Source: an optimization exercise on an open RTL-to-GDS flow (aim: a short achievable clock period and few clock cycles). Production flows keep margins and buffers that such runs may drop. Only simulation tests tie the RTL to the original design; equivalence was not proved. Some runs may be left out. An edit can pass the tests and still lose a function that they never use. Power figures rest on the tool's default switching activity, not on a simulated workload.

`flow/design.v`:
```
    typedef enum bit [6:0] {
        lui_opcode   = 7'b0110111,  
        auipc_opcode = 7'b0010111,  
        jal_opcode   = 7'b1101111,  
        jalr_opcode  = 7'b1100111,  
        br_opcode    = 7'b1100011,  
        load_opcode  = 7'b0000011,  
        store_opcode = 7'b0100011,  
        imm_opcode   = 7'b0010011,  
        reg_opcode   = 7'b0110011,   
        csr_opcode   = 7'b1110011   
    } rv32i_opcode;
    typedef enum bit [2:0] {
        add_funct3  = 3'b000,  
        sll_funct3  = 3'b001,
        slt_funct3  = 3'b010,
        sltu_funct3 = 3'b011,
        axor_funct3 = 3'b100,
        sr_funct3   = 3'b101,  
        aor_funt3  = 3'b110,
        aand_funct3 = 3'b111
    } arith_funct3_t;
    typedef enum bit [2:0] {
        beq_funct3  = 3'b000,
        bne_funct3  = 3'b001,
        blt_funct3  = 3'b100,
        bge_funct3  = 3'b101,
        bltu_funct3 = 3'b110,
        bgeu_funct3 = 3'b111
    } branch_funct3_t;
    typedef enum bit [2:0] {
        lb_funct3  = 3'b000,
        lh_funct3  = 3'b001,
        lw_funct3  = 3'b010,
        lbu_funct3 = 3'b100,
        lhu_funct3 = 3'b101
    } load_funct3_t;
    typedef enum bit [2:0] {
        sb_funct3 = 3'b000,
        sh_funct3 = 3'b001,
        sw_funct3 = 3'b010
    } store_funct3_t;
    typedef enum bit [6:0] {
        base_funct7    = 7'b0000000,
        variant_funct7 = 7'b0100000
    } arith_funct7_t;
    typedef enum bit [2:0] {
        add_alu_op = 3'b000,
        sll_alu_op = 3'b001,
        sra_alu_op = 3'b010,
        sub_alu_op = 3'b011,
        xor_alu_op = 3'b100,
        srl_alu_op = 3'b101,
        or_alu_op  = 3'b110,
        and_alu_op = 3'b111
    } alu_ops_t;
    typedef enum bit [2:0] {
        beq_cmp_op  = 3'b000,
        bne_cmp_op  = 3'b001,
        blt_cmp_op  = 3'b100,
        bge_cmp_op  = 3'b101,
        bltu_cmp_op = 3'b110,
        bgeu_cmp_op = 3'b111
    } cmp_ops_t;
    typedef enum bit {
        rs1_v_alu_ex = 1'b0,
        pc_out_alu_ex = 1'b1
    } alu_m1_sel_t;
    typedef enum bit [2:0] {
        i_imm_alu_ex    = 3'b000, 
        u_imm_alu_ex   = 3'b001, 
        b_imm_alu_ex   = 3'b010,
        s_imm_alu_ex   = 3'b011,
        j_imm_alu_ex   = 3'b100,
        rs2_v_alu_ex    = 3'b101
    } alu_m2_sel_t;
    typedef enum bit {
        rs2_v_cmp_ex = 1'b0,
        i_imm_cmp_ex = 1'b1
    } cmp_m_sel_t;
    typedef enum bit [2:0] {
        lb_mem  = 3'b000,
        lh_mem  = 3'b001,
        lw_mem  = 3'b010,
        lbu_mem = 3'b100,
        lhu_mem = 3'b101
    } load_ops_t;
    typedef enum bit [2:0] {
        sb_mem = 3'b000,
        sh_mem = 3'b001,
        sw_mem = 3'b010
    } store_ops_t;
    typedef enum bit [3:0] {
        alu_out_wb   = 4'b0000
        ,br_en_wb    = 4'b0001
        ,u_imm_wb    = 4'b0010
        ,lw_wb       = 4'b0011
        ,pc_plus4_wb = 4'b0100
        ,lb_wb        = 4'b0101
        ,lbu_wb       = 4'b0110   
        ,lh_wb        = 4'b0111
        ,lhu_wb       = 4'b1000   
    } regf_m_sel_t;
    typedef enum bit[1:0] {
        rs1_s_ex_ex = 2'b00,
        rs1_s_mem_ex = 2'b01,
        rs1_s_wb_ex = 2'b10 
    } ex_rs1_forward_sel_t;
    typedef enum bit[1:0] {
        rs2_s_ex_ex = 2'b00,
        rs2_s_mem_ex = 2'b01,
        rs2_s_wb_ex = 2'b10 
    } ex_rs2_forward_sel_t;
    typedef enum bit {
        rs1_s_id_id = 1'b0,
        rs1_s_wb_id = 1'b1
    } id_rs1_forward_sel_t;
    typedef enum bit {
        rs2_s_id_id = 1'b0,
        rs2_s_wb_id = 1'b1
    } id_rs2_forward_sel_t;
    typedef struct packed {
        logic                   alu_m1_sel;
        logic [2:0]             alu_m2_sel;
        logic [2:0]             alu_ops;
        logic                   cmp_m_sel;
        logic [2:0]             cmp_ops;
    }ex_signal_t;
    typedef struct packed {
        logic               MemRead;
        logic               MemWrite;
        logic [2:0]         load_ops;
        logic [2:0]         store_ops;
    }mem_signal_t;
    typedef struct packed {
        logic [3:0]         regf_m_sel;
        logic               regf_we;
    }wb_signal_t;
    typedef struct packed {
        logic   [31:0]      pc;
        logic   [31:0]      pc_next;
        logic   [63:0]      order;
        logic               valid;
    } if_id_stage_reg_t;
    typedef struct packed {
        logic   [31:0]      inst;
        logic   [31:0]      pc;
        logic   [31:0]      pc_next;
        logic   [63:0]      order;
        logic               valid;
        ex_signal_t     ex_signal;
        mem_signal_t    mem_signal;
        wb_signal_t     wb_signal;
        logic   [31:0]      i_imm;
        logic   [31:0]      s_imm;
        logic   [31:0]      b_imm;
        logic   [31:0]      u_imm;
        logic   [31:0]      j_imm;
        logic   [31:0]      rs1_v;
        logic   [31:0]      rs2_v;
        logic   [4:0]       rs1_s;
        logic   [4:0]       rs2_s;
        logic   [4:0]       rd_s;
    } id_ex_stage_reg_t;
    typedef struct packed {
        logic   [31:0]      inst;
        logic   [31:0]      pc;
        logic   [31:0]      pc_next;
        logic   [63:0]      order;
        logic               valid;
        mem_signal_t        mem_signal;
        wb_signal_t         wb_signal;
        logic   [31:0]      alu_out;
        logic   [31:0]      br_en;
        logic   [31:0]      u_imm;
        logic   [31:0]      rs1_v;
        logic   [31:0]      rs2_v;
        logic   [4:0]       rs1_s;
        logic   [4:0]       rs2_s;
        logic   [4:0]       rd_s;
        logic   [31:0]      mem_addr;
        logic   [3:0]       mem_rmask;
        logic   [3:0]       mem_wmask;
        logic   [31:0]      mem_wdata;
    } ex_mem_stage_reg_t;
    typedef struct packed {
        logic   [31:0]      inst;
        logic   [31:0]      pc;
        logic   [31:0]      pc_next;
        logic   [63:0]      order;
        logic               valid;
        mem_signal_t        mem_signal;
        wb_signal_t         wb_signal;
        logic   [31:0]      alu_out;
        logic   [31:0]      br_en;
        logic   [31:0]      u_imm;
        logic   [31:0]      rs1_v;
        logic   [31:0]      rs2_v;
        logic   [4:0]       rs1_s;
        logic   [4:0]       rs2_s;
        logic   [4:0]       rd_s;
        logic   [31:0]      mem_addr;
        logic   [3:0]       mem_rmask;
        logic   [3:0]       mem_wmask;
        logic   [31:0]      mem_wdata;
    } mem_wb_stage_reg_t;
module alu
(
    input   logic   [2:0]   aluop,
    input   logic   [31:0]  a, b,
    output  logic   [31:0]  f
);
    logic signed   [31:0] as;
    logic signed   [31:0] bs;
    logic unsigned [31:0] au;
    logic unsigned [31:0] bu;
    assign as =   signed'(a);
    assign bs =   signed'(b);
    assign au = unsigned'(a);
    assign bu = unsigned'(b);
    always_comb begin
        unique case (aluop)
            add_alu_op: f = au +   bu;
            sll_alu_op: f = au <<  bu[4:0];
            sra_alu_op: f = unsigned'(as >>> bu[4:0]);
            sub_alu_op: f = au -   bu;
            xor_alu_op: f = au ^   bu;
            srl_alu_op: f = au >>  bu[4:0];
            or_alu_op:  f = au |   bu;
            and_alu_op: f = au &   bu;
            default: f = '0;
        endcase
    end
endmodule
module cmp
(
    input   logic   [2:0]   cmpop,
    input   logic   [31:0]  a, b,
    output  logic           br_en
);
    logic signed   [31:0] as;
    logic signed   [31:0] bs;
    logic unsigned [31:0] au;
    logic unsigned [31:0] bu;
    assign as =   signed'(a);
    assign bs =   signed'(b);
    assign au = unsigned'(a);
    assign bu = unsigned'(b);
    always_comb begin
        unique case (cmpop)
            beq_cmp_op:  br_en = (au == bu);
            bne_cmp_op:  br_en = (au != bu);
            blt_cmp_op:  br_en = (as <  bs);
            bge_cmp_op:  br_en = (as >=  bs);
            bltu_cmp_op: br_en = (au <  bu);
            bgeu_cmp_op: br_en = (au >=  bu);
            default: br_en = 1'b0;
        endcase
    end
endmodule
module regfile
(
    input   logic           clk,
    input   logic           rst,
    input   logic           regf_we,
    input   logic   [31:0]  rd_v,
    input   logic   [4:0]   rs1_s, rs2_s, rd_s,
    output  logic   [31:0]  rs1_v, rs2_v,
    input   id_rs1_forward_sel_t         id_rs1_forward_sel,
    input   id_rs2_forward_sel_t         id_rs2_forward_sel
);
    logic   [31:0]  data [32];
    always_ff @(posedge clk) begin
        if (rst) begin
            for (int i = 0; i < 32; i++) begin
                data[i] <= '0;
            end
        end else if (regf_we && (rd_s != 5'd0)) begin
            data[rd_s] <= rd_v;
        end
    end
    always_comb begin
        if (rst) begin
            rs1_v = '0;
            rs2_v = '0;
        end else begin 
            case (id_rs1_forward_sel) 
                rs1_s_id_id: rs1_v = (rs1_s != 5'd0) ? data[rs1_s] : '0;
                rs1_s_wb_id: rs1_v = (rs1_s != 5'd0) ? rd_v : '0;
            endcase
            case (id_rs2_forward_sel)
                rs2_s_id_id: rs2_v = (rs2_s != 5'd0) ? data[rs2_s] : '0;
                rs2_s_wb_id: rs2_v = (rs2_s != 5'd0) ? rd_v : '0;
            endcase
        end 
    end 
endmodule
module Forwarding
(
    input logic [4:0]                   id_rs1_s,
    input logic [4:0]                   id_rs2_s,
    input id_ex_stage_reg_t             id_ex_stage_reg,
    input ex_mem_stage_reg_t            ex_mem_stage_reg,
    input mem_wb_stage_reg_t            mem_wb_stage_reg,
    output logic                        forwarding_stall,
    output id_rs1_forward_sel_t         id_rs1_forward_sel,
    output id_rs2_forward_sel_t         id_rs2_forward_sel,
    output ex_rs1_forward_sel_t         ex_rs1_forward_sel,
    output ex_rs2_forward_sel_t         ex_rs2_forward_sel
);
    always_comb begin
        forwarding_stall = '0;
        id_rs1_forward_sel = rs1_s_id_id;
        id_rs2_forward_sel = rs2_s_id_id;
        ex_rs1_forward_sel = rs1_s_ex_ex;
        ex_rs2_forward_sel = rs2_s_ex_ex;
        if (mem_wb_stage_reg.rd_s != '0 && mem_wb_stage_reg.wb_signal.regf_we && mem_wb_stage_reg.rd_s == id_rs1_s) begin 
            id_rs1_forward_sel = rs1_s_wb_id;
        end 
        if (mem_wb_stage_reg.rd_s != '0 && mem_wb_stage_reg.wb_signal.regf_we && mem_wb_stage_reg.rd_s == id_rs2_s) begin 
            id_rs2_forward_sel = rs2_s_wb_id;
        end 
        if (id_ex_stage_reg.rd_s != '0 && id_ex_stage_reg.wb_signal.regf_we && id_ex_stage_reg.mem_signal.MemRead && 
            (id_ex_stage_reg.rd_s == id_rs1_s || id_ex_stage_reg.rd_s == id_rs2_s)) begin 
            forwarding_stall = '1;
        end 
        if (ex_mem_stage_reg.rd_s != '0 && ex_mem_stage_reg.wb_signal.regf_we && ex_mem_stage_reg.rd_s == id_ex_stage_reg.rs1_s) begin 
            ex_rs1_forward_sel = rs1_s_mem_ex;
        end
        if (ex_mem_stage_reg.rd_s != '0 && ex_mem_stage_reg.wb_signal.regf_we && ex_mem_stage_reg.rd_s == id_ex_stage_reg.rs2_s) begin 
            ex_rs2_forward_sel = rs2_s_mem_ex;
        end
        if (!(ex_mem_stage_reg.rd_s != '0 && ex_mem_stage_reg.wb_signal.regf_we && ex_mem_stage_reg.rd_s == id_ex_stage_reg.rs1_s) &&
             mem_wb_stage_reg.rd_s != '0 && mem_wb_stage_reg.wb_signal.regf_we && mem_wb_stage_reg.rd_s == id_ex_stage_reg.rs1_s) begin 
            ex_rs1_forward_sel = rs1_s_wb_ex;
        end  
        if (!(ex_mem_stage_reg.rd_s != '0 && ex_mem_stage_reg.wb_signal.regf_we && ex_mem_stage_reg.rd_s == id_ex_stage_reg.rs2_s) &&
             mem_wb_stage_reg.rd_s != '0 && mem_wb_stage_reg.wb_signal.regf_we && mem_wb_stage_reg.rd_s == id_ex_stage_reg.rs2_s) begin 
            ex_rs2_forward_sel = rs2_s_wb_ex;
        end 
    end
endmodule
module STALLFSM
(   
    input logic clk,
    input logic rst,
    input logic imem_rqst,
    input logic dmem_rqst,
    input logic imem_resp,
    input logic dmem_resp,
    output logic move_pipeline
);
    enum logic[1:0] {Start, IMEM_STALL, DMEM_STALL, IMEM_DMEM_STALL} curr_state, next_state;
    always_ff @(posedge clk) begin
        if (rst) begin
            curr_state <= Start;
        end else begin
            curr_state <= next_state;
        end
    end
    always_comb begin 
        next_state = curr_state;
        move_pipeline = '0;
        case (curr_state) 
            Start: begin 
                if (imem_rqst == '1 && dmem_rqst == '1) begin 
                    next_state = IMEM_DMEM_STALL;
                end else if (imem_rqst == '1) begin 
                    next_state = IMEM_STALL;
                end else if (dmem_rqst == '1) begin 
                    next_state = DMEM_STALL;
                end else begin 
                    next_state = Start;
                end
            end 
            IMEM_STALL: begin 
                if (imem_resp == '1) begin 
                    if (imem_rqst == '1 && dmem_rqst == '1) begin 
                        next_state = IMEM_DMEM_STALL;
                    end else if (imem_rqst == '1) begin 
                        next_state = IMEM_STALL;
                    end else if (dmem_rqst == '1) begin 
                        next_state = DMEM_STALL;
                    end else begin 
                        next_state = Start;
                    end 
                end
            end 
            DMEM_STALL: begin 
                if (dmem_resp == '1) begin 
                    if (imem_rqst == '1 && dmem_rqst == '1) begin 
                        next_state = IMEM_DMEM_STALL;
                    end else if (imem_rqst == '1) begin 
                        next_state = IMEM_STALL;
                    end else if (dmem_rqst == '1) begin 
                        next_state = DMEM_STALL;
                    end else begin 
                        next_state = Start;
                    end
                end
            end 
            IMEM_DMEM_STALL: begin 
                if (imem_resp == '1 && dmem_resp == '1) begin 
                    if (imem_rqst == '1 && dmem_rqst == '1) begin 
                        next_state = IMEM_DMEM_STALL;
                    end else if (imem_rqst == '1) begin 
                        next_state = IMEM_STALL;
                    end else if (dmem_rqst == '1) begin 
                        next_state = DMEM_STALL;
                    end else begin 
                        next_state = Start;
                    end
                end else if (imem_resp == '1) begin 
                    next_state = DMEM_STALL;
                end else if (dmem_resp == '1) begin 
                    next_state = IMEM_STALL;
                end 
            end
        endcase
        case (curr_state) 
            Start: begin
                move_pipeline = '1;
            end 
            IMEM_STALL: begin 
                if (imem_resp == '1) begin 
                    move_pipeline = '1;
                end
            end
            DMEM_STALL: begin 
                if (dmem_resp == '1) begin 
                    move_pipeline = '1;
                end
            end
            IMEM_DMEM_STALL: begin 
                if (imem_resp == '1 && dmem_resp == '1) begin 
                    move_pipeline = '1;
                end 
            end
        endcase
    end 
endmodule
module FLUSHFSM
(
    input logic clk,
    input logic rst,
    input logic branch_flush,
    input logic move_pipeline,
    output logic branch_flush_delay
);
    enum logic {Start, FLUSH_DELAY} curr_state, next_state;
    always_ff @(posedge clk) begin
        if (rst) begin
            curr_state <= Start;
        end else begin
            curr_state <= next_state;
        end
    end
    always_comb begin 
        next_state = curr_state;
        branch_flush_delay = '0;
        case (curr_state)
            Start: begin 
                if (move_pipeline == '1) begin 
                    if (branch_flush == '1) begin
                        next_state = FLUSH_DELAY;
                    end else begin
                        next_state = Start;
                    end
                end 
            end 
            FLUSH_DELAY: begin 
                if (move_pipeline == '1) begin 
                    if (branch_flush == '1) begin
                        next_state = FLUSH_DELAY;
                    end else begin
                        next_state = Start;
                    end
                end 
            end 
        endcase 
        case (curr_state)
            Start: begin 
                branch_flush_delay = '0;
            end 
            FLUSH_DELAY: begin 
                branch_flush_delay = '1;
            end 
        endcase
    end 
endmodule
module IF_Stage
(
    input   logic           clk,
    input   logic           rst,
    output  logic   [31:0]  imem_addr,
    output  logic   [3:0]   imem_rmask,
    input   logic             forwarding_stall,
    output  if_id_stage_reg_t if_id_stage_reg,
    input   logic             branch_flush,
    input   logic [31:0]      target_pc,
    input  logic move_pipeline,
    output logic imem_rqst
);      
    logic   [31:0]  pc;
    logic   [31:0]  pc_next;
    logic   [31:0]  data;
    always_ff @( posedge clk ) begin
        if (rst) begin 
            pc <= 32'h60000000;
        end else begin 
            if (~forwarding_stall) begin 
                if (move_pipeline) begin 
                    pc <= pc_next;
                end
            end
        end 
    end
    always_comb begin
        imem_addr = '0;
        imem_rmask = '0;
        imem_rqst = '0;
        if (~forwarding_stall) begin
            if (move_pipeline) begin 
                imem_addr = pc;
                imem_rmask = 4'b1111;
                imem_rqst = '1;
            end 
        end 
    end
    always_comb begin
        if (branch_flush) begin 
            pc_next = (target_pc);
        end else begin 
            pc_next = (pc + 'd4);
        end 
    end 
    always_comb begin 
        if_id_stage_reg.pc = pc;
        if_id_stage_reg.pc_next = pc_next;
        if_id_stage_reg.order = '0;
        if_id_stage_reg.valid = 1'b1;
        if (branch_flush) begin 
            if_id_stage_reg = '0;
        end
    end 
endmodule
module ID_Stage
(
    input   logic           clk,
    input   logic           rst,
    input   if_id_stage_reg_t if_id_stage_reg,
    output  id_ex_stage_reg_t id_ex_stage_reg,
    input   logic           imem_resp,
    input   logic   [31:0]  imem_rdata,
    input   logic [4:0]     wb_rd_s,
    input   logic [31:0]    wb_rd_v,
    input   logic           wb_regf_we,
    input   logic           forwarding_stall,
    input   logic           branch_flush,
    output  logic [4:0]                 id_rs1_s,
    output  logic [4:0]                 id_rs2_s,
    input   id_rs1_forward_sel_t         id_rs1_forward_sel,
    input   id_rs2_forward_sel_t         id_rs2_forward_sel,
    input logic move_pipeline,
    input logic branch_flush_delay
);  
    logic   [31:0]      inst;
    logic   [31:0]      pc;
    logic   [31:0]      pc_next;
    logic   [63:0]      order;
    logic               valid;
    ex_signal_t     ex_signal;
    mem_signal_t    mem_signal;
    wb_signal_t     wb_signal;
    logic   [31:0]      i_imm;
    logic   [31:0]      s_imm;
    logic   [31:0]      b_imm;
    logic   [31:0]      u_imm;
    logic   [31:0]      j_imm;
    logic   [31:0]      rs1_v;
    logic   [31:0]      rs2_v;
    logic   [4:0]       rd_s;
    logic   [2:0]       funct3;
    logic   [6:0]       funct7;
    logic   [6:0]       opcode;
    logic [31:0] imem_rdata_store;
    always_ff @ (posedge clk) begin 
        if (rst) begin
            imem_rdata_store <= '0;
        end else if (imem_resp) begin 
            imem_rdata_store <= imem_rdata;
        end 
    end 
    always_comb begin
        inst = '0;
        pc = '0;
        pc_next = '0;
        order = '0;
        valid = '0;
        funct3 = '0;
        funct7 = '0;
        opcode = '0;
        i_imm = '0;
        s_imm = '0;
        b_imm = '0;
        u_imm = '0;
        j_imm = '0;
        id_rs1_s = '0;
        id_rs2_s = '0;
        rd_s = '0;
        if (move_pipeline == '1 && branch_flush_delay == '0 && imem_resp == '1) begin
            inst = imem_rdata;
            pc = if_id_stage_reg.pc;
            pc_next = if_id_stage_reg.pc_next;
            order = if_id_stage_reg.order;
            valid = if_id_stage_reg.valid;
            funct3 = imem_rdata[14:12];
            funct7 = imem_rdata[31:25];
            opcode = imem_rdata[6:0];
            i_imm = {{21{imem_rdata[31]}}, imem_rdata[30:20]};
            s_imm = {{21{imem_rdata[31]}}, imem_rdata[30:25], imem_rdata[11:7]};
            b_imm = {{20{imem_rdata[31]}}, imem_rdata[7], imem_rdata[30:25], imem_rdata[11:8], 1'b0};
            u_imm = {imem_rdata[31:12], 12'h000};
            j_imm = {{12{imem_rdata[31]}}, imem_rdata[19:12], imem_rdata[20], imem_rdata[30:21], 1'b0};
            id_rs1_s = imem_rdata[19:15];
            id_rs2_s = imem_rdata[24:20];
            rd_s = imem_rdata[11:7]; 
        end else if (move_pipeline == '1 && branch_flush_delay == '0) begin 
            inst = imem_rdata_store;
            pc = if_id_stage_reg.pc;
            pc_next = if_id_stage_reg.pc_next;
            order = if_id_stage_reg.order;
            valid = if_id_stage_reg.valid;
            funct3 = imem_rdata_store[14:12];
            funct7 = imem_rdata_store[31:25];
            opcode = imem_rdata_store[6:0];
            i_imm = {{21{imem_rdata_store[31]}}, imem_rdata_store[30:20]};
            s_imm = {{21{imem_rdata_store[31]}}, imem_rdata_store[30:25], imem_rdata_store[11:7]};
            b_imm = {{20{imem_rdata_store[31]}}, imem_rdata_store[7], imem_rdata_store[30:25], imem_rdata_store[11:8], 1'b0};
            u_imm = {imem_rdata_store[31:12], 12'h000};
            j_imm = {{12{imem_rdata_store[31]}}, imem_rdata_store[19:12], imem_rdata_store[20], imem_rdata_store[30:21], 1'b0};
            id_rs1_s = imem_rdata_store[19:15];
            id_rs2_s = imem_rdata_store[24:20];
            rd_s = imem_rdata_store[11:7];
        end 
    end
    regfile regfile(
        .clk(clk),
        .rst(rst),
        .regf_we(wb_regf_we),
        .rd_s(wb_rd_s),
        .rd_v(wb_rd_v),
        .rs1_s(id_rs1_s),
        .rs2_s(id_rs2_s),
        .rs1_v(rs1_v),
        .rs2_v(rs2_v),
        .id_rs1_forward_sel(id_rs1_forward_sel),
        .id_rs2_forward_sel(id_rs2_forward_sel)
    );
    always_comb begin 
        ex_signal.alu_m1_sel = '0;
        ex_signal.alu_m2_sel = '0;
        ex_signal.alu_ops = '0;
        ex_signal.cmp_m_sel = '0;
        ex_signal.cmp_ops = '0;
        mem_signal.MemRead = '0;
        mem_signal.MemWrite = '0;
        mem_signal.load_ops = '0;
        mem_signal.store_ops = '0;
        wb_signal.regf_m_sel = '0;
        wb_signal.regf_we = '0;
        case (opcode) 
            lui_opcode: begin
                wb_signal.regf_m_sel = u_imm_wb;
                wb_signal.regf_we = '1;
            end
            auipc_opcode: begin
                ex_signal.alu_m1_sel = pc_out_alu_ex;
                ex_signal.alu_m2_sel = u_imm_alu_ex;
                ex_signal.alu_ops = add_alu_op;
                wb_signal.regf_m_sel = alu_out_wb;
                wb_signal.regf_we = '1;
            end
            imm_opcode: begin 
                wb_signal.regf_we = '1;
                case (funct3)
                    slt_funct3: begin 
                        ex_signal.cmp_m_sel = i_imm_cmp_ex;
                        ex_signal.cmp_ops = blt_cmp_op;
                        wb_signal.regf_m_sel = br_en_wb;
                    end
                    sltu_funct3: begin 
                        ex_signal.cmp_m_sel = i_imm_cmp_ex;
                        ex_signal.cmp_ops = bltu_cmp_op;
                        wb_signal.regf_m_sel = br_en_wb;
                    end 
                    sr_funct3: begin 
                        ex_signal.alu_m1_sel = rs1_v_alu_ex;
                        ex_signal.alu_m2_sel = i_imm_alu_ex;
                        if (funct7[5]) begin 
                            ex_signal.alu_ops = sra_alu_op;
                            wb_signal.regf_m_sel = alu_out_wb;
                        end else begin 
                            ex_signal.alu_ops = srl_alu_op;
                            wb_signal.regf_m_sel = alu_out_wb;
                        end 
                    end 
                    default: begin 
                        ex_signal.alu_m1_sel = rs1_v_alu_ex;
                        ex_signal.alu_m2_sel = i_imm_alu_ex;
                        ex_signal.alu_ops = funct3;
                        wb_signal.regf_m_sel = alu_out_wb;
                    end 
                endcase
            end
            reg_opcode: begin 
                wb_signal.regf_we = '1;
                case (funct3)  
                    slt_funct3: begin 
                        ex_signal.cmp_m_sel = rs2_v_cmp_ex;
                        ex_signal.cmp_ops = blt_cmp_op;
                        wb_signal.regf_m_sel = br_en_wb;
                    end 
                    sltu_funct3: begin 
                        ex_signal.cmp_m_sel = rs2_v_cmp_ex;
                        ex_signal.cmp_ops = bltu_cmp_op;
                        wb_signal.regf_m_sel = br_en_wb;
                    end
                    sr_funct3: begin 
                        ex_signal.alu_m1_sel = rs1_v_alu_ex;
                        ex_signal.alu_m2_sel = rs2_v_alu_ex;
                        if (funct7[5]) begin 
                            ex_signal.alu_ops = sra_alu_op;
                            wb_signal.regf_m_sel = alu_out_wb;
                        end else begin 
                            ex_signal.alu_ops = srl_alu_op;
                            wb_signal.regf_m_sel = alu_out_wb;
                        end 
                    end
                    add_funct3: begin 
                        ex_signal.alu_m1_sel = rs1_v_alu_ex;
                        ex_signal.alu_m2_sel = rs2_v_alu_ex;
                        if (funct7[5]) begin 
                            ex_signal.alu_ops = sub_alu_op;
                            wb_signal.regf_m_sel = alu_out_wb;
                        end else begin 
                            ex_signal.alu_ops = add_alu_op;
                            wb_signal.regf_m_sel = alu_out_wb;
                        end 
                    end 
                    default: begin 
                        ex_signal.alu_m1_sel = rs1_v_alu_ex;
                        ex_signal.alu_m2_sel = rs2_v_alu_ex;
                        ex_signal.alu_ops = funct3;
                        wb_signal.regf_m_sel = alu_out_wb;
                    end 
                endcase 
            end
            load_opcode: begin 
                ex_signal.alu_m1_sel = rs1_v_alu_ex;
                ex_signal.alu_m2_sel = i_imm_alu_ex;
                ex_signal.alu_ops = add_alu_op;
                mem_signal.MemRead = '1;
                mem_signal.load_ops = funct3;
                wb_signal.regf_we = '1;
                case (funct3)  
                    lb_funct3:  wb_signal.regf_m_sel = lb_wb;
                    lh_funct3:  wb_signal.regf_m_sel = lh_wb;
                    lw_funct3:  wb_signal.regf_m_sel = lw_wb;
                    lbu_funct3: wb_signal.regf_m_sel = lbu_wb;
                    lhu_funct3: wb_signal.regf_m_sel = lhu_wb;   
                endcase 
            end
            store_opcode: begin 
                ex_signal.alu_m1_sel = rs1_v_alu_ex;
                ex_signal.alu_m2_sel = s_imm_alu_ex;
                ex_signal.alu_ops = add_alu_op;
                mem_signal.MemWrite = '1;
                mem_signal.store_ops = funct3;
            end 
            jal_opcode: begin 
                wb_signal.regf_m_sel = pc_plus4_wb;
                wb_signal.regf_we = '1;
            end 
            jalr_opcode: begin 
                wb_signal.regf_m_sel = pc_plus4_wb;
                wb_signal.regf_we = '1;
            end 
            br_opcode: begin
                ex_signal.cmp_m_sel = rs2_v_cmp_ex;
                ex_signal.cmp_ops = funct3;
            end 
        endcase
    end 
    always_comb begin 
        id_ex_stage_reg.inst = {25'd0, inst[6:0]};
        id_ex_stage_reg.pc = pc;
        id_ex_stage_reg.pc_next = pc_next;
        id_ex_stage_reg.order = '0;
        id_ex_stage_reg.valid = valid;
        id_ex_stage_reg.ex_signal = ex_signal;
        id_ex_stage_reg.mem_signal = mem_signal;
        id_ex_stage_reg.wb_signal = wb_signal;
        id_ex_stage_reg.i_imm = i_imm;
        id_ex_stage_reg.s_imm = s_imm;
        id_ex_stage_reg.b_imm = b_imm;
        id_ex_stage_reg.u_imm = u_imm;
        id_ex_stage_reg.j_imm = j_imm;
        id_ex_stage_reg.rs1_v = rs1_v;
        id_ex_stage_reg.rs2_v = rs2_v;
        id_ex_stage_reg.rs1_s = id_rs1_s;
        id_ex_stage_reg.rs2_s = id_rs2_s;
        id_ex_stage_reg.rd_s = rd_s;
        if (forwarding_stall) begin 
            id_ex_stage_reg = '0;
        end 
        if (branch_flush) begin 
            id_ex_stage_reg = '0;
        end 
    end
endmodule
module EX_Stage
(
    input   id_ex_stage_reg_t id_ex_stage_reg,
    output  ex_mem_stage_reg_t ex_mem_stage_reg,
    input   ex_mem_stage_reg_t ex_mem_stage_reg_curr,
    input   logic[31:0]         wb_rd_v,
    input ex_rs1_forward_sel_t         ex_rs1_forward_sel,
    input ex_rs2_forward_sel_t         ex_rs2_forward_sel,
    output   logic          branch_flush,
    output   logic [31:0]   target_pc
);  
    logic   [31:0]      inst;
    logic   [31:0]      pc;
    logic   [31:0]      pc_next;
    logic   [63:0]      order;
    logic               valid;
    ex_signal_t     ex_signal;
    mem_signal_t    mem_signal;
    wb_signal_t     wb_signal;
    logic   [31:0]      i_imm;
    logic   [31:0]      s_imm;
    logic   [31:0]      b_imm;
    logic   [31:0]      u_imm;
    logic   [31:0]      j_imm;
    logic   [31:0]      rs1_v;
    logic   [31:0]      rs1_v_ex;
    logic   [31:0]      rs1_v_mem;
    logic   [31:0]      rs1_v_wb;
    logic   [31:0]      rs2_v;
    logic   [31:0]      rs2_v_ex;
    logic   [31:0]      rs2_v_mem;
    logic   [31:0]      rs2_v_wb;
    logic   [4:0]       rs1_s;
    logic   [4:0]       rs2_s;
    logic   [4:0]       rd_s;
    logic   [31:0]      mem_addr;
    logic   [3:0]       mem_rmask;
    logic   [3:0]       mem_wmask;
    logic   [31:0]       mem_wdata;
    logic   [6:0]       opcode;
    assign opcode =  inst[6:0];
    logic   [31:0]      alu_out_grab;
    logic               br_en_grab;
    always_comb begin 
        inst = id_ex_stage_reg.inst;
        pc = id_ex_stage_reg.pc;
        order = id_ex_stage_reg.order;
        valid = id_ex_stage_reg.valid;
        ex_signal = id_ex_stage_reg.ex_signal;
        mem_signal = id_ex_stage_reg.mem_signal;
        wb_signal = id_ex_stage_reg.wb_signal;
        i_imm = id_ex_stage_reg.i_imm;
        s_imm = id_ex_stage_reg.s_imm;
        b_imm = id_ex_stage_reg.b_imm;
        u_imm = id_ex_stage_reg.u_imm;
        j_imm = id_ex_stage_reg.j_imm;
        rs1_v_ex = id_ex_stage_reg.rs1_v;
        rs2_v_ex = id_ex_stage_reg.rs2_v;
        rs1_s = id_ex_stage_reg.rs1_s;
        rs2_s = id_ex_stage_reg.rs2_s;
        rd_s = id_ex_stage_reg.rd_s;
    end 
    always_comb begin 
        rs1_v_mem = '0;
        rs2_v_mem = '0;
        case(ex_mem_stage_reg_curr.wb_signal.regf_m_sel) 
            alu_out_wb: begin
                rs1_v_mem = ex_mem_stage_reg_curr.alu_out;
                rs2_v_mem = ex_mem_stage_reg_curr.alu_out;
            end 
            br_en_wb:   begin 
                rs1_v_mem = ex_mem_stage_reg_curr.br_en;
                rs2_v_mem = ex_mem_stage_reg_curr.br_en;
            end 
            u_imm_wb:   begin       
                rs1_v_mem = ex_mem_stage_reg_curr.u_imm;
                rs2_v_mem = ex_mem_stage_reg_curr.u_imm;
            end 
            pc_plus4_wb: begin 
                rs1_v_mem = ex_mem_stage_reg_curr.pc + 4;
                rs2_v_mem = ex_mem_stage_reg_curr.pc + 4;
            end 
        endcase 
    end 
    always_comb begin 
        rs1_v_wb = wb_rd_v;
        rs2_v_wb = wb_rd_v;
    end 
    always_comb begin 
        rs1_v = '0;
        rs2_v = '0;
        case (ex_rs1_forward_sel)  
            rs1_s_ex_ex: rs1_v = rs1_v_ex;
            rs1_s_mem_ex: rs1_v = rs1_v_mem;
            rs1_s_wb_ex:  rs1_v = rs1_v_wb;
        endcase 
        case (ex_rs2_forward_sel)  
            rs2_s_ex_ex: rs2_v = rs2_v_ex;
            rs2_s_mem_ex: rs2_v = rs2_v_mem;
            rs2_s_wb_ex:  rs2_v = rs2_v_wb;
        endcase
    end
    always_comb begin
        pc_next = id_ex_stage_reg.pc_next;
        branch_flush = '0;
        target_pc = '0;
        case (opcode)
            jal_opcode: begin 
                if (pc_next != ((pc + j_imm))) begin 
                    branch_flush = '1;
                    target_pc = pc + j_imm;
                    pc_next = pc + j_imm;
                end 
            end 
            jalr_opcode: begin 
                if (pc_next != ((rs1_v + i_imm) & 32'hfffffffe)) begin 
                    branch_flush = '1;
                    target_pc = (rs1_v + i_imm) & 32'hfffffffe;
                    pc_next = (rs1_v + i_imm) & 32'hfffffffe;
                end
            end 
            br_opcode: begin
                if (br_en_grab) begin 
                    if (pc_next != ((pc + b_imm))) begin 
                        branch_flush = '1;
                        target_pc = pc + b_imm;
                        pc_next = pc + b_imm;
                    end
                end
            end 
        endcase
    end 
    logic [31:0]    alu_m1_sel_grab;
    always_comb begin 
        alu_m1_sel_grab = '0;
        case (ex_signal.alu_m1_sel)
            rs1_v_alu_ex: alu_m1_sel_grab = rs1_v;
            pc_out_alu_ex: alu_m1_sel_grab = pc;
        endcase
    end 
    logic [31:0]    alu_m2_sel_grab;
    always_comb begin 
        alu_m2_sel_grab = '0;
        case (ex_signal.alu_m2_sel)
            i_imm_alu_ex: alu_m2_sel_grab = i_imm;
            u_imm_alu_ex: alu_m2_sel_grab = u_imm;  
            b_imm_alu_ex: alu_m2_sel_grab = b_imm;  
            s_imm_alu_ex: alu_m2_sel_grab = s_imm;  
            j_imm_alu_ex: alu_m2_sel_grab = j_imm;
            rs2_v_alu_ex: alu_m2_sel_grab = rs2_v;
        endcase
    end 
    logic [31:0]   cmp_m_sel_grab;
    always_comb begin
        cmp_m_sel_grab = '0;
        case (ex_signal.cmp_m_sel) 
            rs2_v_cmp_ex: cmp_m_sel_grab = rs2_v;
            i_imm_cmp_ex: cmp_m_sel_grab = i_imm;
        endcase
    end 
    alu alu(
        .aluop(ex_signal.alu_ops),
        .a(alu_m1_sel_grab),
        .b(alu_m2_sel_grab),
        .f(alu_out_grab)
    );
    cmp cmp(
        .cmpop(ex_signal.cmp_ops),
        .a(rs1_v),
        .b(cmp_m_sel_grab),
        .br_en(br_en_grab)
    );
    always_comb begin
        mem_addr = '0;
        mem_wdata = '0;
        mem_rmask = '0;
        mem_wmask = '0;
        if (mem_signal.MemRead) begin
            case (mem_signal.load_ops) 
                lb_mem, lbu_mem: begin 
                    mem_addr = alu_out_grab;
                    mem_rmask = 4'b0001 << mem_addr[1:0];
                end
                lh_mem, lhu_mem: begin 
                    mem_addr = alu_out_grab;
                    mem_rmask = 4'b0011 << mem_addr[1:0];
                end 
                lw_mem: begin
                    mem_addr = alu_out_grab;
                    mem_rmask = 4'b1111;
                end 
            endcase
        end else if (mem_signal.MemWrite) begin 
            case (mem_signal.store_ops)
                sb_mem: begin 
                    mem_addr = alu_out_grab;
                    mem_wmask = 4'b0001 << mem_addr[1:0];
                    mem_wdata[8 * mem_addr[1:0] +: 8] = rs2_v[7:0];
                end
                sh_mem: begin  
                    mem_addr = alu_out_grab;
                    mem_wmask = 4'b0011 << mem_addr[1:0];
                    mem_wdata[16 * mem_addr[1] +: 16] = rs2_v[15:0];
                end
                sw_mem: begin
                    mem_addr = alu_out_grab;
                    mem_wmask = 4'b1111;
                    mem_wdata = rs2_v;
                end
            endcase
        end
    end 
    always_comb begin
        ex_mem_stage_reg.inst = {25'd0, inst[6:0]};
        ex_mem_stage_reg.pc = pc;
        ex_mem_stage_reg.pc_next = '0;
        ex_mem_stage_reg.order = '0;
        ex_mem_stage_reg.valid = valid; 
        ex_mem_stage_reg.mem_signal = mem_signal;
        ex_mem_stage_reg.wb_signal = wb_signal;
        ex_mem_stage_reg.alu_out = alu_out_grab;
        ex_mem_stage_reg.br_en = {31'd0, br_en_grab};
        ex_mem_stage_reg.u_imm = u_imm;
        ex_mem_stage_reg.rs1_v = '0;
        ex_mem_stage_reg.rs2_v = '0;
        ex_mem_stage_reg.rs1_s = '0;
        ex_mem_stage_reg.rs2_s = '0;
        ex_mem_stage_reg.rd_s = rd_s;   
        ex_mem_stage_reg.mem_addr = mem_addr;
        ex_mem_stage_reg.mem_rmask = mem_rmask;
        ex_mem_stage_reg.mem_wmask = mem_wmask;
        ex_mem_stage_reg.mem_wdata = mem_wdata;
    end 
endmodule
module MEM_Stage
(
    output  logic   [31:0]  dmem_addr,
    output  logic   [3:0]   dmem_rmask,
    output  logic   [3:0]   dmem_wmask,
    output  logic   [31:0]  dmem_wdata,
    input   ex_mem_stage_reg_t ex_mem_stage_reg,
    output  mem_wb_stage_reg_t mem_wb_stage_reg,
    input  logic move_pipeline,
    output logic dmem_rqst  
);
    logic   [31:0]      inst;
    logic   [31:0]      pc;
    logic   [31:0]      pc_next;
    logic   [63:0]      order;
    logic               valid;
    mem_signal_t        mem_signal;
    wb_signal_t         wb_signal;
    logic   [31:0]      alu_out;
    logic   [31:0]      br_en;
    logic   [31:0]      u_imm;
    logic   [31:0]      rs1_v;
    logic   [31:0]      rs2_v;
    logic   [4:0]       rs1_s;
    logic   [4:0]       rs2_s;
    logic   [4:0]       rd_s;
    logic   [31:0]      lw;
    logic   [31:0]      lb;
    logic   [31:0]      lbu;
    logic   [31:0]      lh;
    logic   [31:0]      lhu;
    logic   [6:0]       opcode;
    assign opcode =  inst[6:0];
    always_comb begin 
        inst = ex_mem_stage_reg.inst;
        pc = ex_mem_stage_reg.pc;
        pc_next = ex_mem_stage_reg.pc_next;
        order = ex_mem_stage_reg.order;
        valid = ex_mem_stage_reg.valid;
        mem_signal = ex_mem_stage_reg.mem_signal;
        wb_signal = ex_mem_stage_reg.wb_signal;
        alu_out = ex_mem_stage_reg.alu_out;
        br_en = ex_mem_stage_reg.br_en;
        u_imm = ex_mem_stage_reg.u_imm;
        rs1_v = ex_mem_stage_reg.rs1_v;
        rs2_v = ex_mem_stage_reg.rs2_v;
        rs1_s = ex_mem_stage_reg.rs1_s;
        rs2_s = ex_mem_stage_reg.rs2_s;
        rd_s = ex_mem_stage_reg.rd_s;
        dmem_addr = '0;
        dmem_rmask = '0;
        dmem_wmask = '0;
        dmem_wdata =  '0;
        dmem_rqst = '0;
        if (move_pipeline == '1 && (opcode == load_opcode || opcode == store_opcode)) begin 
            dmem_addr = ex_mem_stage_reg.mem_addr & 32'hfffffffc;
            dmem_rmask = ex_mem_stage_reg.mem_rmask;
            dmem_wmask = ex_mem_stage_reg.mem_wmask;
            dmem_wdata =  ex_mem_stage_reg.mem_wdata;
            dmem_rqst = '1;
        end 
    end 
    always_comb begin 
        mem_wb_stage_reg.inst = inst;
        mem_wb_stage_reg.pc = pc;
        mem_wb_stage_reg.pc_next = '0;
        mem_wb_stage_reg.order = '0;
        mem_wb_stage_reg.valid = valid;
        mem_wb_stage_reg.mem_signal = mem_signal;
        mem_wb_stage_reg.wb_signal = wb_signal;
        mem_wb_stage_reg.alu_out = alu_out;
        mem_wb_stage_reg.br_en = br_en;
        mem_wb_stage_reg.u_imm = u_imm;
        mem_wb_stage_reg.rs1_v = '0;
        mem_wb_stage_reg.rs2_v = '0;
        mem_wb_stage_reg.rs1_s = '0;
        mem_wb_stage_reg.rs2_s = '0;
        mem_wb_stage_reg.rd_s = rd_s;
        mem_wb_stage_reg.mem_addr = {30'd0, ex_mem_stage_reg.mem_addr[1:0]};
        mem_wb_stage_reg.mem_rmask = '0;
        mem_wb_stage_reg.mem_wmask = '0;
        mem_wb_stage_reg.mem_wdata = '0;
    end 
endmodule
module WB_Stage
(   
    input logic clk,
    input logic rst,
    input       mem_wb_stage_reg_t mem_wb_stage_reg,
    input   logic           dmem_resp,
    input   logic   [31:0]  dmem_rdata,
    output      logic [4:0]     wb_rd_s,
    output      logic [31:0]    wb_rd_v,
    output      logic           wb_regf_we,
    input logic move_pipeline
);
    logic   [31:0]      inst;
    logic   [31:0]      pc;
    logic   [31:0]      pc_next;
    logic   [63:0]      order;
    logic               valid;
    mem_signal_t        mem_signal;
    wb_signal_t         wb_signal;
    logic   [31:0]      alu_out;
    logic   [31:0]      br_en;
    logic   [31:0]      u_imm;
    logic   [31:0]      lw;
    logic   [31:0]      lb;
    logic   [31:0]      lbu;
    logic   [31:0]      lh;
    logic   [31:0]      lhu; 
    logic   [31:0]      rs1_v;
    logic   [31:0]      rs2_v;
    logic   [4:0]       rs1_s;
    logic   [4:0]       rs2_s;
    logic   [4:0]       rd_s;
    logic   [31:0]      mem_addr;
    logic   [3:0]       mem_rmask;
    logic   [3:0]       mem_wmask;
    logic   [31:0]       mem_rdata;
    logic   [31:0]       mem_wdata;
    logic   [31:0]      wb_rd_v_grab;
    logic   [31:0]     dmem_rdata_store;
    always_ff @ (posedge clk) begin 
        if (rst) begin 
            dmem_rdata_store <= '0;
        end else if (dmem_resp) begin 
            dmem_rdata_store <= dmem_rdata;
        end 
    end 
    always_comb begin
        inst = mem_wb_stage_reg.inst;
        pc = mem_wb_stage_reg.pc;
        pc_next = mem_wb_stage_reg.pc_next;
        order = mem_wb_stage_reg.order;
        mem_signal = mem_wb_stage_reg.mem_signal;
        wb_signal = mem_wb_stage_reg.wb_signal;
        alu_out = mem_wb_stage_reg.alu_out;
        br_en = mem_wb_stage_reg.br_en;
        u_imm = mem_wb_stage_reg.u_imm;
        rd_s = mem_wb_stage_reg.rd_s;
        if (mem_signal.MemWrite) begin 
            rd_s = '0;
        end 
        if (inst[6:0] == br_opcode) begin
            rd_s = '0;
        end 
        rs1_v = mem_wb_stage_reg.rs1_v;
        rs2_v = mem_wb_stage_reg.rs2_v;
        rs1_s = mem_wb_stage_reg.rs1_s;
        rs2_s = mem_wb_stage_reg.rs2_s;
        if (mem_signal.MemRead) begin
            rs2_s = '0;
        end 
        mem_addr = mem_wb_stage_reg.mem_addr;
        mem_rmask = mem_wb_stage_reg.mem_rmask;
        mem_wmask = mem_wb_stage_reg.mem_wmask;
        mem_wdata = mem_wb_stage_reg.mem_wdata;
    end 
    always_comb begin 
        mem_rdata = '0;
        lb = '0;
        lbu = '0;
        lh = '0;
        lhu = '0;
        lw = '0;
        if (mem_signal.MemRead == '1 && move_pipeline == '1 && dmem_resp == '1) begin
            case (mem_signal.load_ops)
                lb_mem: begin 
                    lb = {{24{dmem_rdata[7 +8 * mem_addr[1:0]]}}, dmem_rdata[8 * mem_addr[1:0] +: 8 ]};
                    mem_rdata = dmem_rdata;
                end
                lbu_mem: begin 
                    lbu = {{24{1'b0}}                          , dmem_rdata[8 * mem_addr[1:0] +: 8 ]};
                    mem_rdata = dmem_rdata;
                end
                lh_mem: begin 
                    lh = {{16{dmem_rdata[15+16*mem_addr[1]  ]}}, dmem_rdata[16 * mem_addr[1]   +: 16]};
                    mem_rdata = dmem_rdata;
                end 
                lhu_mem: begin 
                    lhu = {{16{1'b0}}                          , dmem_rdata[16*mem_addr[1]   +: 16]};
                    mem_rdata = dmem_rdata;
                end
                lw_mem: begin 
                    lw = dmem_rdata;
                    mem_rdata = dmem_rdata;
                end
            endcase
        end else if (mem_signal.MemRead == '1 && move_pipeline == '1) begin 
            case (mem_signal.load_ops)
                lb_mem: begin 
                    lb = {{24{dmem_rdata_store[7 +8 * mem_addr[1:0]]}}, dmem_rdata_store[8 * mem_addr[1:0] +: 8 ]};
                    mem_rdata = dmem_rdata_store;
                end
                lbu_mem: begin 
                    lbu = {{24{1'b0}}                          , dmem_rdata_store[8 * mem_addr[1:0] +: 8 ]};
                    mem_rdata = dmem_rdata_store;
                end
                lh_mem: begin 
                    lh = {{16{dmem_rdata_store[15+16*mem_addr[1]  ]}}, dmem_rdata_store[16 * mem_addr[1]   +: 16]};
                    mem_rdata = dmem_rdata_store;
                end 
                lhu_mem: begin 
                    lhu = {{16{1'b0}}                          , dmem_rdata_store[16*mem_addr[1]   +: 16]};
                    mem_rdata = dmem_rdata_store;
                end
                lw_mem: begin 
                    lw = dmem_rdata_store;
                    mem_rdata = dmem_rdata_store;
                end
            endcase
        end 
    end
    always_comb begin 
        wb_rd_v_grab = '0;
        if (mem_wb_stage_reg.valid) begin
            case (wb_signal.regf_m_sel)
                alu_out_wb: begin
                    wb_rd_v_grab = alu_out;
                end 
                br_en_wb:   begin 
                    wb_rd_v_grab = br_en;
                end 
                u_imm_wb:   begin       
                    wb_rd_v_grab = u_imm;
                end 
                lw_wb:  begin             
                    wb_rd_v_grab = lw;
                end
                lb_wb:  begin            
                    wb_rd_v_grab = lb;
                end
                lbu_wb: begin            
                    wb_rd_v_grab = lbu;
                end
                lh_wb:  begin            
                    wb_rd_v_grab = lh;
                end
                lhu_wb: begin             
                    wb_rd_v_grab = lhu;
                end
                pc_plus4_wb:        wb_rd_v_grab = pc + 4;
            endcase
        end 
    end 
    always_comb begin
        wb_rd_s = rd_s;
        wb_rd_v = wb_rd_v_grab;
        wb_regf_we = wb_signal.regf_we;
        valid = '0;
        if (mem_wb_stage_reg.valid && move_pipeline) begin
            valid = '1;
        end
    end 
endmodule
module cpu
(
    input   logic           clk,
    input   logic           rst,
    output  logic   [31:0]  imem_addr,
    output  logic   [3:0]   imem_rmask,
    input   logic   [31:0]  imem_rdata,
    input   logic           imem_resp,
    output  logic   [31:0]  dmem_addr,
    output  logic   [3:0]   dmem_rmask,
    output  logic   [3:0]   dmem_wmask,
    input   logic   [31:0]  dmem_rdata,
    output  logic   [31:0]  dmem_wdata,
    input   logic           dmem_resp
);
    if_id_stage_reg_t   curr_if_id_stage_reg, next_if_id_stage_reg;
    id_ex_stage_reg_t   curr_id_ex_stage_reg, next_id_ex_stage_reg;
    ex_mem_stage_reg_t  curr_ex_mem_stage_reg, next_ex_mem_stage_reg;
    mem_wb_stage_reg_t  curr_mem_wb_stage_reg, next_mem_wb_stage_reg;
    logic               forwarding_stall;
    logic [4:0]         wb_rd_s;
    logic [31:0]        wb_rd_v;
    logic               wb_regf_we;
    id_rs1_forward_sel_t         id_rs1_forward_sel;
    id_rs2_forward_sel_t         id_rs2_forward_sel;
    ex_rs1_forward_sel_t         ex_rs1_forward_sel;
    ex_rs2_forward_sel_t         ex_rs2_forward_sel;
    logic  [4:0]    id_rs1_s;
    logic  [4:0]    id_rs2_s;
    logic  branch_flush;
    logic  [31:0]  target_pc;
    logic branch_flush_delay;
    logic imem_rqst;
    logic dmem_rqst;
    logic move_pipeline;
    STALLFSM stallfsm(
        .clk(clk),
        .rst(rst),
        .imem_rqst(imem_rqst),
        .dmem_rqst(dmem_rqst),
        .imem_resp(imem_resp),
        .dmem_resp(dmem_resp),
        .move_pipeline(move_pipeline)
    ); 
    FLUSHFSM flushfsm(
        .clk(clk),
        .rst(rst),
        .branch_flush(branch_flush),
        .branch_flush_delay(branch_flush_delay),
        .move_pipeline(move_pipeline)
    );
    Forwarding forwarding(
        .id_rs1_s(id_rs1_s),
        .id_rs2_s(id_rs2_s),
        .id_ex_stage_reg(curr_id_ex_stage_reg),
        .ex_mem_stage_reg(curr_ex_mem_stage_reg),
        .mem_wb_stage_reg(curr_mem_wb_stage_reg),
        .forwarding_stall(forwarding_stall),
        .id_rs1_forward_sel(id_rs1_forward_sel),
        .id_rs2_forward_sel(id_rs2_forward_sel),
        .ex_rs1_forward_sel(ex_rs1_forward_sel),
        .ex_rs2_forward_sel(ex_rs2_forward_sel)
    );
    IF_Stage if_stage(
        .clk(clk),
        .rst(rst),
        .imem_addr(imem_addr),
        .imem_rmask(imem_rmask),
        .forwarding_stall(forwarding_stall),
        .if_id_stage_reg(next_if_id_stage_reg),
        .branch_flush(branch_flush),
        .target_pc(target_pc),
        .move_pipeline(move_pipeline),
        .imem_rqst(imem_rqst)
    );
    always_ff @ (posedge clk ) begin 
        if (rst) begin 
            curr_if_id_stage_reg <= '0;
        end else if (~forwarding_stall) begin 
            if (move_pipeline) begin 
                curr_if_id_stage_reg <= next_if_id_stage_reg;
            end 
        end 
    end 
    ID_Stage id_stage(
        .clk(clk),
        .rst(rst),
        .if_id_stage_reg(curr_if_id_stage_reg),
        .id_ex_stage_reg(next_id_ex_stage_reg),
        .imem_resp(imem_resp),
        .imem_rdata(imem_rdata),
        .wb_rd_s(wb_rd_s),
        .wb_rd_v(wb_rd_v),
        .wb_regf_we(wb_regf_we),
        .forwarding_stall(forwarding_stall),
        .id_rs1_s(id_rs1_s),
        .id_rs2_s(id_rs2_s),
        .id_rs1_forward_sel(id_rs1_forward_sel),
        .id_rs2_forward_sel(id_rs2_forward_sel),
        .branch_flush(branch_flush),
        .move_pipeline(move_pipeline),
        .branch_flush_delay(branch_flush_delay)
    );
    always_ff @ (posedge clk ) begin 
        if (rst) begin 
            curr_id_ex_stage_reg <= '0;
        end else if (move_pipeline) begin 
            curr_id_ex_stage_reg <= next_id_ex_stage_reg;
        end 
    end
    EX_Stage ex_stage(
        .id_ex_stage_reg(curr_id_ex_stage_reg),
        .ex_mem_stage_reg(next_ex_mem_stage_reg),
        .ex_mem_stage_reg_curr(curr_ex_mem_stage_reg),
        .wb_rd_v(wb_rd_v),
        .ex_rs1_forward_sel(ex_rs1_forward_sel),
        .ex_rs2_forward_sel(ex_rs2_forward_sel),
        .branch_flush(branch_flush),
        .target_pc(target_pc)
    );
    always_ff @ (posedge clk ) begin 
        if (rst) begin 
            curr_ex_mem_stage_reg <= '0;
        end else if (move_pipeline) begin 
            curr_ex_mem_stage_reg <= next_ex_mem_stage_reg;
        end 
    end
    MEM_Stage mem_stage(
        .dmem_addr(dmem_addr),
        .dmem_rmask(dmem_rmask),
        .dmem_wmask(dmem_wmask),
        .dmem_wdata(dmem_wdata),
        .ex_mem_stage_reg(curr_ex_mem_stage_reg),
        .mem_wb_stage_reg(next_mem_wb_stage_reg),
        .dmem_rqst(dmem_rqst),
        .move_pipeline(move_pipeline)
    );
    always_ff @ (posedge clk ) begin 
        if (rst) begin 
            curr_mem_wb_stage_reg <= '0;
        end else if (move_pipeline) begin 
            curr_mem_wb_stage_reg <= next_mem_wb_stage_reg;
        end 
    end
    WB_Stage wb_stage(
        .clk(clk),
        .rst(rst),
        .mem_wb_stage_reg(curr_mem_wb_stage_reg),
        .dmem_resp(dmem_resp),
        .dmem_rdata(dmem_rdata),
        .wb_rd_s(wb_rd_s),
        .wb_rd_v(wb_rd_v),
        .wb_regf_we(wb_regf_we),
        .move_pipeline(move_pipeline)
    );
endmodule
```
`flow/run.sh`:
```
#!/bin/bash
# synth_recipe.tcl (not shown) runs the flow's synth.tcl, then flattens the netlist and writes it again
# the make line also repeats each setting of config.mk as NAME=value (left out here)
make -C /OpenROAD-flow-scripts/flow DESIGN_CONFIG=/design/flow/config.mk WORK_HOME=/design/flow/orfs CLKGATE_MAP_FILE= SYNTH_SCRIPT=/design/flow/synth_recipe.tcl finish
```
`flow/config.mk`:
```
export PLATFORM = sky130hd
export DESIGN_NAME = cpu
export DESIGN_NICKNAME = cpu
export VERILOG_FILES = /design/flow/design.v
export SDC_FILE = /design/flow/constraint.sdc
export NUM_CORES = 4
export LEC_CHECK = 0
export CAP_MARGIN = 20
export CORE_MARGIN = 2
export CORE_UTILIZATION = 40
export PLACE_DENSITY = 0.6
export SLEW_MARGIN = 20
```
`flow/constraint.sdc`:
```
create_clock -name core_clock -period 12.0 [get_ports {clk}]
set_input_delay 2.4000 -clock core_clock [delete_from_list [all_inputs] [get_ports {clk}]]
set_output_delay 2.4000 -clock core_clock [all_outputs]
set_load 0.01 [all_outputs]
```
Fig. 1: run 1, met4 routing
Supply wires on this layer in grey.
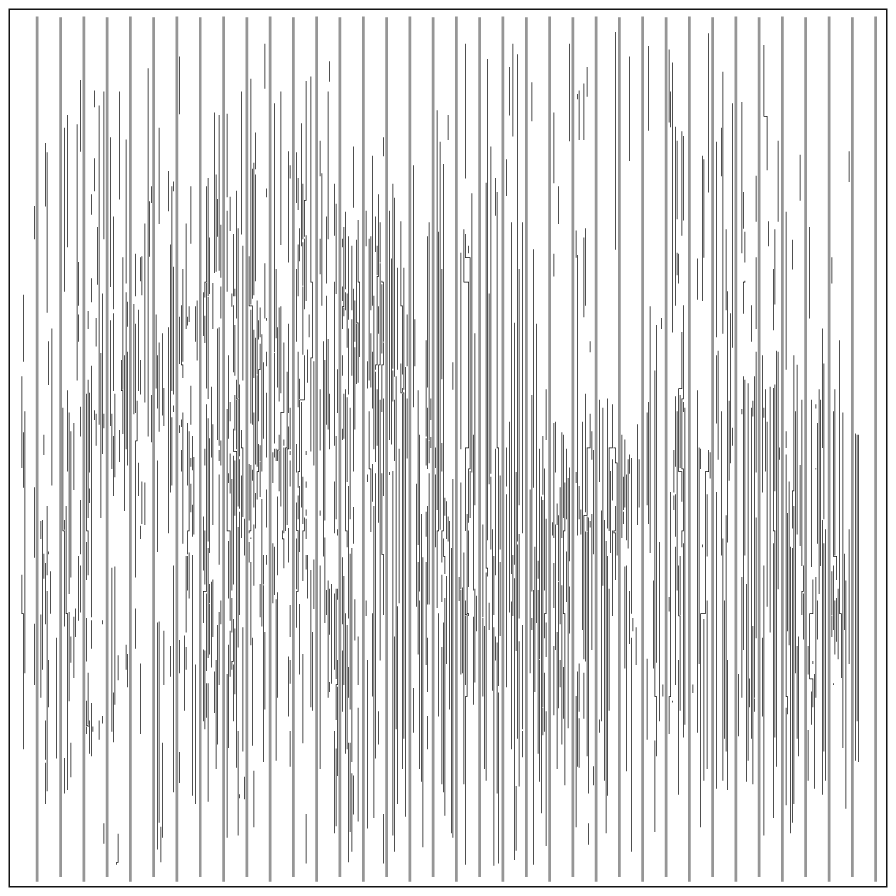
wire length on this layer = 53.8 mm
nets with wire on the layer = 521
main direction = vertical
longest straight run = 284 µm
vias after detailed routing: 105400
Total Wirelength: 568100 µm

Fig. 2: run 1, path with the least slack
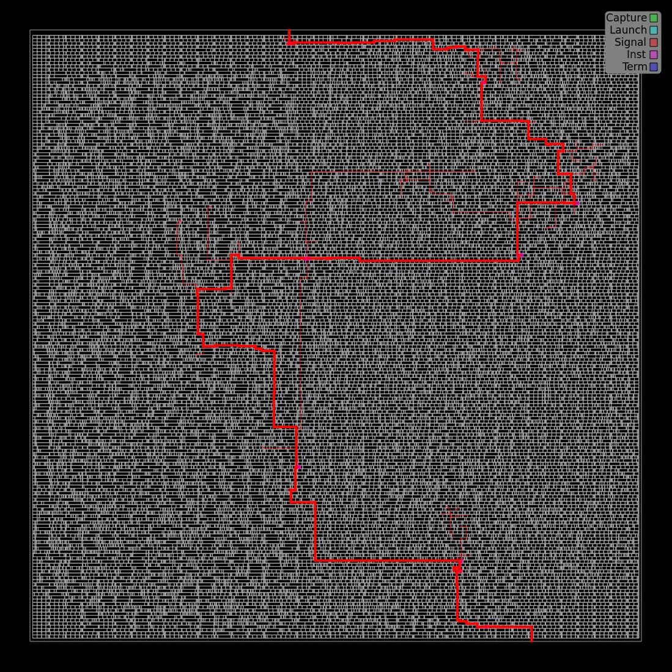
worst setup margin: 1.524 ns
Layout Cells excl Fill: 15610
Final TNS setup: 0 ns
Final Critical Period: 10.48 ns

==> summary.txt, run 1 <==
Outcome
  • Status: no timing/DRC/antenna violations

Synthesis
  • Post-synth top area cell: edfxtp_1
  • Simple-Gate Fraction of Synth Area: 23.61%
  • Synth Area in XOR/XNOR: 2.409%
  • Syn Inst Count: 12370
  • Yosys warning count: 12
  • Mux share of post-synthesis cell area: under 10%
  • Most frequent cells after synthesis: nand2_1, nor2_1, edfxtp_1
  • Synth area leaders: edfxtp_1, dfxtp_1, nand2_1, nor2_1, mux2i_1
  • Yosys reg bits: ~1700
  • Post-synth cell types: approximately 120
  • Adder-cell share of the synthesized area: around 2.6%
  • Yosys top cell area share: ~30%
  • Cell area after synthesis: 102600 µm²
  • Seq/Total Area, Yosys: between 40% and 50%
  • Main combinational cell family by area after synthesis: simple AND/OR/NAND/NOR gates
  • Main synth FF type: edfxtp_1
  • Avg Inst Size Synth: 8.292 µm²
  • Ys async rst share: 0%
  • EDFF count, synth: approximately 1000
  • Most common cell in the netlist: nand2_1
  • Synth Area in Compound Gates: a little under a fifth

CTS
  • Clock Path Buffers: 3
  • Clock transition at path regs: 0.05 ns
  • Total clock sinks: between 1500 and 2000
  • TritonCTS clock tree: built
  • Post-CTS Hold Fix Bufs: 0
  • TritonCTS buffer count: 195
  • H-tree Lvls: 4
  • Root buffer cell: clkbuf_16
  • Post-CTS setup buffer count: 0
  • Cts repair resizes: 0
  • Worst-Skew Late Latency: approximately 0.93 ns

Global routing
  • Pin count of the biggest net entering global routing: about 150
  • M3 GR Usage: between 10% and 20%
  • Vias in the first global route: 97520
  • Met1 Resource Use GR: a little over half
  • GRT Total Usage: 42.11%
  • Antenna violations before repair: just over 50
  • Grt ovf: 0
  • First-pass GRT wire length: between 700000 and 800000 µm
  • Most Crowded Layer GR: met2

Drt
  • Residual DRC: 0
  • DRT met1 WL: roughly 210000 µm
  • DR top layer: met5
  • Avg WL per Cell: approximately 36 µm
  • Detailed Routing Iterations Pass 1: 9
  • DR iter-0 viols: 16050
  • Routed met3 length: 66000 µm
  • Drt via density: ~6.8
  • Final antenna-violating net count: 0
  • Routed wl met2: approximately 240000 µm

Timing
  • Maximum clock rate: about 0.095 GHz
  • Final period utilization: between 80% and 90%
  • Clk_skew: roughly 0.096 ns
  • Final Hold Fails: 0
  • # setup viols final: 0
  • Worst slew margin: a little under a tenth
  • Final slew viol count: 0
  • WHS: 0.4437 ns
  • Worst slew pin tran: 1.352 ns
  • RSZ-0062 raised after global routing: no

Critical path
  • R2r worst-path depth: 21
  • WS Path Type: in2out
  • CP max FO: 48
  • Worst EP required: 9.60 ns
  • Worst Path Arrival: around 8.1 ns
  • Endpoint class of the critical path: output pin
  • Startpoint types: input port

Power and ir drop
  • Reg power frac: 39.6%
  • Combinational fraction of design power: about 22%
  • PwrDens: about 140 nW/µm²
  • Combinational Power: roughly 3.6 mW
  • Pwr top: sequential cells
  • Sw power: roughly 5.6 mW
  • Clock share of power: 38.3%
  • P_seq: around 6.5 mW
  • Leakage power: approximately 41 nW
  • Sw Ratio: between 30% and 40%
  • Maximum vdd drop: between 0.00015 and 0.0002 V
  • Internal power: 10.77 mW
  • Clock Power: around 6.3 mW

Final layout
  • Inverters: between 150 and 200
  • Final nets: approximately 12000
  • Antenna fix cells: 18
  • FF/Latch Area: about 43000 µm²
  • Commonest non-fill, non-tap cell in the layout: nand2_1
  • Most frequent cells in the layout: nand2_1, nor2_1, edfxtp_1
  • Multi-input logic area: approximately 55000 µm²
  • Top class by area: multi-input gates
  • Sequential cells: about 1700
  • Fraction of area in multi-input gates: approximately 48%
  • Fillers: 24760
  • Multi-input gates: 9444
  • P&R area growth vs syn: 12.12%
  • Clk cell area share: under 10%
  • Non-clock buffer share: under 10%
  • Sequential cell area share: between 30% and 40%
  • Non-clock buffers: a little under 600
  • Layout cells sized above 1: under 10%
  • Max reg flops: between 1000 and 1500
  • Clkbuf count: 249

Worst hold path
  • Hold Crit Class: reg2reg
  • Hold depth: 2

Floorplanning
  • Die height: 510.5 µm
  • Width of the die: 510.5 µm
  • Initial core utilization: 40.29%
  • Tapcells: between 3000 and 4000
  • Die area: between 200000 and 300000 µm²
  • Cell row count: ~190
  • Core ar.: ~250000 µm²
  • I/O pin count: around 180

Flow run
  • Max-Cap Viols: 0

Placement
  • Pre-CTS setup slack: between 0.8 and 0.9 ns
  • GPL Wtd Cong: between 1 and 1.5
  • IO buf count: 173
  • Hpwl dp: around 380000 µm
Testbench counts for the RTL of run 1, summed over its fixed seeds: cycles 19,009.
Fig. 3: run 1, the metal 2 layer
The bar under the picture is 200 µm long.
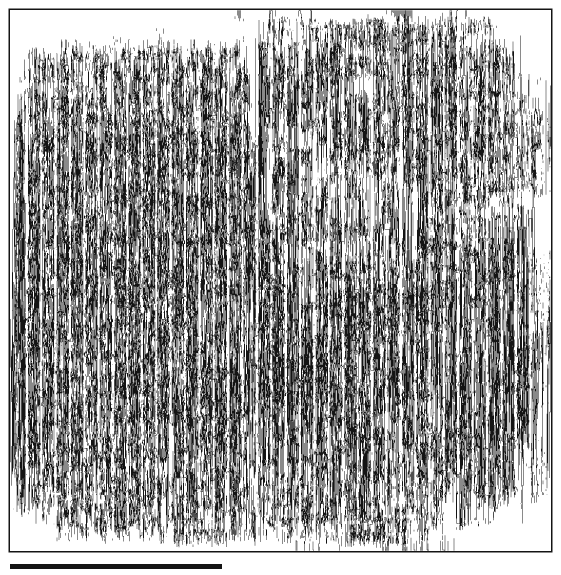
longest straight run = 181 µm
wire length on this layer = 241 mm
share of all routed wire = 42%
met2 global-route usage: 62.71%

==> run 1: path summary, 6_finish.rpt <==
| check | startpoint | endpoint | slack (ns) |
|---|---|---|---|
| max | dmem_resp | imem_rmask[1] | 1.52 |
| max reg2reg | curr_mem_wb_stage_reg[248] | curr_id_ex_stage_reg[255] | 2.71 |
| min reg2reg | curr_ex_mem_stage_reg[51] | curr_ex_mem_stage_reg[51] | 0.44 |
| min | curr_ex_mem_stage_reg[51] | curr_ex_mem_stage_reg[51] | 0.44 |
==> run 1: through the flow <==
step                util [%]  cell area [µm²]  instances  power [mW]
global placement       42.54           108300      15220       10.02
floorplan                  -           102700      12410       8.397
CTS                    45.15           115000      15590       16.17
global route           45.17           115000      15600       16.67
detailed placement     42.55           108300      15230       10.02
finish                 45.18           115000      15610       16.36
==> run 1: critical path, cell delays in order <==
cell	delay, ns
buf_4	0.28
nor2b_1	0.17
or3_2	0.83
nor2_4	0.78
xor2_1	0.13
o31ai_1	0.98
o2111ai_2	0.62
nand2_4	0.71
buf_4	0.37
inv_2	0.14
clkdlybuf4s50_1	0.51
## Run 2: files that changed since run 1, shown whole
==> flow/design.v <==
module cpu
(
    input   logic           clk,
    input   logic           rst,
    output  logic   [31:0]  imem_addr,
    output  logic   [3:0]   imem_rmask,
    input   logic   [31:0]  imem_rdata,
    input   logic           imem_resp,
    output  logic   [31:0]  dmem_addr,
    output  logic   [3:0]   dmem_rmask,
    output  logic   [3:0]   dmem_wmask,
    input   logic   [31:0]  dmem_rdata,
    output  logic   [31:0]  dmem_wdata,
    input   logic           dmem_resp
);
    localparam logic [6:0] OP_LUI   = 7'b0110111;
    localparam logic [6:0] OP_AUIPC = 7'b0010111;
    localparam logic [6:0] OP_JAL   = 7'b1101111;
    localparam logic [6:0] OP_JALR  = 7'b1100111;
    localparam logic [6:0] OP_BR    = 7'b1100011;
    localparam logic [6:0] OP_LOAD  = 7'b0000011;
    localparam logic [6:0] OP_STORE = 7'b0100011;
    localparam logic [6:0] OP_IMM   = 7'b0010011;
    localparam logic [6:0] OP_REG   = 7'b0110011;
    logic [31:0] fpc;           
    logic        ipend;         
    logic        ikill;         
    logic [31:0] req_pc;        
    logic        bv0, bv1;      
    logic [31:0] bi0, bi1, bp0, bp1;
    logic        e_valid;
    logic [31:0] e_rs1v, e_rs2v, e_opb, e_imm, e_alt, e_btgt, e_pc4;
    logic        e_fm1, e_fw1, e_fm2, e_fw2, e_immb;
    logic        e_use_alt, e_sub, e_sra;
    logic [2:0]  e_f3;
    logic [4:0]  e_rd;
    logic        e_wen, e_isload, e_isstore, e_isbr, e_bpred, e_bredir, e_jalr;
    logic        m_valid;
    logic [31:0] m_res, m_wdata;
    logic [31:2] m_addr;
    logic [3:0]  m_wmask;
    logic [4:0]  m_rd;
    logic        m_wen, m_isload, m_isstore, m_alt;
    logic [2:0]  m_f3;
    logic [1:0]  m_off;
    logic        dpend;
    logic        w_valid;
    logic [31:0] w_res;
    logic [4:0]  w_rd;
    logic        w_wen, w_isload;
    logic [2:0]  w_f3;
    logic [1:0]  w_off;
    logic [31:0] rf [1:31];
    logic        w_wait, wb_we;
    logic [31:0] ld_shift, ld_val, wb_val;
    assign w_wait = w_valid & w_isload & ~dmem_resp;
    always_comb begin
        ld_shift = dmem_rdata >> {w_off, 3'b000};
        case (w_f3)
            3'b000:  ld_val = {{24{ld_shift[7]}}, ld_shift[7:0]};
            3'b001:  ld_val = {{16{ld_shift[15]}}, ld_shift[15:0]};
            3'b100:  ld_val = {24'd0, ld_shift[7:0]};
            3'b101:  ld_val = {16'd0, ld_shift[15:0]};
            default: ld_val = dmem_rdata;
        endcase
        wb_val = w_isload ? ld_val : w_res;
    end
    assign wb_we = w_valid & w_wen & ~w_wait;
    always_ff @(posedge clk) begin
        if (wb_we) rf[w_rd] <= wb_val;
    end
    logic port_free, m_mem, m_stall;
    assign port_free  = ~dpend | dmem_resp;
    assign m_mem      = m_valid & (m_isload | m_isstore);
    assign m_stall    = dpend & ~dmem_resp & (m_mem | (w_valid & w_isload));
    assign dmem_addr  = {m_addr, 2'b00};
    assign dmem_wdata = m_wdata;
    assign dmem_rmask = {4{m_valid & m_isload & port_free}};
    assign dmem_wmask = m_wmask & {4{port_free}};
    logic [31:0] opa, ops, opb, alu_res, e_res, agu, e_tgt;
    logic        eq, lt, ltu, taken, e_adv, e_redirect;
    logic [3:0]  e_wmask;
    logic [31:0] e_wdata;
    assign opa = e_fm1 ? m_res : e_fw1 ? wb_val : e_rs1v;
    assign ops = e_fm2 ? m_res : e_fw2 ? wb_val : e_rs2v;
    assign opb = e_immb ? e_opb : ops;
    logic [31:0] bra, brb, jagu;
    assign bra  = e_fm1 ? m_res : e_fw1 ? w_res : e_rs1v;
    assign brb  = e_fm2 ? m_res : e_fw2 ? w_res : e_rs2v;
    assign jagu = bra + e_imm;
    logic [63:0] sr64;
    assign sr64 = {{32{e_sra & opa[31]}}, opa} >> opb[4:0];
    always_comb begin
        case (e_f3)
            3'b000:  alu_res = e_sub ? opa - opb : opa + opb;
            3'b001:  alu_res = opa << opb[4:0];
            3'b010:  alu_res = {31'd0, (opa[31] ^ opb[31]) ? opa[31] : (opa < opb)};
            3'b011:  alu_res = {31'd0, opa < opb};
            3'b100:  alu_res = opa ^ opb;
            3'b101:  alu_res = sr64[31:0];
            3'b110:  alu_res = opa | opb;
            default: alu_res = opa & opb;
        endcase
        e_res = e_use_alt ? e_alt : alu_res;
    end
    assign agu = opa + e_imm;
    assign eq  = (bra == brb);
    assign lt  = (bra[31] ^ brb[31]) ? bra[31] : (bra < brb);
    assign ltu = bra < brb;
    always_comb begin
        case (e_f3)
            3'b000:  taken = eq;
            3'b001:  taken = ~eq;
            3'b100:  taken = lt;
            3'b101:  taken = ~lt;
            3'b110:  taken = ltu;
            default: taken = ~ltu;
        endcase
    end
    always_comb begin
        e_wmask = 4'b0000;
        if (e_isstore) begin
            case (e_f3[1:0])
                2'b00:   e_wmask = 4'b0001 << agu[1:0];
                2'b01:   e_wmask = {agu[1], agu[1], ~agu[1], ~agu[1]};
                default: e_wmask = 4'b1111;
            endcase
        end
        case (e_f3[1:0])
            2'b00:   e_wdata = {4{ops[7:0]}};
            2'b01:   e_wdata = {2{ops[15:0]}};
            default: e_wdata = ops;
        endcase
    end
    assign e_adv      = ~m_stall;
    assign e_redirect = e_valid & e_adv & (e_jalr | (e_isbr & (e_bpred ? ~taken : (e_bredir & taken))));
    assign e_tgt      = e_jalr ? {jagu[31:1], 1'b0} : e_bpred ? e_pc4 : e_btgt;
    logic        arriving, d_valid, d_adv, loaduse, issue, d_redirect;
    logic [31:0] d_inst, d_pc;
    logic [6:0]  d_op;
    logic [4:0]  d_rd, d_rs1, d_rs2;
    logic [2:0]  d_f3;
    logic        d_lui, d_auipc, d_jal, d_jalr, d_br, d_load, d_store, d_opimm, d_opreg;
    logic        d_use1, d_use2, d_wen, d_bwd;
    logic [31:0] i_imm, s_imm, b_imm, u_imm, j_imm;
    logic [31:0] rv1_in, rv2_in, rv1_buf, rv2_buf, rv1, rv2;
    logic [31:0] d_btgt, d_jtgt, d_pc4, d_alt, d_tgt;
    logic        jr_e, jr_m, jr_known;
    logic [31:0] jr_base, jr_tgt;
    assign arriving = ipend & imem_resp & ~ikill;
    assign d_valid  = bv0 | arriving;
    assign d_inst   = bv0 ? bi0 : imem_rdata;
    assign d_pc     = bv0 ? bp0 : req_pc;
    assign d_op  = d_inst[6:0];
    assign d_rd  = d_inst[11:7];
    assign d_rs1 = d_inst[19:15];
    assign d_rs2 = d_inst[24:20];
    assign d_f3  = d_inst[14:12];
    assign d_lui   = d_op == OP_LUI;
    assign d_auipc = d_op == OP_AUIPC;
    assign d_jal   = d_op == OP_JAL;
    assign d_jalr  = d_op == OP_JALR;
    assign d_br    = d_op == OP_BR;
    assign d_load  = d_op == OP_LOAD;
    assign d_store = d_op == OP_STORE;
    assign d_opimm = d_op == OP_IMM;
    assign d_opreg = d_op == OP_REG;
    assign d_use1 = d_jalr | d_br | d_load | d_store | d_opimm | d_opreg;
    assign d_use2 = d_br | d_store | d_opreg;
    assign d_wen  = (d_lui | d_auipc | d_jal | d_jalr | d_load | d_opimm | d_opreg) & (d_rd != 5'd0);
    assign d_bwd  = d_inst[31];
    assign i_imm = {{20{d_inst[31]}}, d_inst[31:20]};
    assign s_imm = {{20{d_inst[31]}}, d_inst[31:25], d_inst[11:7]};
    assign b_imm = {{19{d_inst[31]}}, d_inst[31], d_inst[7], d_inst[30:25], d_inst[11:8], 1'b0};
    assign u_imm = {d_inst[31:12], 12'd0};
    assign j_imm = {{11{d_inst[31]}}, d_inst[31], d_inst[19:12], d_inst[20], d_inst[30:21], 1'b0};
    function automatic logic [31:0] rread(input logic [4:0] s, input logic byp, input logic [31:0] bv);
        if (s == 5'd0)  rread = 32'd0;
        else if (byp)   rread = bv;
        else            rread = rf[s];
    endfunction
    wire [4:0] in_rs1  = imem_rdata[19:15];
    wire [4:0] in_rs2  = imem_rdata[24:20];
    wire [4:0] buf_rs1 = bi0[19:15];
    wire [4:0] buf_rs2 = bi0[24:20];
    wire       wbyp    = w_valid & w_wen;
    assign rv1_in  = rread(in_rs1,  wbyp & (w_rd == in_rs1),  wb_val);
    assign rv2_in  = rread(in_rs2,  wbyp & (w_rd == in_rs2),  wb_val);
    assign rv1_buf = rread(buf_rs1, wbyp & (w_rd == buf_rs1), wb_val);
    assign rv2_buf = rread(buf_rs2, wbyp & (w_rd == buf_rs2), wb_val);
    assign rv1 = bv0 ? rv1_buf : rv1_in;
    assign rv2 = bv0 ? rv2_buf : rv2_in;
    assign d_pc4  = d_pc + 32'd4;
    assign d_btgt = d_pc + b_imm;
    assign d_jtgt = d_pc + j_imm;
    assign d_alt  = d_lui ? u_imm : d_auipc ? d_pc + u_imm : d_pc4;
    assign jr_e     = e_valid & e_wen & (e_rd == d_rs1);
    assign jr_m     = m_valid & m_wen & (m_rd == d_rs1);
    assign jr_known = jr_e ? e_use_alt : (jr_m & ~m_isload);
    assign jr_tgt   = jr_e ? e_alt + i_imm : m_res + i_imm;
    logic d_ctl;
    assign d_ctl   = d_br | (d_jalr & ~jr_known);
    assign loaduse = (e_valid & e_isload & e_wen &
                      ((d_use1 & (d_rs1 == e_rd)) | (d_use2 & (d_rs2 == e_rd)))) |
                     (d_ctl & m_valid & m_isload & m_wen &
                      ((d_rs1 == m_rd) | (d_br & (d_rs2 == m_rd))));
    logic d_go;
    assign d_go    = d_valid & ~m_stall & ~loaduse;
    assign d_adv   = d_go & ~e_redirect;
    logic d_jr_fast;
    assign d_jr_fast  = d_jalr & jr_known;
    logic d_redir0;
    assign d_redir0   = d_go & (d_jal | (d_br & d_bwd) | d_jr_fast);
    assign d_redirect = d_redir0 & ~e_redirect;
    assign d_tgt      = d_jal ? d_jtgt : d_br ? d_btgt : {jr_tgt[31:1], 1'b0};
    logic redirect;
    assign redirect   = e_redirect | d_redirect;
    assign issue      = ~bv0 & (~ipend | imem_resp);
    assign imem_rmask = {4{issue}};
    assign imem_addr  = fpc;
    always_ff @(posedge clk) begin
        if (rst) begin
            fpc   <= 32'h6000_0000;
            ipend <= 1'b0;
            ikill <= 1'b0;
            bv0   <= 1'b0;
            bv1   <= 1'b0;
        end else begin
            fpc <= e_redirect ? {e_tgt[31:2], 2'b00} :
                   d_redir0   ? {d_tgt[31:2], 2'b00} :
                   issue      ? fpc + 32'd4 : fpc;
            if (issue) req_pc <= fpc;
            ipend <= issue | (ipend & ~imem_resp);
            ikill <= redirect ? (issue | (ipend & ~imem_resp)) : (~issue & ~imem_resp & ikill);
            if (redirect) begin
                bv0 <= 1'b0;
                bv1 <= 1'b0;
            end else if (bv0) begin
                if (d_adv) begin
                    if (bv1) bv1 <= arriving;
                    else     bv0 <= arriving;
                end else if (arriving) begin
                    bv1 <= 1'b1;
                end
            end else if (arriving & ~d_adv) begin
                bv0 <= 1'b1;
            end
        end
    end
    always_ff @(posedge clk) begin
        if (bv0 & d_go & bv1) begin
            bi0 <= bi1; bp0 <= bp1;
        end else if (bv0 ? d_go : ~d_go) begin
            bi0 <= imem_rdata; bp0 <= req_pc;
        end
        if (bv0 & (~bv1 | d_go)) begin
            bi1 <= imem_rdata; bp1 <= req_pc;
        end
    end
    always_ff @(posedge clk) begin
        if (rst) begin
            e_valid <= 1'b0;
            m_valid <= 1'b0;
            w_valid <= 1'b0;
            m_wmask <= 4'b0000;
            dpend   <= 1'b0;
        end else begin
            dpend <= (m_mem & port_free) | (dpend & ~dmem_resp);
            if (!w_wait) begin
                w_valid <= m_valid & ~m_stall;
                if (!m_stall) begin
                    w_res    <= m_res;
                    w_rd     <= m_rd;
                    w_wen    <= m_wen;
                    w_isload <= m_isload;
                    w_f3     <= m_f3;
                    w_off    <= m_off;
                end
            end
            if (!m_stall) begin
                m_valid   <= e_valid;
                m_res     <= e_res;
                m_addr    <= agu[31:2];
                m_off     <= agu[1:0];
                m_wmask   <= e_valid ? e_wmask : 4'b0000;
                m_wdata   <= e_wdata;
                m_rd      <= e_rd;
                m_wen     <= e_wen;
                m_isload  <= e_isload;
                m_isstore <= e_isstore;
                m_f3      <= e_f3;
            end
            if (m_stall) begin
                if (e_fw1 & ~w_wait) begin e_rs1v <= wb_val; e_fw1 <= 1'b0; end
                if (e_fw2 & ~w_wait) begin e_rs2v <= wb_val; e_fw2 <= 1'b0; end
            end else begin
                e_valid   <= d_adv;
                e_rs1v    <= rv1;
                e_rs2v    <= rv2;
                e_opb     <= i_imm;
                e_immb    <= ~d_opreg;
                e_imm     <= d_store ? s_imm : i_imm;
                e_alt     <= d_alt;
                e_btgt    <= d_btgt;
                e_pc4     <= d_pc4;
                e_fm1     <= e_valid & e_wen & (e_rd == d_rs1);
                e_fm2     <= e_valid & e_wen & (e_rd == d_rs2);
                e_fw1     <= m_valid & m_wen & (m_rd == d_rs1);
                e_fw2     <= m_valid & m_wen & (m_rd == d_rs2);
                e_use_alt <= d_lui | d_auipc | d_jal | d_jalr;
                e_sub     <= d_opreg & d_inst[30];
                e_sra     <= d_inst[30];
                e_f3      <= d_f3;
                e_rd      <= d_rd;
                e_wen     <= d_wen & d_adv;
                e_isload  <= d_load & d_adv;
                e_isstore <= d_store & d_adv;
                e_isbr    <= d_br & d_adv;
                e_bpred   <= d_bwd;
                e_bredir  <= b_imm != 32'd4;
                e_jalr    <= d_jalr & ~d_jr_fast & d_adv;
            end
        end
    end
endmodule
==> flow/config.mk <==
export PLATFORM = sky130hd
export DESIGN_NAME = cpu
export DESIGN_NICKNAME = cpu
export VERILOG_FILES = /design/flow/design.v
export SDC_FILE = /design/flow/constraint.sdc
export NUM_CORES = 4
export LEC_CHECK = 0
export ABC_CLOCK_PERIOD_IN_PS = 4000
export CAP_MARGIN = 20
export CORE_MARGIN = 2
export CORE_UTILIZATION = 40
export PLACE_DENSITY = 0.6
export SETUP_SLACK_MARGIN = 5
export SLEW_MARGIN = 20
export TNS_END_PERCENT = 100
==> run 2 against run 1 <==
  * Critical path depth up 4
  * Cell count decreased by 24%
  * Still clean on timing, DRC and antenna
  * Worst hold slack got worse by 0.014 ns
  * Sequential share of layout area is 0.47 points higher
  * Via count shrank 23%
  * Die area up 3.4%
  * Clock-buffer cell count decreased by 25
  * Clock power shrank 8.5%
  * Highest routed layer unchanged
==> summary.txt, run 2 <==
Drt
  • Avg WL per Cell: 36.72 µm (+0.90%)
  • Drt via density: 6.805 (+0.77%)
  • DR iter-0 viols: 10620 (-34%)
  • Final antenna-violating net count: 0 (unchanged)
  • Routed wl met2: 200100 µm (-17%)
  • DRT met1 WL: 152900 µm (-26%)
  • Routed met3 length: 48870 µm (-26%)
  • Residual DRC: 0 (unchanged)

Power and ir drop
  • PwrDens: 149.7 nW/µm² (+5.3%)
  • Power Total: 17.92 mW (+9.5%)
  • Leakage power: 41.13 nW (+0.45%)

Final layout
  • Fraction of area in multi-input gates: 48.79% (+0.99 points)
  • Non-clock buffer share: 3.539% (-0.85 points)
  • Most frequent cells in the layout: edfxtp_1, mux4_2, a21oi_1
  • Sequential cells: 1541 (-7.1%)
  • Commonest non-fill, non-tap cell in the layout: edfxtp_1
  • Final instance area: 119700 µm² (+4.1%)
  • Clk cell area share: 5.002% (-0.76 points)
  • Multi-input gates: 5785 (-39%)
  • Non-clock buffers: 470 (-20%)
  • Max reg flops: 992 (-3.1%)
  • Final nets: 8556 (-31%)
  • Inverters: 219 (+27%)
  • P&R area growth vs syn: 12.80%
  • Antenna fix cells: 9 (-9)
  • Top class by area: multi-input gates
  • Final Util: 45.23% (+0.055 points)
  • Clkbuf count: 224 (-10%)
  • Fillers: 23480 (-5.2%)

Synthesis
  • Synth area leaders: edfxtp_1, mux4_2, mux2i_1, ha_1, a21oi_1
  • Post-synth top area cell: edfxtp_1
  • Most common cell in the netlist: edfxtp_1
  • Syn Inst Count: 8172 (-34%)
  • Most frequent cells after synthesis: edfxtp_1, mux4_2, a21oi_1
  • Post-synth cell types: 109 (-8.4%)
  • Yosys reg bits: 1541 (-7.1%)
  • Avg Inst Size Synth: 12.99 µm² (+57%)
  • Cell area after synthesis: 106100 µm² (+3.4%)
  • Main synth FF type: edfxtp_1
  • EDFF count, synth: 1489 (+45%)

Global routing
  • Most Crowded Layer GR: met2
  • First-pass GRT wire length: 604200 µm (-22%)
  • GRT Total Usage: 31.53% (-11 points)
  • Pin count of the biggest net entering global routing: 136 (-7.5%)
  • Vias in the first global route: 78040 (-20%)
  • Grt ovf: 0 (unchanged)

CTS
  • Root buffer cell: clkbuf_16
  • Post-CTS setup buffer count: 29 (+29)
  • TritonCTS buffer count: 183 (-6.2%)
  • H-tree Lvls: 4 (unchanged)
  • Worst-Skew Late Latency: 0.91 ns (-0.02 ns)
  • Clock transition at path regs: 0.06 ns (about the same)
  • Post-CTS Hold Fix Bufs: 0 (unchanged)
  • Total clock sinks: 1541 (-7.1%)

Timing
  • # setup viols final: 0 (unchanged)
  • Final slew viol count: 0 (unchanged)
  • Final Hold Fails: 0 (unchanged)
  • WHS: 0.4298 ns (-0.01385 ns)
  • RSZ-0062 raised after global routing: yes
  • Worst slew margin: 12.11% (+2.6 points)
  • Maximum clock rate: 0.1427 GHz (+50%)
  • Final TNS setup: 0 ns (unchanged)

Placement
  • Area after DPL: 112200 µm² (+3.6%)
  • Hpwl dp: 288300 µm (-25%)
  • IO buf count: 171 (-1.2%)

Critical path
  • Crit-path slowest cell: o221a_1
  • CP Buf/Inv Count: 3 (-1)
  • Top Family by Delay on Critical Path: compound AO/OA/AOI/OAI gates
  • CP max stage delay: 0.86 ns (-0.12 ns)
  • Cell breakdown of the critical path: clkdlybuf4s50_1, mux2i_1, mux4_2, buf_4, o31ai_4, buf_4, o221a_1, and2_1, nand2_1, o21ai_0, a21oi_1, mux2_2, or2_1, a21oi_1, o21a_1
  • WS Path Type: in2reg

Floorplanning
  • I/O pin count: 176 (unchanged)
  • Die height: 519.1 µm (+1.7%)
  • Core ar.: 264600 µm² (+3.9%)
  • Die area: 269400 µm² (+3.4%)
  • Width of the die: 519.1 µm (+1.7%)

Outcome
  • Status: no timing/DRC/antenna violations
Testbench counts for the RTL of run 2, summed over its fixed seeds: cycles 18,412.
## run 2: changes by cell type after synthesis, sizes merged, moves of 169 or more
cell    delta
a211oi   -196
a311oi   -207
a31oi    -169
and3     -204
clkbuf   -550
dfxtp    -583
edfxtp   +465
mux4    +1126
nand2   -1855
nand3    -652
nor2     -983
## run 2: cells by family (layout without fill, tap and decap cells)
group / Yosys count / in the layout / share of synthesized area, %
compound gates: 1878 / 1881 / 11.26
mux: 1720 / 1720 / 29.98
simple gates: 1639 / 1643 / 6.932
flops: 1541 / 1541 / 43.12
buf+inv: 856 / 1020 / 3.213
fa+ha+maj: 288 / 288 / 3.438
xor+xnor: 249 / 249 / 2.055
other cells: 1 / 13 / 0.003534
## run 2: path summary, 6_finish.rpt
kind / from / to / slack [ns] / cells past startpoint
hold / removal: m_f3[1] / w_f3[1] / 0.43 / 0
hold reg to reg: m_f3[1] / w_f3[1] / 0.43 / 0
setup reg to reg: e_fw1 / fpc[31] / 5.20 / 18
setup / recovery: dmem_rdata[23] / m_res[2] / 4.99 / 15
## run 2: power breakdown
group	switching, mW	total (mW)	internal, mW
clock network	2.40	5.73	3.32
registers	0.360	6.66	6.30
logic	3.28	5.53	2.25
total	6.04	17.9	11.9
Fig. 4: run 2, metal 1
Supply wires on this layer in grey.
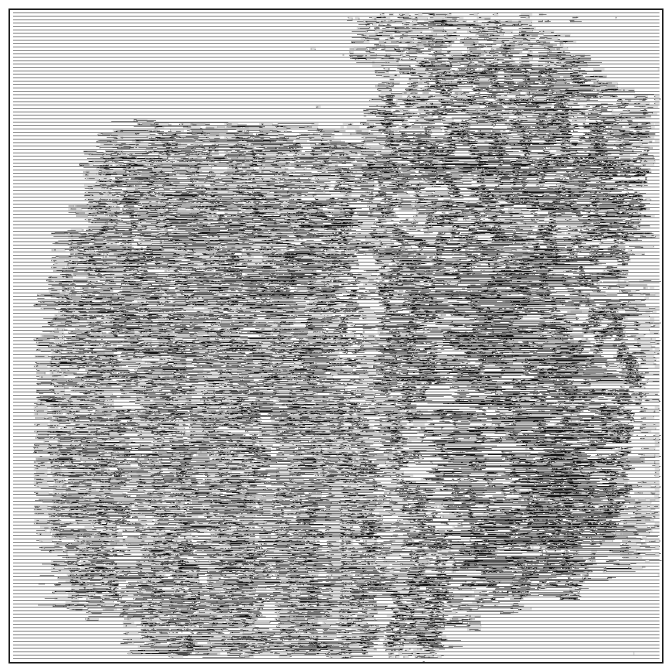
nets with wire on the layer = 8135
share of all routed wire = 35%
Total Wirelength: 436500 µm
met1 Resource Use GR: 38.66%
vias after detailed routing: 80890

Fig. 5: run 2, path with the least slack
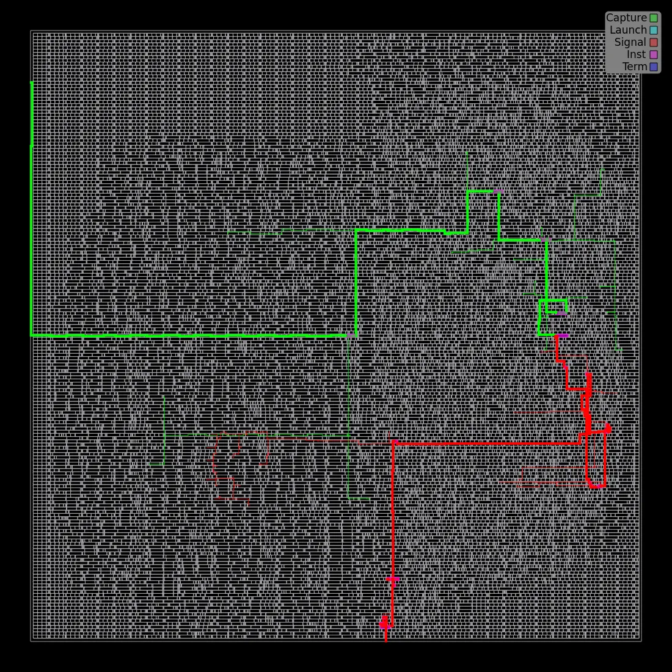
worst setup margin: 4.993 ns
Layout Cells excl Fill: 11890

Fig. 6: run 2, the metal 2 layer
The bar under the picture is 200 µm long.
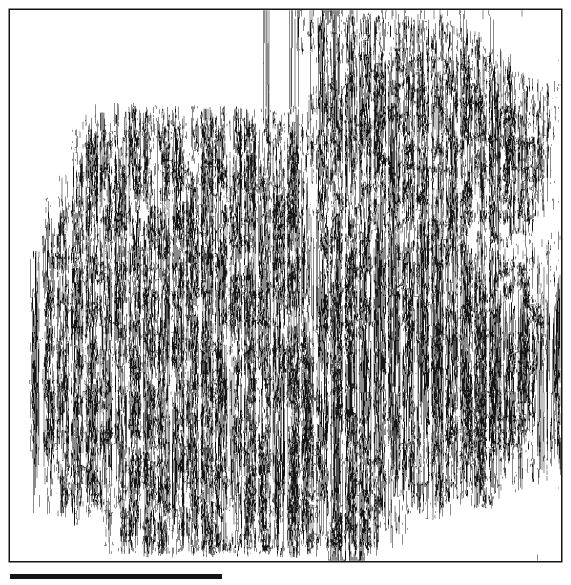
longest straight run = 207 µm
share of all routed wire = 46%
wire length on this layer = 200 mm
nets with wire on the layer = 7392
main direction = vertical
met2 global-route usage: 49.42%

--- run 3 (changed files replaced; the others as in run 2) ---
removed: flow/run.sh
==> flow/design.v <==
module cpu
(
    input   logic           clk,
    input   logic           rst,
    output  logic   [31:0]  imem_addr,
    output  logic   [3:0]   imem_rmask,
    input   logic   [31:0]  imem_rdata,
    input   logic           imem_resp,
    output  logic   [31:0]  dmem_addr,
    output  logic   [3:0]   dmem_rmask,
    output  logic   [3:0]   dmem_wmask,
    input   logic   [31:0]  dmem_rdata,
    output  logic   [31:0]  dmem_wdata,
    input   logic           dmem_resp
);
    localparam logic [6:0] OP_LUI   = 7'b0110111;
    localparam logic [6:0] OP_AUIPC = 7'b0010111;
    localparam logic [6:0] OP_JAL   = 7'b1101111;
    localparam logic [6:0] OP_JALR  = 7'b1100111;
    localparam logic [6:0] OP_BR    = 7'b1100011;
    localparam logic [6:0] OP_LOAD  = 7'b0000011;
    localparam logic [6:0] OP_STORE = 7'b0100011;
    localparam logic [6:0] OP_IMM   = 7'b0010011;
    localparam logic [6:0] OP_REG   = 7'b0110011;
    logic [31:0] fpc;           
    logic        ipend;         
    logic        ikill;         
    logic [31:0] req_pc;        
    logic        bv0, bv1;      
    logic [31:0] bi0, bi1, bp0, bp1;
    logic        bc_ok;
    logic [4:0]  bc_idx;
    logic [31:0] bc_val;
    logic        e_valid;
    logic [31:0] e_rs1v, e_rs2v, e_opb, e_imm, e_alt, e_btgt, e_pc4;
    logic [31:2] e_addr;
    logic [1:0]  e_off;
    logic [3:0]  e_wmask;
    logic        e_fm1, e_fm2, e_immb;
    logic        e_use_alt, e_sub, e_sra;
    logic [2:0]  e_f3;
    logic [4:0]  e_rd;
    logic        e_wen, e_isload, e_isstore, e_isbr, e_bpred, e_bredir, e_jalr;
    logic        m_valid;
    logic [31:0] m_res;
    logic [4:0]  m_rd;
    logic        m_wen, m_isload;
    logic [2:0]  m_f3;
    logic [1:0]  m_off;
    logic        dpend;
    logic [31:0] rf [1:31];
    logic        m_wait, wb_we;
    logic [31:0] ld_shift, ld_val, wb_val;
    assign m_wait = m_valid & m_isload & ~dmem_resp;
    always_comb begin
        ld_shift = dmem_rdata >> {m_off, 3'b000};
        case (m_f3)
            3'b000:  ld_val = {{24{ld_shift[7]}}, ld_shift[7:0]};
            3'b001:  ld_val = {{16{ld_shift[15]}}, ld_shift[15:0]};
            3'b100:  ld_val = {24'd0, ld_shift[7:0]};
            3'b101:  ld_val = {16'd0, ld_shift[15:0]};
            default: ld_val = dmem_rdata;
        endcase
        wb_val = m_isload ? ld_val : m_res;
    end
    assign wb_we = m_valid & m_wen & ~m_wait;
    always_ff @(posedge clk) begin
        if (wb_we) rf[m_rd] <= wb_val;
    end
    logic [31:0] opa, ops, opb, alu_res, e_res, jagu, e_tgt;
    logic [63:0] sr64;
    logic        eq, lt, ltu, taken, e_stall, e_redirect, port_free, e_req;
    assign opa = e_fm1 ? m_res : e_rs1v;
    assign ops = e_fm2 ? m_res : e_rs2v;
    assign opb = e_immb ? e_opb : ops;
    assign sr64 = {{32{e_sra & opa[31]}}, opa} >> opb[4:0];
    always_comb begin
        case (e_f3)
            3'b000:  alu_res = e_sub ? opa - opb : opa + opb;
            3'b001:  alu_res = opa << opb[4:0];
            3'b010:  alu_res = {31'd0, (opa[31] ^ opb[31]) ? opa[31] : (opa < opb)};
            3'b011:  alu_res = {31'd0, opa < opb};
            3'b100:  alu_res = opa ^ opb;
            3'b101:  alu_res = sr64[31:0];
            3'b110:  alu_res = opa | opb;
            default: alu_res = opa & opb;
        endcase
        e_res = e_use_alt ? e_alt : alu_res;
    end
    assign jagu = opa + e_imm;
    assign eq  = (opa == ops);
    assign lt  = (opa[31] ^ ops[31]) ? opa[31] : (opa < ops);
    assign ltu = opa < ops;
    always_comb begin
        case (e_f3)
            3'b000:  taken = eq;
            3'b001:  taken = ~eq;
            3'b100:  taken = lt;
            3'b101:  taken = ~lt;
            3'b110:  taken = ltu;
            default: taken = ~ltu;
        endcase
    end
    assign port_free  = ~dpend | dmem_resp;
    assign e_stall    = m_wait | (e_valid & (e_isload | e_isstore) & ~port_free);
    assign e_req      = e_valid & (e_isload | e_isstore) & port_free;
    assign dmem_addr  = {e_addr, 2'b00};
    assign dmem_rmask = {4{e_valid & e_isload & port_free}};
    assign dmem_wmask = e_wmask & {4{port_free}};
    always_comb begin
        case (e_f3[1:0])
            2'b00:   dmem_wdata = {4{ops[7:0]}};
            2'b01:   dmem_wdata = {2{ops[15:0]}};
            default: dmem_wdata = ops;
        endcase
    end
    assign e_redirect = e_valid & ~e_stall & (e_jalr | (e_isbr & (e_bpred ? ~taken : (e_bredir & taken))));
    assign e_tgt      = e_jalr ? {jagu[31:1], 1'b0} : e_bpred ? e_pc4 : e_btgt;
    logic        arriving, d_valid, d_go, d_adv, loaduse, issue, d_redir0, d_redirect;
    logic [31:0] d_inst, d_pc;
    logic [6:0]  d_op;
    logic [4:0]  d_rd, d_rs1, d_rs2;
    logic [2:0]  d_f3;
    logic        d_lui, d_auipc, d_jal, d_jalr, d_br, d_load, d_store, d_opimm, d_opreg;
    logic        d_use1, d_use2, d_wen, d_bwd, d_mem;
    logic [31:0] i_imm, s_imm, b_imm, u_imm, j_imm;
    logic [31:0] rv1_in, rv2_in, rv1_buf, rv2_buf, rv1, rv2;
    logic [31:0] d_btgt, d_jtgt, d_pc4, d_alt, d_tgt, d_addr;
    logic [3:0]  d_wmask;
    logic        jr_e, jr_m, jr_known, d_jr_fast;
    logic [31:0] jr_tgt;
    logic        bc_hit, bc_busy, mem_stall;
    assign arriving = ipend & imem_resp & ~ikill;
    assign d_valid  = bv0 | arriving;
    assign d_inst   = bv0 ? bi0 : imem_rdata;
    assign d_pc     = bv0 ? bp0 : req_pc;
    assign d_op  = d_inst[6:0];
    assign d_rd  = d_inst[11:7];
    assign d_rs1 = d_inst[19:15];
    assign d_rs2 = d_inst[24:20];
    assign d_f3  = d_inst[14:12];
    assign d_lui   = d_op == OP_LUI;
    assign d_auipc = d_op == OP_AUIPC;
    assign d_jal   = d_op == OP_JAL;
    assign d_jalr  = d_op == OP_JALR;
    assign d_br    = d_op == OP_BR;
    assign d_load  = d_op == OP_LOAD;
    assign d_store = d_op == OP_STORE;
    assign d_opimm = d_op == OP_IMM;
    assign d_opreg = d_op == OP_REG;
    assign d_mem   = d_load | d_store;
    assign d_use1 = d_jalr | d_br | d_opimm | d_opreg;    
    assign d_use2 = d_br | d_store | d_opreg;
    assign d_wen  = (d_lui | d_auipc | d_jal | d_jalr | d_load | d_opimm | d_opreg) & (d_rd != 5'd0);
    assign d_bwd  = d_inst[31];
    assign i_imm = {{20{d_inst[31]}}, d_inst[31:20]};
    assign s_imm = {{20{d_inst[31]}}, d_inst[31:25], d_inst[11:7]};
    assign b_imm = {{19{d_inst[31]}}, d_inst[31], d_inst[7], d_inst[30:25], d_inst[11:8], 1'b0};
    assign u_imm = {d_inst[31:12], 12'd0};
    assign j_imm = {{11{d_inst[31]}}, d_inst[31], d_inst[19:12], d_inst[20], d_inst[30:21], 1'b0};
    function automatic logic [31:0] rread(input logic [4:0] s, input logic byp, input logic [31:0] bv);
        if (s == 5'd0)  rread = 32'd0;
        else if (byp)   rread = bv;
        else            rread = rf[s];
    endfunction
    wire [4:0] in_rs1  = imem_rdata[19:15];
    wire [4:0] in_rs2  = imem_rdata[24:20];
    wire [4:0] buf_rs1 = bi0[19:15];
    wire [4:0] buf_rs2 = bi0[24:20];
    wire       mbyp    = m_valid & m_wen;
    assign rv1_in  = rread(in_rs1,  mbyp & (m_rd == in_rs1),  wb_val);
    assign rv2_in  = rread(in_rs2,  mbyp & (m_rd == in_rs2),  wb_val);
    assign rv1_buf = rread(buf_rs1, mbyp & (m_rd == buf_rs1), wb_val);
    assign rv2_buf = rread(buf_rs2, mbyp & (m_rd == buf_rs2), wb_val);
    assign rv1 = bv0 ? rv1_buf : rv1_in;
    assign rv2 = bv0 ? rv2_buf : rv2_in;
    assign d_pc4  = d_pc + 32'd4;
    addsx #(13) u_btgt (.base(d_pc), .imm(b_imm[12:0]), .sum(d_btgt));
    addsx #(21) u_jtgt (.base(d_pc), .imm(j_imm[20:0]), .sum(d_jtgt));
    assign d_alt  = d_lui ? u_imm : d_auipc ? d_pc + u_imm : d_pc4;
    assign bc_hit  = bc_ok & (d_rs1 == bc_idx);
    assign bc_busy = (e_valid & e_wen & (e_rd == bc_idx)) | (m_valid & m_wen & (m_rd == bc_idx));
    assign mem_stall = d_mem & ~(bc_hit & ~bc_busy);
    logic [31:0] ag_il, ag_is, ag_bl, ag_bs;
    addsx #(12) u_ag_il (.base(bc_val), .imm(imem_rdata[31:20]), .sum(ag_il));
    addsx #(12) u_ag_is (.base(bc_val), .imm({imem_rdata[31:25], imem_rdata[11:7]}), .sum(ag_is));
    addsx #(12) u_ag_bl (.base(bc_val), .imm(bi0[31:20]), .sum(ag_bl));
    addsx #(12) u_ag_bs (.base(bc_val), .imm({bi0[31:25], bi0[11:7]}), .sum(ag_bs));
    assign d_addr = bv0 ? (d_store ? ag_bs : ag_bl) : (d_store ? ag_is : ag_il);
    always_comb begin
        case (d_f3[1:0])
            2'b00:   d_wmask = 4'b0001 << d_addr[1:0];
            2'b01:   d_wmask = {d_addr[1], d_addr[1], ~d_addr[1], ~d_addr[1]};
            default: d_wmask = 4'b1111;
        endcase
    end
    assign jr_e     = e_valid & e_wen & (e_rd == d_rs1);
    assign jr_m     = m_valid & m_wen & (m_rd == d_rs1);
    assign jr_known = jr_e ? e_use_alt : (jr_m & ~m_isload);
    logic [31:0] jr_te, jr_tm;
    addsx #(12) u_jr_te (.base(e_alt), .imm(i_imm[11:0]), .sum(jr_te));
    addsx #(12) u_jr_tm (.base(m_res), .imm(i_imm[11:0]), .sum(jr_tm));
    assign jr_tgt   = jr_e ? jr_te : jr_tm;
    assign d_jr_fast = d_jalr & jr_known;
    assign loaduse = e_valid & e_isload & e_wen &
                     ((d_use1 & (d_rs1 == e_rd)) | (d_use2 & (d_rs2 == e_rd)));
    assign d_go    = d_valid & ~e_stall & ~loaduse & ~mem_stall;
    assign d_adv   = d_go & ~e_redirect;
    assign d_redir0   = d_go & (d_jal | (d_br & d_bwd) | d_jr_fast);
    assign d_redirect = d_redir0 & ~e_redirect;
    assign d_tgt      = d_jal ? d_jtgt : d_br ? d_btgt : {jr_tgt[31:1], 1'b0};
    logic redirect;
    assign redirect   = e_redirect | d_redirect;
    assign issue      = ~bv0 & (~ipend | imem_resp);
    assign imem_rmask = {4{issue}};
    assign imem_addr  = fpc;
    always_ff @(posedge clk) begin
        if (rst) begin
            fpc   <= 32'h6000_0000;
            ipend <= 1'b0;
            ikill <= 1'b0;
            bv0   <= 1'b0;
            bv1   <= 1'b0;
        end else begin
            fpc <= e_redirect ? {e_tgt[31:2], 2'b00} :
                   d_redir0   ? {d_tgt[31:2], 2'b00} :
                   issue      ? fpc + 32'd4 : fpc;
            ipend <= issue | (ipend & ~imem_resp);
            ikill <= redirect ? (issue | (ipend & ~imem_resp)) : (~issue & ~imem_resp & ikill);
            if (redirect) begin
                bv0 <= 1'b0;
                bv1 <= 1'b0;
            end else if (bv0) begin
                if (d_adv) begin
                    if (bv1) bv1 <= arriving;
                    else     bv0 <= arriving;
                end else if (arriving) begin
                    bv1 <= 1'b1;
                end
            end else if (arriving & ~d_adv) begin
                bv0 <= 1'b1;
            end
        end
    end
    always_ff @(posedge clk) begin
        if (issue) req_pc <= fpc;
        if (bv0 & d_go & bv1) begin
            bi0 <= bi1; bp0 <= bp1;
        end else if (bv0 ? d_go : ~d_go) begin
            bi0 <= imem_rdata; bp0 <= req_pc;
        end
        if (bv0 & (~bv1 | d_go)) begin
            bi1 <= imem_rdata; bp1 <= req_pc;
        end
    end
    always_ff @(posedge clk) begin
        if (rst) begin
            bc_ok <= 1'b0;
        end else if (d_valid & d_mem & ~bc_hit) begin
            bc_ok  <= 1'b1;
            bc_idx <= d_rs1;
            bc_val <= rv1;
        end else if (wb_we & (m_rd == bc_idx)) begin
            bc_val <= wb_val;
        end
    end
    always_ff @(posedge clk) begin
        if (rst) begin
            e_valid <= 1'b0;
            e_wmask <= 4'b0000;
            m_valid <= 1'b0;
            dpend   <= 1'b0;
        end else begin
            dpend <= e_req | (dpend & ~dmem_resp);
            if (!m_wait) begin
                m_valid <= e_valid & ~e_stall;
                if (!e_stall) begin
                    m_res    <= e_res;
                    m_rd     <= e_rd;
                    m_wen    <= e_wen;
                    m_isload <= e_isload;
                    m_f3     <= e_f3;
                    m_off    <= e_off;
                end
            end
            if (e_stall) begin
                if (e_fm1 & ~m_wait) begin e_rs1v <= m_res; e_fm1 <= 1'b0; end
                if (e_fm2 & ~m_wait) begin e_rs2v <= m_res; e_fm2 <= 1'b0; end
            end else begin
                e_valid   <= d_adv;
                e_rs1v    <= rv1;
                e_rs2v    <= rv2;
                e_opb     <= i_imm;
                e_immb    <= ~d_opreg;
                e_imm     <= i_imm;
                e_alt     <= d_alt;
                e_btgt    <= d_btgt;
                e_pc4     <= d_pc4;
                e_addr    <= d_addr[31:2];
                e_off     <= d_addr[1:0];
                e_wmask   <= (d_adv & d_store) ? d_wmask : 4'b0000;
                e_fm1     <= e_valid & e_wen & (e_rd == d_rs1);
                e_fm2     <= e_valid & e_wen & (e_rd == d_rs2);
                e_use_alt <= d_lui | d_auipc | d_jal | d_jalr;
                e_sub     <= d_opreg & d_inst[30];
                e_sra     <= d_inst[30];
                e_f3      <= d_f3;
                e_rd      <= d_rd;
                e_wen     <= d_wen & d_adv;
                e_isload  <= d_load & d_adv;
                e_isstore <= d_store & d_adv;
                e_isbr    <= d_br & d_adv;
                e_bpred   <= d_bwd;
                e_bredir  <= b_imm != 32'd4;
                e_jalr    <= d_jalr & ~d_jr_fast & d_adv;
            end
        end
    end
endmodule
module addsx #(parameter int N = 12)
(
    input  logic [31:0]  base,
    input  logic [N-1:0] imm,
    output logic [31:0]  sum
);
    logic [N:0]      lo;
    logic [31-N:0]   hi0, hip, him;
    assign lo  = {1'b0, base[N-1:0]} + {1'b0, imm};
    assign hi0 = base[31:N];
    assign hip = base[31:N] + 1'b1;
    assign him = base[31:N] - 1'b1;
    assign sum = {(imm[N-1] == lo[N]) ? hi0 : lo[N] ? hip : him, lo[N-1:0]};
endmodule
==> flow/flow/run.sh <==
#!/bin/bash
set -euo pipefail
MARGIN=${MARGIN:-7}
bash standard.sh synth > log_synth.txt 2>&1
bash standard.sh SETUP_SLACK_MARGIN=$MARGIN floorplan > log_floorplan.txt 2>&1
bash standard.sh SETUP_SLACK_MARGIN=$MARGIN place > log_place.txt 2>&1
bash standard.sh SETUP_SLACK_MARGIN=$MARGIN cts > log_cts.txt 2>&1
bash standard.sh SETUP_SLACK_MARGIN=$MARGIN route > log_route.txt 2>&1
bash standard.sh SETUP_SLACK_MARGIN=$MARGIN finish > log_finish.txt 2>&1
test -f out/final.def
==> flow/standard.sh <==
#!/bin/bash
# synth_recipe.tcl (not shown) runs the flow's synth.tcl, then flattens the netlist and writes it again
# the make line also repeats each setting of config.mk as NAME=value (left out here)
make -C /OpenROAD-flow-scripts/flow DESIGN_CONFIG=/design/flow/config.mk WORK_HOME=/design/flow/orfs CLKGATE_MAP_FILE= SYNTH_SCRIPT=/design/flow/synth_recipe.tcl "${@:-finish}"
==> flow/config.mk <==
export PLATFORM = sky130hd
export DESIGN_NAME = cpu
export DESIGN_NICKNAME = cpu
export VERILOG_FILES = /design/flow/design.v
export SDC_FILE = /design/flow/constraint.sdc
export NUM_CORES = 4
export LEC_CHECK = 0
export CAP_MARGIN = 20
export CORE_MARGIN = 2
export CORE_UTILIZATION = 40
export PLACE_DENSITY = 0.6
export SLEW_MARGIN = 20
export TNS_END_PERCENT = 100
==> run 3 against run 2 <==
  * Still clean
  * Cell area rose by 5.4%
  * Register-to-register slack improved by 1.1 ns
  * Power rose by 7.9%
  * Sequential share of layout area fell by 3.0 points
  * Worst hold slack got worse by 0.0066 ns
  * Maximum frequency rose by 18%
  * Global-route usage rose by 1.1 points
  * Cell count rose by 4.5%
  * Combinational power rose by 34%
  * Clock power fell by 4.7%
  * Largest power group is now combinational logic
==> summary.txt, run 3 <==
Placement
  • Area after DPL: 113100 µm² (+0.76%)
  • IO buf count: 171 (unchanged)
  • Placed Cells: approximately 12000
  • GPL Wtd Cong: around 1.0
  • Hpwl dp: 287500 µm (-0.29%)

Power and ir drop
  • Reg power frac: 33.5% (-3.7 points)
  • Power Total: 19.33 mW (+7.9%)
  • P_seq: 6.47 mW (-3%)
  • Combinational Power: 7.40 mW (+34%)
  • PwrDens: 153.2 nW/µm² (+2.4%)
  • Pwr top: combinational logic
  • Clock Power: 5.46 mW (-4.7%)
  • Maximum vdd drop: between 0.0001 and 0.00015 V
  • Clock share of power: 28.2% (-3.8 points)
  • Sw power: 7.009 mW (+16%)
  • Sw Ratio: 36.26% (+2.5 points)
  • Internal power: 12.32 mW (+3.8%)
  • Leakage power: 44.01 nW (+7.0%)
  • Combinational fraction of design power: 38.3% (+7.5 points)

Drt
  • Routed wl met2: 202700 µm (+1.3%)
  • Final antenna-violating net count: 0 (unchanged)
  • Drt via density: 6.861 (+0.82%)
  • DR iter-0 viols: 12300 (+16%)
  • Residual DRC: 0 (unchanged)
  • Avg WL per Cell: 36.72 µm (about the same)
  • DRT met1 WL: 158500 µm (+3.6%)
  • Routed met3 length: 52910 µm (+8.3%)
  • DR top layer: met5

Synthesis
  • Post-synth cell types: 115 (+5.5%)
  • Yosys top cell area share: slightly above 40%
  • EDFF count, synth: 1444 (-3.0%)
  • Synth area leaders: edfxtp_1, mux4_2, mux2i_1, ha_1, a21oi_1
  • Avg Inst Size Synth: 12.61 µm² (-2.9%)
  • Most frequent cells after synthesis: edfxtp_1, mux4_2, nor2_1
  • Main combinational cell family by area after synthesis: multiplexers
  • Adder-cell share of the synthesized area: 3.976% (+0.54 points)
  • Yosys reg bits: 1496 (-2.9%)
  • Most common cell in the netlist: edfxtp_1
  • Syn Inst Count: 8447 (+3.4%)
  • Cell area after synthesis: 106500 µm² (+0.36%)
  • Synth Area in XOR/XNOR: 2.564% (+0.51 points)
  • Synth Area in Compound Gates: 11.27% (about the same)
  • Mux share of post-synthesis cell area: 29.92% (-0.059 points)
  • Simple-Gate Fraction of Synth Area: 7.116% (+0.18 points)
  • Main synth FF type: edfxtp_1
  • Post-synth top area cell: edfxtp_1
  • Seq/Total Area, Yosys: a little over two fifths

Final layout
  • Final nets: 9131 (+6.7%)
  • Top reg by flops: rf
  • Layout Cells excl Fill: 12420 (+4.5%)
  • Layout cells sized above 1: 31.89%
  • Fillers: 22820 (-2.8%)
  • Max reg flops: 992 (unchanged)
  • Commonest non-fill, non-tap cell in the layout: edfxtp_1
  • Final Util: 47.59% (+2.4 points)
  • P&R area growth vs syn: 18.46%
  • Final instance area: 126200 µm² (+5.4%)
  • Most frequent cells in the layout: edfxtp_1, mux4_2, nor2_1

Critical path
  • R2r worst-path depth: 23 (+5)
  • Levels on crit path: 23 (+8)
  • Top Family by Delay on Critical Path: compound AO/OA/AOI/OAI gates
  • Crit-path slowest cell: or3_4
  • Worst EP required: between 10 and 15 ns
  • Endpoint class of the critical path: flop
  • CP max FO: 7
  • Cell breakdown of the critical path: buf_16, mux2i_4, inv_4, ha_4, nand2_2, or3_4, nand3_4, a31oi_4, o221ai_4, clkinvlp_4, buf_8, ha_4, or3_4, nor2_4, o31ai_4, a32oi_2, o21ai_2, a21o_1, a21oi_2, xor2_1, o211a_1, o31ai_2, a221o_1
  • CP Buf/Inv Count: 4 (+1)
  • CP max stage delay: 0.42 ns (-0.44 ns)
  • Startpoint types: input port
  • WS Path Type: in2reg

Floorplanning
  • Die area: 270400 µm² (+0.36%)
  • Width of the die: 520.0 µm (+0.18%)
  • I/O pin count: 176 (unchanged)
  • Die height: 520.0 µm (+0.18%)
  • Core ar.: 265100 µm² (+0.18%)

CTS
  • TritonCTS buffer count: 178 (-2.7%)
  • TritonCTS clock tree: built
  • Post-CTS setup buffer count: 203 (+600%)
  • Worst-Skew Late Latency: 0.89 ns (-0.02 ns)
  • Clock transition at path regs: 0.07 ns (about the same)
  • Total clock sinks: 1496 (-2.9%)
  • Clock Path Buffers: 4
  • Post-CTS Hold Fix Bufs: 0 (unchanged)
  • H-tree Lvls: 4 (unchanged)
  • Root buffer cell: clkbuf_16

Timing
  • WHS: 0.4232 ns (-0.006592 ns)
  • Final Critical Period: about 6 ns
  • Worst slew pin tran: 1.235 ns
  • Final period utilization: about 50%
  • Final slew viol count: 0 (unchanged)
  • # setup viols final: 0 (unchanged)
  • RSZ-0062 raised after global routing: yes
  • Worst slew margin: 17.29% (+5.2 points)
  • Maximum clock rate: 0.1680 GHz (+18%)
  • Clk_skew: about 0.052 ns
  • Worst setup margin: 6.048 ns (+1.055 ns)
  • Final Hold Fails: 0 (unchanged)
  • Final TNS setup: 0 ns (unchanged)

Flow run
  • Max-Cap Viols: 0

Worst hold path
  • Hold depth: 0 (unchanged)
  • Hold Crit Class: reg2reg

Global routing
  • Vias in the first global route: 81930 (+5.0%)
  • Pin count of the biggest net entering global routing: 156 (+15%)
  • Antenna violations before repair: 24
  • Grt ovf: 0 (unchanged)
  • GRT Total Usage: 32.64% (+1.1 points)
  • Met2 global-route usage: 49.55% (+0.13 points)
  • Most Crowded Layer GR: met2
  • First-pass GRT wire length: 629400 µm (+4.2%)

Outcome
  • Status: no timing/DRC/antenna violations
Testbench counts for the RTL of run 3, summed over its fixed seeds: cycles 18,359.
[run 3: cell types whose count changed after synthesis, moves of 39 or more]
cell      before   now
o21a_1        86    28
o211ai_1      44   137
mux2i_1      435   545
nor2_1       578   685
a22o_1        59    12
mux4_2      1153  1081
xnor2_1      152   191
edfxtp_1    1489  1444
buf_2         46    97
mux2_2       124   166
a31oi_1       42   109
[run 3: cell type report]
type | count | area share [%]
flip-flops and latches | 1496 | 35.23
clock inverters | 100 | 0.8093
multi-input cells | 6059 | 49.74
clock buffers | 213 | 3.651
repair inverters | 4 | 0.02975
repair buffers | 745 | 6.133
inverters | 249 | 0.8688
diodes | 19 | 0.03769
well taps | 3533 | 3.504
[run 3: worst paths after layout]
kind	start	endpoint	slack (ns)
hold reg to reg	e_off[1]	m_off[1]	0.42
setup / recovery	imem_rdata[22]	fpc[29]	6.05
setup reg to reg	bv0	fpc[29]	6.26
hold / removal	e_off[1]	m_off[1]	0.42
Fig. 7: run 3, metal 1
Supply wires on this layer in grey.
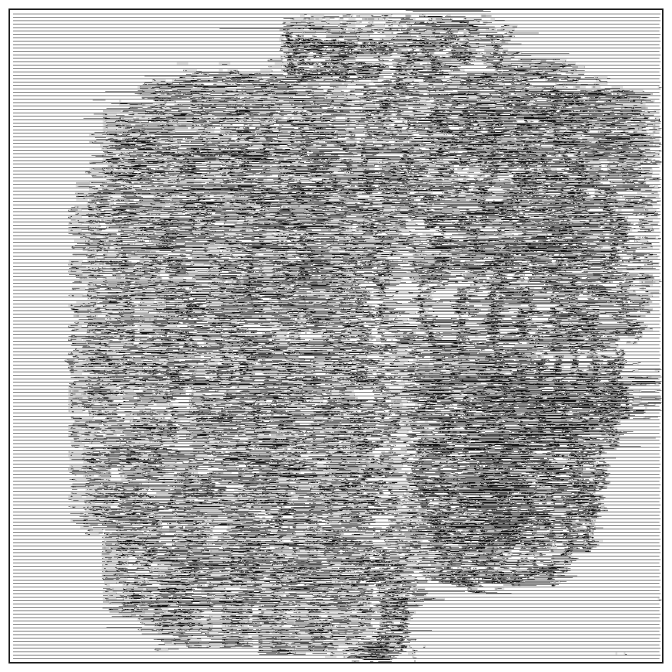
main direction = horizontal
share of all routed wire = 35%
wire length on this layer = 158 mm
vias after detailed routing: 85200
Total Wirelength: 456000 µm
met1 Resource Use GR: 39.66%

Fig. 8: run 3, signal wires on met3
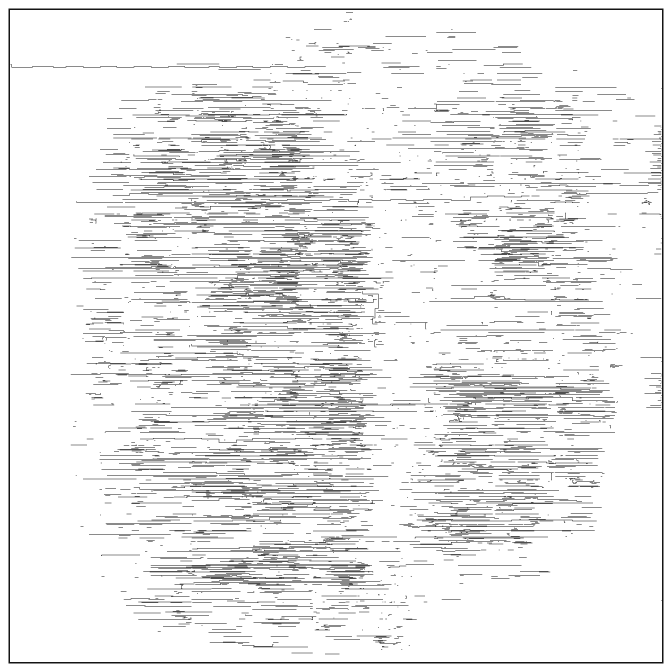
longest straight run = 186 µm
share of all routed wire = 12%
main direction = horizontal
nets with wire on the layer = 1525
M3 GR Usage: 8.758%

Fig. 9: run 3, met4 routing
Supply wires on this layer in grey.
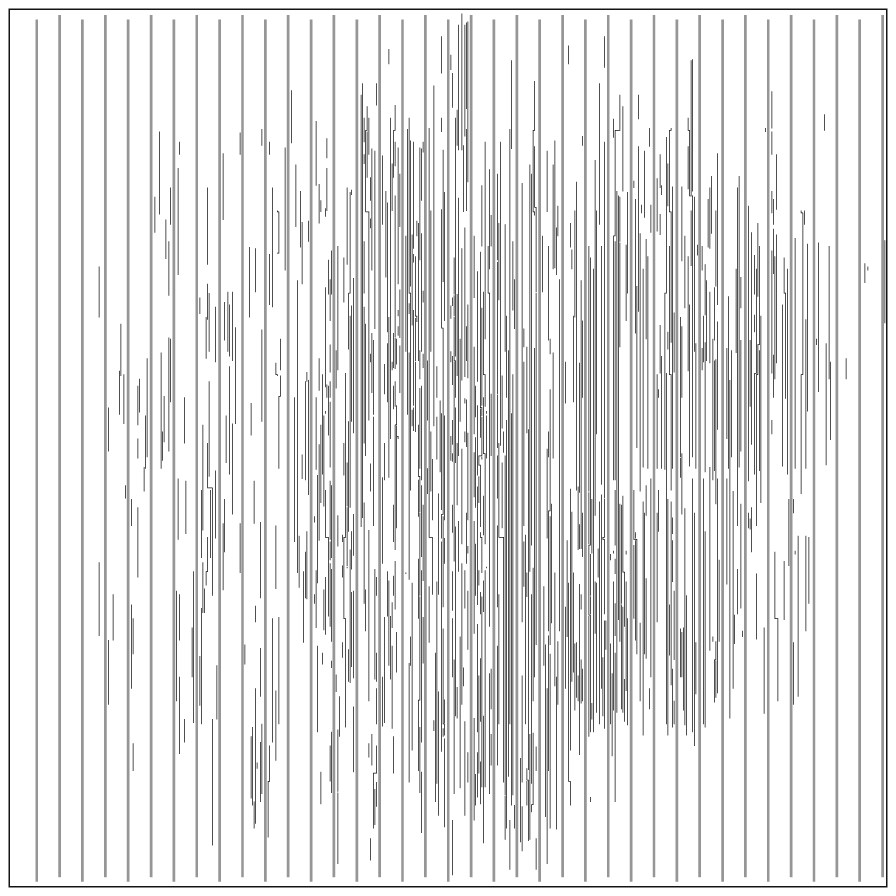
share of all routed wire = 9.1%
wire length on this layer = 41.6 mm
nets with wire on the layer = 413
main direction = vertical

==> run 3 -> run 4 <==
==> flow/run.sh (new file) <==
#!/bin/bash
# synth_recipe.tcl (not shown) runs the flow's synth.tcl, then flattens the netlist and writes it again
# the make line also repeats each setting of config.mk as NAME=value (left out here)
make -C /OpenROAD-flow-scripts/flow DESIGN_CONFIG=/design/flow/config.mk WORK_HOME=/design/flow/orfs CLKGATE_MAP_FILE= SYNTH_SCRIPT=/design/flow/synth_recipe.tcl finish
--- a/flow/config.mk
+++ b/flow/config.mk
@@ -6,8 +6,10 @@
 export NUM_CORES = 4
 export LEC_CHECK = 0
+export ABC_CLOCK_PERIOD_IN_PS = 4000
 export CAP_MARGIN = 20
 export CORE_MARGIN = 2
 export CORE_UTILIZATION = 40
 export PLACE_DENSITY = 0.6
+export SETUP_SLACK_MARGIN = 5
 export SLEW_MARGIN = 20
 export TNS_END_PERCENT = 100
removed: flow/flow/run.sh
removed: flow/standard.sh
==> run 4 against run 3 <==
  * Combinational power decreased by 12%
  * Maximum frequency decreased by 14%
  * Setup slack got worse by 0.96 ns
  * Sequential share of layout area increased by 2.2 points
  * Utilization decreased by 2.8 points
  * Clock power decreased by 1%
  * Synthesized cell count unchanged
  * Area after synthesis unchanged
  * Cell area decreased by 5.9%
  * Die area unchanged
  * Flip-flop and latch count unchanged
  * Global-route usage decreased by 0.49 points
  * Critical path type unchanged
  * Highest routed layer unchanged
==> summary.txt, run 4 <==
Final layout
  • Top reg by flops: rf
  • Inverters: 250 (-1.2%)
  • Multi-input gates: 6052 (-0.12%)
  • Layout cells sized above 1: 23.42% (-8.5 points)
  • Clkbuf count: 208 (-2.3%)
  • P&R area growth vs syn: 11.52%
  • Clk cell area share: 4.776% (+0.32 points)
  • Sequential cell area share: 37.42% (+2.2 points)
  • Antenna fix cells: 15 (-4)
  • Sequential cells: 1496 (unchanged)
  • Commonest non-fill, non-tap cell in the layout: edfxtp_1
  • Fraction of area in multi-input gates: 49.94% (+0.20 points)
  • Final instance area: 118800 µm² (-5.9%)
  • Non-clock buffers: 451 (-39%)
  • Top class by area: multi-input gates

Critical path
  • Levels on crit path: 21 (-8.7%)
  • CP max FO: 18 (+11)
  • R2r worst-path depth: 15 (-35%)
  • Crit path to: fpc[31]
  • CP max stage delay: 0.56 ns (+0.14 ns)
  • Top Family by Delay on Critical Path: compound AO/OA/AOI/OAI gates
  • Endpoint class of the critical path: flop
  • Critical Path Start: imem_rdata[24]
  • WS Path Type: in2reg
  • Reg2reg start: e_fm1
  • CP Buf/Inv Count: 2 (-2)
  • Crit-path slowest cell: buf_4
  • Worst EP required: 12.75 ns (-0.03 ns)
  • Cell breakdown of the critical path: buf_4, mux2_2, ha_1, a21oi_1, o21ai_0, and2_1, a2111oi_4, or3_4, inv_1, fa_1, nor2b_1, o21ai_0, nand2b_1, a311oi_2, o41ai_2, and2_1, mux2i_1, xnor2_1, o21ai_0, a221oi_1, a211oi_1
  • Startpoint types: input port
  • R2r endpoint: m_res[0]
  • Reg2Reg Setup Slack: 5.18 ns (-1.08 ns)

Timing
  • Final Hold Fails: 0 (unchanged)
  • Final Critical Period: 6.916 ns (+0.9638 ns)
  • Clk_skew: 0.04632 ns (-0.005859 ns)
  • Worst setup margin: 5.084 ns (-0.9638 ns)
  • Final period utilization: 57.63% (+8.0 points)
  • RSZ-0062 raised after global routing: yes
  • # setup viols final: 0 (unchanged)
  • Worst slew margin: 16.45% (-0.83 points)
  • Final TNS setup: 0 ns (unchanged)
  • Worst slew pin tran: 1.240 ns (+0.004856 ns)

Drt
  • Final antenna-violating net count: 0 (unchanged)
  • Avg WL per Cell: 36.77 µm (+0.15%)
  • DR iter-0 viols: 11650 (-5.3%)
  • Residual DRC: 0 (unchanged)

Global routing
  • Antenna violations before repair: 27 (+13%)
  • First-pass GRT wire length: 618800 µm (-1.7%)
  • Vias in the first global route: 79890 (-2.5%)
  • Pin count of the biggest net entering global routing: 132 (-15%)
  • Grt ovf: 0 (unchanged)

Placement
  • GPL Wtd Cong: 1.011 (-2.5%)
  • IO buf count: 171 (unchanged)
  • Placed Cells: 11760 (+0.19%)
  • Hpwl dp: 293200 µm (+2.0%)
  • Area after DPL: 112600 µm² (-0.43%)

Power and ir drop
  • Power Total: 18.37 mW (-5.0%)
  • Leakage power: 41.22 nW (-6.3%)
  • Sw Ratio: 36.47% (+0.21 points)
  • Maximum vdd drop: 0.0001235 V (+7.9%)
  • Internal power: 11.67 mW (-5.3%)
  • Pwr top: combinational logic
  • PwrDens: 154.7 nW/µm² (+0.96%)
  • Combinational Power: 6.50 mW (-12%)

CTS
  • Total clock sinks: 1496 (unchanged)
  • TritonCTS clock tree: built
  • Clock transition at path regs: 0.06 ns (about the same)
  • H-tree Lvls: 4 (unchanged)
  • Clock Path Buffers: 3 (-1)
  • Root buffer cell: clkbuf_16
  • TritonCTS buffer count: 169 (-5.1%)
  • Worst-Skew Late Latency: 0.89 ns (about the same)

Floorplanning
  • Core ar.: 265100 µm² (unchanged)
  • I/O pin count: 176 (unchanged)
  • Die area: 270400 µm² (unchanged)
  • Tapcells: 3533 (unchanged)
  • Die height: 520.0 µm (unchanged)

Synthesis
  • Main synth FF type: edfxtp_1
  • Syn Inst Count: 8447 (unchanged)
  • Most frequent cells after synthesis: edfxtp_1, mux4_2, nor2_1
  • Post-synth top area cell: edfxtp_1
  • Yosys top cell area share: 40.72% (unchanged)
  • Avg Inst Size Synth: 12.61 µm² (unchanged)
  • Yosys reg bits: 1496 (unchanged)
  • Most common cell in the netlist: edfxtp_1
  • Synth area leaders: edfxtp_1, mux4_2, mux2i_1, ha_1, a21oi_1
  • Post-synth cell types: 115 (unchanged)
  • Cell area after synthesis: 106500 µm² (unchanged)

Worst hold path
  • Hold Crit Class: reg2reg
  • Hold depth: 2 (+2)
  • HP Start: bc_ok

Flow run
  • Max-Cap Viols: 0 (unchanged)

Outcome
  • Status: no timing/DRC/antenna violations
-- run 4: cell types whose count changed in the layout (fill, tap and decap cells not counted), sizes merged, moves of 2 or more --
cell / delta
buf: -306
bufbuf: -19
bufinv: -4
clkbuf: -26
clkdlybuf4s15: -7
clkdlybuf4s50: +66
clkinv: +11
clkinvlp: -9
diode: -4
dlygate4sd2: -5
dlymetal6s2s: -2
inv: +7
mux2: -4
-- run 4: repair_timing --
action	4_1_cts	5_1_grt
pin swaps	3	6
endpoints found under the hold margin	0	0
setup endpoints to repair	34	23
buffers inserted	7	14
gates cloned	0	3
resized for setup	23	39
-- run 4: metal layers --
metal	vias up	global-route usage, %	wire length [µm]	share of wire, %
li1	33750	-	-	-
met1	41760	39.50	157400	35
met2	5981	48.68	198000	44
met3	1445	9.599	53450	12
met4	24	22.30	36480	8.2
met5	-	0	148	0.033
-- run 4: cells by family after synthesis --
group	Yosys count	synth area share, %
AOI/OAI and AO/OA	1893	11.27
xor gates and xnor gates	310	2.564
adders and majority gates	330	3.976
buffers and inverters	904	3.456
DFF	1496	41.69
muxes	1803	29.92
other	1	0.003521
and+or+nand+nor	1710	7.116
Fig. 10: run 4, the metal 2 layer
The bar under the picture is 200 µm long.
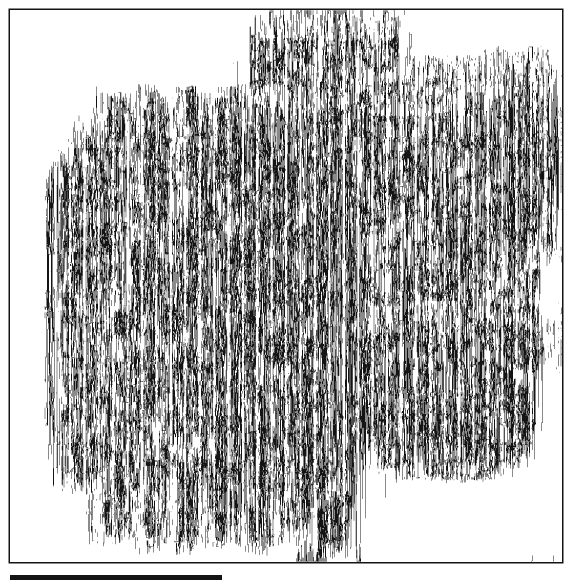
main direction = vertical
longest straight run = 170 µm
vias after detailed routing: 82960
Total Wirelength: 445400 µm
met2 global-route usage: 48.68%

Fig. 11: run 4, met4 routing
Supply wires on this layer in grey.
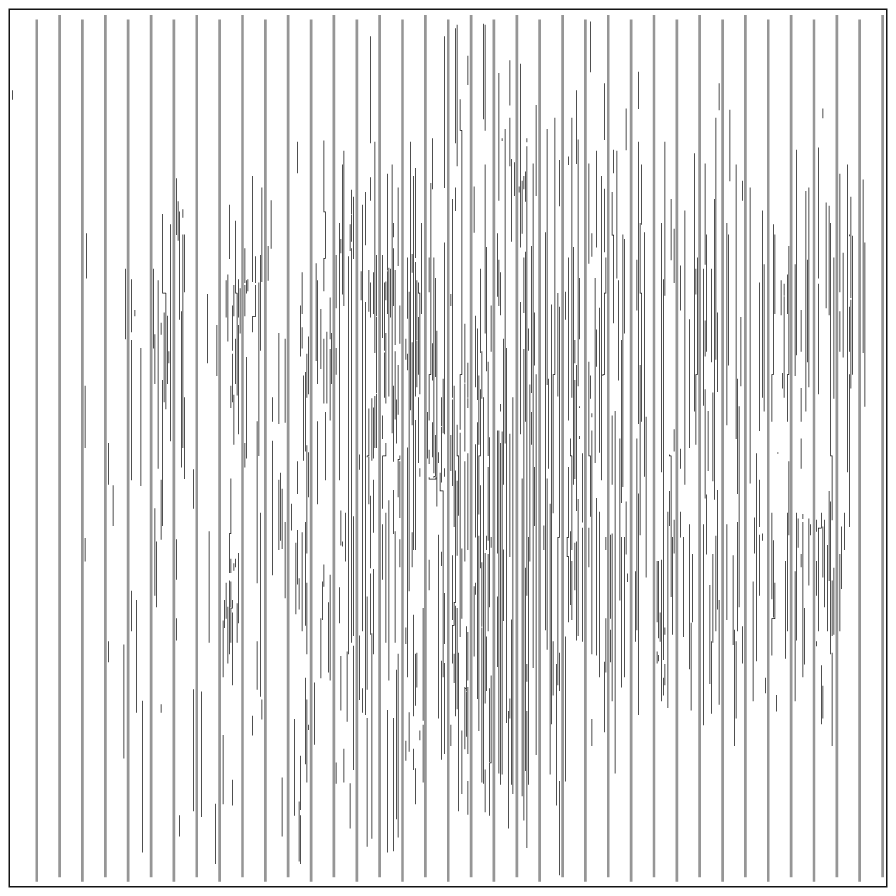
longest straight run = 299 µm
share of all routed wire = 8.2%
wire length on this layer = 36.5 mm
nets with wire on the layer = 360

Fig. 12: run 4, path with the least slack
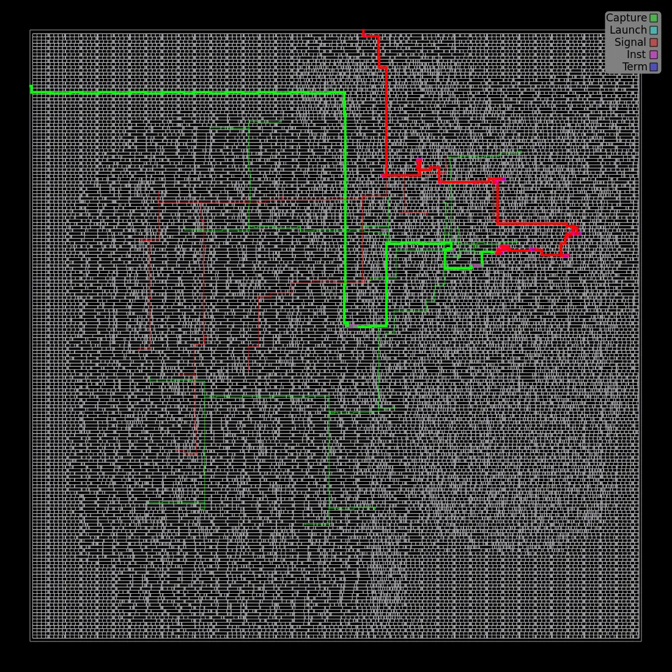
Layout Cells excl Fill: 12110
Final Util: 44.80%

## Run 5: files that changed since run 4, shown whole
removed: flow/run.sh
==> flow/design.v <==
module cpu
(
    input   logic           clk,
    input   logic           rst,
    output  logic   [31:0]  imem_addr,
    output  logic   [3:0]   imem_rmask,
    input   logic   [31:0]  imem_rdata,
    input   logic           imem_resp,
    output  logic   [31:0]  dmem_addr,
    output  logic   [3:0]   dmem_rmask,
    output  logic   [3:0]   dmem_wmask,
    input   logic   [31:0]  dmem_rdata,
    output  logic   [31:0]  dmem_wdata,
    input   logic           dmem_resp
);
    localparam logic [6:0] OP_LUI   = 7'b0110111;
    function automatic logic [31:0] spsum(input logic [52:0] sp);
        spsum = {sp[52] ? sp[51:32] : sp[31:12], sp[11:0]};
    endfunction
    localparam logic [6:0] OP_AUIPC = 7'b0010111;
    localparam logic [6:0] OP_JAL   = 7'b1101111;
    localparam logic [6:0] OP_JALR  = 7'b1100111;
    localparam logic [6:0] OP_BR    = 7'b1100011;
    localparam logic [6:0] OP_LOAD  = 7'b0000011;
    localparam logic [6:0] OP_STORE = 7'b0100011;
    localparam logic [6:0] OP_IMM   = 7'b0010011;
    localparam logic [6:0] OP_REG   = 7'b0110011;
    logic [31:0] fpc;           
    logic        ipend;         
    logic        ikill;         
    logic [31:0] req_pc;        
    logic        bv0, bv1;      
    logic [31:0] bi0, bi1, bp0, bp1;
    logic        bc_ok;
    logic [4:0]  bc_idx;
    logic [31:0] bc_val;
    logic        e_valid;
    logic [31:0] e_rs1v, e_rs2v, e_opb, e_imm, e_alt, e_pc4;
    logic [52:0] e_bsp;
    logic [31:2] e_addr;
    logic [1:0]  e_off;
    logic [3:0]  e_wmask;
    logic        e_fm1, e_fm2, e_immb;
    logic        e_use_alt, e_sub, e_sra;
    logic [2:0]  e_f3;
    logic [4:0]  e_rd;
    logic        e_wen, e_isload, e_isstore, e_isbr, e_bpred, e_bredir, e_jalr;
    logic        e_ldv;      
    logic        m_valid;
    logic [31:0] m_res;
    logic [4:0]  m_rd;
    logic        m_wen, m_isload;
    logic [2:0]  m_f3;
    logic [1:0]  m_off;
    logic        dpend;
    logic [31:0] rf [1:31];
    logic        m_wait, wb_we;
    logic [31:0] ld_shift, ld_val, wb_val;
    assign m_wait = m_valid & m_isload & ~dmem_resp;
    always_comb begin
        ld_shift = dmem_rdata >> {m_off, 3'b000};
        case (m_f3)
            3'b000:  ld_val = {{24{ld_shift[7]}}, ld_shift[7:0]};
            3'b001:  ld_val = {{16{ld_shift[15]}}, ld_shift[15:0]};
            3'b100:  ld_val = {24'd0, ld_shift[7:0]};
            3'b101:  ld_val = {16'd0, ld_shift[15:0]};
            default: ld_val = dmem_rdata;
        endcase
        wb_val = m_isload ? ld_val : m_res;
    end
    assign wb_we = m_valid & m_wen & ~m_wait;
    always_ff @(posedge clk) begin
        if (wb_we) rf[m_rd] <= wb_val;
    end
    logic [31:0] opa, ops, opb, alu_res, e_res, jagu, e_tgt;
    logic [63:0] sr64;
    logic        eq, lt, ltu, taken, e_stall, e_redirect, port_free, e_req;
    assign opa = e_fm1 ? m_res : e_rs1v;
    assign ops = e_fm2 ? m_res : e_rs2v;
    assign opb = e_immb ? e_opb : ops;
    assign sr64 = {{32{e_sra & opa[31]}}, opa} >> opb[4:0];
    always_comb begin
        case (e_f3)
            3'b000:  alu_res = e_sub ? opa - opb : opa + opb;
            3'b001:  alu_res = opa << opb[4:0];
            3'b010:  alu_res = {31'd0, (opa[31] ^ opb[31]) ? opa[31] : (opa < opb)};
            3'b011:  alu_res = {31'd0, opa < opb};
            3'b100:  alu_res = opa ^ opb;
            3'b101:  alu_res = sr64[31:0];
            3'b110:  alu_res = opa | opb;
            default: alu_res = opa & opb;
        endcase
        e_res = e_use_alt ? e_alt : alu_res;
    end
    assign jagu = opa + e_imm;
    assign eq  = (opa == ops);
    assign lt  = (opa[31] ^ ops[31]) ? opa[31] : (opa < ops);
    assign ltu = opa < ops;
    always_comb begin
        case (e_f3)
            3'b000:  taken = eq;
            3'b001:  taken = ~eq;
            3'b100:  taken = lt;
            3'b101:  taken = ~lt;
            3'b110:  taken = ltu;
            default: taken = ~ltu;
        endcase
    end
    assign port_free  = ~dpend | dmem_resp;
    assign e_stall    = m_wait | (e_valid & (e_isload | e_isstore) & ~port_free);
    assign e_req      = e_valid & (e_isload | e_isstore) & port_free;
    assign dmem_addr  = {e_addr, 2'b00};
    logic       o_r0, o_r1;
    logic [3:0] o_w0, o_w1;
    assign dmem_rmask = {4{o_r0 | (o_r1 & dmem_resp)}};
    assign dmem_wmask = o_w0 | (o_w1 & {4{dmem_resp}});
    always_comb begin
        case (e_f3[1:0])
            2'b00:   dmem_wdata = {4{ops[7:0]}};
            2'b01:   dmem_wdata = {2{ops[15:0]}};
            default: dmem_wdata = ops;
        endcase
    end
    assign e_redirect = e_valid & ~e_stall & (e_jalr | (e_isbr & (e_bpred ? ~taken : (e_bredir & taken))));
    assign e_tgt      = e_jalr ? {jagu[31:1], 1'b0} : e_bpred ? e_pc4 : spsum(e_bsp);
    logic        arriving, d_valid, d_go, d_adv, loaduse, issue, d_redir0, d_redirect;
    logic [31:0] d_inst, d_pc;
    logic [6:0]  d_op;
    logic [4:0]  d_rd, d_rs1, d_rs2;
    logic [2:0]  d_f3;
    logic        d_lui, d_auipc, d_jal, d_jalr, d_br, d_load, d_store, d_opimm, d_opreg;
    logic        d_use1, d_use2, d_wen, d_bwd, d_mem;
    logic [31:0] i_imm, s_imm, b_imm, u_imm, j_imm;
    logic [31:0] rv1_in, rv2_in, rv1_buf, rv2_buf, rv1, rv2;
    logic [31:0] d_pc4, d_alt, d_addr;
    logic [52:0] d_tsp;
    logic [3:0]  d_wmask;
    logic        jr_e, jr_m, jr_known, d_jr_fast;
    logic [52:0] jr_sp;
    logic        bc_hit, bc_busy, mem_stall;
    assign arriving = ipend & imem_resp & ~ikill;
    assign d_valid  = bv0 | arriving;
    assign d_inst   = bv0 ? bi0 : imem_rdata;
    assign d_pc     = bv0 ? bp0 : req_pc;
    assign d_op  = d_inst[6:0];
    assign d_rd  = d_inst[11:7];
    assign d_rs1 = d_inst[19:15];
    assign d_rs2 = d_inst[24:20];
    assign d_f3  = d_inst[14:12];
    assign d_lui   = d_op == OP_LUI;
    assign d_auipc = d_op == OP_AUIPC;
    assign d_jal   = d_op == OP_JAL;
    assign d_jalr  = d_op == OP_JALR;
    assign d_br    = d_op == OP_BR;
    assign d_load  = d_op == OP_LOAD;
    assign d_store = d_op == OP_STORE;
    assign d_opimm = d_op == OP_IMM;
    assign d_opreg = d_op == OP_REG;
    assign d_mem   = d_load | d_store;
    assign d_use1 = d_jalr | d_br | d_opimm | d_opreg;    
    assign d_use2 = d_br | d_store | d_opreg;
    assign d_wen  = (d_lui | d_auipc | d_jal | d_jalr | d_load | d_opimm | d_opreg) & (d_rd != 5'd0);
    assign d_bwd  = d_inst[31];
    assign i_imm = {{20{d_inst[31]}}, d_inst[31:20]};
    assign s_imm = {{20{d_inst[31]}}, d_inst[31:25], d_inst[11:7]};
    assign b_imm = {{19{d_inst[31]}}, d_inst[31], d_inst[7], d_inst[30:25], d_inst[11:8], 1'b0};
    assign u_imm = {d_inst[31:12], 12'd0};
    assign j_imm = {{11{d_inst[31]}}, d_inst[31], d_inst[19:12], d_inst[20], d_inst[30:21], 1'b0};
    function automatic logic [31:0] rread(input logic [4:0] s, input logic byp, input logic [31:0] bv);
        if (s == 5'd0)  rread = 32'd0;
        else if (byp)   rread = bv;
        else            rread = rf[s];
    endfunction
    wire [4:0] in_rs1  = imem_rdata[19:15];
    wire [4:0] in_rs2  = imem_rdata[24:20];
    wire [4:0] buf_rs1 = bi0[19:15];
    wire [4:0] buf_rs2 = bi0[24:20];
    wire       mbyp    = m_valid & m_wen;
    assign rv1_in  = rread(in_rs1,  mbyp & (m_rd == in_rs1),  wb_val);
    assign rv2_in  = rread(in_rs2,  mbyp & (m_rd == in_rs2),  wb_val);
    assign rv1_buf = rread(buf_rs1, mbyp & (m_rd == buf_rs1), wb_val);
    assign rv2_buf = rread(buf_rs2, mbyp & (m_rd == buf_rs2), wb_val);
    assign rv1 = bv0 ? rv1_buf : rv1_in;
    assign rv2 = bv0 ? rv2_buf : rv2_in;
    assign d_pc4  = d_pc + 32'd4;
    logic [52:0] bt_in, bt_buf, jt_in, jt_buf, d_bsp, d_jsp;
    addsp #(13) u_bt_in  (.base(req_pc), .imm({imem_rdata[31], imem_rdata[7], imem_rdata[30:25], imem_rdata[11:8], 1'b0}), .sp(bt_in));
    addsp #(13) u_bt_buf (.base(bp0),    .imm({bi0[31], bi0[7], bi0[30:25], bi0[11:8], 1'b0}), .sp(bt_buf));
    addsp #(21) u_jt_in  (.base(req_pc), .imm({imem_rdata[31], imem_rdata[19:12], imem_rdata[20], imem_rdata[30:21], 1'b0}), .sp(jt_in));
    addsp #(21) u_jt_buf (.base(bp0),    .imm({bi0[31], bi0[19:12], bi0[20], bi0[30:21], 1'b0}), .sp(jt_buf));
    assign d_bsp = bv0 ? bt_buf : bt_in;
    assign d_jsp = bv0 ? jt_buf : jt_in;
    assign d_alt  = d_lui ? u_imm : d_auipc ? d_pc + u_imm : d_pc4;
    assign bc_hit  = bc_ok & (d_rs1 == bc_idx);
    assign bc_busy = (e_valid & e_wen & (e_rd == bc_idx)) | (m_valid & m_wen & (m_rd == bc_idx));
    assign mem_stall = d_mem & ~(bc_hit & ~bc_busy);
    logic [31:0] ag_il, ag_is, ag_bl, ag_bs;
    addsx #(12) u_ag_il (.base(bc_val), .imm(imem_rdata[31:20]), .sum(ag_il));
    addsx #(12) u_ag_is (.base(bc_val), .imm({imem_rdata[31:25], imem_rdata[11:7]}), .sum(ag_is));
    addsx #(12) u_ag_bl (.base(bc_val), .imm(bi0[31:20]), .sum(ag_bl));
    addsx #(12) u_ag_bs (.base(bc_val), .imm({bi0[31:25], bi0[11:7]}), .sum(ag_bs));
    assign d_addr = bv0 ? (d_store ? ag_bs : ag_bl) : (d_store ? ag_is : ag_il);
    always_comb begin
        case (d_f3[1:0])
            2'b00:   d_wmask = 4'b0001 << d_addr[1:0];
            2'b01:   d_wmask = {d_addr[1], d_addr[1], ~d_addr[1], ~d_addr[1]};
            default: d_wmask = 4'b1111;
        endcase
    end
    assign jr_e     = e_valid & e_wen & (e_rd == d_rs1);
    assign jr_m     = m_valid & m_wen & (m_rd == d_rs1);
    assign jr_known = jr_e ? e_use_alt : (jr_m & ~m_isload);
    logic [52:0] jr_te_in, jr_tm_in, jr_te_buf, jr_tm_buf;
    addsp #(12) u_jr_te_in  (.base(e_alt), .imm(imem_rdata[31:20]), .sp(jr_te_in));
    addsp #(12) u_jr_tm_in  (.base(m_res), .imm(imem_rdata[31:20]), .sp(jr_tm_in));
    addsp #(12) u_jr_te_buf (.base(e_alt), .imm(bi0[31:20]), .sp(jr_te_buf));
    addsp #(12) u_jr_tm_buf (.base(m_res), .imm(bi0[31:20]), .sp(jr_tm_buf));
    assign jr_sp    = bv0 ? (jr_e ? jr_te_buf : jr_tm_buf) : (jr_e ? jr_te_in : jr_tm_in);
    assign d_jr_fast = d_jalr & jr_known;
    assign loaduse = e_valid & e_isload & e_wen &
                     ((d_use1 & (d_rs1 == e_rd)) | (d_use2 & (d_rs2 == e_rd)));
    assign d_go    = d_valid & ~e_stall & ~loaduse & ~mem_stall;
    assign d_adv   = d_go & ~e_redirect;
    assign d_redir0   = d_go & (d_jal | (d_br & d_bwd) | d_jr_fast);
    assign d_redirect = d_redir0 & ~e_redirect;
    assign d_tsp      = d_jal ? d_jsp : d_br ? d_bsp : jr_sp;
    logic redirect;
    assign redirect   = e_redirect | d_redirect;
    assign issue      = ~bv0 & (~ipend | imem_resp);
    logic o_i0, o_i1;
    assign imem_rmask = {4{o_i0 | (o_i1 & imem_resp)}};
    logic        e_redir_r, d_redir_r;
    logic [31:0] e_tgt_r, d_tgt_r;
    logic [52:0] d_tsp_r;
    assign d_tgt_r    = spsum(d_tsp_r);
    assign imem_addr  = e_redir_r ? e_tgt_r : d_redir_r ? {d_tgt_r[31:2], 2'b00} : fpc;
    always_ff @(posedge clk) begin
        if (rst) begin
            fpc   <= 32'h6000_0000;
            e_redir_r <= 1'b0;
            d_redir_r <= 1'b0;
            ipend <= 1'b0;
            ikill <= 1'b0;
            bv0   <= 1'b0;
            bv1   <= 1'b0;
            o_i0  <= 1'b1;
            o_i1  <= 1'b1;
        end else begin
            e_redir_r <= e_redirect;
            d_redir_r <= d_redirect;
            fpc <= issue ? imem_addr + 32'd4 : imem_addr;
            ipend <= issue | (ipend & ~imem_resp);
            ikill <= redirect ? (issue | (ipend & ~imem_resp)) : (~issue & ~imem_resp & ikill);
            bv0 <= bv0_n;
            bv1 <= bv1_n;
            o_i0 <= ~bv0_n & ~(issue | (ipend & ~imem_resp));
            o_i1 <= ~bv0_n;
        end
    end
    logic bv0_n, bv1_n;
    always_comb begin
        bv0_n = bv0;
        bv1_n = bv1;
        if (redirect) begin
            bv0_n = 1'b0;
            bv1_n = 1'b0;
        end else if (bv0) begin
            if (d_adv) begin
                if (bv1) bv1_n = arriving;
                else     bv0_n = arriving;
            end else if (arriving) begin
                bv1_n = 1'b1;
            end
        end else if (arriving & ~d_adv) begin
            bv0_n = 1'b1;
        end
    end
    always_ff @(posedge clk) begin
        if (issue) req_pc <= imem_addr;
        e_tgt_r <= {e_tgt[31:2], 2'b00};
        d_tsp_r <= d_tsp;
        if (bv0 & d_go & bv1) begin
            bi0 <= bi1; bp0 <= bp1;
        end else if (bv0 ? d_go : ~d_go) begin
            bi0 <= imem_rdata; bp0 <= req_pc;
        end
        if (bv0 & (~bv1 | d_go)) begin
            bi1 <= imem_rdata; bp1 <= req_pc;
        end
    end
    always_ff @(posedge clk) begin
        if (rst) begin
            bc_ok <= 1'b0;
        end else if (d_valid & d_mem & ~bc_hit) begin
            bc_ok  <= 1'b1;
            bc_idx <= d_rs1;
            bc_val <= rv1;
        end else if (wb_we & (m_rd == bc_idx)) begin
            bc_val <= wb_val;
        end
    end
    logic       dpend_n, e_ldv_n;
    logic [3:0] e_wmask_n;
    assign dpend_n   = e_req | (dpend & ~dmem_resp);
    assign e_ldv_n   = e_stall ? e_ldv : (d_load & d_adv);
    assign e_wmask_n = e_stall ? e_wmask : ((d_adv & d_store) ? d_wmask : 4'b0000);
    always_ff @(posedge clk) begin
        if (rst) begin
            e_valid <= 1'b0;
            e_ldv   <= 1'b0;
            e_wmask <= 4'b0000;
            m_valid <= 1'b0;
            dpend   <= 1'b0;
            o_r0    <= 1'b0;
            o_r1    <= 1'b0;
            o_w0    <= 4'b0000;
            o_w1    <= 4'b0000;
        end else begin
            dpend <= dpend_n;
            o_r0  <= e_ldv_n & ~dpend_n;
            o_r1  <= e_ldv_n;
            o_w0  <= e_wmask_n & {4{~dpend_n}};
            o_w1  <= e_wmask_n;
            if (!m_wait) begin
                m_valid <= e_valid & ~e_stall;
                if (!e_stall) begin
                    m_res    <= e_res;
                    m_rd     <= e_rd;
                    m_wen    <= e_wen;
                    m_isload <= e_isload;
                    m_f3     <= e_f3;
                    m_off    <= e_off;
                end
            end
            if (e_stall) begin
                if (e_fm1 & ~m_wait) begin e_rs1v <= m_res; e_fm1 <= 1'b0; end
                if (e_fm2 & ~m_wait) begin e_rs2v <= m_res; e_fm2 <= 1'b0; end
            end else begin
                e_valid   <= d_adv;
                e_rs1v    <= rv1;
                e_rs2v    <= rv2;
                e_opb     <= i_imm;
                e_immb    <= ~d_opreg;
                e_imm     <= i_imm;
                e_alt     <= d_alt;
                e_bsp     <= d_bsp;
                e_pc4     <= d_pc4;
                e_addr    <= d_addr[31:2];
                e_off     <= d_addr[1:0];
                e_wmask   <= (d_adv & d_store) ? d_wmask : 4'b0000;
                e_fm1     <= e_valid & e_wen & (e_rd == d_rs1);
                e_fm2     <= e_valid & e_wen & (e_rd == d_rs2);
                e_use_alt <= d_lui | d_auipc | d_jal | d_jalr;
                e_sub     <= d_opreg & d_inst[30];
                e_sra     <= d_inst[30];
                e_f3      <= d_f3;
                e_rd      <= d_rd;
                e_wen     <= d_wen & d_adv;
                e_isload  <= d_load & d_adv;
                e_ldv     <= d_load & d_adv;
                e_isstore <= d_store & d_adv;
                e_isbr    <= d_br & d_adv;
                e_bpred   <= d_bwd;
                e_bredir  <= b_imm != 32'd4;
                e_jalr    <= d_jalr & ~d_jr_fast & d_adv;
            end
        end
    end
endmodule
module addsx #(parameter int N = 12)
(
    input  logic [31:0]  base,
    input  logic [N-1:0] imm,
    output logic [31:0]  sum
);
    logic [N:0]      lo;
    logic [31-N:0]   hi0, hip, him;
    if (N > 12) begin : g_split
        logic [12:0]   l12;
        logic [N-12:0] m0, m1;
        assign l12 = {1'b0, base[11:0]} + {1'b0, imm[11:0]};
        assign m0  = {1'b0, base[N-1:12]} + {1'b0, imm[N-1:12]};
        assign m1  = {1'b0, base[N-1:12]} + {1'b0, imm[N-1:12]} + 1'b1;
        assign lo  = {l12[12] ? m1 : m0, l12[11:0]};
    end else begin : g_plain
        assign lo  = {1'b0, base[N-1:0]} + {1'b0, imm};
    end
    assign hi0 = base[31:N];
    assign hip = base[31:N] + 1'b1;
    assign him = base[31:N] - 1'b1;
    assign sum = {(imm[N-1] == lo[N]) ? hi0 : lo[N] ? hip : him, lo[N-1:0]};
endmodule
module addsp #(parameter int N = 12)
(
    input  logic [31:0]  base,
    input  logic [N-1:0] imm,
    output logic [52:0]  sp
);
    logic [12:0] l;
    logic [19:0] u0, u1;
    assign l = {1'b0, base[11:0]} + {1'b0, imm[11:0]};
    if (N > 13) begin : g_wide
        logic [19:0] mid;
        assign mid = {{(32-N){imm[N-1]}}, imm[N-1:12]};
        assign u0  = base[31:12] + mid;
        assign u1  = base[31:12] + mid + 1'b1;
    end else begin : g_narrow
        logic [19:0] h0, hp, hm;
        assign h0 = base[31:12];
        assign hp = base[31:12] + 1'b1;
        assign hm = base[31:12] - 1'b1;
        assign u0 = imm[N-1] ? hm : h0;
        assign u1 = imm[N-1] ? h0 : hp;
    end
    assign sp = {l[12], u1, u0, l[11:0]};
endmodule
==> flow/flow/run.sh <==
#!/bin/bash
set -euo pipefail
MARGIN=${MARGIN:-7}
bash standard.sh synth > log_synth.txt 2>&1
bash standard.sh SETUP_SLACK_MARGIN=$MARGIN floorplan > log_floorplan.txt 2>&1
bash standard.sh SETUP_SLACK_MARGIN=$MARGIN place > log_place.txt 2>&1
bash standard.sh SETUP_SLACK_MARGIN=$MARGIN cts > log_cts.txt 2>&1
bash standard.sh SETUP_SLACK_MARGIN=$MARGIN route > log_route.txt 2>&1
bash standard.sh SETUP_SLACK_MARGIN=$MARGIN finish > log_finish.txt 2>&1
test -f out/final.def
==> flow/standard.sh <==
#!/bin/bash
# synth_recipe.tcl (not shown) runs the flow's synth.tcl, then flattens the netlist and writes it again
# the make line also repeats each setting of config.mk as NAME=value (left out here)
make -C /OpenROAD-flow-scripts/flow DESIGN_CONFIG=/design/flow/config.mk WORK_HOME=/design/flow/orfs CLKGATE_MAP_FILE= SYNTH_SCRIPT=/design/flow/synth_recipe.tcl "${@:-finish}"
==> flow/config.mk <==
export PLATFORM = sky130hd
export DESIGN_NAME = cpu
export DESIGN_NICKNAME = cpu
export VERILOG_FILES = /design/flow/design.v
export SDC_FILE = /design/flow/constraint.sdc
export NUM_CORES = 4
export LEC_CHECK = 0
export CAP_MARGIN = 20
export CORE_MARGIN = 2
export CORE_UTILIZATION = 40
export PLACE_DENSITY = 0.6
export SLEW_MARGIN = 20
export TNS_END_PERCENT = 100
==> run 5 against run 4 <==
  * Area after synthesis grew 6.6%
  * Still clean on timing, DRC and antenna
  * Die area rose by 6.6%
  * Critical endpoint is now dmem_rmask[3]
  * Cell count up 9.6%
==> summary.txt, run 5 <==
Global routing
  • First-pass GRT wire length: 662600 µm (+7.1%)
  • Vias in the first global route: 85870 (+7.5%)
  • Grt ovf: 0 (unchanged)
  • Pin count of the biggest net entering global routing: 136 (+3.0%)
  • Met1 Resource Use GR: 39.36% (-0.14 points)

Timing
  • Final Critical Period: 5.297 ns (-1.619 ns)
  • Clk_skew: 0.1264 ns (+0.08012 ns)
  • Final TNS setup: 0 ns (unchanged)
  • Final Hold Fails: 0 (unchanged)
  • Worst setup margin: 6.703 ns (+1.619 ns)
  • Worst slew pin tran: 1.194 ns (-0.04574 ns)
  • RSZ-0062 raised after global routing: yes
  • # setup viols final: 0 (unchanged)

Synthesis
  • Avg Inst Size Synth: 12.34 µm² (-2.1%)
  • Most common cell in the netlist: edfxtp_1
  • Main combinational cell family by area after synthesis: multiplexers
  • Yosys reg bits: 1618 (+8.2%)
  • Cell area after synthesis: 113500 µm² (+6.6%)
  • Post-synth cell types: 112 (-2.6%)
  • Mux share of post-synthesis cell area: 29.31% (-0.62 points)
  • Synth Area in XOR/XNOR: 3.464% (+0.90 points)
  • Synth Area in Compound Gates: 10.32% (-0.95 points)
  • Most frequent cells after synthesis: edfxtp_1, mux4_2, nor2_1
  • Syn Inst Count: 9201 (+8.9%)

Drt
  • DR top layer: met5
  • Final antenna-violating net count: 0 (unchanged)
  • Routed wl met2: 213900 µm (+8.0%)
  • DR iter-0 viols: 13020 (+12%)
  • DRT met1 WL: 166200 µm (+5.6%)
  • Residual DRC: 0 (unchanged)

Critical path
  • R2r worst-path depth: 19 (+4)
  • Critical Path Start: dmem_resp
  • CP max FO: 6 (-12)
  • Startpoint types: input port
  • Reg2Reg Setup Slack: 6.95 ns (+1.77 ns)
  • Reg2reg start: e_fm2
  • Levels on crit path: 3 (-86%)
  • Endpoint class of the critical path: output pin
  • CP Buf/Inv Count: 2 (unchanged)
  • CP max stage delay: 0.24 ns (-0.32 ns)

CTS
  • H-tree Lvls: 4 (unchanged)
  • Total clock sinks: 1618 (+8.2%)
  • Root buffer cell: clkbuf_16
  • TritonCTS buffer count: 192 (+14%)
  • Clock transition at path regs: 0.05 ns (about the same)
  • TritonCTS clock tree: built
  • Worst-Skew Late Latency: 0.91 ns (+0.02 ns)

Floorplanning
  • Die area: 288100 µm² (+6.6%)
  • Die height: 536.8 µm (+3.2%)
  • Core ar.: 282300 µm² (+6.5%)
  • I/O pin count: 176 (unchanged)

Worst hold path
  • Hold Crit Class: reg2reg
  • Hold depth: 2 (unchanged)
  • HP Start: e_wmask[1]

Final layout
  • Top reg by flops: rf
  • Layout Cells excl Fill: 13270 (+9.6%)
  • Final Util: 46.72% (+1.9 points)
  • Commonest non-fill, non-tap cell in the layout: edfxtp_1
  • P&R area growth vs syn: 16.15%
  • Final instance area: 131900 µm² (+11%)
  • Layout cells sized above 1: 28.10% (+4.7 points)

Power and ir drop
  • Maximum vdd drop: 0.0001179 V (-4.5%)
  • Internal power: 13.37 mW (+15%)
  • Pwr top: combinational logic
  • Combinational Power: 7.66 mW (+18%)
  • Sw Ratio: 36.26% (-0.21 points)
  • PwrDens: 159.1 nW/µm² (+2.8%)
  • Leakage power: 45.87 nW (+11%)

Outcome
  • Status: no timing/DRC/antenna violations

Placement
  • Placed Cells: 12640 (+7.5%)
  • IO buf count: 173 (+1.2%)
  • Hpwl dp: 309100 µm (+5.4%)
  • Area after DPL: 119900 µm² (+6.6%)

Flow run
  • Max-Cap Viols: 0 (unchanged)
Testbench counts for the RTL of run 5, summed over its fixed seeds: cycles 18,359.
## run 5: area by class of cell
type                    count  area (µm²)  area share [%]
clock buffers             223        5037           3.820
inverters                 264        1074          0.8141
repair buffers            697        7286           5.525
well taps                3743        4683           3.551
repair inverters            1       5.005        0.003795
multi-input cells        6597       65300           49.52
flip-flops and latches   1618       47190           35.78
clock inverters           117        1274          0.9659
diodes                     13       32.53         0.02467
## run 5: worst register-to-register path, stage by stage, from the launching register on
cell and delay, ns:
edfxtp_1 0.44, buf_12 0.18, buf_16 0.16, mux2_4 0.35, buf_12 0.16, mux2i_4 0.16
buf_12 0.15, buf_12 0.18, ha_2 0.34, or3_1 0.39, a2bb2oi_2 0.15, a21oi_2 0.29
a211oi_4 0.10, buf_4 0.18, buf_4 0.16, o21bai_1 0.11, a21oi_1 0.10, xnor2_1 0.27
a221oi_1 0.73, nor2_1 0.13
## run 5: repair_timing
| action | in CTS | in global routing |
|---|---|---|
| gates resized for setup | 578 | 267 |
| setup buffers | 141 | 99 |
| cloned | 27 | 6 |
| endpoints found under the setup margin | 661 | 352 |
| hold buffers | 0 | 0 |
| pin swaps | 54 | 88 |
Fig. 13: run 5, met4 routing
Supply wires on this layer in grey.
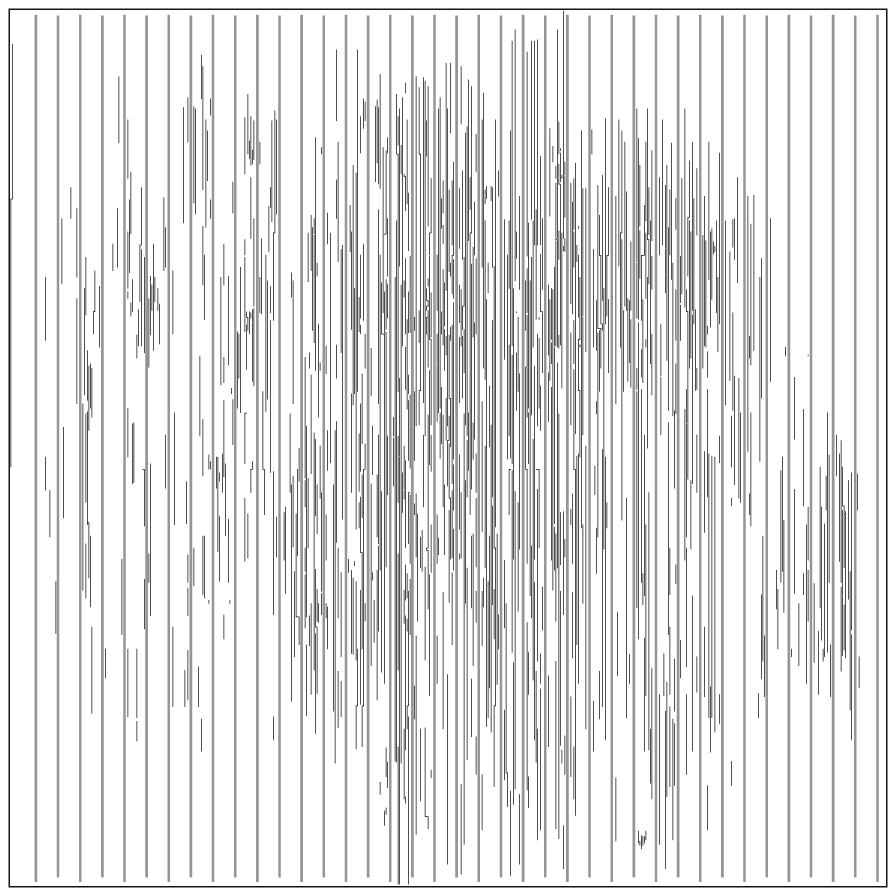
wire length on this layer = 46.1 mm
share of all routed wire = 9.6%
main direction = vertical
longest straight run = 332 µm
vias after detailed routing: 90080
Total Wirelength: 481600 µm

Fig. 14: run 5, the metal 2 layer
The bar under the picture is 200 µm long.
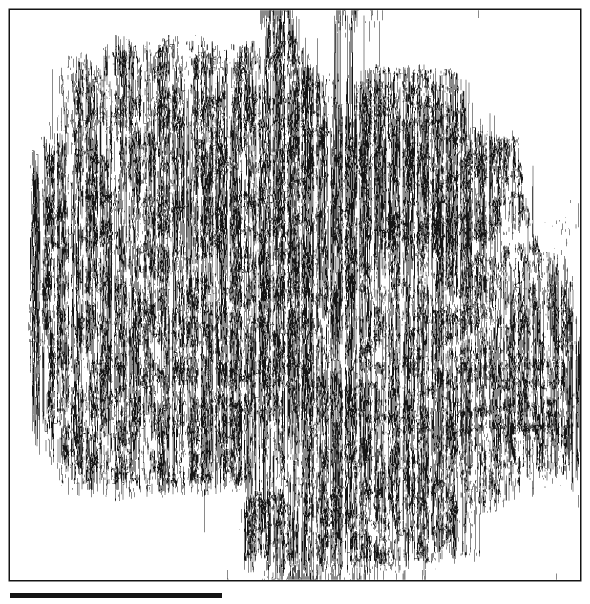
main direction = vertical
wire length on this layer = 214 mm
met2 global-route usage: 49.67%

Fig. 15: run 5, signal wires on met3
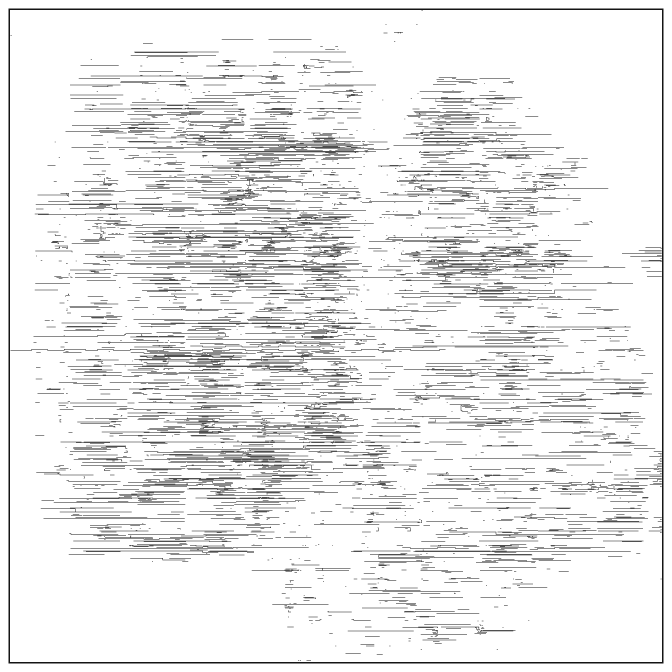
main direction = horizontal
nets with wire on the layer = 1546
share of all routed wire = 11%
M3 GR Usage: 8.404%

==> run 5 -> run 6 <==
--- a/flow/design.v
+++ b/flow/design.v
@@ -32,9 +32,19 @@
     logic        bv0, bv1;      
     logic [31:0] bi0, bi1, bp0, bp1;
+    logic        req_pred, bpr0, bpr1;   
+    localparam int NB = 8;
+    logic [NB-1:0] bt_v;
+    logic [29:0]   bt_pc [NB];
+    logic [29:0]   bt_tg [NB];
+    logic [2:0]    bt_ptr;
+    logic          al_v, al_inv;       
+    logic          al_d;               
+    logic [29:0]   al_pc;
+    logic [52:0]   al_sp;
     logic        bc_ok;
     logic [4:0]  bc_idx;
     logic [31:0] bc_val;
     logic        e_valid;
-    logic [31:0] e_rs1v, e_rs2v, e_opb, e_imm, e_alt, e_pc4;
+    logic [31:0] e_rs1v, e_rs2v, e_opb, e_imm, e_alt, e_pc4, e_pc;
     logic [52:0] e_bsp;
     logic [31:2] e_addr;
@@ -143,4 +153,6 @@
     assign d_inst   = bv0 ? bi0 : imem_rdata;
     assign d_pc     = bv0 ? bp0 : req_pc;
+    logic d_pred, d_badpred;
+    assign d_pred   = bv0 ? bpr0 : req_pred;
     assign d_op  = d_inst[6:0];
     assign d_rd  = d_inst[11:7];
@@ -222,7 +234,9 @@
     assign d_go    = d_valid & ~e_stall & ~loaduse & ~mem_stall;
     assign d_adv   = d_go & ~e_redirect;
-    assign d_redir0   = d_go & (d_jal | (d_br & d_bwd) | d_jr_fast);
+    assign d_badpred  = d_pred & ~(d_jal | d_br | d_jalr);
+    assign d_redir0   = d_go & (((d_jal | (d_br & d_bwd)) & ~d_pred) | d_jr_fast | d_badpred);
     assign d_redirect = d_redir0 & ~e_redirect;
-    assign d_tsp      = d_jal ? d_jsp : d_br ? d_bsp : jr_sp;
+    assign d_tsp      = d_jal ? d_jsp : d_br ? d_bsp : d_jalr ? jr_sp :
+                        {1'b0, 20'd0, d_pc4[31:12], d_pc4[11:0]};
     logic redirect;
     assign redirect   = e_redirect | d_redirect;
@@ -249,5 +263,5 @@
             e_redir_r <= e_redirect;
             d_redir_r <= d_redirect;
-            fpc <= issue ? imem_addr + 32'd4 : imem_addr;
+            fpc <= issue ? (bt_hit ? {bt_tgt, 2'b00} : imem_addr + 32'd4) : imem_addr;
             ipend <= issue | (ipend & ~imem_resp);
             ikill <= redirect ? (issue | (ipend & ~imem_resp)) : (~issue & ~imem_resp & ikill);
@@ -258,4 +272,16 @@
         end
     end
+    logic        bt_hit;
+    logic [29:0] bt_tgt;
+    always_comb begin
+        bt_hit = 1'b0;
+        bt_tgt = 30'd0;
+        for (int i = 0; i < NB; i++) begin
+            if (bt_v[i] && bt_pc[i] == imem_addr[31:2]) begin
+                bt_hit = 1'b1;
+                bt_tgt = bt_tgt | bt_tg[i];
+            end
+        end
+    end
     logic bv0_n, bv1_n;
     always_comb begin
@@ -277,14 +303,47 @@
     end
     always_ff @(posedge clk) begin
-        if (issue) req_pc <= imem_addr;
+        if (issue) begin
+            req_pc   <= imem_addr;
+            req_pred <= bt_hit;
+        end
         e_tgt_r <= {e_tgt[31:2], 2'b00};
         d_tsp_r <= d_tsp;
         if (bv0 & d_go & bv1) begin
-            bi0 <= bi1; bp0 <= bp1;
+            bi0 <= bi1; bp0 <= bp1; bpr0 <= bpr1;
         end else if (bv0 ? d_go : ~d_go) begin
-            bi0 <= imem_rdata; bp0 <= req_pc;
+            bi0 <= imem_rdata; bp0 <= req_pc; bpr0 <= req_pred;
         end
         if (bv0 & (~bv1 | d_go)) begin
-            bi1 <= imem_rdata; bp1 <= req_pc;
+            bi1 <= imem_rdata; bp1 <= req_pc; bpr1 <= req_pred;
+        end
+    end
+    always_ff @(posedge clk) begin
+        if (rst) begin
+            bt_v   <= '0;
+            bt_ptr <= 3'd0;
+            al_v   <= 1'b0;
+            al_d   <= 1'b0;
+        end else begin
+            al_v   <= e_redirect & e_isbr;
+            al_inv <= e_bpred;
+            al_pc  <= e_pc[31:2];
+            al_sp  <= e_bsp;
+            al_d   <= d_redirect & (d_jal | d_br) & ~d_pred;
+            if (al_d) begin
+                bt_v[bt_ptr]  <= 1'b1;
+                bt_pc[bt_ptr] <= e_pc[31:2];
+                bt_tg[bt_ptr] <= d_tgt_r[31:2];
+                bt_ptr <= bt_ptr + 3'd1;
+            end else if (al_v) begin
+                if (al_inv) begin
+                    for (int i = 0; i < NB; i++)
+                        if (bt_pc[i] == al_pc) bt_v[i] <= 1'b0;
+                end else begin
+                    bt_v[bt_ptr]  <= 1'b1;
+                    bt_pc[bt_ptr] <= al_pc;
+                    bt_tg[bt_ptr] <= spsum(al_sp) >> 2;
+                    bt_ptr <= bt_ptr + 3'd1;
+                end
+            end
         end
     end
@@ -361,5 +420,6 @@
                 e_isstore <= d_store & d_adv;
                 e_isbr    <= d_br & d_adv;
-                e_bpred   <= d_bwd;
+                e_bpred   <= d_bwd | d_pred;
+                e_pc      <= d_pc;
                 e_bredir  <= b_imm != 32'd4;
                 e_jalr    <= d_jalr & ~d_jr_fast & d_adv;
==> run 6 against run 5 <==
  * Cell area is 27% higher
  * Still clean
  * Cell count increased by 29%
  * Largest cell class unchanged
  * Combinational power up 25%
  * Setup slack worse by 0.0043 ns
  * Clock-buffer cell count is 104 higher
  * Critical endpoint is now imem_rmask[1]
  * Critical path depth unchanged
  * Via count up 31%
  * Sequential share of layout area is 3.1 points higher
  * Routed wire length is 48% higher
  * Largest power group is now sequential cells
  * Register-to-register slack is essentially flat
  * Area after synthesis rose by 27%
  * Power grew 33%
==> summary.txt, run 6 <==
Drt
  • Detailed Routing Iterations Pass 1: 8
  • Residual DRC: 0 (unchanged)
  • Final antenna-violating net count: 0 (unchanged)
  • DR top layer: met5
  • Routed wl met2: 311200 µm (+45%)
  • DRT met1 WL: 235600 µm (+42%)
  • Avg WL per Cell: ~42 µm
  • DR iter-0 viols: 17880 (+37%)
  • Routed met3 length: 82330 µm
  • Drt via density: a little under 7

CTS
  • H-tree Lvls: 5 (+1)
  • Clock transition at path regs: 0.06 ns (about the same)
  • Root buffer cell: clkbuf_16
  • Worst-Skew Late Latency: 0.94 ns (+0.03 ns)
  • TritonCTS clock tree: built
  • Clock Path Buffers: 4
  • Post-CTS Hold Fix Bufs: 0 (unchanged)
  • Total clock sinks: 2227 (+38%)
  • TritonCTS buffer count: 265 (+38%)

Timing
  • Maximum clock rate: 0.1886 GHz
  • # setup viols final: 0 (unchanged)
  • WHS: 0.4235 ns
  • RSZ-0062 raised after global routing: yes
  • Final Hold Fails: 0 (unchanged)
  • Worst slew pin tran: 1.308 ns (+0.1138 ns)
  • Worst slew margin: between 10 and 15%
  • Final slew viol count: 0
  • Clk_skew: 0.07527 ns (-0.05116 ns)
  • Final TNS setup: 0 ns (unchanged)
  • Final period utilization: about 44%

Final layout
  • Final nets: around 13000
  • Fillers: 31820
  • Commonest non-fill, non-tap cell in the layout: edfxtp_1
  • Final instance area: 168000 µm² (+27%)
  • Layout cells sized above 1: 24.35% (-3.8 points)
  • Max reg flops: 992
  • P&R area growth vs syn: 16.45%
  • Top reg by flops: rf
  • Most frequent cells in the layout: edfxtp_1, mux4_2, nor2_1

Critical path
  • Crit-path slowest cell: a21o_4
  • Endpoint class of the critical path: output pin
  • Reg2reg start: e_redir_r
  • Worst EP required: 9.60 ns
  • Cell breakdown of the critical path: buf_12, a21o_4, buf_6
  • Crit path to: imem_rmask[1]
  • Startpoint types: input port
  • Critical Path Start: imem_resp
  • CP max stage delay: 0.25 ns (about the same)
  • CP max FO: 4 (-2)
  • R2r endpoint: fpc[27]
  • R2r worst-path depth: 19 (unchanged)
  • Reg2Reg Setup Slack: 6.95 ns (about the same)
  • WS Path Type: in2out
  • Worst Path Arrival: approximately 2.9 ns

Power and ir drop
  • Combinational Power: 9.56 mW (+25%)
  • Maximum vdd drop: 0.0001743 V (+48%)
  • Clock share of power: 30.0%
  • PwrDens: 166.2 nW/µm² (+4.5%)
  • Sw Ratio: 36.74% (+0.49 points)
  • Reg power frac: between 30% and 40%
  • Internal power: 17.67 mW (+32%)
  • Pwr top: sequential cells
  • Power Total: roughly 28 mW
  • Clock Power: approximately 8.4 mW
  • Sw power: ~10 mW
  • Combinational fraction of design power: between 30% and 40%
  • P_seq: about 10 mW
  • Leakage power: 58.29 nW (+27%)

Synthesis
  • Syn Inst Count: 11840 (+29%)
  • Avg Inst Size Synth: 12.19 µm² (-1.2%)
  • Cell area after synthesis: 144300 µm² (+27%)
  • Most common cell in the netlist: edfxtp_1
  • Synth area leaders: edfxtp_1, mux4_2, mux2i_1, xnor2_1, ha_1
  • Yosys warning count: 1
  • Post-synth top area cell: edfxtp_1
  • EDFF count, synth: between 2000 and 2500
  • Post-synth cell types: 101 (-9.8%)
  • Ys async rst share: 0%
  • Seq/Total Area, Yosys: roughly 45%
  • Yosys reg bits: 2227 (+38%)
  • Most frequent cells after synthesis: edfxtp_1, mux4_2, nor2_1
  • Yosys top cell area share: between 40% and 50%
  • Main synth FF type: edfxtp_1

Floorplanning
  • Width of the die: around 600 µm
  • Cell row count: 220
  • Die area: 365500 µm² (+27%)
  • Die height: 604.6 µm (+13%)
  • I/O pin count: 176 (unchanged)
  • Core ar.: 358900 µm² (+27%)
  • Initial core utilization: between 40% and 50%

Placement
  • Pre-CTS setup slack: between 4 and 5 ns
  • Area after DPL: 152400 µm² (+27%)
  • GPL Wtd Cong: about 1.0
  • IO buf count: 173 (unchanged)
  • Placed Cells: 16260 (+29%)
  • Hpwl dp: 459900 µm (+49%)

Worst hold path
  • HP Start: e_off[0]
  • Hold depth: 0 (-2)
  • Hold Crit Class: reg2reg
  • Hold EP: m_off[0]

Global routing
  • Most Crowded Layer GR: met2
  • GRT Total Usage: between 30% and 40%
  • Antenna violations before repair: 65
  • Pin count of the biggest net entering global routing: 141 (+3.7%)
  • Grt ovf: 0 (unchanged)
  • Vias in the first global route: 112000 (+30%)
  • Met2 global-route usage: 57.54% (+7.9 points)
  • First-pass GRT wire length: 952700 µm (+44%)

Flow run
  • Max-Cap Viols: 0 (unchanged)

Outcome
  • Status: no timing/DRC/antenna violations
Testbench counts for the RTL of run 6, summed over its fixed seeds: cycles 17,844.
==> run 6: logic make-up (layout without fill, tap and decap cells) <==
kind of cell,count (synthesis),in the layout,synth area share (%)
DFF,2227,2227,45.25
adders and majority gates,353,353,3.129
and+or+nand+nor,2652,2659,8.545
AOI/OAI and AO/OA,2467,2467,10.87
buffers and inverters,1234,1715,3.362
xor gates and xnor gates,1025,1025,6.222
other,1,25,0.002599
muxes,1878,1878,22.61
==> run 6: what timing repair did <==
| action | in CTS | in global routing |
|---|---|---|
| gates resized for setup | 780 | 267 |
| endpoints found under the setup margin | 1103 | 503 |
| buffers inserted | 227 | 94 |
| pin swaps | 57 | 73 |
| gates cloned | 32 | 13 |
==> run 6: final cells by class <==
class                      instances  area (µm²)  share of cell area (%)
multi-input combinational       8384       76870                   45.75
tap                             4773        5972                   3.555
antenna                           23       57.56                 0.03426
timing repair buffer             930        9622                   5.727
sequential                      2227       65360                   38.90
timing repair inverter             4       25.02                 0.01489
clock inverter                   146        1638                  0.9748
inverter                         308        1326                  0.7894
clock buffer                     327        7144                   4.252
==> run 6: critical path, delay by kind of cell <==
family	cells	cell delay (ns)
AO/OA/AOI/OAI	1	0.25
buffers and inverters	2	0.25
Fig. 16: run 6, metal 1
Supply wires on this layer in grey.
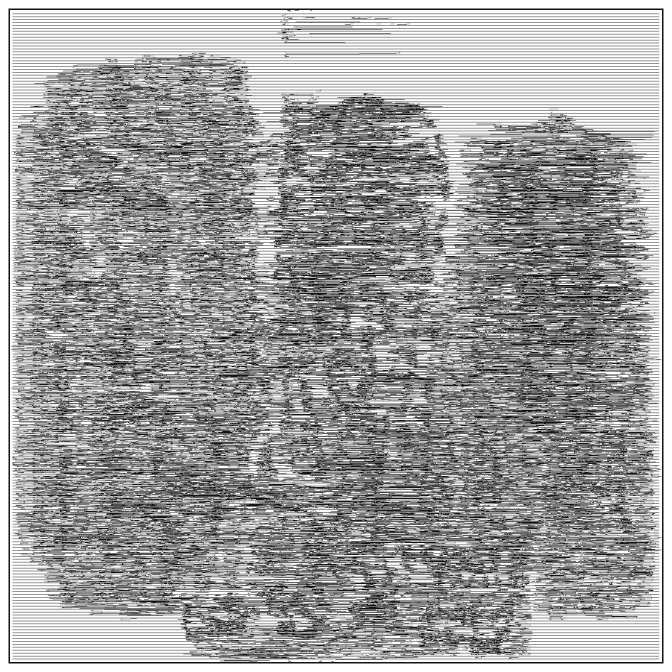
main direction = horizontal
nets with wire on the layer = 11945
met1 Resource Use GR: 43.53%
Total Wirelength: 711900 µm

Fig. 17: run 6, signal wires on met3
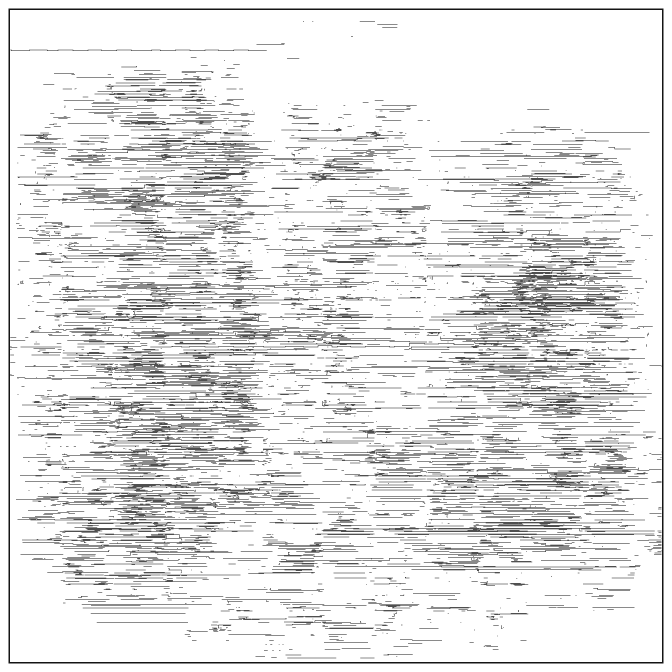
share of all routed wire = 12%
nets with wire on the layer = 2178
longest straight run = 174 µm
M3 GR Usage: 10.19%
vias after detailed routing: 118300

Fig. 18: run 6, path with the least slack
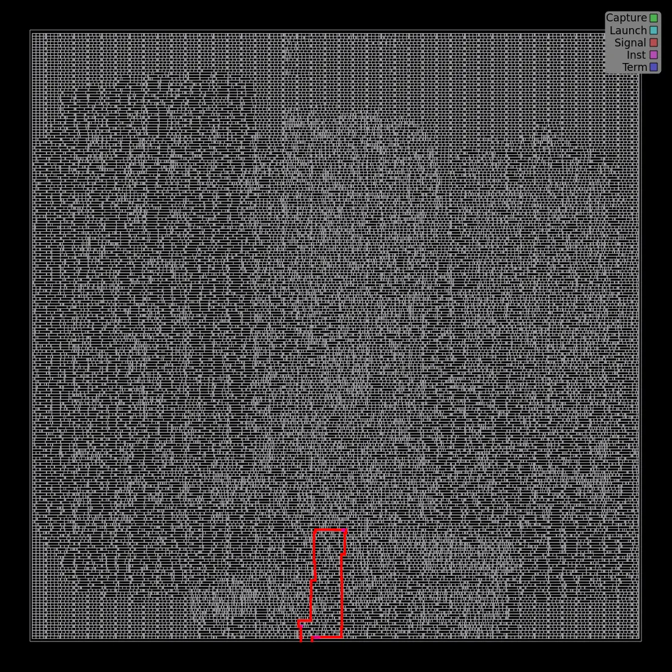
Final Util: 46.81%
Layout Cells excl Fill: 17120
Final Critical Period: 5.301 ns
worst setup margin: 6.699 ns

==> run 6 -> run 7 <==
--- a/flow/design.v
+++ b/flow/design.v
@@ -56,4 +56,6 @@
     logic [4:0]  e_rd;
     logic        e_wen, e_isload, e_isstore, e_isbr, e_bpred, e_bredir, e_jalr;
+    logic        e_b8;       
+    logic        skip_pend;  
     logic        e_ldv;      
     logic        m_valid;
@@ -133,4 +135,6 @@
     end
     assign e_redirect = e_valid & ~e_stall & (e_jalr | (e_isbr & (e_bpred ? ~taken : (e_bredir & taken))));
+    logic e_skip;
+    assign e_skip     = e_valid & ~e_stall & e_isbr & ~e_bpred & e_b8 & taken;
     assign e_tgt      = e_jalr ? {jagu[31:1], 1'b0} : e_bpred ? e_pc4 : spsum(e_bsp);
     logic        arriving, d_valid, d_go, d_adv, loaduse, issue, d_redir0, d_redirect;
@@ -233,9 +237,11 @@
                      ((d_use1 & (d_rs1 == e_rd)) | (d_use2 & (d_rs2 == e_rd)));
     assign d_go    = d_valid & ~e_stall & ~loaduse & ~mem_stall;
-    assign d_adv   = d_go & ~e_redirect;
+    logic d_drop;
+    assign d_drop  = d_valid & (e_skip | skip_pend);
+    assign d_adv   = d_go & ~e_redirect & ~d_drop;
     assign d_badpred  = d_pred & ~(d_jal | d_br | d_jalr);
-    assign d_redir0   = d_go & (((d_jal | (d_br & d_bwd)) & ~d_pred) | d_jr_fast | d_badpred);
-    assign d_redirect = d_redir0 & ~e_redirect;
-    assign d_tsp      = d_jal ? d_jsp : d_br ? d_bsp : d_jalr ? jr_sp :
+    assign d_redir0   = d_go & ((((d_jal & (j_imm != 32'd4)) | (d_br & d_bwd)) & ~d_pred) | d_jr_fast | d_badpred);
+    assign d_redirect = (d_redir0 & ~e_redirect & ~d_drop) | (d_drop & d_pred);
+    assign d_tsp      = (~d_drop & d_jal) ? d_jsp : (~d_drop & d_br) ? d_bsp : (~d_drop & d_jalr) ? jr_sp :
                         {1'b0, 20'd0, d_pc4[31:12], d_pc4[11:0]};
     logic redirect;
@@ -292,5 +298,5 @@
             bv1_n = 1'b0;
         end else if (bv0) begin
-            if (d_adv) begin
+            if (d_adv | d_drop) begin
                 if (bv1) bv1_n = arriving;
                 else     bv0_n = arriving;
@@ -298,8 +304,10 @@
                 bv1_n = 1'b1;
             end
-        end else if (arriving & ~d_adv) begin
+        end else if (arriving & ~(d_adv | d_drop)) begin
             bv0_n = 1'b1;
         end
     end
+    logic d_gone;    
+    assign d_gone = d_go | d_drop;
     always_ff @(posedge clk) begin
         if (issue) begin
@@ -309,10 +317,10 @@
         e_tgt_r <= {e_tgt[31:2], 2'b00};
         d_tsp_r <= d_tsp;
-        if (bv0 & d_go & bv1) begin
+        if (bv0 & d_gone & bv1) begin
             bi0 <= bi1; bp0 <= bp1; bpr0 <= bpr1;
-        end else if (bv0 ? d_go : ~d_go) begin
+        end else if (bv0 ? d_gone : ~d_gone) begin
             bi0 <= imem_rdata; bp0 <= req_pc; bpr0 <= req_pred;
         end
-        if (bv0 & (~bv1 | d_go)) begin
+        if (bv0 & (~bv1 | d_gone)) begin
             bi1 <= imem_rdata; bp1 <= req_pc; bpr1 <= req_pred;
         end
@@ -367,4 +375,5 @@
         if (rst) begin
             e_valid <= 1'b0;
+            skip_pend <= 1'b0;
             e_ldv   <= 1'b0;
             e_wmask <= 4'b0000;
@@ -377,4 +386,5 @@
         end else begin
             dpend <= dpend_n;
+            skip_pend <= (e_skip | skip_pend) & ~d_drop;
             o_r0  <= e_ldv_n & ~dpend_n;
             o_r1  <= e_ldv_n;
@@ -422,5 +432,6 @@
                 e_bpred   <= d_bwd | d_pred;
                 e_pc      <= d_pc;
-                e_bredir  <= b_imm != 32'd4;
+                e_bredir  <= (b_imm != 32'd4) & (b_imm != 32'd8);
+                e_b8      <= b_imm == 32'd8;
                 e_jalr    <= d_jalr & ~d_jr_fast & d_adv;
             end
==> run 7 against run 6 <==
  * Clock skew is 0.024 ns lower
  * Still clean
  * Critical path depth stayed put
  * Register-to-register slack worse by 0.16 ns
  * Flip-flop and latch count is 2 higher
==> summary.txt, run 7 <==
Drt
  • Drt via density: 6.811 (-1.4%)
  • Detailed Routing Iterations Pass 1: 19 (+11)
  • Avg WL per Cell: 40.35 µm (-3.0%)
  • DR iter-0 viols: 17990 (+0.61%)
  • Final antenna-violating net count: 0 (unchanged)
  • Residual DRC: 0 (unchanged)

Synthesis
  • EDFF count, synth: 2070 (+0.048%)
  • Synth area leaders: edfxtp_1, mux4_2, mux2i_1, xnor2_1, a21oi_1
  • Yosys warning count: 1 (unchanged)
  • Mux share of post-synthesis cell area: 22.10% (-0.51 points)
  • Most common cell in the netlist: edfxtp_1
  • Post-synth top area cell: edfxtp_1
  • Cell area after synthesis: 142900 µm² (-0.98%)
  • Syn Inst Count: 11770 (-0.53%)
  • Yosys reg bits: 2229 (+0.090%)
  • Seq/Total Area, Yosys: 45.74% (+0.48 points)
  • Synth Area in Compound Gates: 11.21% (+0.34 points)
  • Yosys top cell area share: 43.51% (+0.45 points)
  • Main synth FF type: edfxtp_1
  • Avg Inst Size Synth: 12.13 µm² (-0.45%)
  • Adder-cell share of the synthesized area: 3.160% (+0.031 points)
  • Most frequent cells after synthesis: edfxtp_1, mux4_2, nor2_1
  • Synth Area in XOR/XNOR: 5.940% (-0.28 points)
  • Post-synth cell types: 105 (+4.0%)
  • Main combinational cell family by area after synthesis: multiplexers
  • Ys async rst share: 0% (unchanged)
  • Simple-Gate Fraction of Synth Area: 8.592% (+0.047 points)

Placement
  • IO buf count: 173 (unchanged)
  • Area after DPL: 150700 µm² (-1.2%)
  • Placed Cells: 16150 (-0.70%)
  • Pre-CTS setup slack: 4.475 ns (+0.4214 ns)
  • GPL Wtd Cong: 1.060 (+1.5%)
  • Hpwl dp: 447400 µm (-2.7%)

Critical path
  • Cell breakdown of the critical path: buf_12, a21o_4, buf_6
  • Crit-path slowest cell: a21o_4
  • Worst Path Arrival: 2.95 ns (+0.05 ns)
  • CP Buf/Inv Count: 2 (unchanged)
  • CP max FO: 6 (+2)
  • Top Family by Delay on Critical Path: compound AO/OA/AOI/OAI gates
  • Worst EP required: 9.60 ns (about the same)
  • Levels on crit path: 3 (unchanged)
  • R2r endpoint: m_res[7]
  • Reg2reg start: e_fm2
  • WS Path Type: in2out
  • Reg2Reg Setup Slack: 6.79 ns (-0.16 ns)
  • R2r worst-path depth: 14 (-5)
  • Startpoint types: input port
  • Critical Path Start: dmem_resp
  • Endpoint class of the critical path: output pin
  • Crit path to: dmem_rmask[2]
  • CP max stage delay: 0.28 ns (+0.03 ns)

CTS
  • Clock transition at path regs: 0.06 ns (about the same)
  • Total clock sinks: 2229 (+0.090%)
  • Root buffer cell: clkbuf_16
  • Worst-Skew Late Latency: 0.94 ns (about the same)
  • TritonCTS buffer count: 269 (+1.5%)
  • H-tree Lvls: 5 (unchanged)
  • TritonCTS clock tree: built
  • Clock Path Buffers: 4 (unchanged)
  • Post-CTS Hold Fix Bufs: 0 (unchanged)

Flow run
  • Max-Cap Viols: 0 (unchanged)

Floorplanning
  • Initial core utilization: 40.17% (about the same)
  • Die area: 362000 µm² (-0.98%)
  • Cell row count: 219 (-0.45%)
  • Width of the die: 601.6 µm (-0.49%)
  • Die height: 601.6 µm (-0.49%)
  • Core ar.: 355700 µm² (-0.91%)
  • I/O pin count: 176 (unchanged)

Timing
  • Maximum clock rate: 0.1869 GHz (-0.93%)
  • WHS: 0.4249 ns (+0.001448 ns)
  • Clk_skew: 0.05133 ns (-0.02394 ns)
  • Final TNS setup: 0 ns (unchanged)
  • Final slew viol count: 0 (unchanged)
  • Worst slew pin tran: 1.364 ns (+0.05628 ns)
  • Final period utilization: 44.59% (+0.41 points)
  • Final Critical Period: 5.351 ns (+0.04976 ns)
  • RSZ-0062 raised after global routing: yes
  • Worst setup margin: 6.649 ns (-0.04976 ns)
  • Worst slew margin: 8.381% (-4.1 points)
  • Final Hold Fails: 0 (unchanged)
  • # setup viols final: 0 (unchanged)

Global routing
  • First-pass GRT wire length: 923400 µm (-3.1%)
  • Pin count of the biggest net entering global routing: 153 (+8.5%)
  • Vias in the first global route: 110600 (-1.2%)
  • Grt ovf: 0 (unchanged)
  • GRT Total Usage: 36.71% (-1.1 points)
  • Antenna violations before repair: 51 (-22%)
  • Most Crowded Layer GR: met2

Final layout
  • P&R area growth vs syn: 17.37%
  • Final nets: 12450 (-0.75%)
  • Final Util: 47.15% (+0.34 points)
  • Final instance area: 167700 µm² (-0.19%)
  • Top reg by flops: rf
  • Layout Cells excl Fill: 17020 (-0.62%)
  • Commonest non-fill, non-tap cell in the layout: edfxtp_1
  • Fillers: 31540 (-0.89%)
  • Layout cells sized above 1: 25.16% (+0.81 points)
  • Most frequent cells in the layout: edfxtp_1, mux4_2, nor2_1
  • Max reg flops: 992 (unchanged)

Power and ir drop
  • Leakage power: 57.66 nW (-1.1%)
  • PwrDens: 168.6 nW/µm² (+1.4%)
  • Power Total: 28.27 mW (+1.2%)
  • Maximum vdd drop: 0.0001691 V (-3.0%)

Worst hold path
  • Hold depth: 0 (unchanged)
  • HP Start: e_off[1]
  • Hold EP: m_off[1]
  • Hold Crit Class: reg2reg

Outcome
  • Status: no timing/DRC/antenna violations
Testbench counts for the RTL of run 7, summed over its fixed seeds: cycles 17,722.
[run 7: layout make-up]
| type | count | area (µm²) | share of cell area (%) |
|---|---|---|---|
| Clock inverter | 151 | 1740 | 1.038 |
| Sequential cell | 2229 | 65400 | 39.00 |
| Multi-Input combinational cell | 8384 | 76800 | 45.80 |
| Antenna cell | 22 | 55.05 | 0.03283 |
| Tap cell | 4751 | 5944 | 3.545 |
| Inverter | 274 | 1174 | 0.6999 |
| Clock buffer | 336 | 7460 | 4.449 |
| Timing Repair Buffer | 868 | 9105 | 5.430 |
[run 7: repair_timing]
| item | 4_1_cts | 5_1_grt |
|---|---|---|
| endpoints found under the setup margin | 666 | 478 |
| gates resized for setup | 940 | 334 |
| endpoints found under the hold margin | 0 | 0 |
| pin swaps | 89 | 114 |
| cloned | 31 | 10 |
| buffers inserted | 194 | 120 |
[run 7: layer usage]
layer / wire [µm] / vias to the layer above / part of all wire (%)
met5: 201 / - / 0.029
met3: 71600 / 2523 / 10
li1: - / 46390 / -
met2: 303300 / 8778 / 44
met4: 75820 / 26 / 11
met1: 235500 / 58180 / 34
[run 7: power breakdown]
group | switching (mW) | internal (mW)
clock network | 3.57 | 5.11
registers | 0.854 | 9.23
logic | 5.93 | 3.58
Fig. 19: run 7, the metal 2 layer
The bar under the picture is 200 µm long.
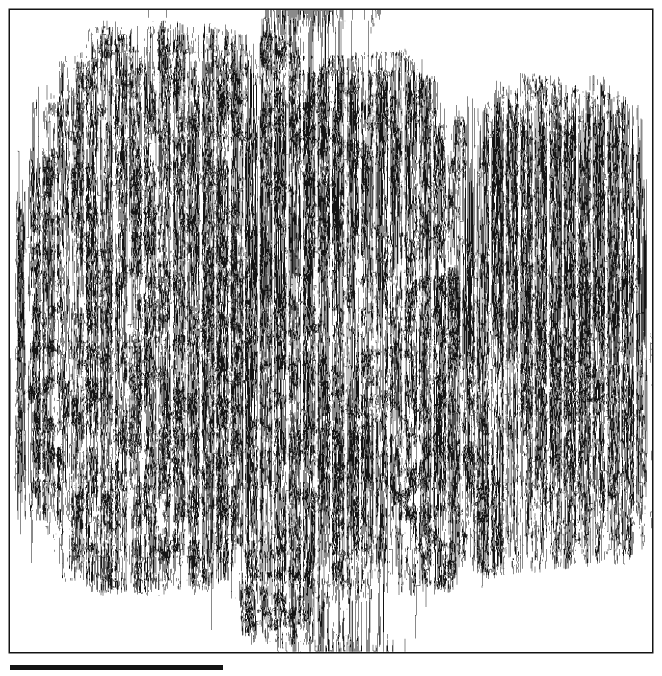
main direction = vertical
longest straight run = 189 µm
share of all routed wire = 44%
nets with wire on the layer = 10599
Total Wirelength: 686500 µm
met2 global-route usage: 56.32%
vias after detailed routing: 115900

Fig. 20: run 7, metal 1
Supply wires on this layer in grey.
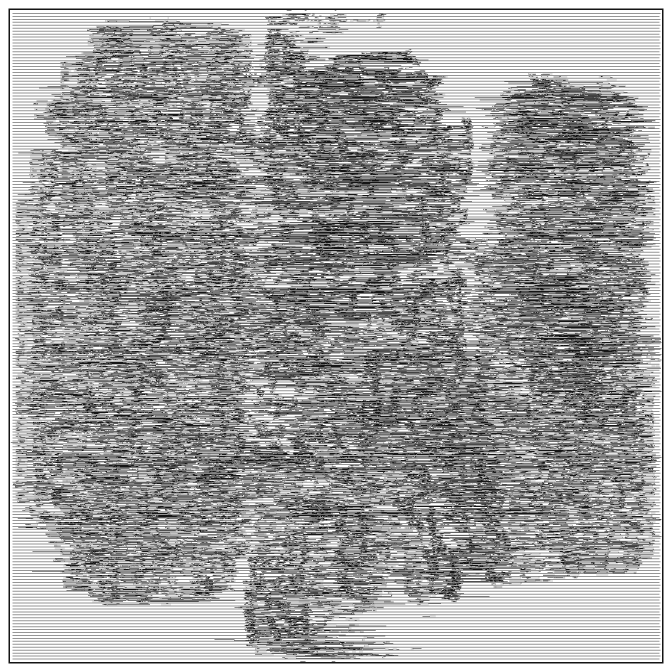
main direction = horizontal
wire length on this layer = 236 mm
met1 Resource Use GR: 43.30%

Fig. 21: run 7, signal wires on met3
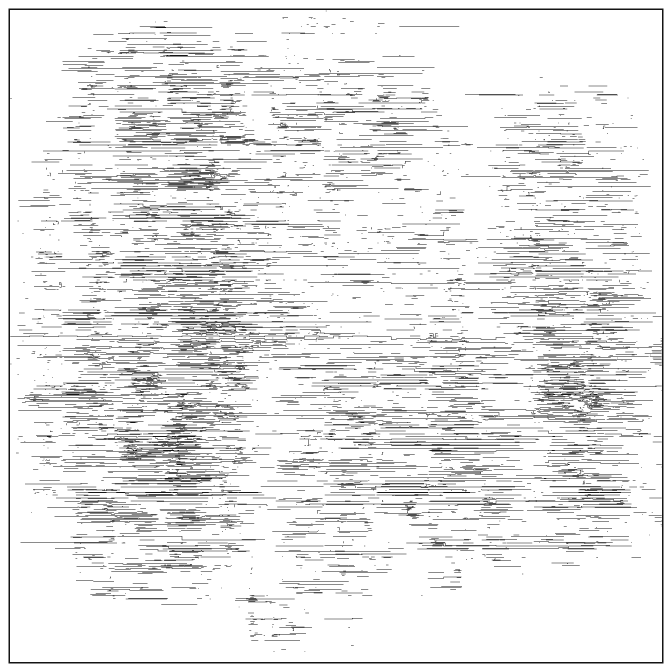
main direction = horizontal
longest straight run = 168 µm
wire length on this layer = 71.6 mm
M3 GR Usage: 8.430%

==> run 7 -> run 8 <==
--- a/flow/design.v
+++ b/flow/design.v
@@ -33,9 +33,9 @@
     logic [31:0] bi0, bi1, bp0, bp1;
     logic        req_pred, bpr0, bpr1;   
-    localparam int NB = 8;
+    localparam int NB = 4;
     logic [NB-1:0] bt_v;
     logic [29:0]   bt_pc [NB];
     logic [29:0]   bt_tg [NB];
-    logic [2:0]    bt_ptr;
+    logic [1:0]    bt_ptr;
     logic          al_v, al_inv;       
     logic          al_d;               
@@ -125,5 +125,5 @@
     logic       o_r0, o_r1;
     logic [3:0] o_w0, o_w1;
-    assign dmem_rmask = {4{o_r0 | (o_r1 & dmem_resp)}};
+    assign dmem_rmask = {3'b000, o_r0 | (o_r1 & dmem_resp)};
     assign dmem_wmask = o_w0 | (o_w1 & {4{dmem_resp}});
     always_comb begin
@@ -234,4 +234,18 @@
     assign jr_sp    = bv0 ? (jr_e ? jr_te_buf : jr_tm_buf) : (jr_e ? jr_te_in : jr_tm_in);
     assign d_jr_fast = d_jalr & jr_known;
+    function automatic logic immeq(input logic [31:0] d, input logic [11:0] imm);
+        immeq = (imm[11] ? &d[31:11] : ~|d[31:11]) & (d[10:0] == imm[10:0]);
+    endfunction
+    logic [31:0] df_ei, df_eb, df_mi, df_mb;
+    logic        jr_pc4, pc4_ei, pc4_eb, pc4_mi, pc4_mb;
+    assign df_ei  = req_pc + 32'd4 - e_alt;
+    assign df_eb  = bp0 + 32'd4 - e_alt;
+    assign df_mi  = req_pc + 32'd4 - m_res;
+    assign df_mb  = bp0 + 32'd4 - m_res;
+    assign pc4_ei = immeq(df_ei, imem_rdata[31:20]) | immeq(df_ei + 32'd1, imem_rdata[31:20]);
+    assign pc4_eb = immeq(df_eb, bi0[31:20])        | immeq(df_eb + 32'd1, bi0[31:20]);
+    assign pc4_mi = immeq(df_mi, imem_rdata[31:20]) | immeq(df_mi + 32'd1, imem_rdata[31:20]);
+    assign pc4_mb = immeq(df_mb, bi0[31:20])        | immeq(df_mb + 32'd1, bi0[31:20]);
+    assign jr_pc4 = bv0 ? (jr_e ? pc4_eb : pc4_mb) : (jr_e ? pc4_ei : pc4_mi);
     assign loaduse = e_valid & e_isload & e_wen &
                      ((d_use1 & (d_rs1 == e_rd)) | (d_use2 & (d_rs2 == e_rd)));
@@ -241,5 +255,5 @@
     assign d_adv   = d_go & ~e_redirect & ~d_drop;
     assign d_badpred  = d_pred & ~(d_jal | d_br | d_jalr);
-    assign d_redir0   = d_go & ((((d_jal & (j_imm != 32'd4)) | (d_br & d_bwd)) & ~d_pred) | d_jr_fast | d_badpred);
+    assign d_redir0   = d_go & ((((d_jal & (j_imm != 32'd4)) | (d_br & d_bwd)) & ~d_pred) | (d_jr_fast & ~jr_pc4) | d_badpred);
     assign d_redirect = (d_redir0 & ~e_redirect & ~d_drop) | (d_drop & d_pred);
     assign d_tsp      = (~d_drop & d_jal) ? d_jsp : (~d_drop & d_br) ? d_bsp : (~d_drop & d_jalr) ? jr_sp :
@@ -249,5 +263,5 @@
     assign issue      = ~bv0 & (~ipend | imem_resp);
     logic o_i0, o_i1;
-    assign imem_rmask = {4{o_i0 | (o_i1 & imem_resp)}};
+    assign imem_rmask = {3'b000, o_i0 | (o_i1 & imem_resp)};
     logic        e_redir_r, d_redir_r;
     logic [31:0] e_tgt_r, d_tgt_r;
@@ -329,9 +343,9 @@
         if (rst) begin
             bt_v   <= '0;
-            bt_ptr <= 3'd0;
+            bt_ptr <= 2'd0;
             al_v   <= 1'b0;
             al_d   <= 1'b0;
         end else begin
-            al_v   <= e_redirect & e_isbr;
+            al_v   <= (e_redirect & e_isbr) | e_skip;
             al_inv <= e_bpred;
             al_pc  <= e_pc[31:2];
@@ -342,5 +356,5 @@
                 bt_pc[bt_ptr] <= e_pc[31:2];
                 bt_tg[bt_ptr] <= d_tgt_r[31:2];
-                bt_ptr <= bt_ptr + 3'd1;
+                bt_ptr <= bt_ptr + 2'd1;
             end else if (al_v) begin
                 if (al_inv) begin
@@ -351,5 +365,5 @@
                     bt_pc[bt_ptr] <= al_pc;
                     bt_tg[bt_ptr] <= spsum(al_sp) >> 2;
-                    bt_ptr <= bt_ptr + 3'd1;
+                    bt_ptr <= bt_ptr + 2'd1;
                 end
             end
==> run 8 against run 7 <==
  * Setup slack got worse by 1.0 ns
  * Cell area is 2.9% higher
  * Non-clock buffer count increased by 237
  * Maximum frequency fell by 16%
  * Global-route usage is 3.8 points lower
  * Still clean on timing, DRC and antenna
  * First-iteration DRC count up 4.3%
  * Cell count increased by 5.8%
  * Flip-flop and latch count down 245
==> summary.txt, run 8 <==
Outcome
  • Status: no timing/DRC/antenna violations

Final layout
  • Layout Cells excl Fill: 18010 (+5.8%)
  • Max reg flops: 992 (unchanged)
  • Commonest non-fill, non-tap cell in the layout: edfxtp_1
  • Top reg by flops: rf
  • Most frequent cells in the layout: edfxtp_1, mux4_2, nor2_1
  • P&R area growth vs syn: 20.47%
  • Layout cells sized above 1: 28.63% (+3.5 points)
  • Final Util: 48.46% (+1.3 points)
  • Final nets: 13590 (+9.2%)
  • Final instance area: 172600 µm² (+2.9%)

Timing
  • RSZ-0062 raised after global routing: yes
  • Final period utilization: 53.29% (+8.7 points)
  • Final Hold Fails: 0 (unchanged)
  • Worst slew margin: 7.411% (-0.97 points)
  • Clk_skew: 0.1403 ns (+0.08901 ns)
  • Final slew viol count: 0 (unchanged)
  • WHS: 0.3853 ns (-0.03966 ns)
  • # setup viols final: 0 (unchanged)
  • Final Critical Period: 6.395 ns (+1.044 ns)
  • Worst slew pin tran: 1.374 ns (+0.009828 ns)
  • Maximum clock rate: 0.1564 GHz (-16%)
  • Worst setup margin: 5.605 ns (-1.044 ns)
  • Final TNS setup: 0 ns (unchanged)

Synthesis
  • Simple-Gate Fraction of Synth Area: 10.77% (+2.2 points)
  • Avg Inst Size Synth: 11.36 µm² (-6.4%)
  • Main combinational cell family by area after synthesis: multiplexers
  • Ys async rst share: 0% (unchanged)
  • Synth Area in XOR/XNOR: 5.643% (-0.30 points)
  • Synth area leaders: edfxtp_1, mux4_2, ha_1, xnor2_1, mux2i_1
  • Post-synth top area cell: edfxtp_1
  • Seq/Total Area, Yosys: 40.50% (-5.2 points)
  • Most common cell in the netlist: edfxtp_1
  • Yosys reg bits: 1984 (-11%)
  • Yosys top cell area share: 38.35% (-5.2 points)
  • Adder-cell share of the synthesized area: 4.342% (+1.2 points)
  • Synth Area in Compound Gates: 12.04% (+0.83 points)
  • Main synth FF type: edfxtp_1
  • EDFF count, synth: 1830 (-12%)
  • Post-synth cell types: 100 (-4.8%)
  • Mux share of post-synthesis cell area: 23.13% (+1.0 points)
  • Most frequent cells after synthesis: edfxtp_1, mux4_2, nor2_1
  • Syn Inst Count: 12610 (+7.1%)
  • Cell area after synthesis: 143300 µm² (+0.29%)
  • Yosys warning count: 1 (unchanged)

Global routing
  • Pin count of the biggest net entering global routing: 142 (-7.2%)
  • Grt ovf: 0 (unchanged)
  • Vias in the first global route: 110800 (+0.18%)
  • GRT Total Usage: 32.87% (-3.8 points)
  • Met1 Resource Use GR: 39.98% (-3.3 points)
  • Most Crowded Layer GR: met2
  • Antenna violations before repair: 48 (-5.9%)
  • First-pass GRT wire length: 852400 µm (-7.7%)

Flow run
  • Max-Cap Viols: 0 (unchanged)

Drt
  • Residual DRC: 0 (unchanged)
  • Routed met3 length: 82650 µm (+15%)
  • Final antenna-violating net count: 0 (unchanged)
  • Routed wl met2: 267500 µm (-12%)
  • DR iter-0 viols: 18770 (+4.3%)
  • Detailed Routing Iterations Pass 1: 9 (-10)
  • DR top layer: met5
  • DRT met1 WL: 217100 µm (-7.8%)
  • Avg WL per Cell: 34.98 µm (-13%)
  • Drt via density: 6.724 (-1.3%)

Floorplanning
  • Cell row count: 219 (unchanged)
  • Initial core utilization: 40.22% (+0.055 points)
  • I/O pin count: 176 (unchanged)
  • Die height: 602.5 µm (+0.14%)
  • Core ar.: 356200 µm² (+0.15%)
  • Width of the die: 602.5 µm (+0.14%)
  • Die area: 363000 µm² (+0.29%)

Critical path
  • Crit-path slowest cell: or4b_4
  • Crit-path most repeated cell: nand4_1
  • Cell breakdown of the critical path: and3_4, nand4_1, buf_6, inv_2, nand4_1, xnor2_4, buf_12, ha_4, and3_4, o211ai_1, and4_1, a2111o_1, or4b_4, or4b_4, buf_12, nor4_4, xnor2_2, a21boi_2, nand4_1, o2111a_2, a211oi_4, a21oi_4, or2_4, or3_1
  • Top Family by Delay on Critical Path: simple AND/OR/NAND/NOR gates
  • CP Buf/Inv Count: 4 (+2)
  • Worst EP required: 12.81 ns (+3.21 ns)
  • CP max stage delay: 0.59 ns (+0.31 ns)
  • Endpoint class of the critical path: flop
  • CP max FO: 5 (-1)
  • Worst Path Arrival: 7.21 ns (+4.26 ns)
  • WS Path Type: reg2reg
  • Startpoint types: flop

CTS
  • Worst-Skew Late Latency: 1.00 ns (+0.06 ns)
  • Cts repair resizes: 1299 (+38%)
  • Clock Path Buffers: 4 (unchanged)
  • TritonCTS buffer count: 224 (-17%)
  • Post-CTS Hold Fix Bufs: 0 (unchanged)
  • Total clock sinks: 1984 (-11%)
  • H-tree Lvls: 4 (-1)
  • Post-CTS setup buffer count: 376 (+94%)
  • Clock transition at path regs: 0.07 ns (about the same)
  • Root buffer cell: clkbuf_16
  • TritonCTS clock tree: built

Power and ir drop
  • Power Total: 29.74 mW (+5.2%)
  • Leakage power: 60.66 nW (+5.2%)
  • Maximum vdd drop: 0.0002774 V (+64%)
  • PwrDens: 172.3 nW/µm² (+2.2%)

Worst hold path
  • Hold Crit Class: reg2reg

Placement
  • IO buf count: 167 (-3.5%)
  • Placed Cells: 16920 (+4.8%)
  • GPL Wtd Cong: 1.047 (-1.2%)
  • Area after DPL: 150500 µm² (-0.12%)
  • Hpwl dp: 407800 µm (-8.9%)
  • Pre-CTS setup slack: 3.794 ns (-0.6811 ns)
Testbench counts for the RTL of run 8, summed over its fixed seeds: cycles 17,545.
run 8: final timing paths:
kind	from	end	slack, ns	cells after the start
max	req_pc[4]	o_i1	5.61	24
min	e_bsp[32]	al_sp[32]	0.39	0
max reg2reg	req_pc[4]	o_i1	5.61	24
min reg2reg	e_bsp[32]	al_sp[32]	0.39	0
run 8: power breakdown:
| part | total [mW] | leakage (nW) | internal [mW] | switching [mW] |
|---|---|---|---|---|
| clock network | 7.36 | 3.76 | 4.25 | 3.10 |
| logic | 13.6 | 38.7 | 5.24 | 8.35 |
| registers | 8.79 | 18.2 | 8.22 | 0.574 |
| total | 29.7 | 60.7 | 17.7 | 12.0 |
run 8: cell type report:
| type | count | area [µm²] |
|---|---|---|
| clock inverters | 153 | 1793 |
| fillers | 31440 | 183600 |
| diodes | 29 | 72.57 |
| multi-input cells | 9305 | 87340 |
| well taps | 4751 | 5944 |
| repair buffers | 1105 | 11740 |
| repair inverters | 1 | 5.005 |
| inverters | 416 | 1704 |
| flip-flops and latches | 1984 | 58090 |
| clock buffers | 265 | 5932 |
Fig. 22: run 8, signal wires on met3
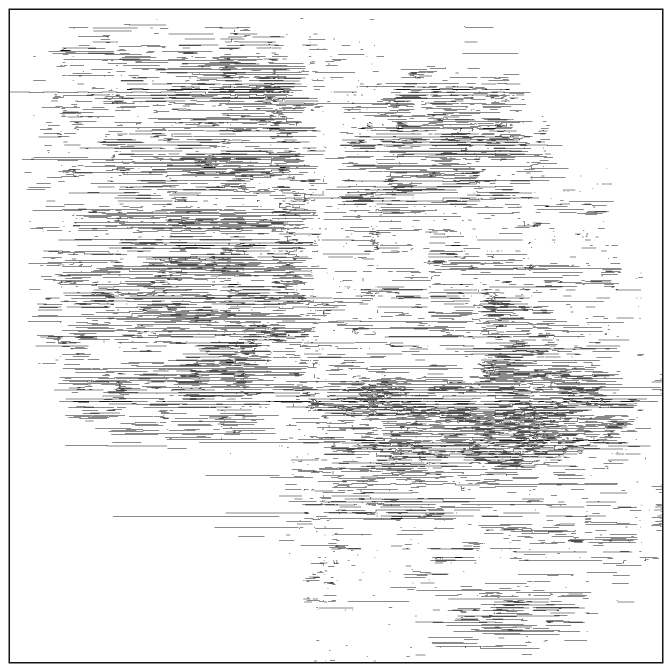
longest straight run = 223 µm
main direction = horizontal
M3 GR Usage: 10.36%
Total Wirelength: 629900 µm

Fig. 23: run 8, met4 routing
Supply wires on this layer in grey.
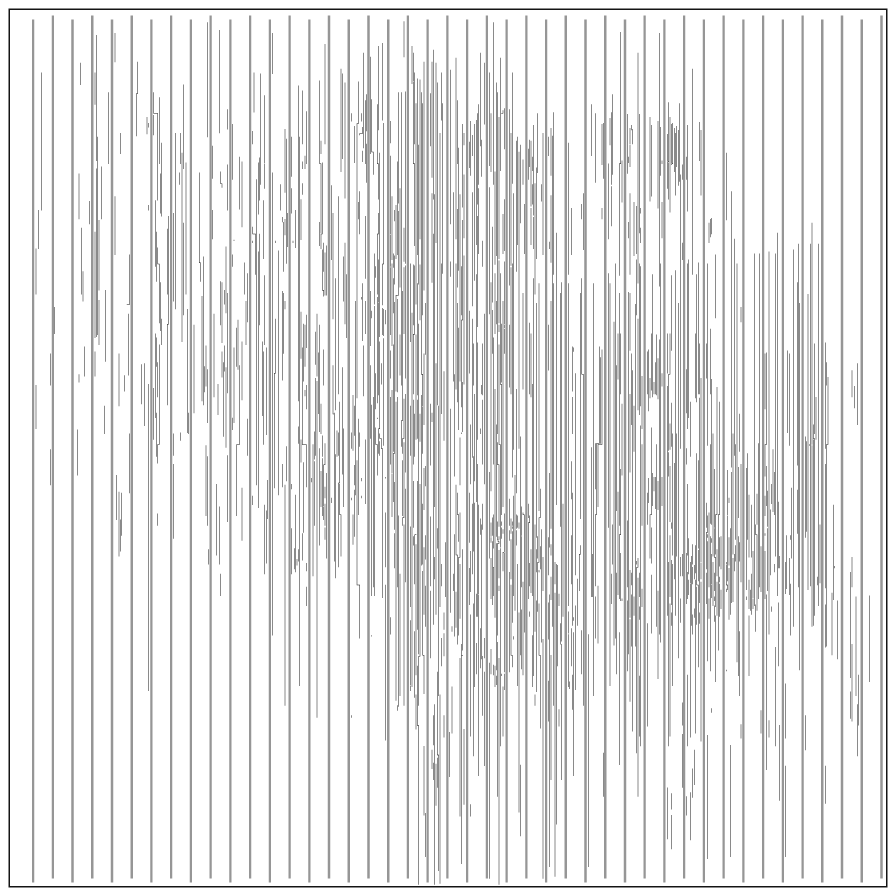
main direction = vertical
longest straight run = 377 µm
wire length on this layer = 62.2 mm
vias after detailed routing: 121100

Fig. 24: run 8, the metal 2 layer
The bar under the picture is 200 µm long.
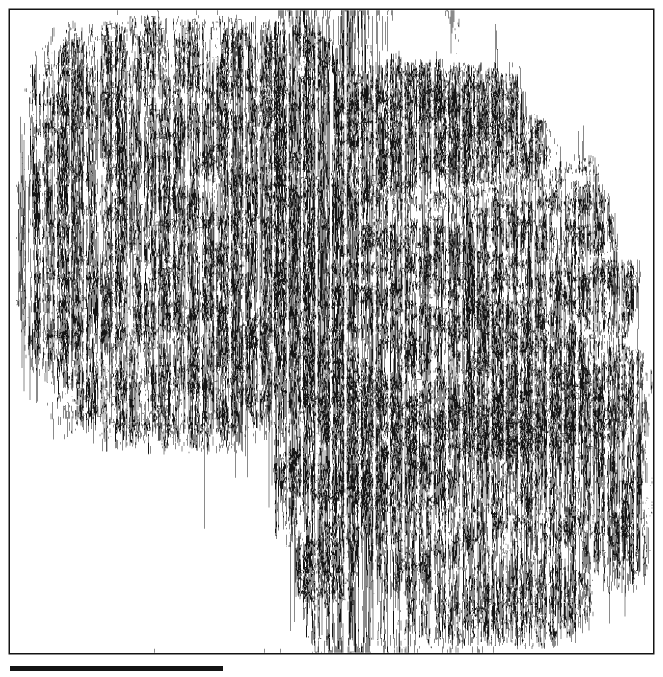
nets with wire on the layer = 11542
longest straight run = 230 µm
wire length on this layer = 267 mm
main direction = vertical
met2 global-route usage: 48.23%

==> run 8 -> run 9 <==
--- a/flow/design.v
+++ b/flow/design.v
@@ -42,7 +42,9 @@
     logic [29:0]   al_pc;
     logic [52:0]   al_sp;
-    logic        bc_ok;
-    logic [4:0]  bc_idx;
-    logic [31:0] bc_val;
+    localparam int NC = 4;
+    logic [NC-1:0] bc_ok;
+    logic [4:0]    bc_idx [NC];
+    logic [31:0]   bc_val [NC];
+    logic [1:0]    bc_ptr;
     logic        e_valid;
     logic [31:0] e_rs1v, e_rs2v, e_opb, e_imm, e_alt, e_pc4, e_pc;
@@ -208,13 +210,21 @@
     assign d_jsp = bv0 ? jt_buf : jt_in;
     assign d_alt  = d_lui ? u_imm : d_auipc ? d_pc + u_imm : d_pc4;
-    assign bc_hit  = bc_ok & (d_rs1 == bc_idx);
-    assign bc_busy = (e_valid & e_wen & (e_rd == bc_idx)) | (m_valid & m_wen & (m_rd == bc_idx));
+    logic [NC-1:0] bc_hitv;
+    logic [31:0]   ag_il [NC], ag_is [NC], ag_bl [NC], ag_bs [NC];
+    for (genvar k = 0; k < NC; k++) begin : g_ag
+        assign bc_hitv[k] = bc_ok[k] & (d_rs1 == bc_idx[k]);
+        addsx #(12) u_ag_il (.base(bc_val[k]), .imm(imem_rdata[31:20]), .sum(ag_il[k]));
+        addsx #(12) u_ag_is (.base(bc_val[k]), .imm({imem_rdata[31:25], imem_rdata[11:7]}), .sum(ag_is[k]));
+        addsx #(12) u_ag_bl (.base(bc_val[k]), .imm(bi0[31:20]), .sum(ag_bl[k]));
+        addsx #(12) u_ag_bs (.base(bc_val[k]), .imm({bi0[31:25], bi0[11:7]}), .sum(ag_bs[k]));
+    end
+    assign bc_hit  = |bc_hitv;
+    assign bc_busy = (e_valid & e_wen & (e_rd == d_rs1)) | (m_valid & m_wen & (m_rd == d_rs1));
     assign mem_stall = d_mem & ~(bc_hit & ~bc_busy);
-    logic [31:0] ag_il, ag_is, ag_bl, ag_bs;
-    addsx #(12) u_ag_il (.base(bc_val), .imm(imem_rdata[31:20]), .sum(ag_il));
-    addsx #(12) u_ag_is (.base(bc_val), .imm({imem_rdata[31:25], imem_rdata[11:7]}), .sum(ag_is));
-    addsx #(12) u_ag_bl (.base(bc_val), .imm(bi0[31:20]), .sum(ag_bl));
-    addsx #(12) u_ag_bs (.base(bc_val), .imm({bi0[31:25], bi0[11:7]}), .sum(ag_bs));
-    assign d_addr = bv0 ? (d_store ? ag_bs : ag_bl) : (d_store ? ag_is : ag_il);
+    always_comb begin
+        d_addr = 32'd0;
+        for (int k = 0; k < NC; k++)
+            if (bc_hitv[k]) d_addr = d_addr | (bv0 ? (d_store ? ag_bs[k] : ag_bl[k]) : (d_store ? ag_is[k] : ag_il[k]));
+    end
     always_comb begin
         case (d_f3[1:0])
@@ -234,18 +244,4 @@
     assign jr_sp    = bv0 ? (jr_e ? jr_te_buf : jr_tm_buf) : (jr_e ? jr_te_in : jr_tm_in);
     assign d_jr_fast = d_jalr & jr_known;
-    function automatic logic immeq(input logic [31:0] d, input logic [11:0] imm);
-        immeq = (imm[11] ? &d[31:11] : ~|d[31:11]) & (d[10:0] == imm[10:0]);
-    endfunction
-    logic [31:0] df_ei, df_eb, df_mi, df_mb;
-    logic        jr_pc4, pc4_ei, pc4_eb, pc4_mi, pc4_mb;
-    assign df_ei  = req_pc + 32'd4 - e_alt;
-    assign df_eb  = bp0 + 32'd4 - e_alt;
-    assign df_mi  = req_pc + 32'd4 - m_res;
-    assign df_mb  = bp0 + 32'd4 - m_res;
-    assign pc4_ei = immeq(df_ei, imem_rdata[31:20]) | immeq(df_ei + 32'd1, imem_rdata[31:20]);
-    assign pc4_eb = immeq(df_eb, bi0[31:20])        | immeq(df_eb + 32'd1, bi0[31:20]);
-    assign pc4_mi = immeq(df_mi, imem_rdata[31:20]) | immeq(df_mi + 32'd1, imem_rdata[31:20]);
-    assign pc4_mb = immeq(df_mb, bi0[31:20])        | immeq(df_mb + 32'd1, bi0[31:20]);
-    assign jr_pc4 = bv0 ? (jr_e ? pc4_eb : pc4_mb) : (jr_e ? pc4_ei : pc4_mi);
     assign loaduse = e_valid & e_isload & e_wen &
                      ((d_use1 & (d_rs1 == e_rd)) | (d_use2 & (d_rs2 == e_rd)));
@@ -255,5 +251,5 @@
     assign d_adv   = d_go & ~e_redirect & ~d_drop;
     assign d_badpred  = d_pred & ~(d_jal | d_br | d_jalr);
-    assign d_redir0   = d_go & ((((d_jal & (j_imm != 32'd4)) | (d_br & d_bwd)) & ~d_pred) | (d_jr_fast & ~jr_pc4) | d_badpred);
+    assign d_redir0   = d_go & ((((d_jal & (j_imm != 32'd4)) | (d_br & d_bwd)) & ~d_pred) | d_jr_fast | d_badpred);
     assign d_redirect = (d_redir0 & ~e_redirect & ~d_drop) | (d_drop & d_pred);
     assign d_tsp      = (~d_drop & d_jal) ? d_jsp : (~d_drop & d_br) ? d_bsp : (~d_drop & d_jalr) ? jr_sp :
@@ -372,11 +368,15 @@
     always_ff @(posedge clk) begin
         if (rst) begin
-            bc_ok <= 1'b0;
-        end else if (d_valid & d_mem & ~bc_hit) begin
-            bc_ok  <= 1'b1;
-            bc_idx <= d_rs1;
-            bc_val <= rv1;
-        end else if (wb_we & (m_rd == bc_idx)) begin
-            bc_val <= wb_val;
+            bc_ok  <= '0;
+            bc_ptr <= 2'd0;
+        end else begin
+            for (int k = 0; k < NC; k++)
+                if (wb_we & (m_rd == bc_idx[k])) bc_val[k] <= wb_val;
+            if (d_valid & d_mem & ~bc_hit) begin
+                bc_ok[bc_ptr]  <= 1'b1;
+                bc_idx[bc_ptr] <= d_rs1;
+                bc_val[bc_ptr] <= rv1;
+                bc_ptr <= bc_ptr + 2'd1;
+            end
         end
     end
==> run 9 against run 8 <==
  * Global-route usage increased by 0.92 points
  * Die area increased by 2.8%
  * Sequential share of layout area up 1.8 points
  * Clock-buffer cell count up 26
  * Setup slack better by 1.1 ns
  * Critical path depth fell by 21
  * First-iteration DRC count grew 2.7%
  * Critical path type is now in2out
  * Critical endpoint is now dmem_rmask[0]
  * Largest power group is now sequential cells
  * Highest routed layer unchanged
==> summary.txt, run 9 <==
Final layout
  • Final Util: 47.40% (-1.1 points)
  • Final nets: 13570 (-0.20%)
  • Layout cells sized above 1: 25.03% (-3.6 points)
  • Max reg flops: 992 (unchanged)
  • Top reg by flops: rf
  • Commonest non-fill, non-tap cell in the layout: edfxtp_1
  • Layout Cells excl Fill: 18060 (+0.29%)
  • P&R area growth vs syn: 17.79%
  • Most frequent cells in the layout: edfxtp_1, mux4_2, nor2_1
  • Final instance area: 173500 µm² (+0.54%)

Global routing
  • Vias in the first global route: 113200 (+2.1%)
  • Grt ovf: 0 (unchanged)
  • GRT Total Usage: 33.80% (+0.92 points)
  • First-pass GRT wire length: 896800 µm (+5.2%)
  • Most Crowded Layer GR: met2
  • M3 GR Usage: 8.534% (-1.8 points)
  • Pin count of the biggest net entering global routing: 142 (unchanged)

Floorplanning
  • Die area: 373200 µm² (+2.8%)
  • Cell row count: 222 (+1.4%)
  • Width of the die: 610.9 µm (+1.4%)
  • I/O pin count: 176 (unchanged)
  • Die height: 610.9 µm (+1.4%)
  • Core ar.: 366100 µm² (+2.8%)
  • Initial core utilization: 40.24% (about the same)

Critical path
  • Reg2reg start: e_fm2
  • WS Path Type: in2out
  • Critical Path Start: dmem_resp
  • Worst Path Arrival: 2.87 ns (-4.34 ns)
  • Worst EP required: 9.60 ns (-3.21 ns)
  • CP max FO: 6 (+1)
  • Startpoint types: input port
  • Endpoint class of the critical path: output pin

Drt
  • Routed met3 length: 80330 µm (-2.8%)
  • Detailed Routing Iterations Pass 1: 7 (-2)
  • Routed wl met2: 279800 µm (+4.6%)
  • Drt via density: 6.789 (+0.97%)
  • Avg WL per Cell: 36.22 µm (+3.5%)
  • Residual DRC: 0 (unchanged)
  • DRT met1 WL: 235000 µm (+8.2%)
  • Final antenna-violating net count: 0 (unchanged)
  • DR top layer: met5
  • DR iter-0 viols: 19280 (+2.7%)

CTS
  • H-tree Lvls: 4 (unchanged)
  • Clock transition at path regs: 0.07 ns (about the same)
  • TritonCTS clock tree: built
  • TritonCTS buffer count: 233 (+4.0%)
  • Cts repair resizes: 934 (-28%)
  • Post-CTS setup buffer count: 296 (-21%)
  • Post-CTS Hold Fix Bufs: 0 (unchanged)
  • Clock Path Buffers: 4 (unchanged)
  • Total clock sinks: 2100 (+5.8%)
  • Worst-Skew Late Latency: 0.98 ns (-0.02 ns)
  • Root buffer cell: clkbuf_16

Outcome
  • Status: no timing/DRC/antenna violations

Placement
  • IO buf count: 167 (unchanged)
  • Hpwl dp: 419900 µm (+3.0%)
  • Placed Cells: 17100 (+1.1%)
  • Area after DPL: 155200 µm² (+3.1%)
  • Pre-CTS setup slack: 4.186 ns (+0.3922 ns)

Timing
  • Final Hold Fails: 0 (unchanged)
  • Final TNS setup: 0 ns (unchanged)
  • Worst slew pin tran: 1.197 ns (-0.1773 ns)
  • RSZ-0062 raised after global routing: yes
  • WHS: 0.4252 ns (+0.03991 ns)
  • # setup viols final: 0 (unchanged)
  • Worst setup margin: 6.727 ns (+1.121 ns)
  • Worst slew margin: 20.20% (+13 points)
  • Clk_skew: 0.09712 ns (-0.04322 ns)
  • Final Critical Period: 5.273 ns (-1.121 ns)
  • Maximum clock rate: 0.1896 GHz (+21%)
  • Final period utilization: 43.94% (-9.3 points)
  • Final slew viol count: 0 (unchanged)

Synthesis
  • Synth area leaders: edfxtp_1, mux4_2, mux2i_1, ha_1, a21oi_1
  • Yosys top cell area share: 39.56% (+1.2 points)
  • Yosys warning count: 5 (+4)
  • Main synth FF type: edfxtp_1
  • Yosys reg bits: 2100 (+5.8%)
  • Post-synth top area cell: edfxtp_1
  • Cell area after synthesis: 147300 µm² (+2.8%)
  • Avg Inst Size Synth: 11.53 µm² (+1.5%)
  • EDFF count, synth: 1941 (+6.1%)
  • Most common cell in the netlist: edfxtp_1
  • Syn Inst Count: 12770 (+1.3%)
  • Most frequent cells after synthesis: edfxtp_1, mux4_2, nor2_1
  • Ys async rst share: 0% (unchanged)
  • Seq/Total Area, Yosys: 41.72% (+1.2 points)

Power and ir drop
  • Pwr top: sequential cells
  • Power Total: 26.09 mW (-12%)
  • Maximum vdd drop: 0.0001360 V (-51%)
  • PwrDens: 150.4 nW/µm² (-13%)
  • Clock share of power: 28.5% (+3.8 points)
  • Sw Ratio: 36.59% (-3.8 points)
  • Combinational fraction of design power: 35.8% (-9.9 points)
  • P_seq: 9.33 mW (+6.1%)
  • Combinational Power: 9.33 mW (-31%)
  • Reg power frac: 35.7% (+6.1 points)
  • Clock Power: 7.44 mW (+1%)
  • Leakage power: 61.02 nW (+0.58%)

Worst hold path
  • HP Start: e_off[1]
  • Hold Crit Class: reg2reg

Flow run
  • Max-Cap Viols: 0 (unchanged)
Testbench counts for the RTL of run 9, summed over its fixed seeds: cycles 17,606.
==> run 9: cell count changes in the layout (fill, tap and decap cells not counted), moves of 96 or more <==
| cell | delta |
|---|---|
| mux2i_1 | +197 |
| mux4_2 | -100 |
| xnor2_1 | -96 |
| edfxtp_1 | +111 |
| xor2_1 | +154 |
| o21ai_0 | +176 |
==> run 9: final cells by class <==
cell class	count	area, µm²
fillers	32630	192600
multi-input cells	9385	85960
flip-flops and latches	2100	61520
repair buffers	987	10930
clock buffers	291	6201
well taps	4816	6026
clock inverters	145	1562
inverters	312	1284
diodes	26	65.06
==> run 9: worst max-delay path: stages <==
cell and delay [ns]:
buf_12 0.11, a21o_4 0.23, buf_6 0.13
==> run 9: cells by family after synthesis <==
logic type | synth area share (%)
simple gates | 9.140
other cells | 0.002545
compound gates | 13.18
flops | 41.72
xor+xnor | 5.469
mux | 22.78
fa+ha+maj | 4.187
buf+inv | 3.516
==> run 9: final timing paths <==
kind	cells after the start	end	slack, ns
worst min-delay path	0	m_off[1]	0.43
worst max-delay path	3	dmem_rmask[0]	6.73
worst min register to register	0	m_off[1]	0.43
worst max register to register	24	m_res[26]	6.75
Fig. 25: run 9, met4 routing
Supply wires on this layer in grey.
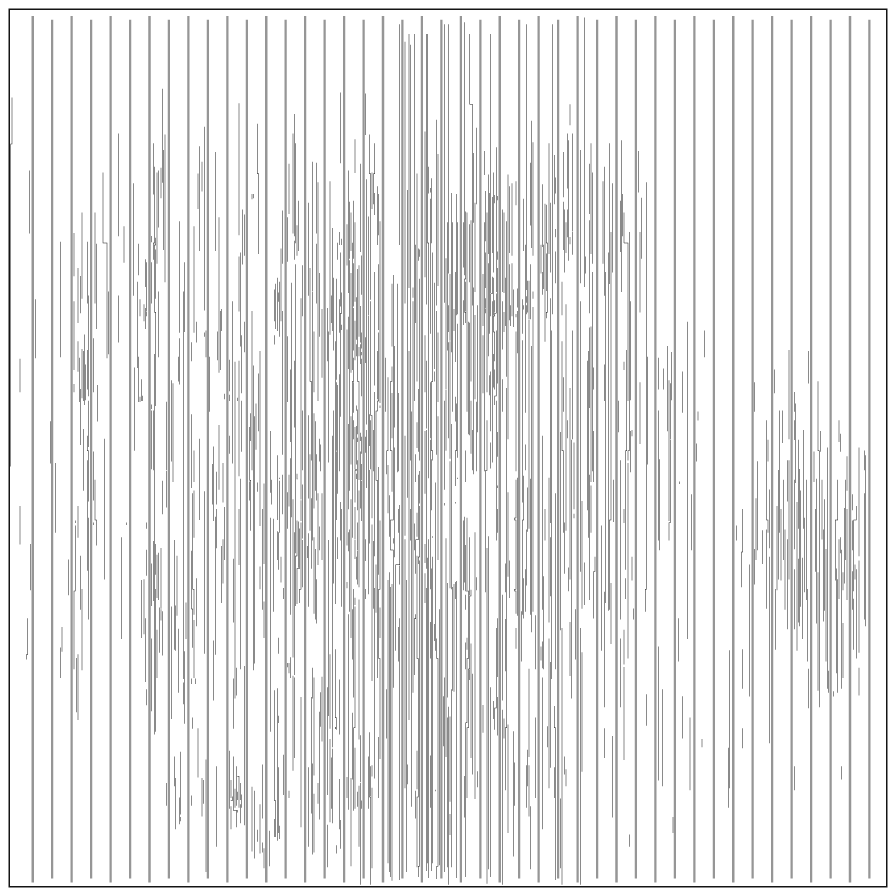
share of all routed wire = 9.0%
main direction = vertical
wire length on this layer = 58.7 mm
nets with wire on the layer = 652
vias after detailed routing: 122600
Total Wirelength: 654100 µm

Fig. 26: run 9, metal 1
Supply wires on this layer in grey.
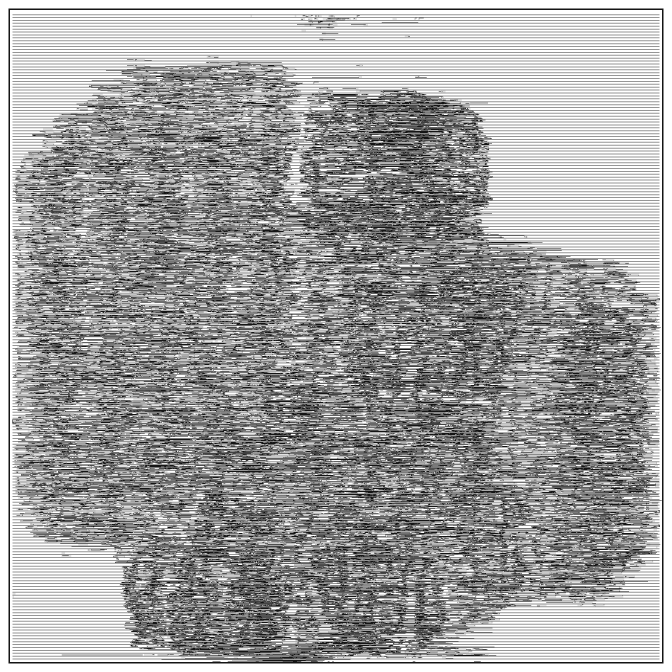
share of all routed wire = 36%
wire length on this layer = 235 mm
nets with wire on the layer = 12921
main direction = horizontal
met1 Resource Use GR: 43.30%

Fig. 27: run 9, the metal 2 layer
The bar under the picture is 200 µm long.
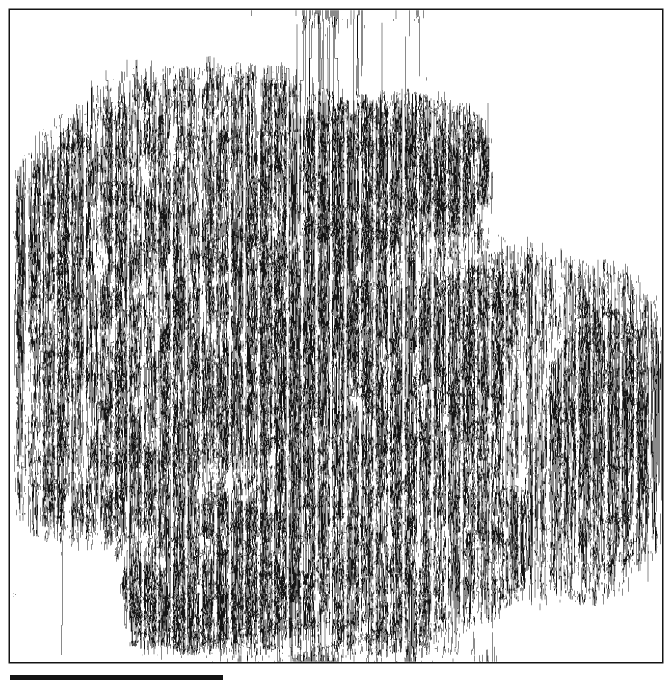
longest straight run = 161 µm
nets with wire on the layer = 11142
share of all routed wire = 43%
main direction = vertical
met2 global-route usage: 49.87%

==> run 9 -> run 10 <==
--- a/flow/design.v
+++ b/flow/design.v
@@ -257,5 +257,5 @@
     logic redirect;
     assign redirect   = e_redirect | d_redirect;
-    assign issue      = ~bv0 & (~ipend | imem_resp);
+    assign issue      = ~ipend ? (~bv0 | ~bv1) : (imem_resp & ~bv0);
     logic o_i0, o_i1;
     assign imem_rmask = {3'b000, o_i0 | (o_i1 & imem_resp)};
@@ -264,5 +264,9 @@
     logic [52:0] d_tsp_r;
     assign d_tgt_r    = spsum(d_tsp_r);
-    assign imem_addr  = e_redir_r ? e_tgt_r : d_redir_r ? {d_tgt_r[31:2], 2'b00} : fpc;
+    logic        s_e, s_d1, s_d0, s_f;
+    assign imem_addr  = ({32{s_e}} & e_tgt_r) |
+                        ({32{s_d1}} & {d_tsp_r[51:32], d_tsp_r[11:2], 2'b00}) |
+                        ({32{s_d0}} & {d_tsp_r[31:12], d_tsp_r[11:2], 2'b00}) |
+                        ({32{s_f}} & fpc);
     always_ff @(posedge clk) begin
         if (rst) begin
@@ -270,4 +274,8 @@
             e_redir_r <= 1'b0;
             d_redir_r <= 1'b0;
+            s_e  <= 1'b0;
+            s_d1 <= 1'b0;
+            s_d0 <= 1'b0;
+            s_f  <= 1'b1;
             ipend <= 1'b0;
             ikill <= 1'b0;
@@ -279,4 +287,8 @@
             e_redir_r <= e_redirect;
             d_redir_r <= d_redirect;
+            s_e  <= e_redirect;
+            s_d1 <= d_redirect & ~e_redirect & d_tsp[52];
+            s_d0 <= d_redirect & ~e_redirect & ~d_tsp[52];
+            s_f  <= ~(e_redirect | d_redirect);
             fpc <= issue ? (bt_hit ? {bt_tgt, 2'b00} : imem_addr + 32'd4) : imem_addr;
             ipend <= issue | (ipend & ~imem_resp);
@@ -284,5 +296,5 @@
             bv0 <= bv0_n;
             bv1 <= bv1_n;
-            o_i0 <= ~bv0_n & ~(issue | (ipend & ~imem_resp));
+            o_i0 <= (~bv0_n | ~bv1_n) & ~(issue | (ipend & ~imem_resp));
             o_i1 <= ~bv0_n;
         end
==> run 10 against run 9 <==
  * Sequential power is 2.8% lower
  * Die area is 0.43% lower
  * Sequential share of layout area is 0.89 points higher
  * Area after synthesis is 0.44% lower
  * Synthesized cell count is 0.99% lower
  * First-iteration DRC count is 5.6% higher
  * Cell area is 2.4% lower
  * Setup slack worse by 0.034 ns
  * Flip-flop and latch count is 2 higher
  * Utilization is 1.0 points lower
  * Via count is 0.74% lower
  * Critical endpoint unchanged
  * Largest cell class unchanged
  * Largest power group unchanged
  * Highest routed layer unchanged
==> summary.txt, run 10 <==
Outcome
  • Status: no timing/DRC/antenna violations

Timing
  • Worst slew margin: 14.50% (-5.7 points)
  • Final Critical Period: 5.307 ns (+0.03381 ns)
  • Final period utilization: 44.22% (+0.28 points)
  • RSZ-0062 raised after global routing: yes
  • # setup viols final: 0 (unchanged)
  • Worst slew pin tran: 1.279 ns (+0.08152 ns)
  • Final TNS setup: 0 ns (unchanged)
  • Final slew viol count: 0 (unchanged)
  • Maximum clock rate: 0.1884 GHz (-0.64%)
  • Clk_skew: 0.1249 ns (+0.02779 ns)
  • Final Hold Fails: 0 (unchanged)
  • Worst setup margin: 6.693 ns (-0.03381 ns)
  • WHS: 0.4178 ns (-0.007384 ns)

Floorplanning
  • Die height: 609.6 µm (-0.22%)
  • Initial core utilization: 40.16% (-0.085 points)
  • Cell row count: 222 (unchanged)
  • I/O pin count: 176 (unchanged)
  • Die area: 371600 µm² (-0.43%)
  • Width of the die: 609.6 µm (-0.22%)
  • Core ar.: 365300 µm² (-0.23%)

Power and ir drop
  • Reg power frac: 37.5% (+1.8 points)
  • Sw Ratio: 35.01% (-1.6 points)
  • PwrDens: 143.0 nW/µm² (-4.9%)
  • Power Total: 24.23 mW (-7.2%)
  • Maximum vdd drop: 0.0001303 V (-4.2%)
  • Clock share of power: 30.3% (+1.8 points)
  • Sw power: ~8.5 mW
  • Leakage power: 59.34 nW (-2.7%)
  • Internal power: 15.75 mW
  • Combinational fraction of design power: 32.2% (-3.6 points)

Critical path
  • Reg2Reg Setup Slack: 6.91 ns (+0.16 ns)
  • Reg2reg start: e_fm2
  • CP max FO: 6 (unchanged)
  • R2r worst-path depth: 22 (-8.3%)
  • Crit-path slowest cell: a21o_4
  • Worst Path Arrival: 2.91 ns (+0.04 ns)
  • WS Path Type: in2out
  • CP Buf/Inv Count: 2 (unchanged)
  • Top Family by Delay on Critical Path: buffers and inverters
  • R2r endpoint: m_res[25]
  • Endpoint class of the critical path: output pin
  • Worst EP required: 9.60 ns (about the same)
  • CP max stage delay: 0.25 ns (+0.02 ns)
  • Startpoint types: input port
  • Cell breakdown of the critical path: buf_12, a21o_4, buf_6

Synthesis
  • Avg Inst Size Synth: 11.60 µm² (+0.55%)
  • Synth Area in Compound Gates: 12.97% (-0.21 points)
  • Syn Inst Count: 12650 (-0.99%)
  • Yosys reg bits: 2102 (+0.095%)
  • Post-synth top area cell: edfxtp_1
  • Most common cell in the netlist: edfxtp_1
  • Seq/Total Area, Yosys: 41.93% (+0.21 points)
  • Synth Area in XOR/XNOR: 5.188% (-0.28 points)
  • Main synth FF type: edfxtp_1
  • Cell area after synthesis: 146700 µm² (-0.44%)
  • Yosys top cell area share: 39.73% (+0.17 points)
  • EDFF count, synth: 1941 (unchanged)
  • Mux share of post-synthesis cell area: 22.76% (about the same)
  • Main combinational cell family by area after synthesis: multiplexers
  • Most frequent cells after synthesis: edfxtp_1, mux4_2, nor2_1
  • Yosys warning count: 5 (unchanged)
  • Synth area leaders: edfxtp_1, mux4_2, mux2i_1, ha_1, a21oi_1
  • Simple-Gate Fraction of Synth Area: 9.353% (+0.21 points)
  • Adder-cell share of the synthesized area: 4.212% (+0.025 points)
  • Post-synth cell types: between 100 and 150
  • Ys async rst share: 0% (unchanged)

Drt
  • DR top layer: met5
  • DRT met1 WL: 228900 µm (-2.6%)
  • Avg WL per Cell: 36.29 µm (+0.21%)
  • Routed wl met2: 274600 µm (-1.8%)
  • Drt via density: 6.822 (+0.48%)
  • Final antenna-violating net count: 0 (unchanged)
  • Residual DRC: 0 (unchanged)
  • Routed met3 length: 84180 µm (+4.8%)
  • DR iter-0 viols: 20350 (+5.6%)
  • Detailed Routing Iterations Pass 1: 9 (+2)

Final layout
  • Final Util: 46.38% (-1.0 points)
  • Final instance area: 169400 µm² (-2.4%)
  • Max reg flops: 992 (unchanged)
  • Most frequent cells in the layout: edfxtp_1, mux4_2, nor2_1
  • P&R area growth vs syn: 15.49%
  • Layout Cells excl Fill: 17840 (-1.2%)
  • Commonest non-fill, non-tap cell in the layout: edfxtp_1
  • Layout cells sized above 1: 23.43% (-1.6 points)
  • Top reg by flops: rf
  • Fillers: 32750 (+0.36%)
  • Final nets: 13360 (-1.5%)

CTS
  • Post-CTS setup buffer count: 204 (-31%)
  • H-tree Lvls: 4 (unchanged)
  • Post-CTS Hold Fix Bufs: 0 (unchanged)
  • Total clock sinks: 2102 (+0.095%)
  • Worst-Skew Late Latency: 0.97 ns (about the same)
  • Cts repair resizes: 684 (-27%)
  • TritonCTS clock tree: built
  • Clock Path Buffers: 4 (unchanged)
  • Root buffer cell: clkbuf_16
  • TritonCTS buffer count: 230 (-1.3%)
  • Clock transition at path regs: 0.06 ns (about the same)

Worst hold path
  • Hold Crit Class: reg2reg
  • HP Start: e_off[0]
  • Hold depth: 0 (unchanged)
  • Hold EP: m_off[0]

Placement
  • GPL Wtd Cong: 1.074
  • Hpwl dp: 420600 µm (+0.15%)
  • Area after DPL: 154500 µm² (-0.49%)
  • IO buf count: 167 (unchanged)
  • Placed Cells: 17020 (-0.47%)
  • Pre-CTS setup slack: 4.565 ns (+0.3791 ns)

Global routing
  • GRT Total Usage: 33.59% (-0.21 points)
  • Most Crowded Layer GR: met2
  • First-pass GRT wire length: 885200 µm (-1.3%)
  • Grt ovf: 0 (unchanged)
  • Antenna violations before repair: 57
  • Vias in the first global route: 111500 (-1.5%)
  • Pin count of the biggest net entering global routing: 164 (+15%)

Flow run
  • Max-Cap Viols: 0 (unchanged)
Testbench counts for the RTL of run 10, summed over its fixed seeds: cycles 17,261.
==> run 10: power by group through the flow <==
stage	combinational, mW	sequential (mW)	clock (mW)
3_5_place_dp	6.93	9.22	0
5_1_grt	8.08	9.08	7.65
6_report	7.80	9.07	7.35
2_1_floorplan	4.68	8.84	0
4_1_cts	7.33	9.04	7.38
3_3_place_gp	6.90	9.22	0
==> run 10: worst max path at each step <==
stage	from	endpoint	slack, ns	cells past startpoint
6_report	dmem_resp	dmem_rmask[0]	6.69	3
3_3_place_gp	imem_rdata[15]	bc_val[3][9]	4.59	9
2_1_floorplan	dmem_resp	o_w0[1]	4.51	6
5_1_grt	dmem_resp	dmem_rmask[0]	6.71	3
3_5_place_dp	imem_rdata[15]	bc_val[0][9]	4.56	9
4_1_cts	dmem_resp	dmem_rmask[0]	6.68	3
==> run 10: cell type report <==
cell class	instances	area [µm²]	area share [%]
Multi-Input combinational cell	9249	83390	49.22
Sequential cell	2102	61560	36.34
Timing Repair Buffer	885	9419	5.560
Clock buffer	283	6162	3.637
Tap cell	4816	6026	3.557
Clock inverter	133	1375	0.8117
Inverter	335	1368	0.8072
Antenna cell	33	82.58	0.04874
Timing Repair inverter	7	35.03	0.02068
Fig. 28: run 10, the metal 2 layer
The bar under the picture is 200 µm long.
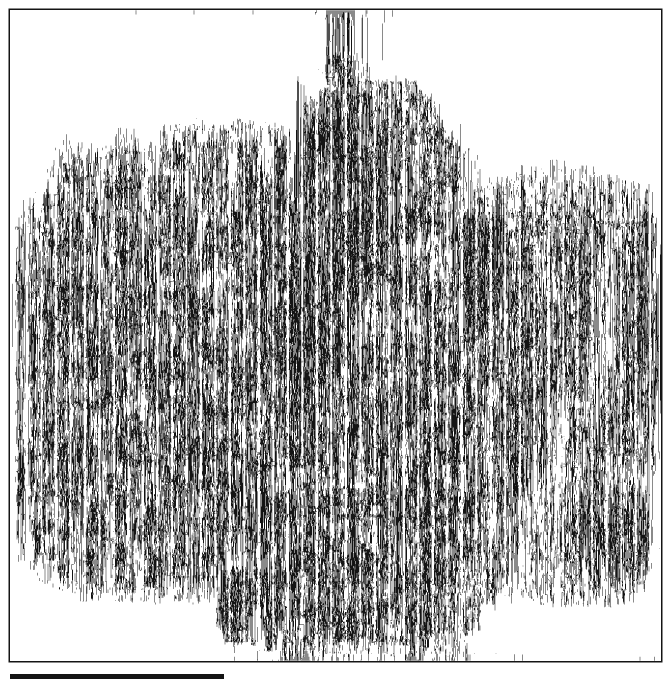
longest straight run = 158 µm
share of all routed wire = 42%
vias after detailed routing: 121700
met2 global-route usage: 48.70%
Total Wirelength: 647500 µm

Fig. 29: run 10, metal 1
Supply wires on this layer in grey.
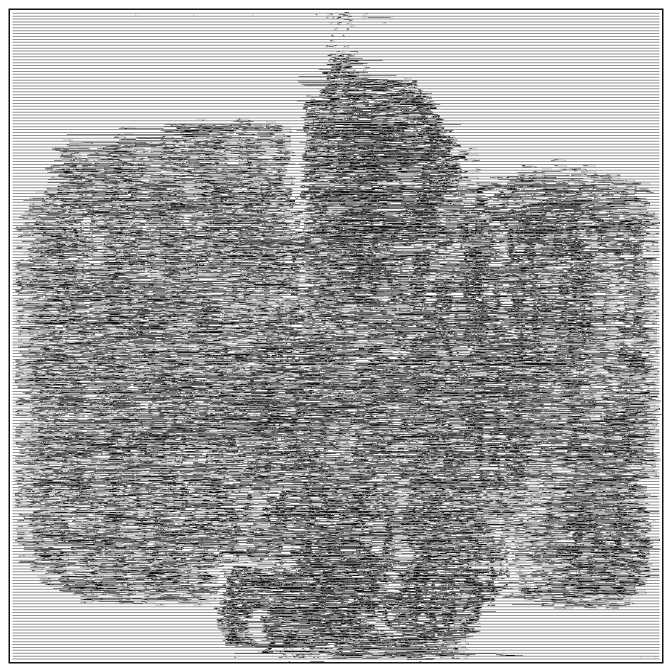
wire length on this layer = 229 mm
longest straight run = 104 µm
share of all routed wire = 35%
main direction = horizontal
met1 Resource Use GR: 42.34%

Fig. 30: run 10, signal wires on met3
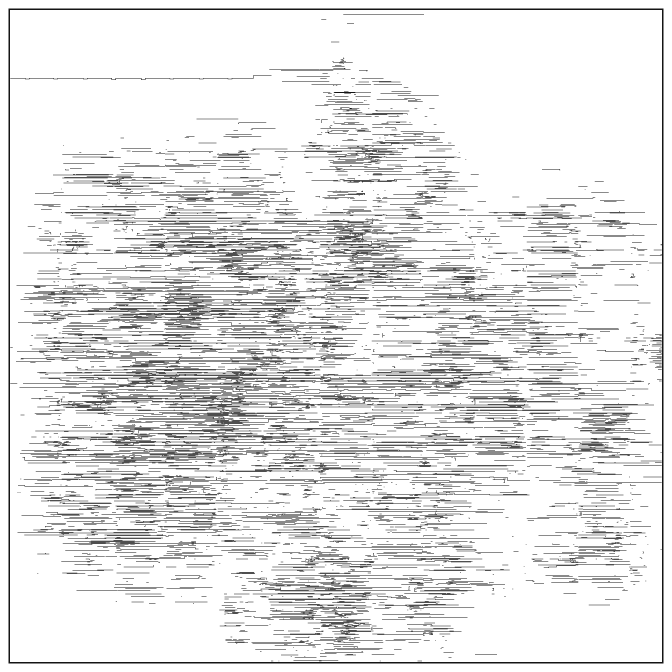
longest straight run = 203 µm
share of all routed wire = 13%
wire length on this layer = 84.2 mm
main direction = horizontal
M3 GR Usage: 9.843%

==> run 10 -> run 11 <==
--- a/flow/design.v
+++ b/flow/design.v
@@ -59,4 +59,6 @@
     logic        e_wen, e_isload, e_isstore, e_isbr, e_bpred, e_bredir, e_jalr;
     logic        e_b8;       
+    logic        e_isaddi;   
+    logic [31:0] e_nimm;
     logic        skip_pend;  
     logic        e_ldv;      
@@ -251,7 +253,14 @@
     assign d_adv   = d_go & ~e_redirect & ~d_drop;
     assign d_badpred  = d_pred & ~(d_jal | d_br | d_jalr);
-    assign d_redir0   = d_go & ((((d_jal & (j_imm != 32'd4)) | (d_br & d_bwd)) & ~d_pred) | d_jr_fast | d_badpred);
-    assign d_redirect = (d_redir0 & ~e_redirect & ~d_drop) | (d_drop & d_pred);
-    assign d_tsp      = (~d_drop & d_jal) ? d_jsp : (~d_drop & d_br) ? d_bsp : (~d_drop & d_jalr) ? jr_sp :
+    logic e_zero, d_ebr_nt;
+    assign e_zero   = (opa == e_nimm);
+    assign d_ebr_nt = d_br & (d_f3[2:1] == 2'b00) & e_valid & e_wen & e_isaddi &
+                      (((d_rs2 == 5'd0) & (d_rs1 == e_rd)) | ((d_rs1 == 5'd0) & (d_rs2 == e_rd))) &
+                      (d_f3[0] ? e_zero : ~e_zero);
+    assign d_redir0   = d_go & ((((d_jal & (j_imm != 32'd4)) | (d_br & d_bwd & ~d_ebr_nt)) & ~d_pred) | d_jr_fast | d_badpred);
+    logic d_redir_p4;
+    assign d_redir_p4 = d_pred & (d_drop | (d_go & ~e_redirect & d_br & d_ebr_nt));
+    assign d_redirect = (d_redir0 & ~e_redirect & ~d_drop) | d_redir_p4;
+    assign d_tsp      = d_jal ? d_jsp : d_br ? d_bsp : d_jalr ? jr_sp :
                         {1'b0, 20'd0, d_pc4[31:12], d_pc4[11:0]};
     logic redirect;
@@ -264,8 +273,10 @@
     logic [52:0] d_tsp_r;
     assign d_tgt_r    = spsum(d_tsp_r);
-    logic        s_e, s_d1, s_d0, s_f;
+    logic        s_e, s_d1, s_d0, s_p4, s_f;
+    logic [31:0] d_pc4_r;
     assign imem_addr  = ({32{s_e}} & e_tgt_r) |
                         ({32{s_d1}} & {d_tsp_r[51:32], d_tsp_r[11:2], 2'b00}) |
                         ({32{s_d0}} & {d_tsp_r[31:12], d_tsp_r[11:2], 2'b00}) |
+                        ({32{s_p4}} & {d_pc4_r[31:2], 2'b00}) |
                         ({32{s_f}} & fpc);
     always_ff @(posedge clk) begin
@@ -277,4 +288,5 @@
             s_d1 <= 1'b0;
             s_d0 <= 1'b0;
+            s_p4 <= 1'b0;
             s_f  <= 1'b1;
             ipend <= 1'b0;
@@ -288,6 +300,7 @@
             d_redir_r <= d_redirect;
             s_e  <= e_redirect;
-            s_d1 <= d_redirect & ~e_redirect & d_tsp[52];
-            s_d0 <= d_redirect & ~e_redirect & ~d_tsp[52];
+            s_d1 <= d_redirect & ~e_redirect & ~d_redir_p4 & d_tsp[52];
+            s_d0 <= d_redirect & ~e_redirect & ~d_redir_p4 & ~d_tsp[52];
+            s_p4 <= d_redir_p4 & ~e_redirect;
             s_f  <= ~(e_redirect | d_redirect);
             fpc <= issue ? (bt_hit ? {bt_tgt, 2'b00} : imem_addr + 32'd4) : imem_addr;
@@ -339,4 +352,5 @@
         e_tgt_r <= {e_tgt[31:2], 2'b00};
         d_tsp_r <= d_tsp;
+        d_pc4_r <= d_pc4;
         if (bv0 & d_gone & bv1) begin
             bi0 <= bi1; bp0 <= bp1; bpr0 <= bpr1;
@@ -456,5 +470,7 @@
                 e_isstore <= d_store & d_adv;
                 e_isbr    <= d_br & d_adv;
-                e_bpred   <= d_bwd | d_pred;
+                e_bpred   <= (d_bwd | d_pred) & ~d_ebr_nt;
+                e_isaddi  <= d_opimm & (d_f3 == 3'b000);
+                e_nimm    <= 32'd0 - i_imm;
                 e_pc      <= d_pc;
                 e_bredir  <= (b_imm != 32'd4) & (b_imm != 32'd8);
==> run 11 against run 10 <==
  * Still clean
  * Setup slack got worse by 0.0069 ns
  * Cell count rose by 1.9%
  * Sequential share of layout area shrank 0.054 points
  * Power up 4.7%
  * Area after synthesis increased by 0.67%
  * Combinational power is 6.9% higher
  * Critical path type unchanged
  * Critical endpoint is now imem_rmask[0]
  * Largest cell class unchanged
  * Highest routed layer unchanged
==> summary.txt, run 11 <==
Final layout
  • Layout cells sized above 1: 24.42% (+0.99 points)
  • Non-clock buffers: 918 (+3.7%)
  • Sequential cells: 2146 (+2.1%)
  • Final instance area: 172500 µm² (+1.8%)
  • Commonest non-fill, non-tap cell in the layout: edfxtp_1
  • Layout Cells excl Fill: 18190 (+1.9%)
  • Inverters: 380 (+11%)
  • Final Util: 46.83% (+0.45 points)
  • Max reg flops: 992 (unchanged)
  • Top class by area: multi-input gates
  • Top reg by flops: rf
  • Fillers: 33150 (+1.2%)
  • Non-clock buffer share: 5.473% (-0.087 points)
  • Clkbuf count: 299 (+5.7%)
  • Sequential cell area share: 36.28% (-0.054 points)

Floorplanning
  • Die height: 611.6 µm (+0.33%)
  • Tapcells: 4837 (+0.44%)
  • Initial core utilization: 40.09% (-0.066 points)
  • Core ar.: 368300 µm² (+0.83%)

Drt
  • Residual DRC: 0 (unchanged)
  • Final antenna-violating net count: 0 (unchanged)
  • Avg WL per Cell: 35.96 µm (-0.90%)
  • Drt via density: 6.750 (-1.1%)

Critical path
  • CP max FO: 2 (-4)
  • Reg2reg start: e_fm2
  • CP max stage delay: 0.25 ns (about the same)
  • R2r endpoint: m_res[30]
  • Crit path to: imem_rmask[0]
  • Crit-path slowest cell: a21o_4

Timing
  • Final period utilization: 44.28% (+0.057 points)
  • Worst slew pin tran: 1.260 ns (-0.01881 ns)
  • Worst slew margin: 15.51% (+1.0 points)
  • Final TNS setup: 0 ns (unchanged)
  • Maximum clock rate: 0.1882 GHz (-0.13%)
  • Final slew viol count: 0 (unchanged)
  • Final Hold Fails: 0 (unchanged)
  • WHS: 0.3963 ns (-0.02146 ns)
  • Worst setup margin: 6.686 ns (-0.006880 ns)

Global routing
  • First-pass GRT wire length: 892000 µm (+0.77%)
  • GRT Total Usage: 33.61% (about the same)
  • Antenna violations before repair: 40 (-30%)
  • Grt ovf: 0 (unchanged)

Synthesis
  • Syn Inst Count: 12920 (+2.1%)
  • Synth Area in XOR/XNOR: 5.135% (-0.052 points)
  • Most common cell in the netlist: edfxtp_1
  • Yosys top cell area share: 39.73% (about the same)
  • Yosys reg bits: 2146 (+2.1%)
  • Synth area leaders: edfxtp_1, mux4_2, mux2i_1, ha_1, a21oi_1
  • Main synth FF type: edfxtp_1
  • Post-synth cell types: 105 (-14%)
  • Adder-cell share of the synthesized area: 4.203% (-0.0093 points)
  • EDFF count, synth: 1954 (+0.67%)

CTS
  • Root buffer cell: clkbuf_16
  • TritonCTS clock tree: built
  • TritonCTS buffer count: 242 (+5.2%)
  • Post-CTS Hold Fix Bufs: 0 (unchanged)
  • Clock Path Buffers: 4 (unchanged)

Worst hold path
  • Hold EP: al_sp[12]

Placement
  • Placed Cells: 17260 (+1.4%)
  • Area after DPL: 155400 µm² (+0.60%)

Outcome
  • Status: no timing/DRC/antenna violations

Power and ir drop
  • Power Total: 25.37 mW (+4.7%)

Flow run
  • Max-Cap Viols: 0 (unchanged)
Testbench counts for the RTL of run 11, summed over its fixed seeds: cycles 17,053.
run 11: changes by cell type after synthesis, sizes merged, moves of 28 or more:
cell	delta
a21o	+34
a22oi	-49
buf	-37
clkbuf	+55
dfxtp	+31
inv	+28
mux2i	-80
nand2	+28
nor2	+43
nor2b	+31
o21ai	+204
o22ai	+32
run 11: what timing repair did:
| item | CTS | global route |
|---|---|---|
| setup buffers | 252 | 134 |
| endpoints found under the setup margin | 1393 | 549 |
| pin swaps | 121 | 171 |
| resized for setup | 853 | 463 |
| gates cloned | 43 | 17 |
| endpoints found under the hold margin | 0 | 0 |
run 11: routing by layer:
| layer | track usage (%) | vias up | wire [µm] |
|---|---|---|---|
| met1 | 41.99 | 60680 | 231100 |
| met4 | 23.57 | 12 | 57140 |
| li1 | - | 50750 | - |
| met3 | 10.63 | 2137 | 87690 |
| met5 | 0.3745 | - | 239 |
| met2 | 49.33 | 9195 | 277900 |
run 11: worst max-delay path: cells and delay by family:
family          cells  cell delay (ns)
compound gates      1             0.25
buf+inv             2             0.26
run 11: report_power, final:
part           internal, mW  switching [mW]  total, mW
clock network          4.41            3.35       7.75
registers              8.75           0.531       9.28
logic                  3.19            5.16       8.34
Fig. 31: run 11, met4 routing
Supply wires on this layer in grey.
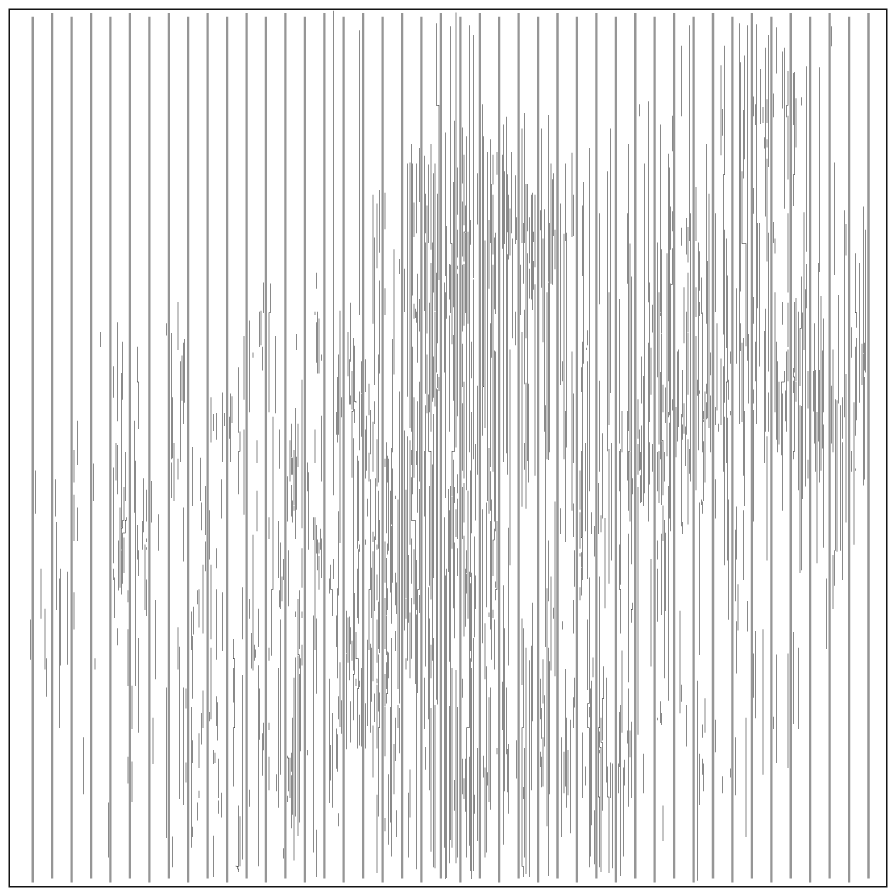
longest straight run = 338 µm
nets with wire on the layer = 628
main direction = vertical
wire length on this layer = 57.1 mm
share of all routed wire = 8.7%
vias after detailed routing: 122800
Total Wirelength: 654200 µm

Fig. 32: run 11, the metal 2 layer
The bar under the picture is 200 µm long.
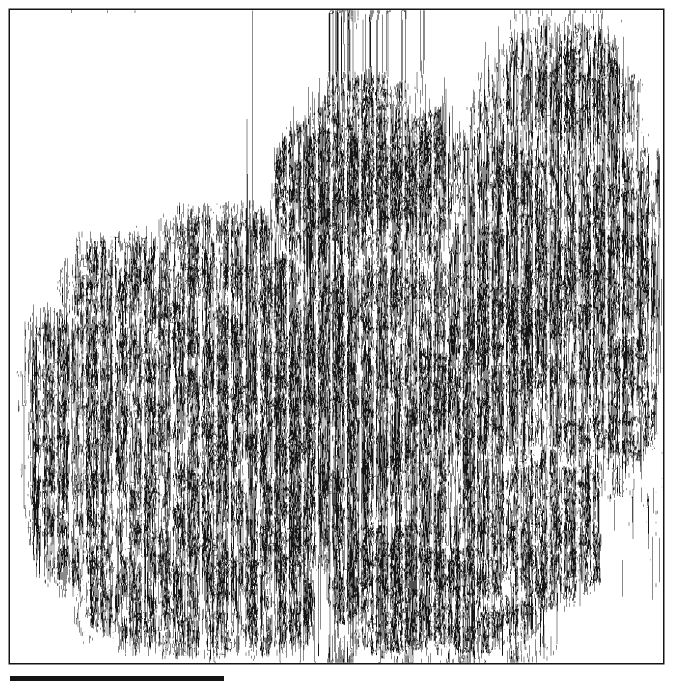
longest straight run = 244 µm
main direction = vertical
share of all routed wire = 42%
met2 global-route usage: 49.33%

Fig. 33: run 11, metal 1
Supply wires on this layer in grey.
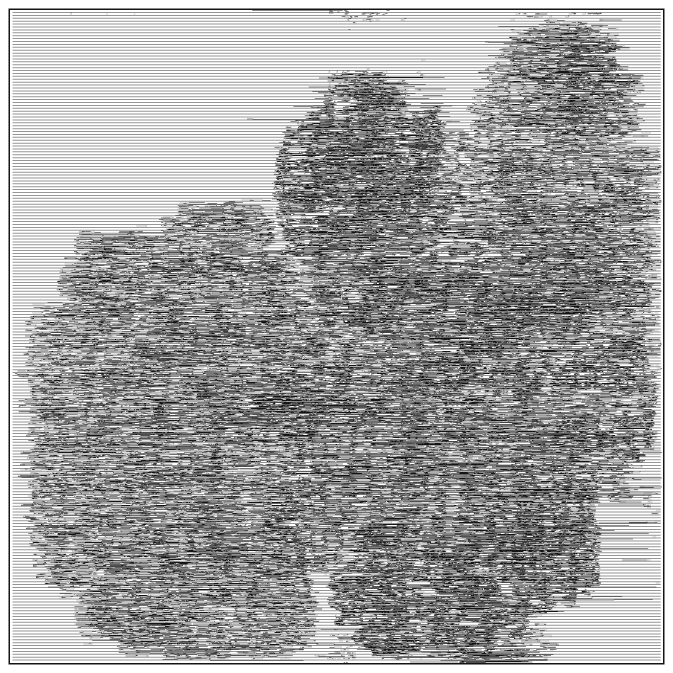
nets with wire on the layer = 13024
main direction = horizontal
met1 Resource Use GR: 41.99%

==> run 11 -> run 12 <==
--- a/flow/flow/run.sh
+++ b/flow/flow/run.sh
@@ -1,5 +1,5 @@
 #!/bin/bash
 set -euo pipefail
-MARGIN=${MARGIN:-7}
+MARGIN=${MARGIN:-8}
 bash standard.sh synth > log_synth.txt 2>&1
 bash standard.sh SETUP_SLACK_MARGIN=$MARGIN floorplan > log_floorplan.txt 2>&1
==> run 12 against run 11 <==
  * First-iteration DRC count increased by 17%
  * Critical path depth grew 4
  * Synthesized cell count did not move
  * Clock-buffer cell count unchanged
  * Sequential power is 0.4% higher
  * Cell count rose by 4.9%
  * Global-route usage increased by 3.5 points
  * Utilization up 5.3 points
  * Sequential share of layout area decreased by 3.7 points
  * Power grew 5.7%
  * Non-clock buffer count rose by 850
  * Worst hold slack better by 0.0011 ns
  * Critical endpoint is now dmem_wdata[31]
  * Largest power group is now combinational logic
==> summary.txt, run 12 <==
Final layout
  • Max reg flops: 992 (unchanged)
  • FF/Latch Area: approximately 63000 µm²
  • Multi-input logic area: around 91000 µm²
  • Inverters: 385 (+1.3%)
  • Most frequent cells in the layout: edfxtp_1, mux4_2, nor2_1
  • Commonest non-fill, non-tap cell in the layout: edfxtp_1
  • Final instance area: 191900 µm² (+11%)
  • Top class by area: multi-input gates
  • Fraction of area in multi-input gates: a little under half
  • Fillers: 30790 (-7.1%)
  • Non-clock buffer share: 11.60% (+6.1 points)
  • Sequential cells: 2146 (unchanged)
  • Clk cell area share: ~4.2%
  • Top reg by flops: rf
  • P&R area growth vs syn: 29.96%
  • Final nets: 14540
  • Non-clock buffers: 1768 (+93%)
  • Clkbuf count: 299 (unchanged)
  • Layout cells sized above 1: 35.28% (+11 points)
  • Antenna fix cells: between 40 and 50
  • Sequential cell area share: 32.61% (-3.7 points)
  • Multi-input gates: between 9000 and 10000

Critical path
  • Critical Path Start: e_fm2
  • R2r worst-path depth: 21
  • Reg2reg start: e_fm2
  • CP max FO: 13 (+11)
  • WS Path Type: reg2out
  • Worst Path Arrival: around 3.0 ns
  • R2r endpoint: m_res[24]
  • Reg2Reg Setup Slack: 6.76 ns
  • Endpoint class of the critical path: output pin
  • Crit path to: dmem_wdata[31]

Floorplanning
  • Width of the die: between 600 and 700 µm
  • Cell row count: between 200 and 250
  • Core ar.: 368300 µm² (unchanged)
  • I/O pin count: 176
  • Initial core utilization: 40.09% (unchanged)
  • Die height: 611.6 µm (unchanged)
  • Tapcells: 4837 (unchanged)
  • Die area: roughly 370000 µm²

Timing
  • Final slew viol count: 0 (unchanged)
  • Final Critical Period: ~5.4 ns
  • Worst slew pin tran: 1.237 ns (-0.02288 ns)
  • # setup viols final: 0
  • Worst slew margin: 17.54% (+2.0 points)
  • Final TNS setup: 0 ns (unchanged)
  • RSZ-0062 raised after global routing: yes
  • Final Hold Fails: 0 (unchanged)
  • WHS: 0.3974 ns (+0.001117 ns)
  • Clk_skew: 0.1397 ns
  • Maximum clock rate: 0.1849 GHz (-1.7%)
  • Final period utilization: 45.06% (+0.78 points)

Placement
  • Pre-CTS setup slack: between 3 and 4 ns
  • GPL Wtd Cong: 1.026
  • Placed Cells: 17280 (+0.093%)
  • Area after DPL: 155200 µm² (-0.12%)
  • Hpwl dp: 431800 µm

Drt
  • Avg WL per Cell: 38.28 µm (+6.4%)
  • Residual DRC: 0 (unchanged)
  • Detailed Routing Iterations Pass 1: 9
  • Drt via density: 6.936 (+2.8%)
  • DR iter-0 viols: around 23000
  • Final antenna-violating net count: 0 (unchanged)

Flow run
  • Max-Cap Viols: 0 (unchanged)

CTS
  • Total clock sinks: 2146
  • Worst-Skew Late Latency: roughly 1.1 ns
  • Clock transition at path regs: 0.07 ns
  • TritonCTS clock tree: built
  • Root buffer cell: clkbuf_16
  • Clock Path Buffers: 4 (unchanged)
  • TritonCTS buffer count: 241 (-0.41%)
  • Cts repair resizes: 2692 (+220%)
  • Post-CTS setup buffer count: 763 (+200%)
  • Post-CTS Hold Fix Bufs: 0 (unchanged)

Power and ir drop
  • Combinational Power: 9.72 mW (+17%)
  • Power Total: 26.81 mW (+5.7%)
  • Combinational fraction of design power: 36.2% (+3.3 points)
  • Leakage power: between 60 and 70 nW
  • Sw power: 9.730 mW (+7.7%)
  • P_seq: 9.32 mW (+0.4%)
  • Internal power: 17.08 mW (+4.5%)
  • Sw Ratio: 36.29% (+0.69 points)
  • Clock share of power: 29.0% (-1.6 points)
  • Pwr top: combinational logic
  • Maximum vdd drop: around 0.00013 V
  • Clock Power: 7.77 mW (about the same)
  • Reg power frac: 34.8% (-1.8 points)
  • PwrDens: about 140 nW/µm²

Worst hold path
  • HP Start: e_bsp[20]
  • Hold depth: 0
  • Hold Crit Class: reg2reg
  • Hold EP: al_sp[20]

Synthesis
  • Post-synth top area cell: edfxtp_1
  • Syn Inst Count: 12920 (unchanged)
  • Post-synth cell types: 105 (unchanged)
  • EDFF count, synth: 1954 (unchanged)
  • Yosys top cell area share: 39.73% (unchanged)
  • Yosys reg bits: 2146 (unchanged)
  • Most frequent cells after synthesis: edfxtp_1, nor2_1, mux4_2
  • Main synth FF type: edfxtp_1
  • Seq/Total Area, Yosys: about 42%
  • Ys async rst share: 0%
  • Most common cell in the netlist: edfxtp_1
  • Yosys warning count: 5
  • Synth area leaders: edfxtp_1, mux4_2, mux2i_1, ha_1, a21oi_1
  • Avg Inst Size Synth: 11.43 µm²

Outcome
  • Status: no timing/DRC/antenna violations

Global routing
  • Vias in the first global route: 121300
  • GRT Total Usage: 37.16% (+3.5 points)
  • First-pass GRT wire length: 975100 µm (+9.3%)
  • Pin count of the biggest net entering global routing: ~120
  • Grt ovf: 0 (unchanged)
  • Antenna violations before repair: 42 (+5.0%)
-- run 12: metal layers --
layer  vias up  wire [µm]  track usage (%)
li1      52560          -                -
met1     65050     246900            45.31
met2     11710     300700            52.99
met3      2987     109200            13.75
met4        16      73310            29.08
met5         -        117          0.02583
-- run 12: logic make-up (layout without fill, tap and decap cells) --
| group | count (synthesis) | after routing | synth area share (%) |
|---|---|---|---|
| AOI/OAI and AO/OA | 3155 | 3156 | 13.29 |
| and+or+nand+nor | 3018 | 3044 | 9.524 |
| DFF | 2146 | 2146 | 42.34 |
| muxes | 1896 | 1898 | 21.93 |
| buffers and inverters | 1357 | 2600 | 3.575 |
| xor gates and xnor gates | 865 | 865 | 5.135 |
| adders and majority gates | 481 | 481 | 4.203 |
| other | 1 | 49 | 0.002539 |
-- run 12: critical path, stage by stage (launching register included) --
cell           delay (ns)
edfxtp_1             0.40
buf_12               0.18
buf_4                0.18
mux2i_4              0.40
nand2_1              0.14
a21oi_2              0.22
a21oi_4              0.09
dlygate4sd2_1        0.31
Fig. 34: run 12, metal 1
Supply wires on this layer in grey.
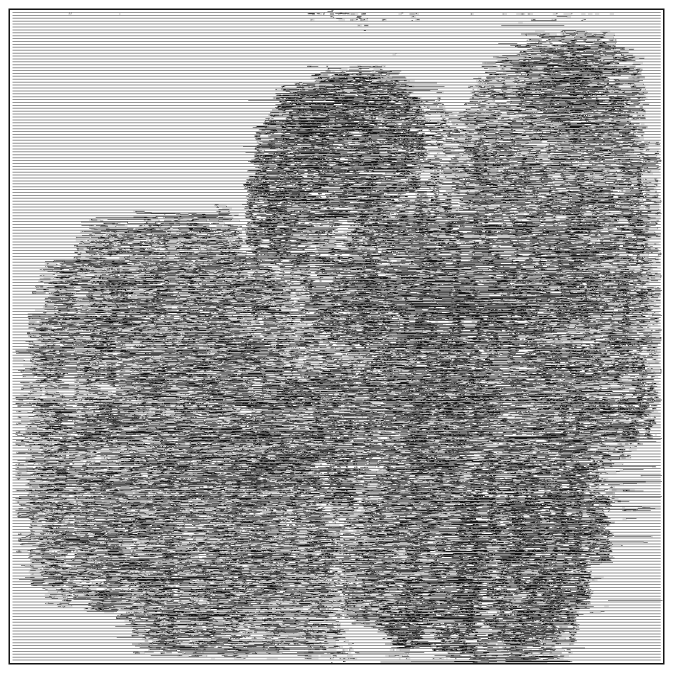
longest straight run = 121 µm
main direction = horizontal
nets with wire on the layer = 13895
share of all routed wire = 34%
Total Wirelength: 730200 µm
vias after detailed routing: 132300
met1 Resource Use GR: 45.31%

Fig. 35: run 12, met4 routing
Supply wires on this layer in grey.
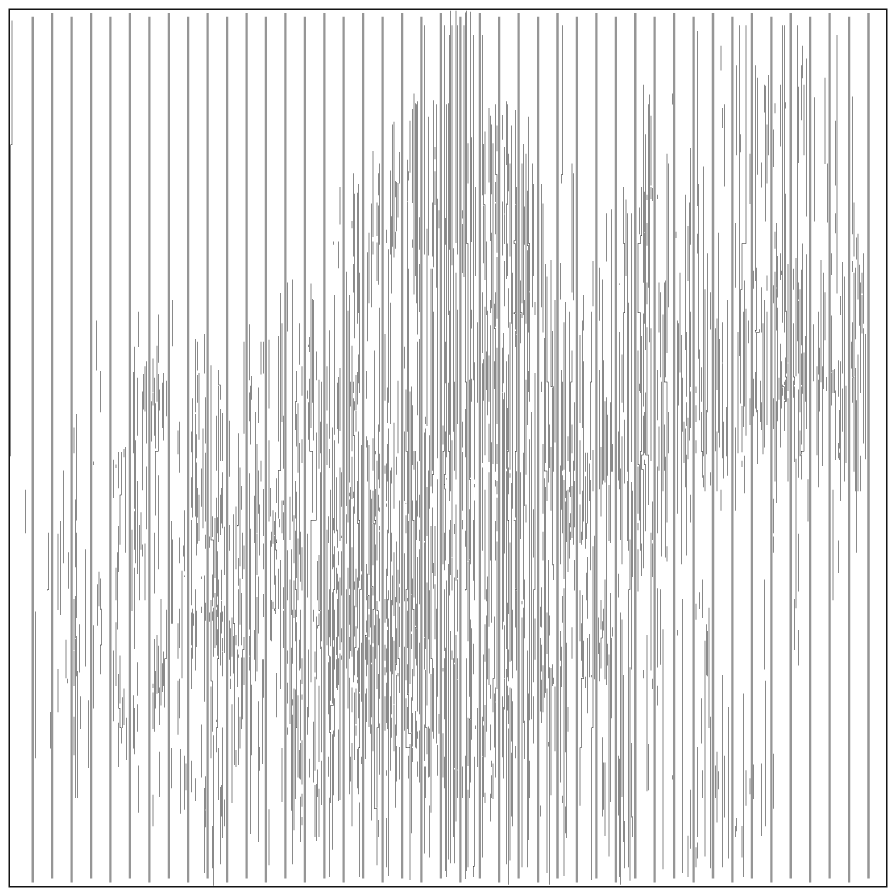
main direction = vertical
share of all routed wire = 10%
nets with wire on the layer = 864

Fig. 36: run 12, path with the least slack
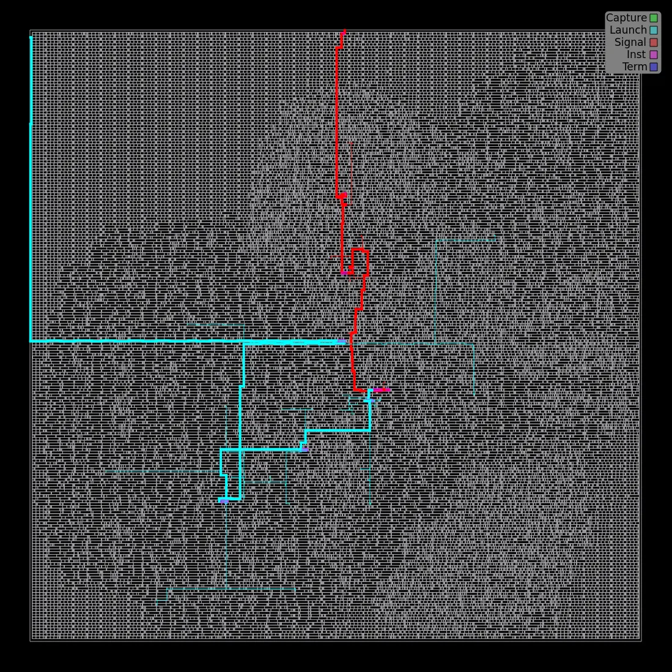
worst setup margin: 6.593 ns
Layout Cells excl Fill: 19080
Final Util: 52.11%

## static timing again, ports no longer ideal
The flow's constraints put no driver on any port. The routed layouts listed below were extracted and timed again, unchanged, in two steps. Step 1 (the two cells are an assumption about what drives the block):
set clk [get_ports {clk}]
set_driving_cell -lib_cell sky130_fd_sc_hd__clkbuf_16 $clk
set_driving_cell -lib_cell sky130_fd_sc_hd__buf_2 [delete_from_list [all_inputs] $clk]
Step 2 moves the port delays by t, midway between the first and last clock arrival at a register: inputs arrive t later, outputs are due t later. That takes back most of the time a late clock gives input paths. Slacks: ideal ports / drivers / drivers and shift; pairs: ideal ports / drivers.
run | t, ns | slack for setup (ns) | hold WS [ns] | slew at the worst register clock pin (ns)
run 1 | 0.994 | 1.524 / 1.470 / 0.640 | 0.444 / 0.444 / 0.444 | 0.07 / 0.07
run 2 | 0.939 | 4.993 / 5.053 / 4.114 | 0.430 / 0.430 / 0.430 | 0.07 / 0.07
run 3 | 0.963 | 6.048 / 5.946 / 4.984 | 0.423 / 0.423 / 0.423 | 0.08 / 0.08
run 4 | 0.960 | 5.084 / 5.063 / 4.169 | 0.452 / 0.452 / 0.452 | 0.08 / 0.08
run 5 | 0.947 | 6.703 / 6.652 / 5.906 | 0.501 / 0.501 / 0.501 | 0.07 / 0.07
run 6 | 1.008 | 6.699 / 6.653 / 5.872 | 0.423 / 0.423 / 0.423 | 0.07 / 0.07
run 7 | 1.022 | 6.649 / 6.437 / 5.807 | 0.425 / 0.425 / 0.425 | 0.07 / 0.07
run 8 | 1.057 | 5.605 / 5.605 / 4.769 | 0.385 / 0.385 / 0.385 | 0.08 / 0.08
run 9 | 1.030 | 6.727 / 6.612 / 5.664 | 0.425 / 0.425 / 0.425 | 0.08 / 0.08
run 10 | 1.028 | 6.693 / 6.554 / 5.561 | 0.418 / 0.418 / 0.418 | 0.08 / 0.08
run 11 | 1.080 | 6.686 / 6.585 / 5.694 | 0.396 / 0.396 / 0.396 | 0.07 / 0.07
run 12 | 1.099 | 6.593 / 6.480 / 5.763 | 0.397 / 0.397 / 0.397 | 0.08 / 0.08
After both steps setup and hold are still met in every run listed. The setup slack of run 10, which loses most, moves by -0.139 ns with the drivers and by -1.132 ns with both steps.
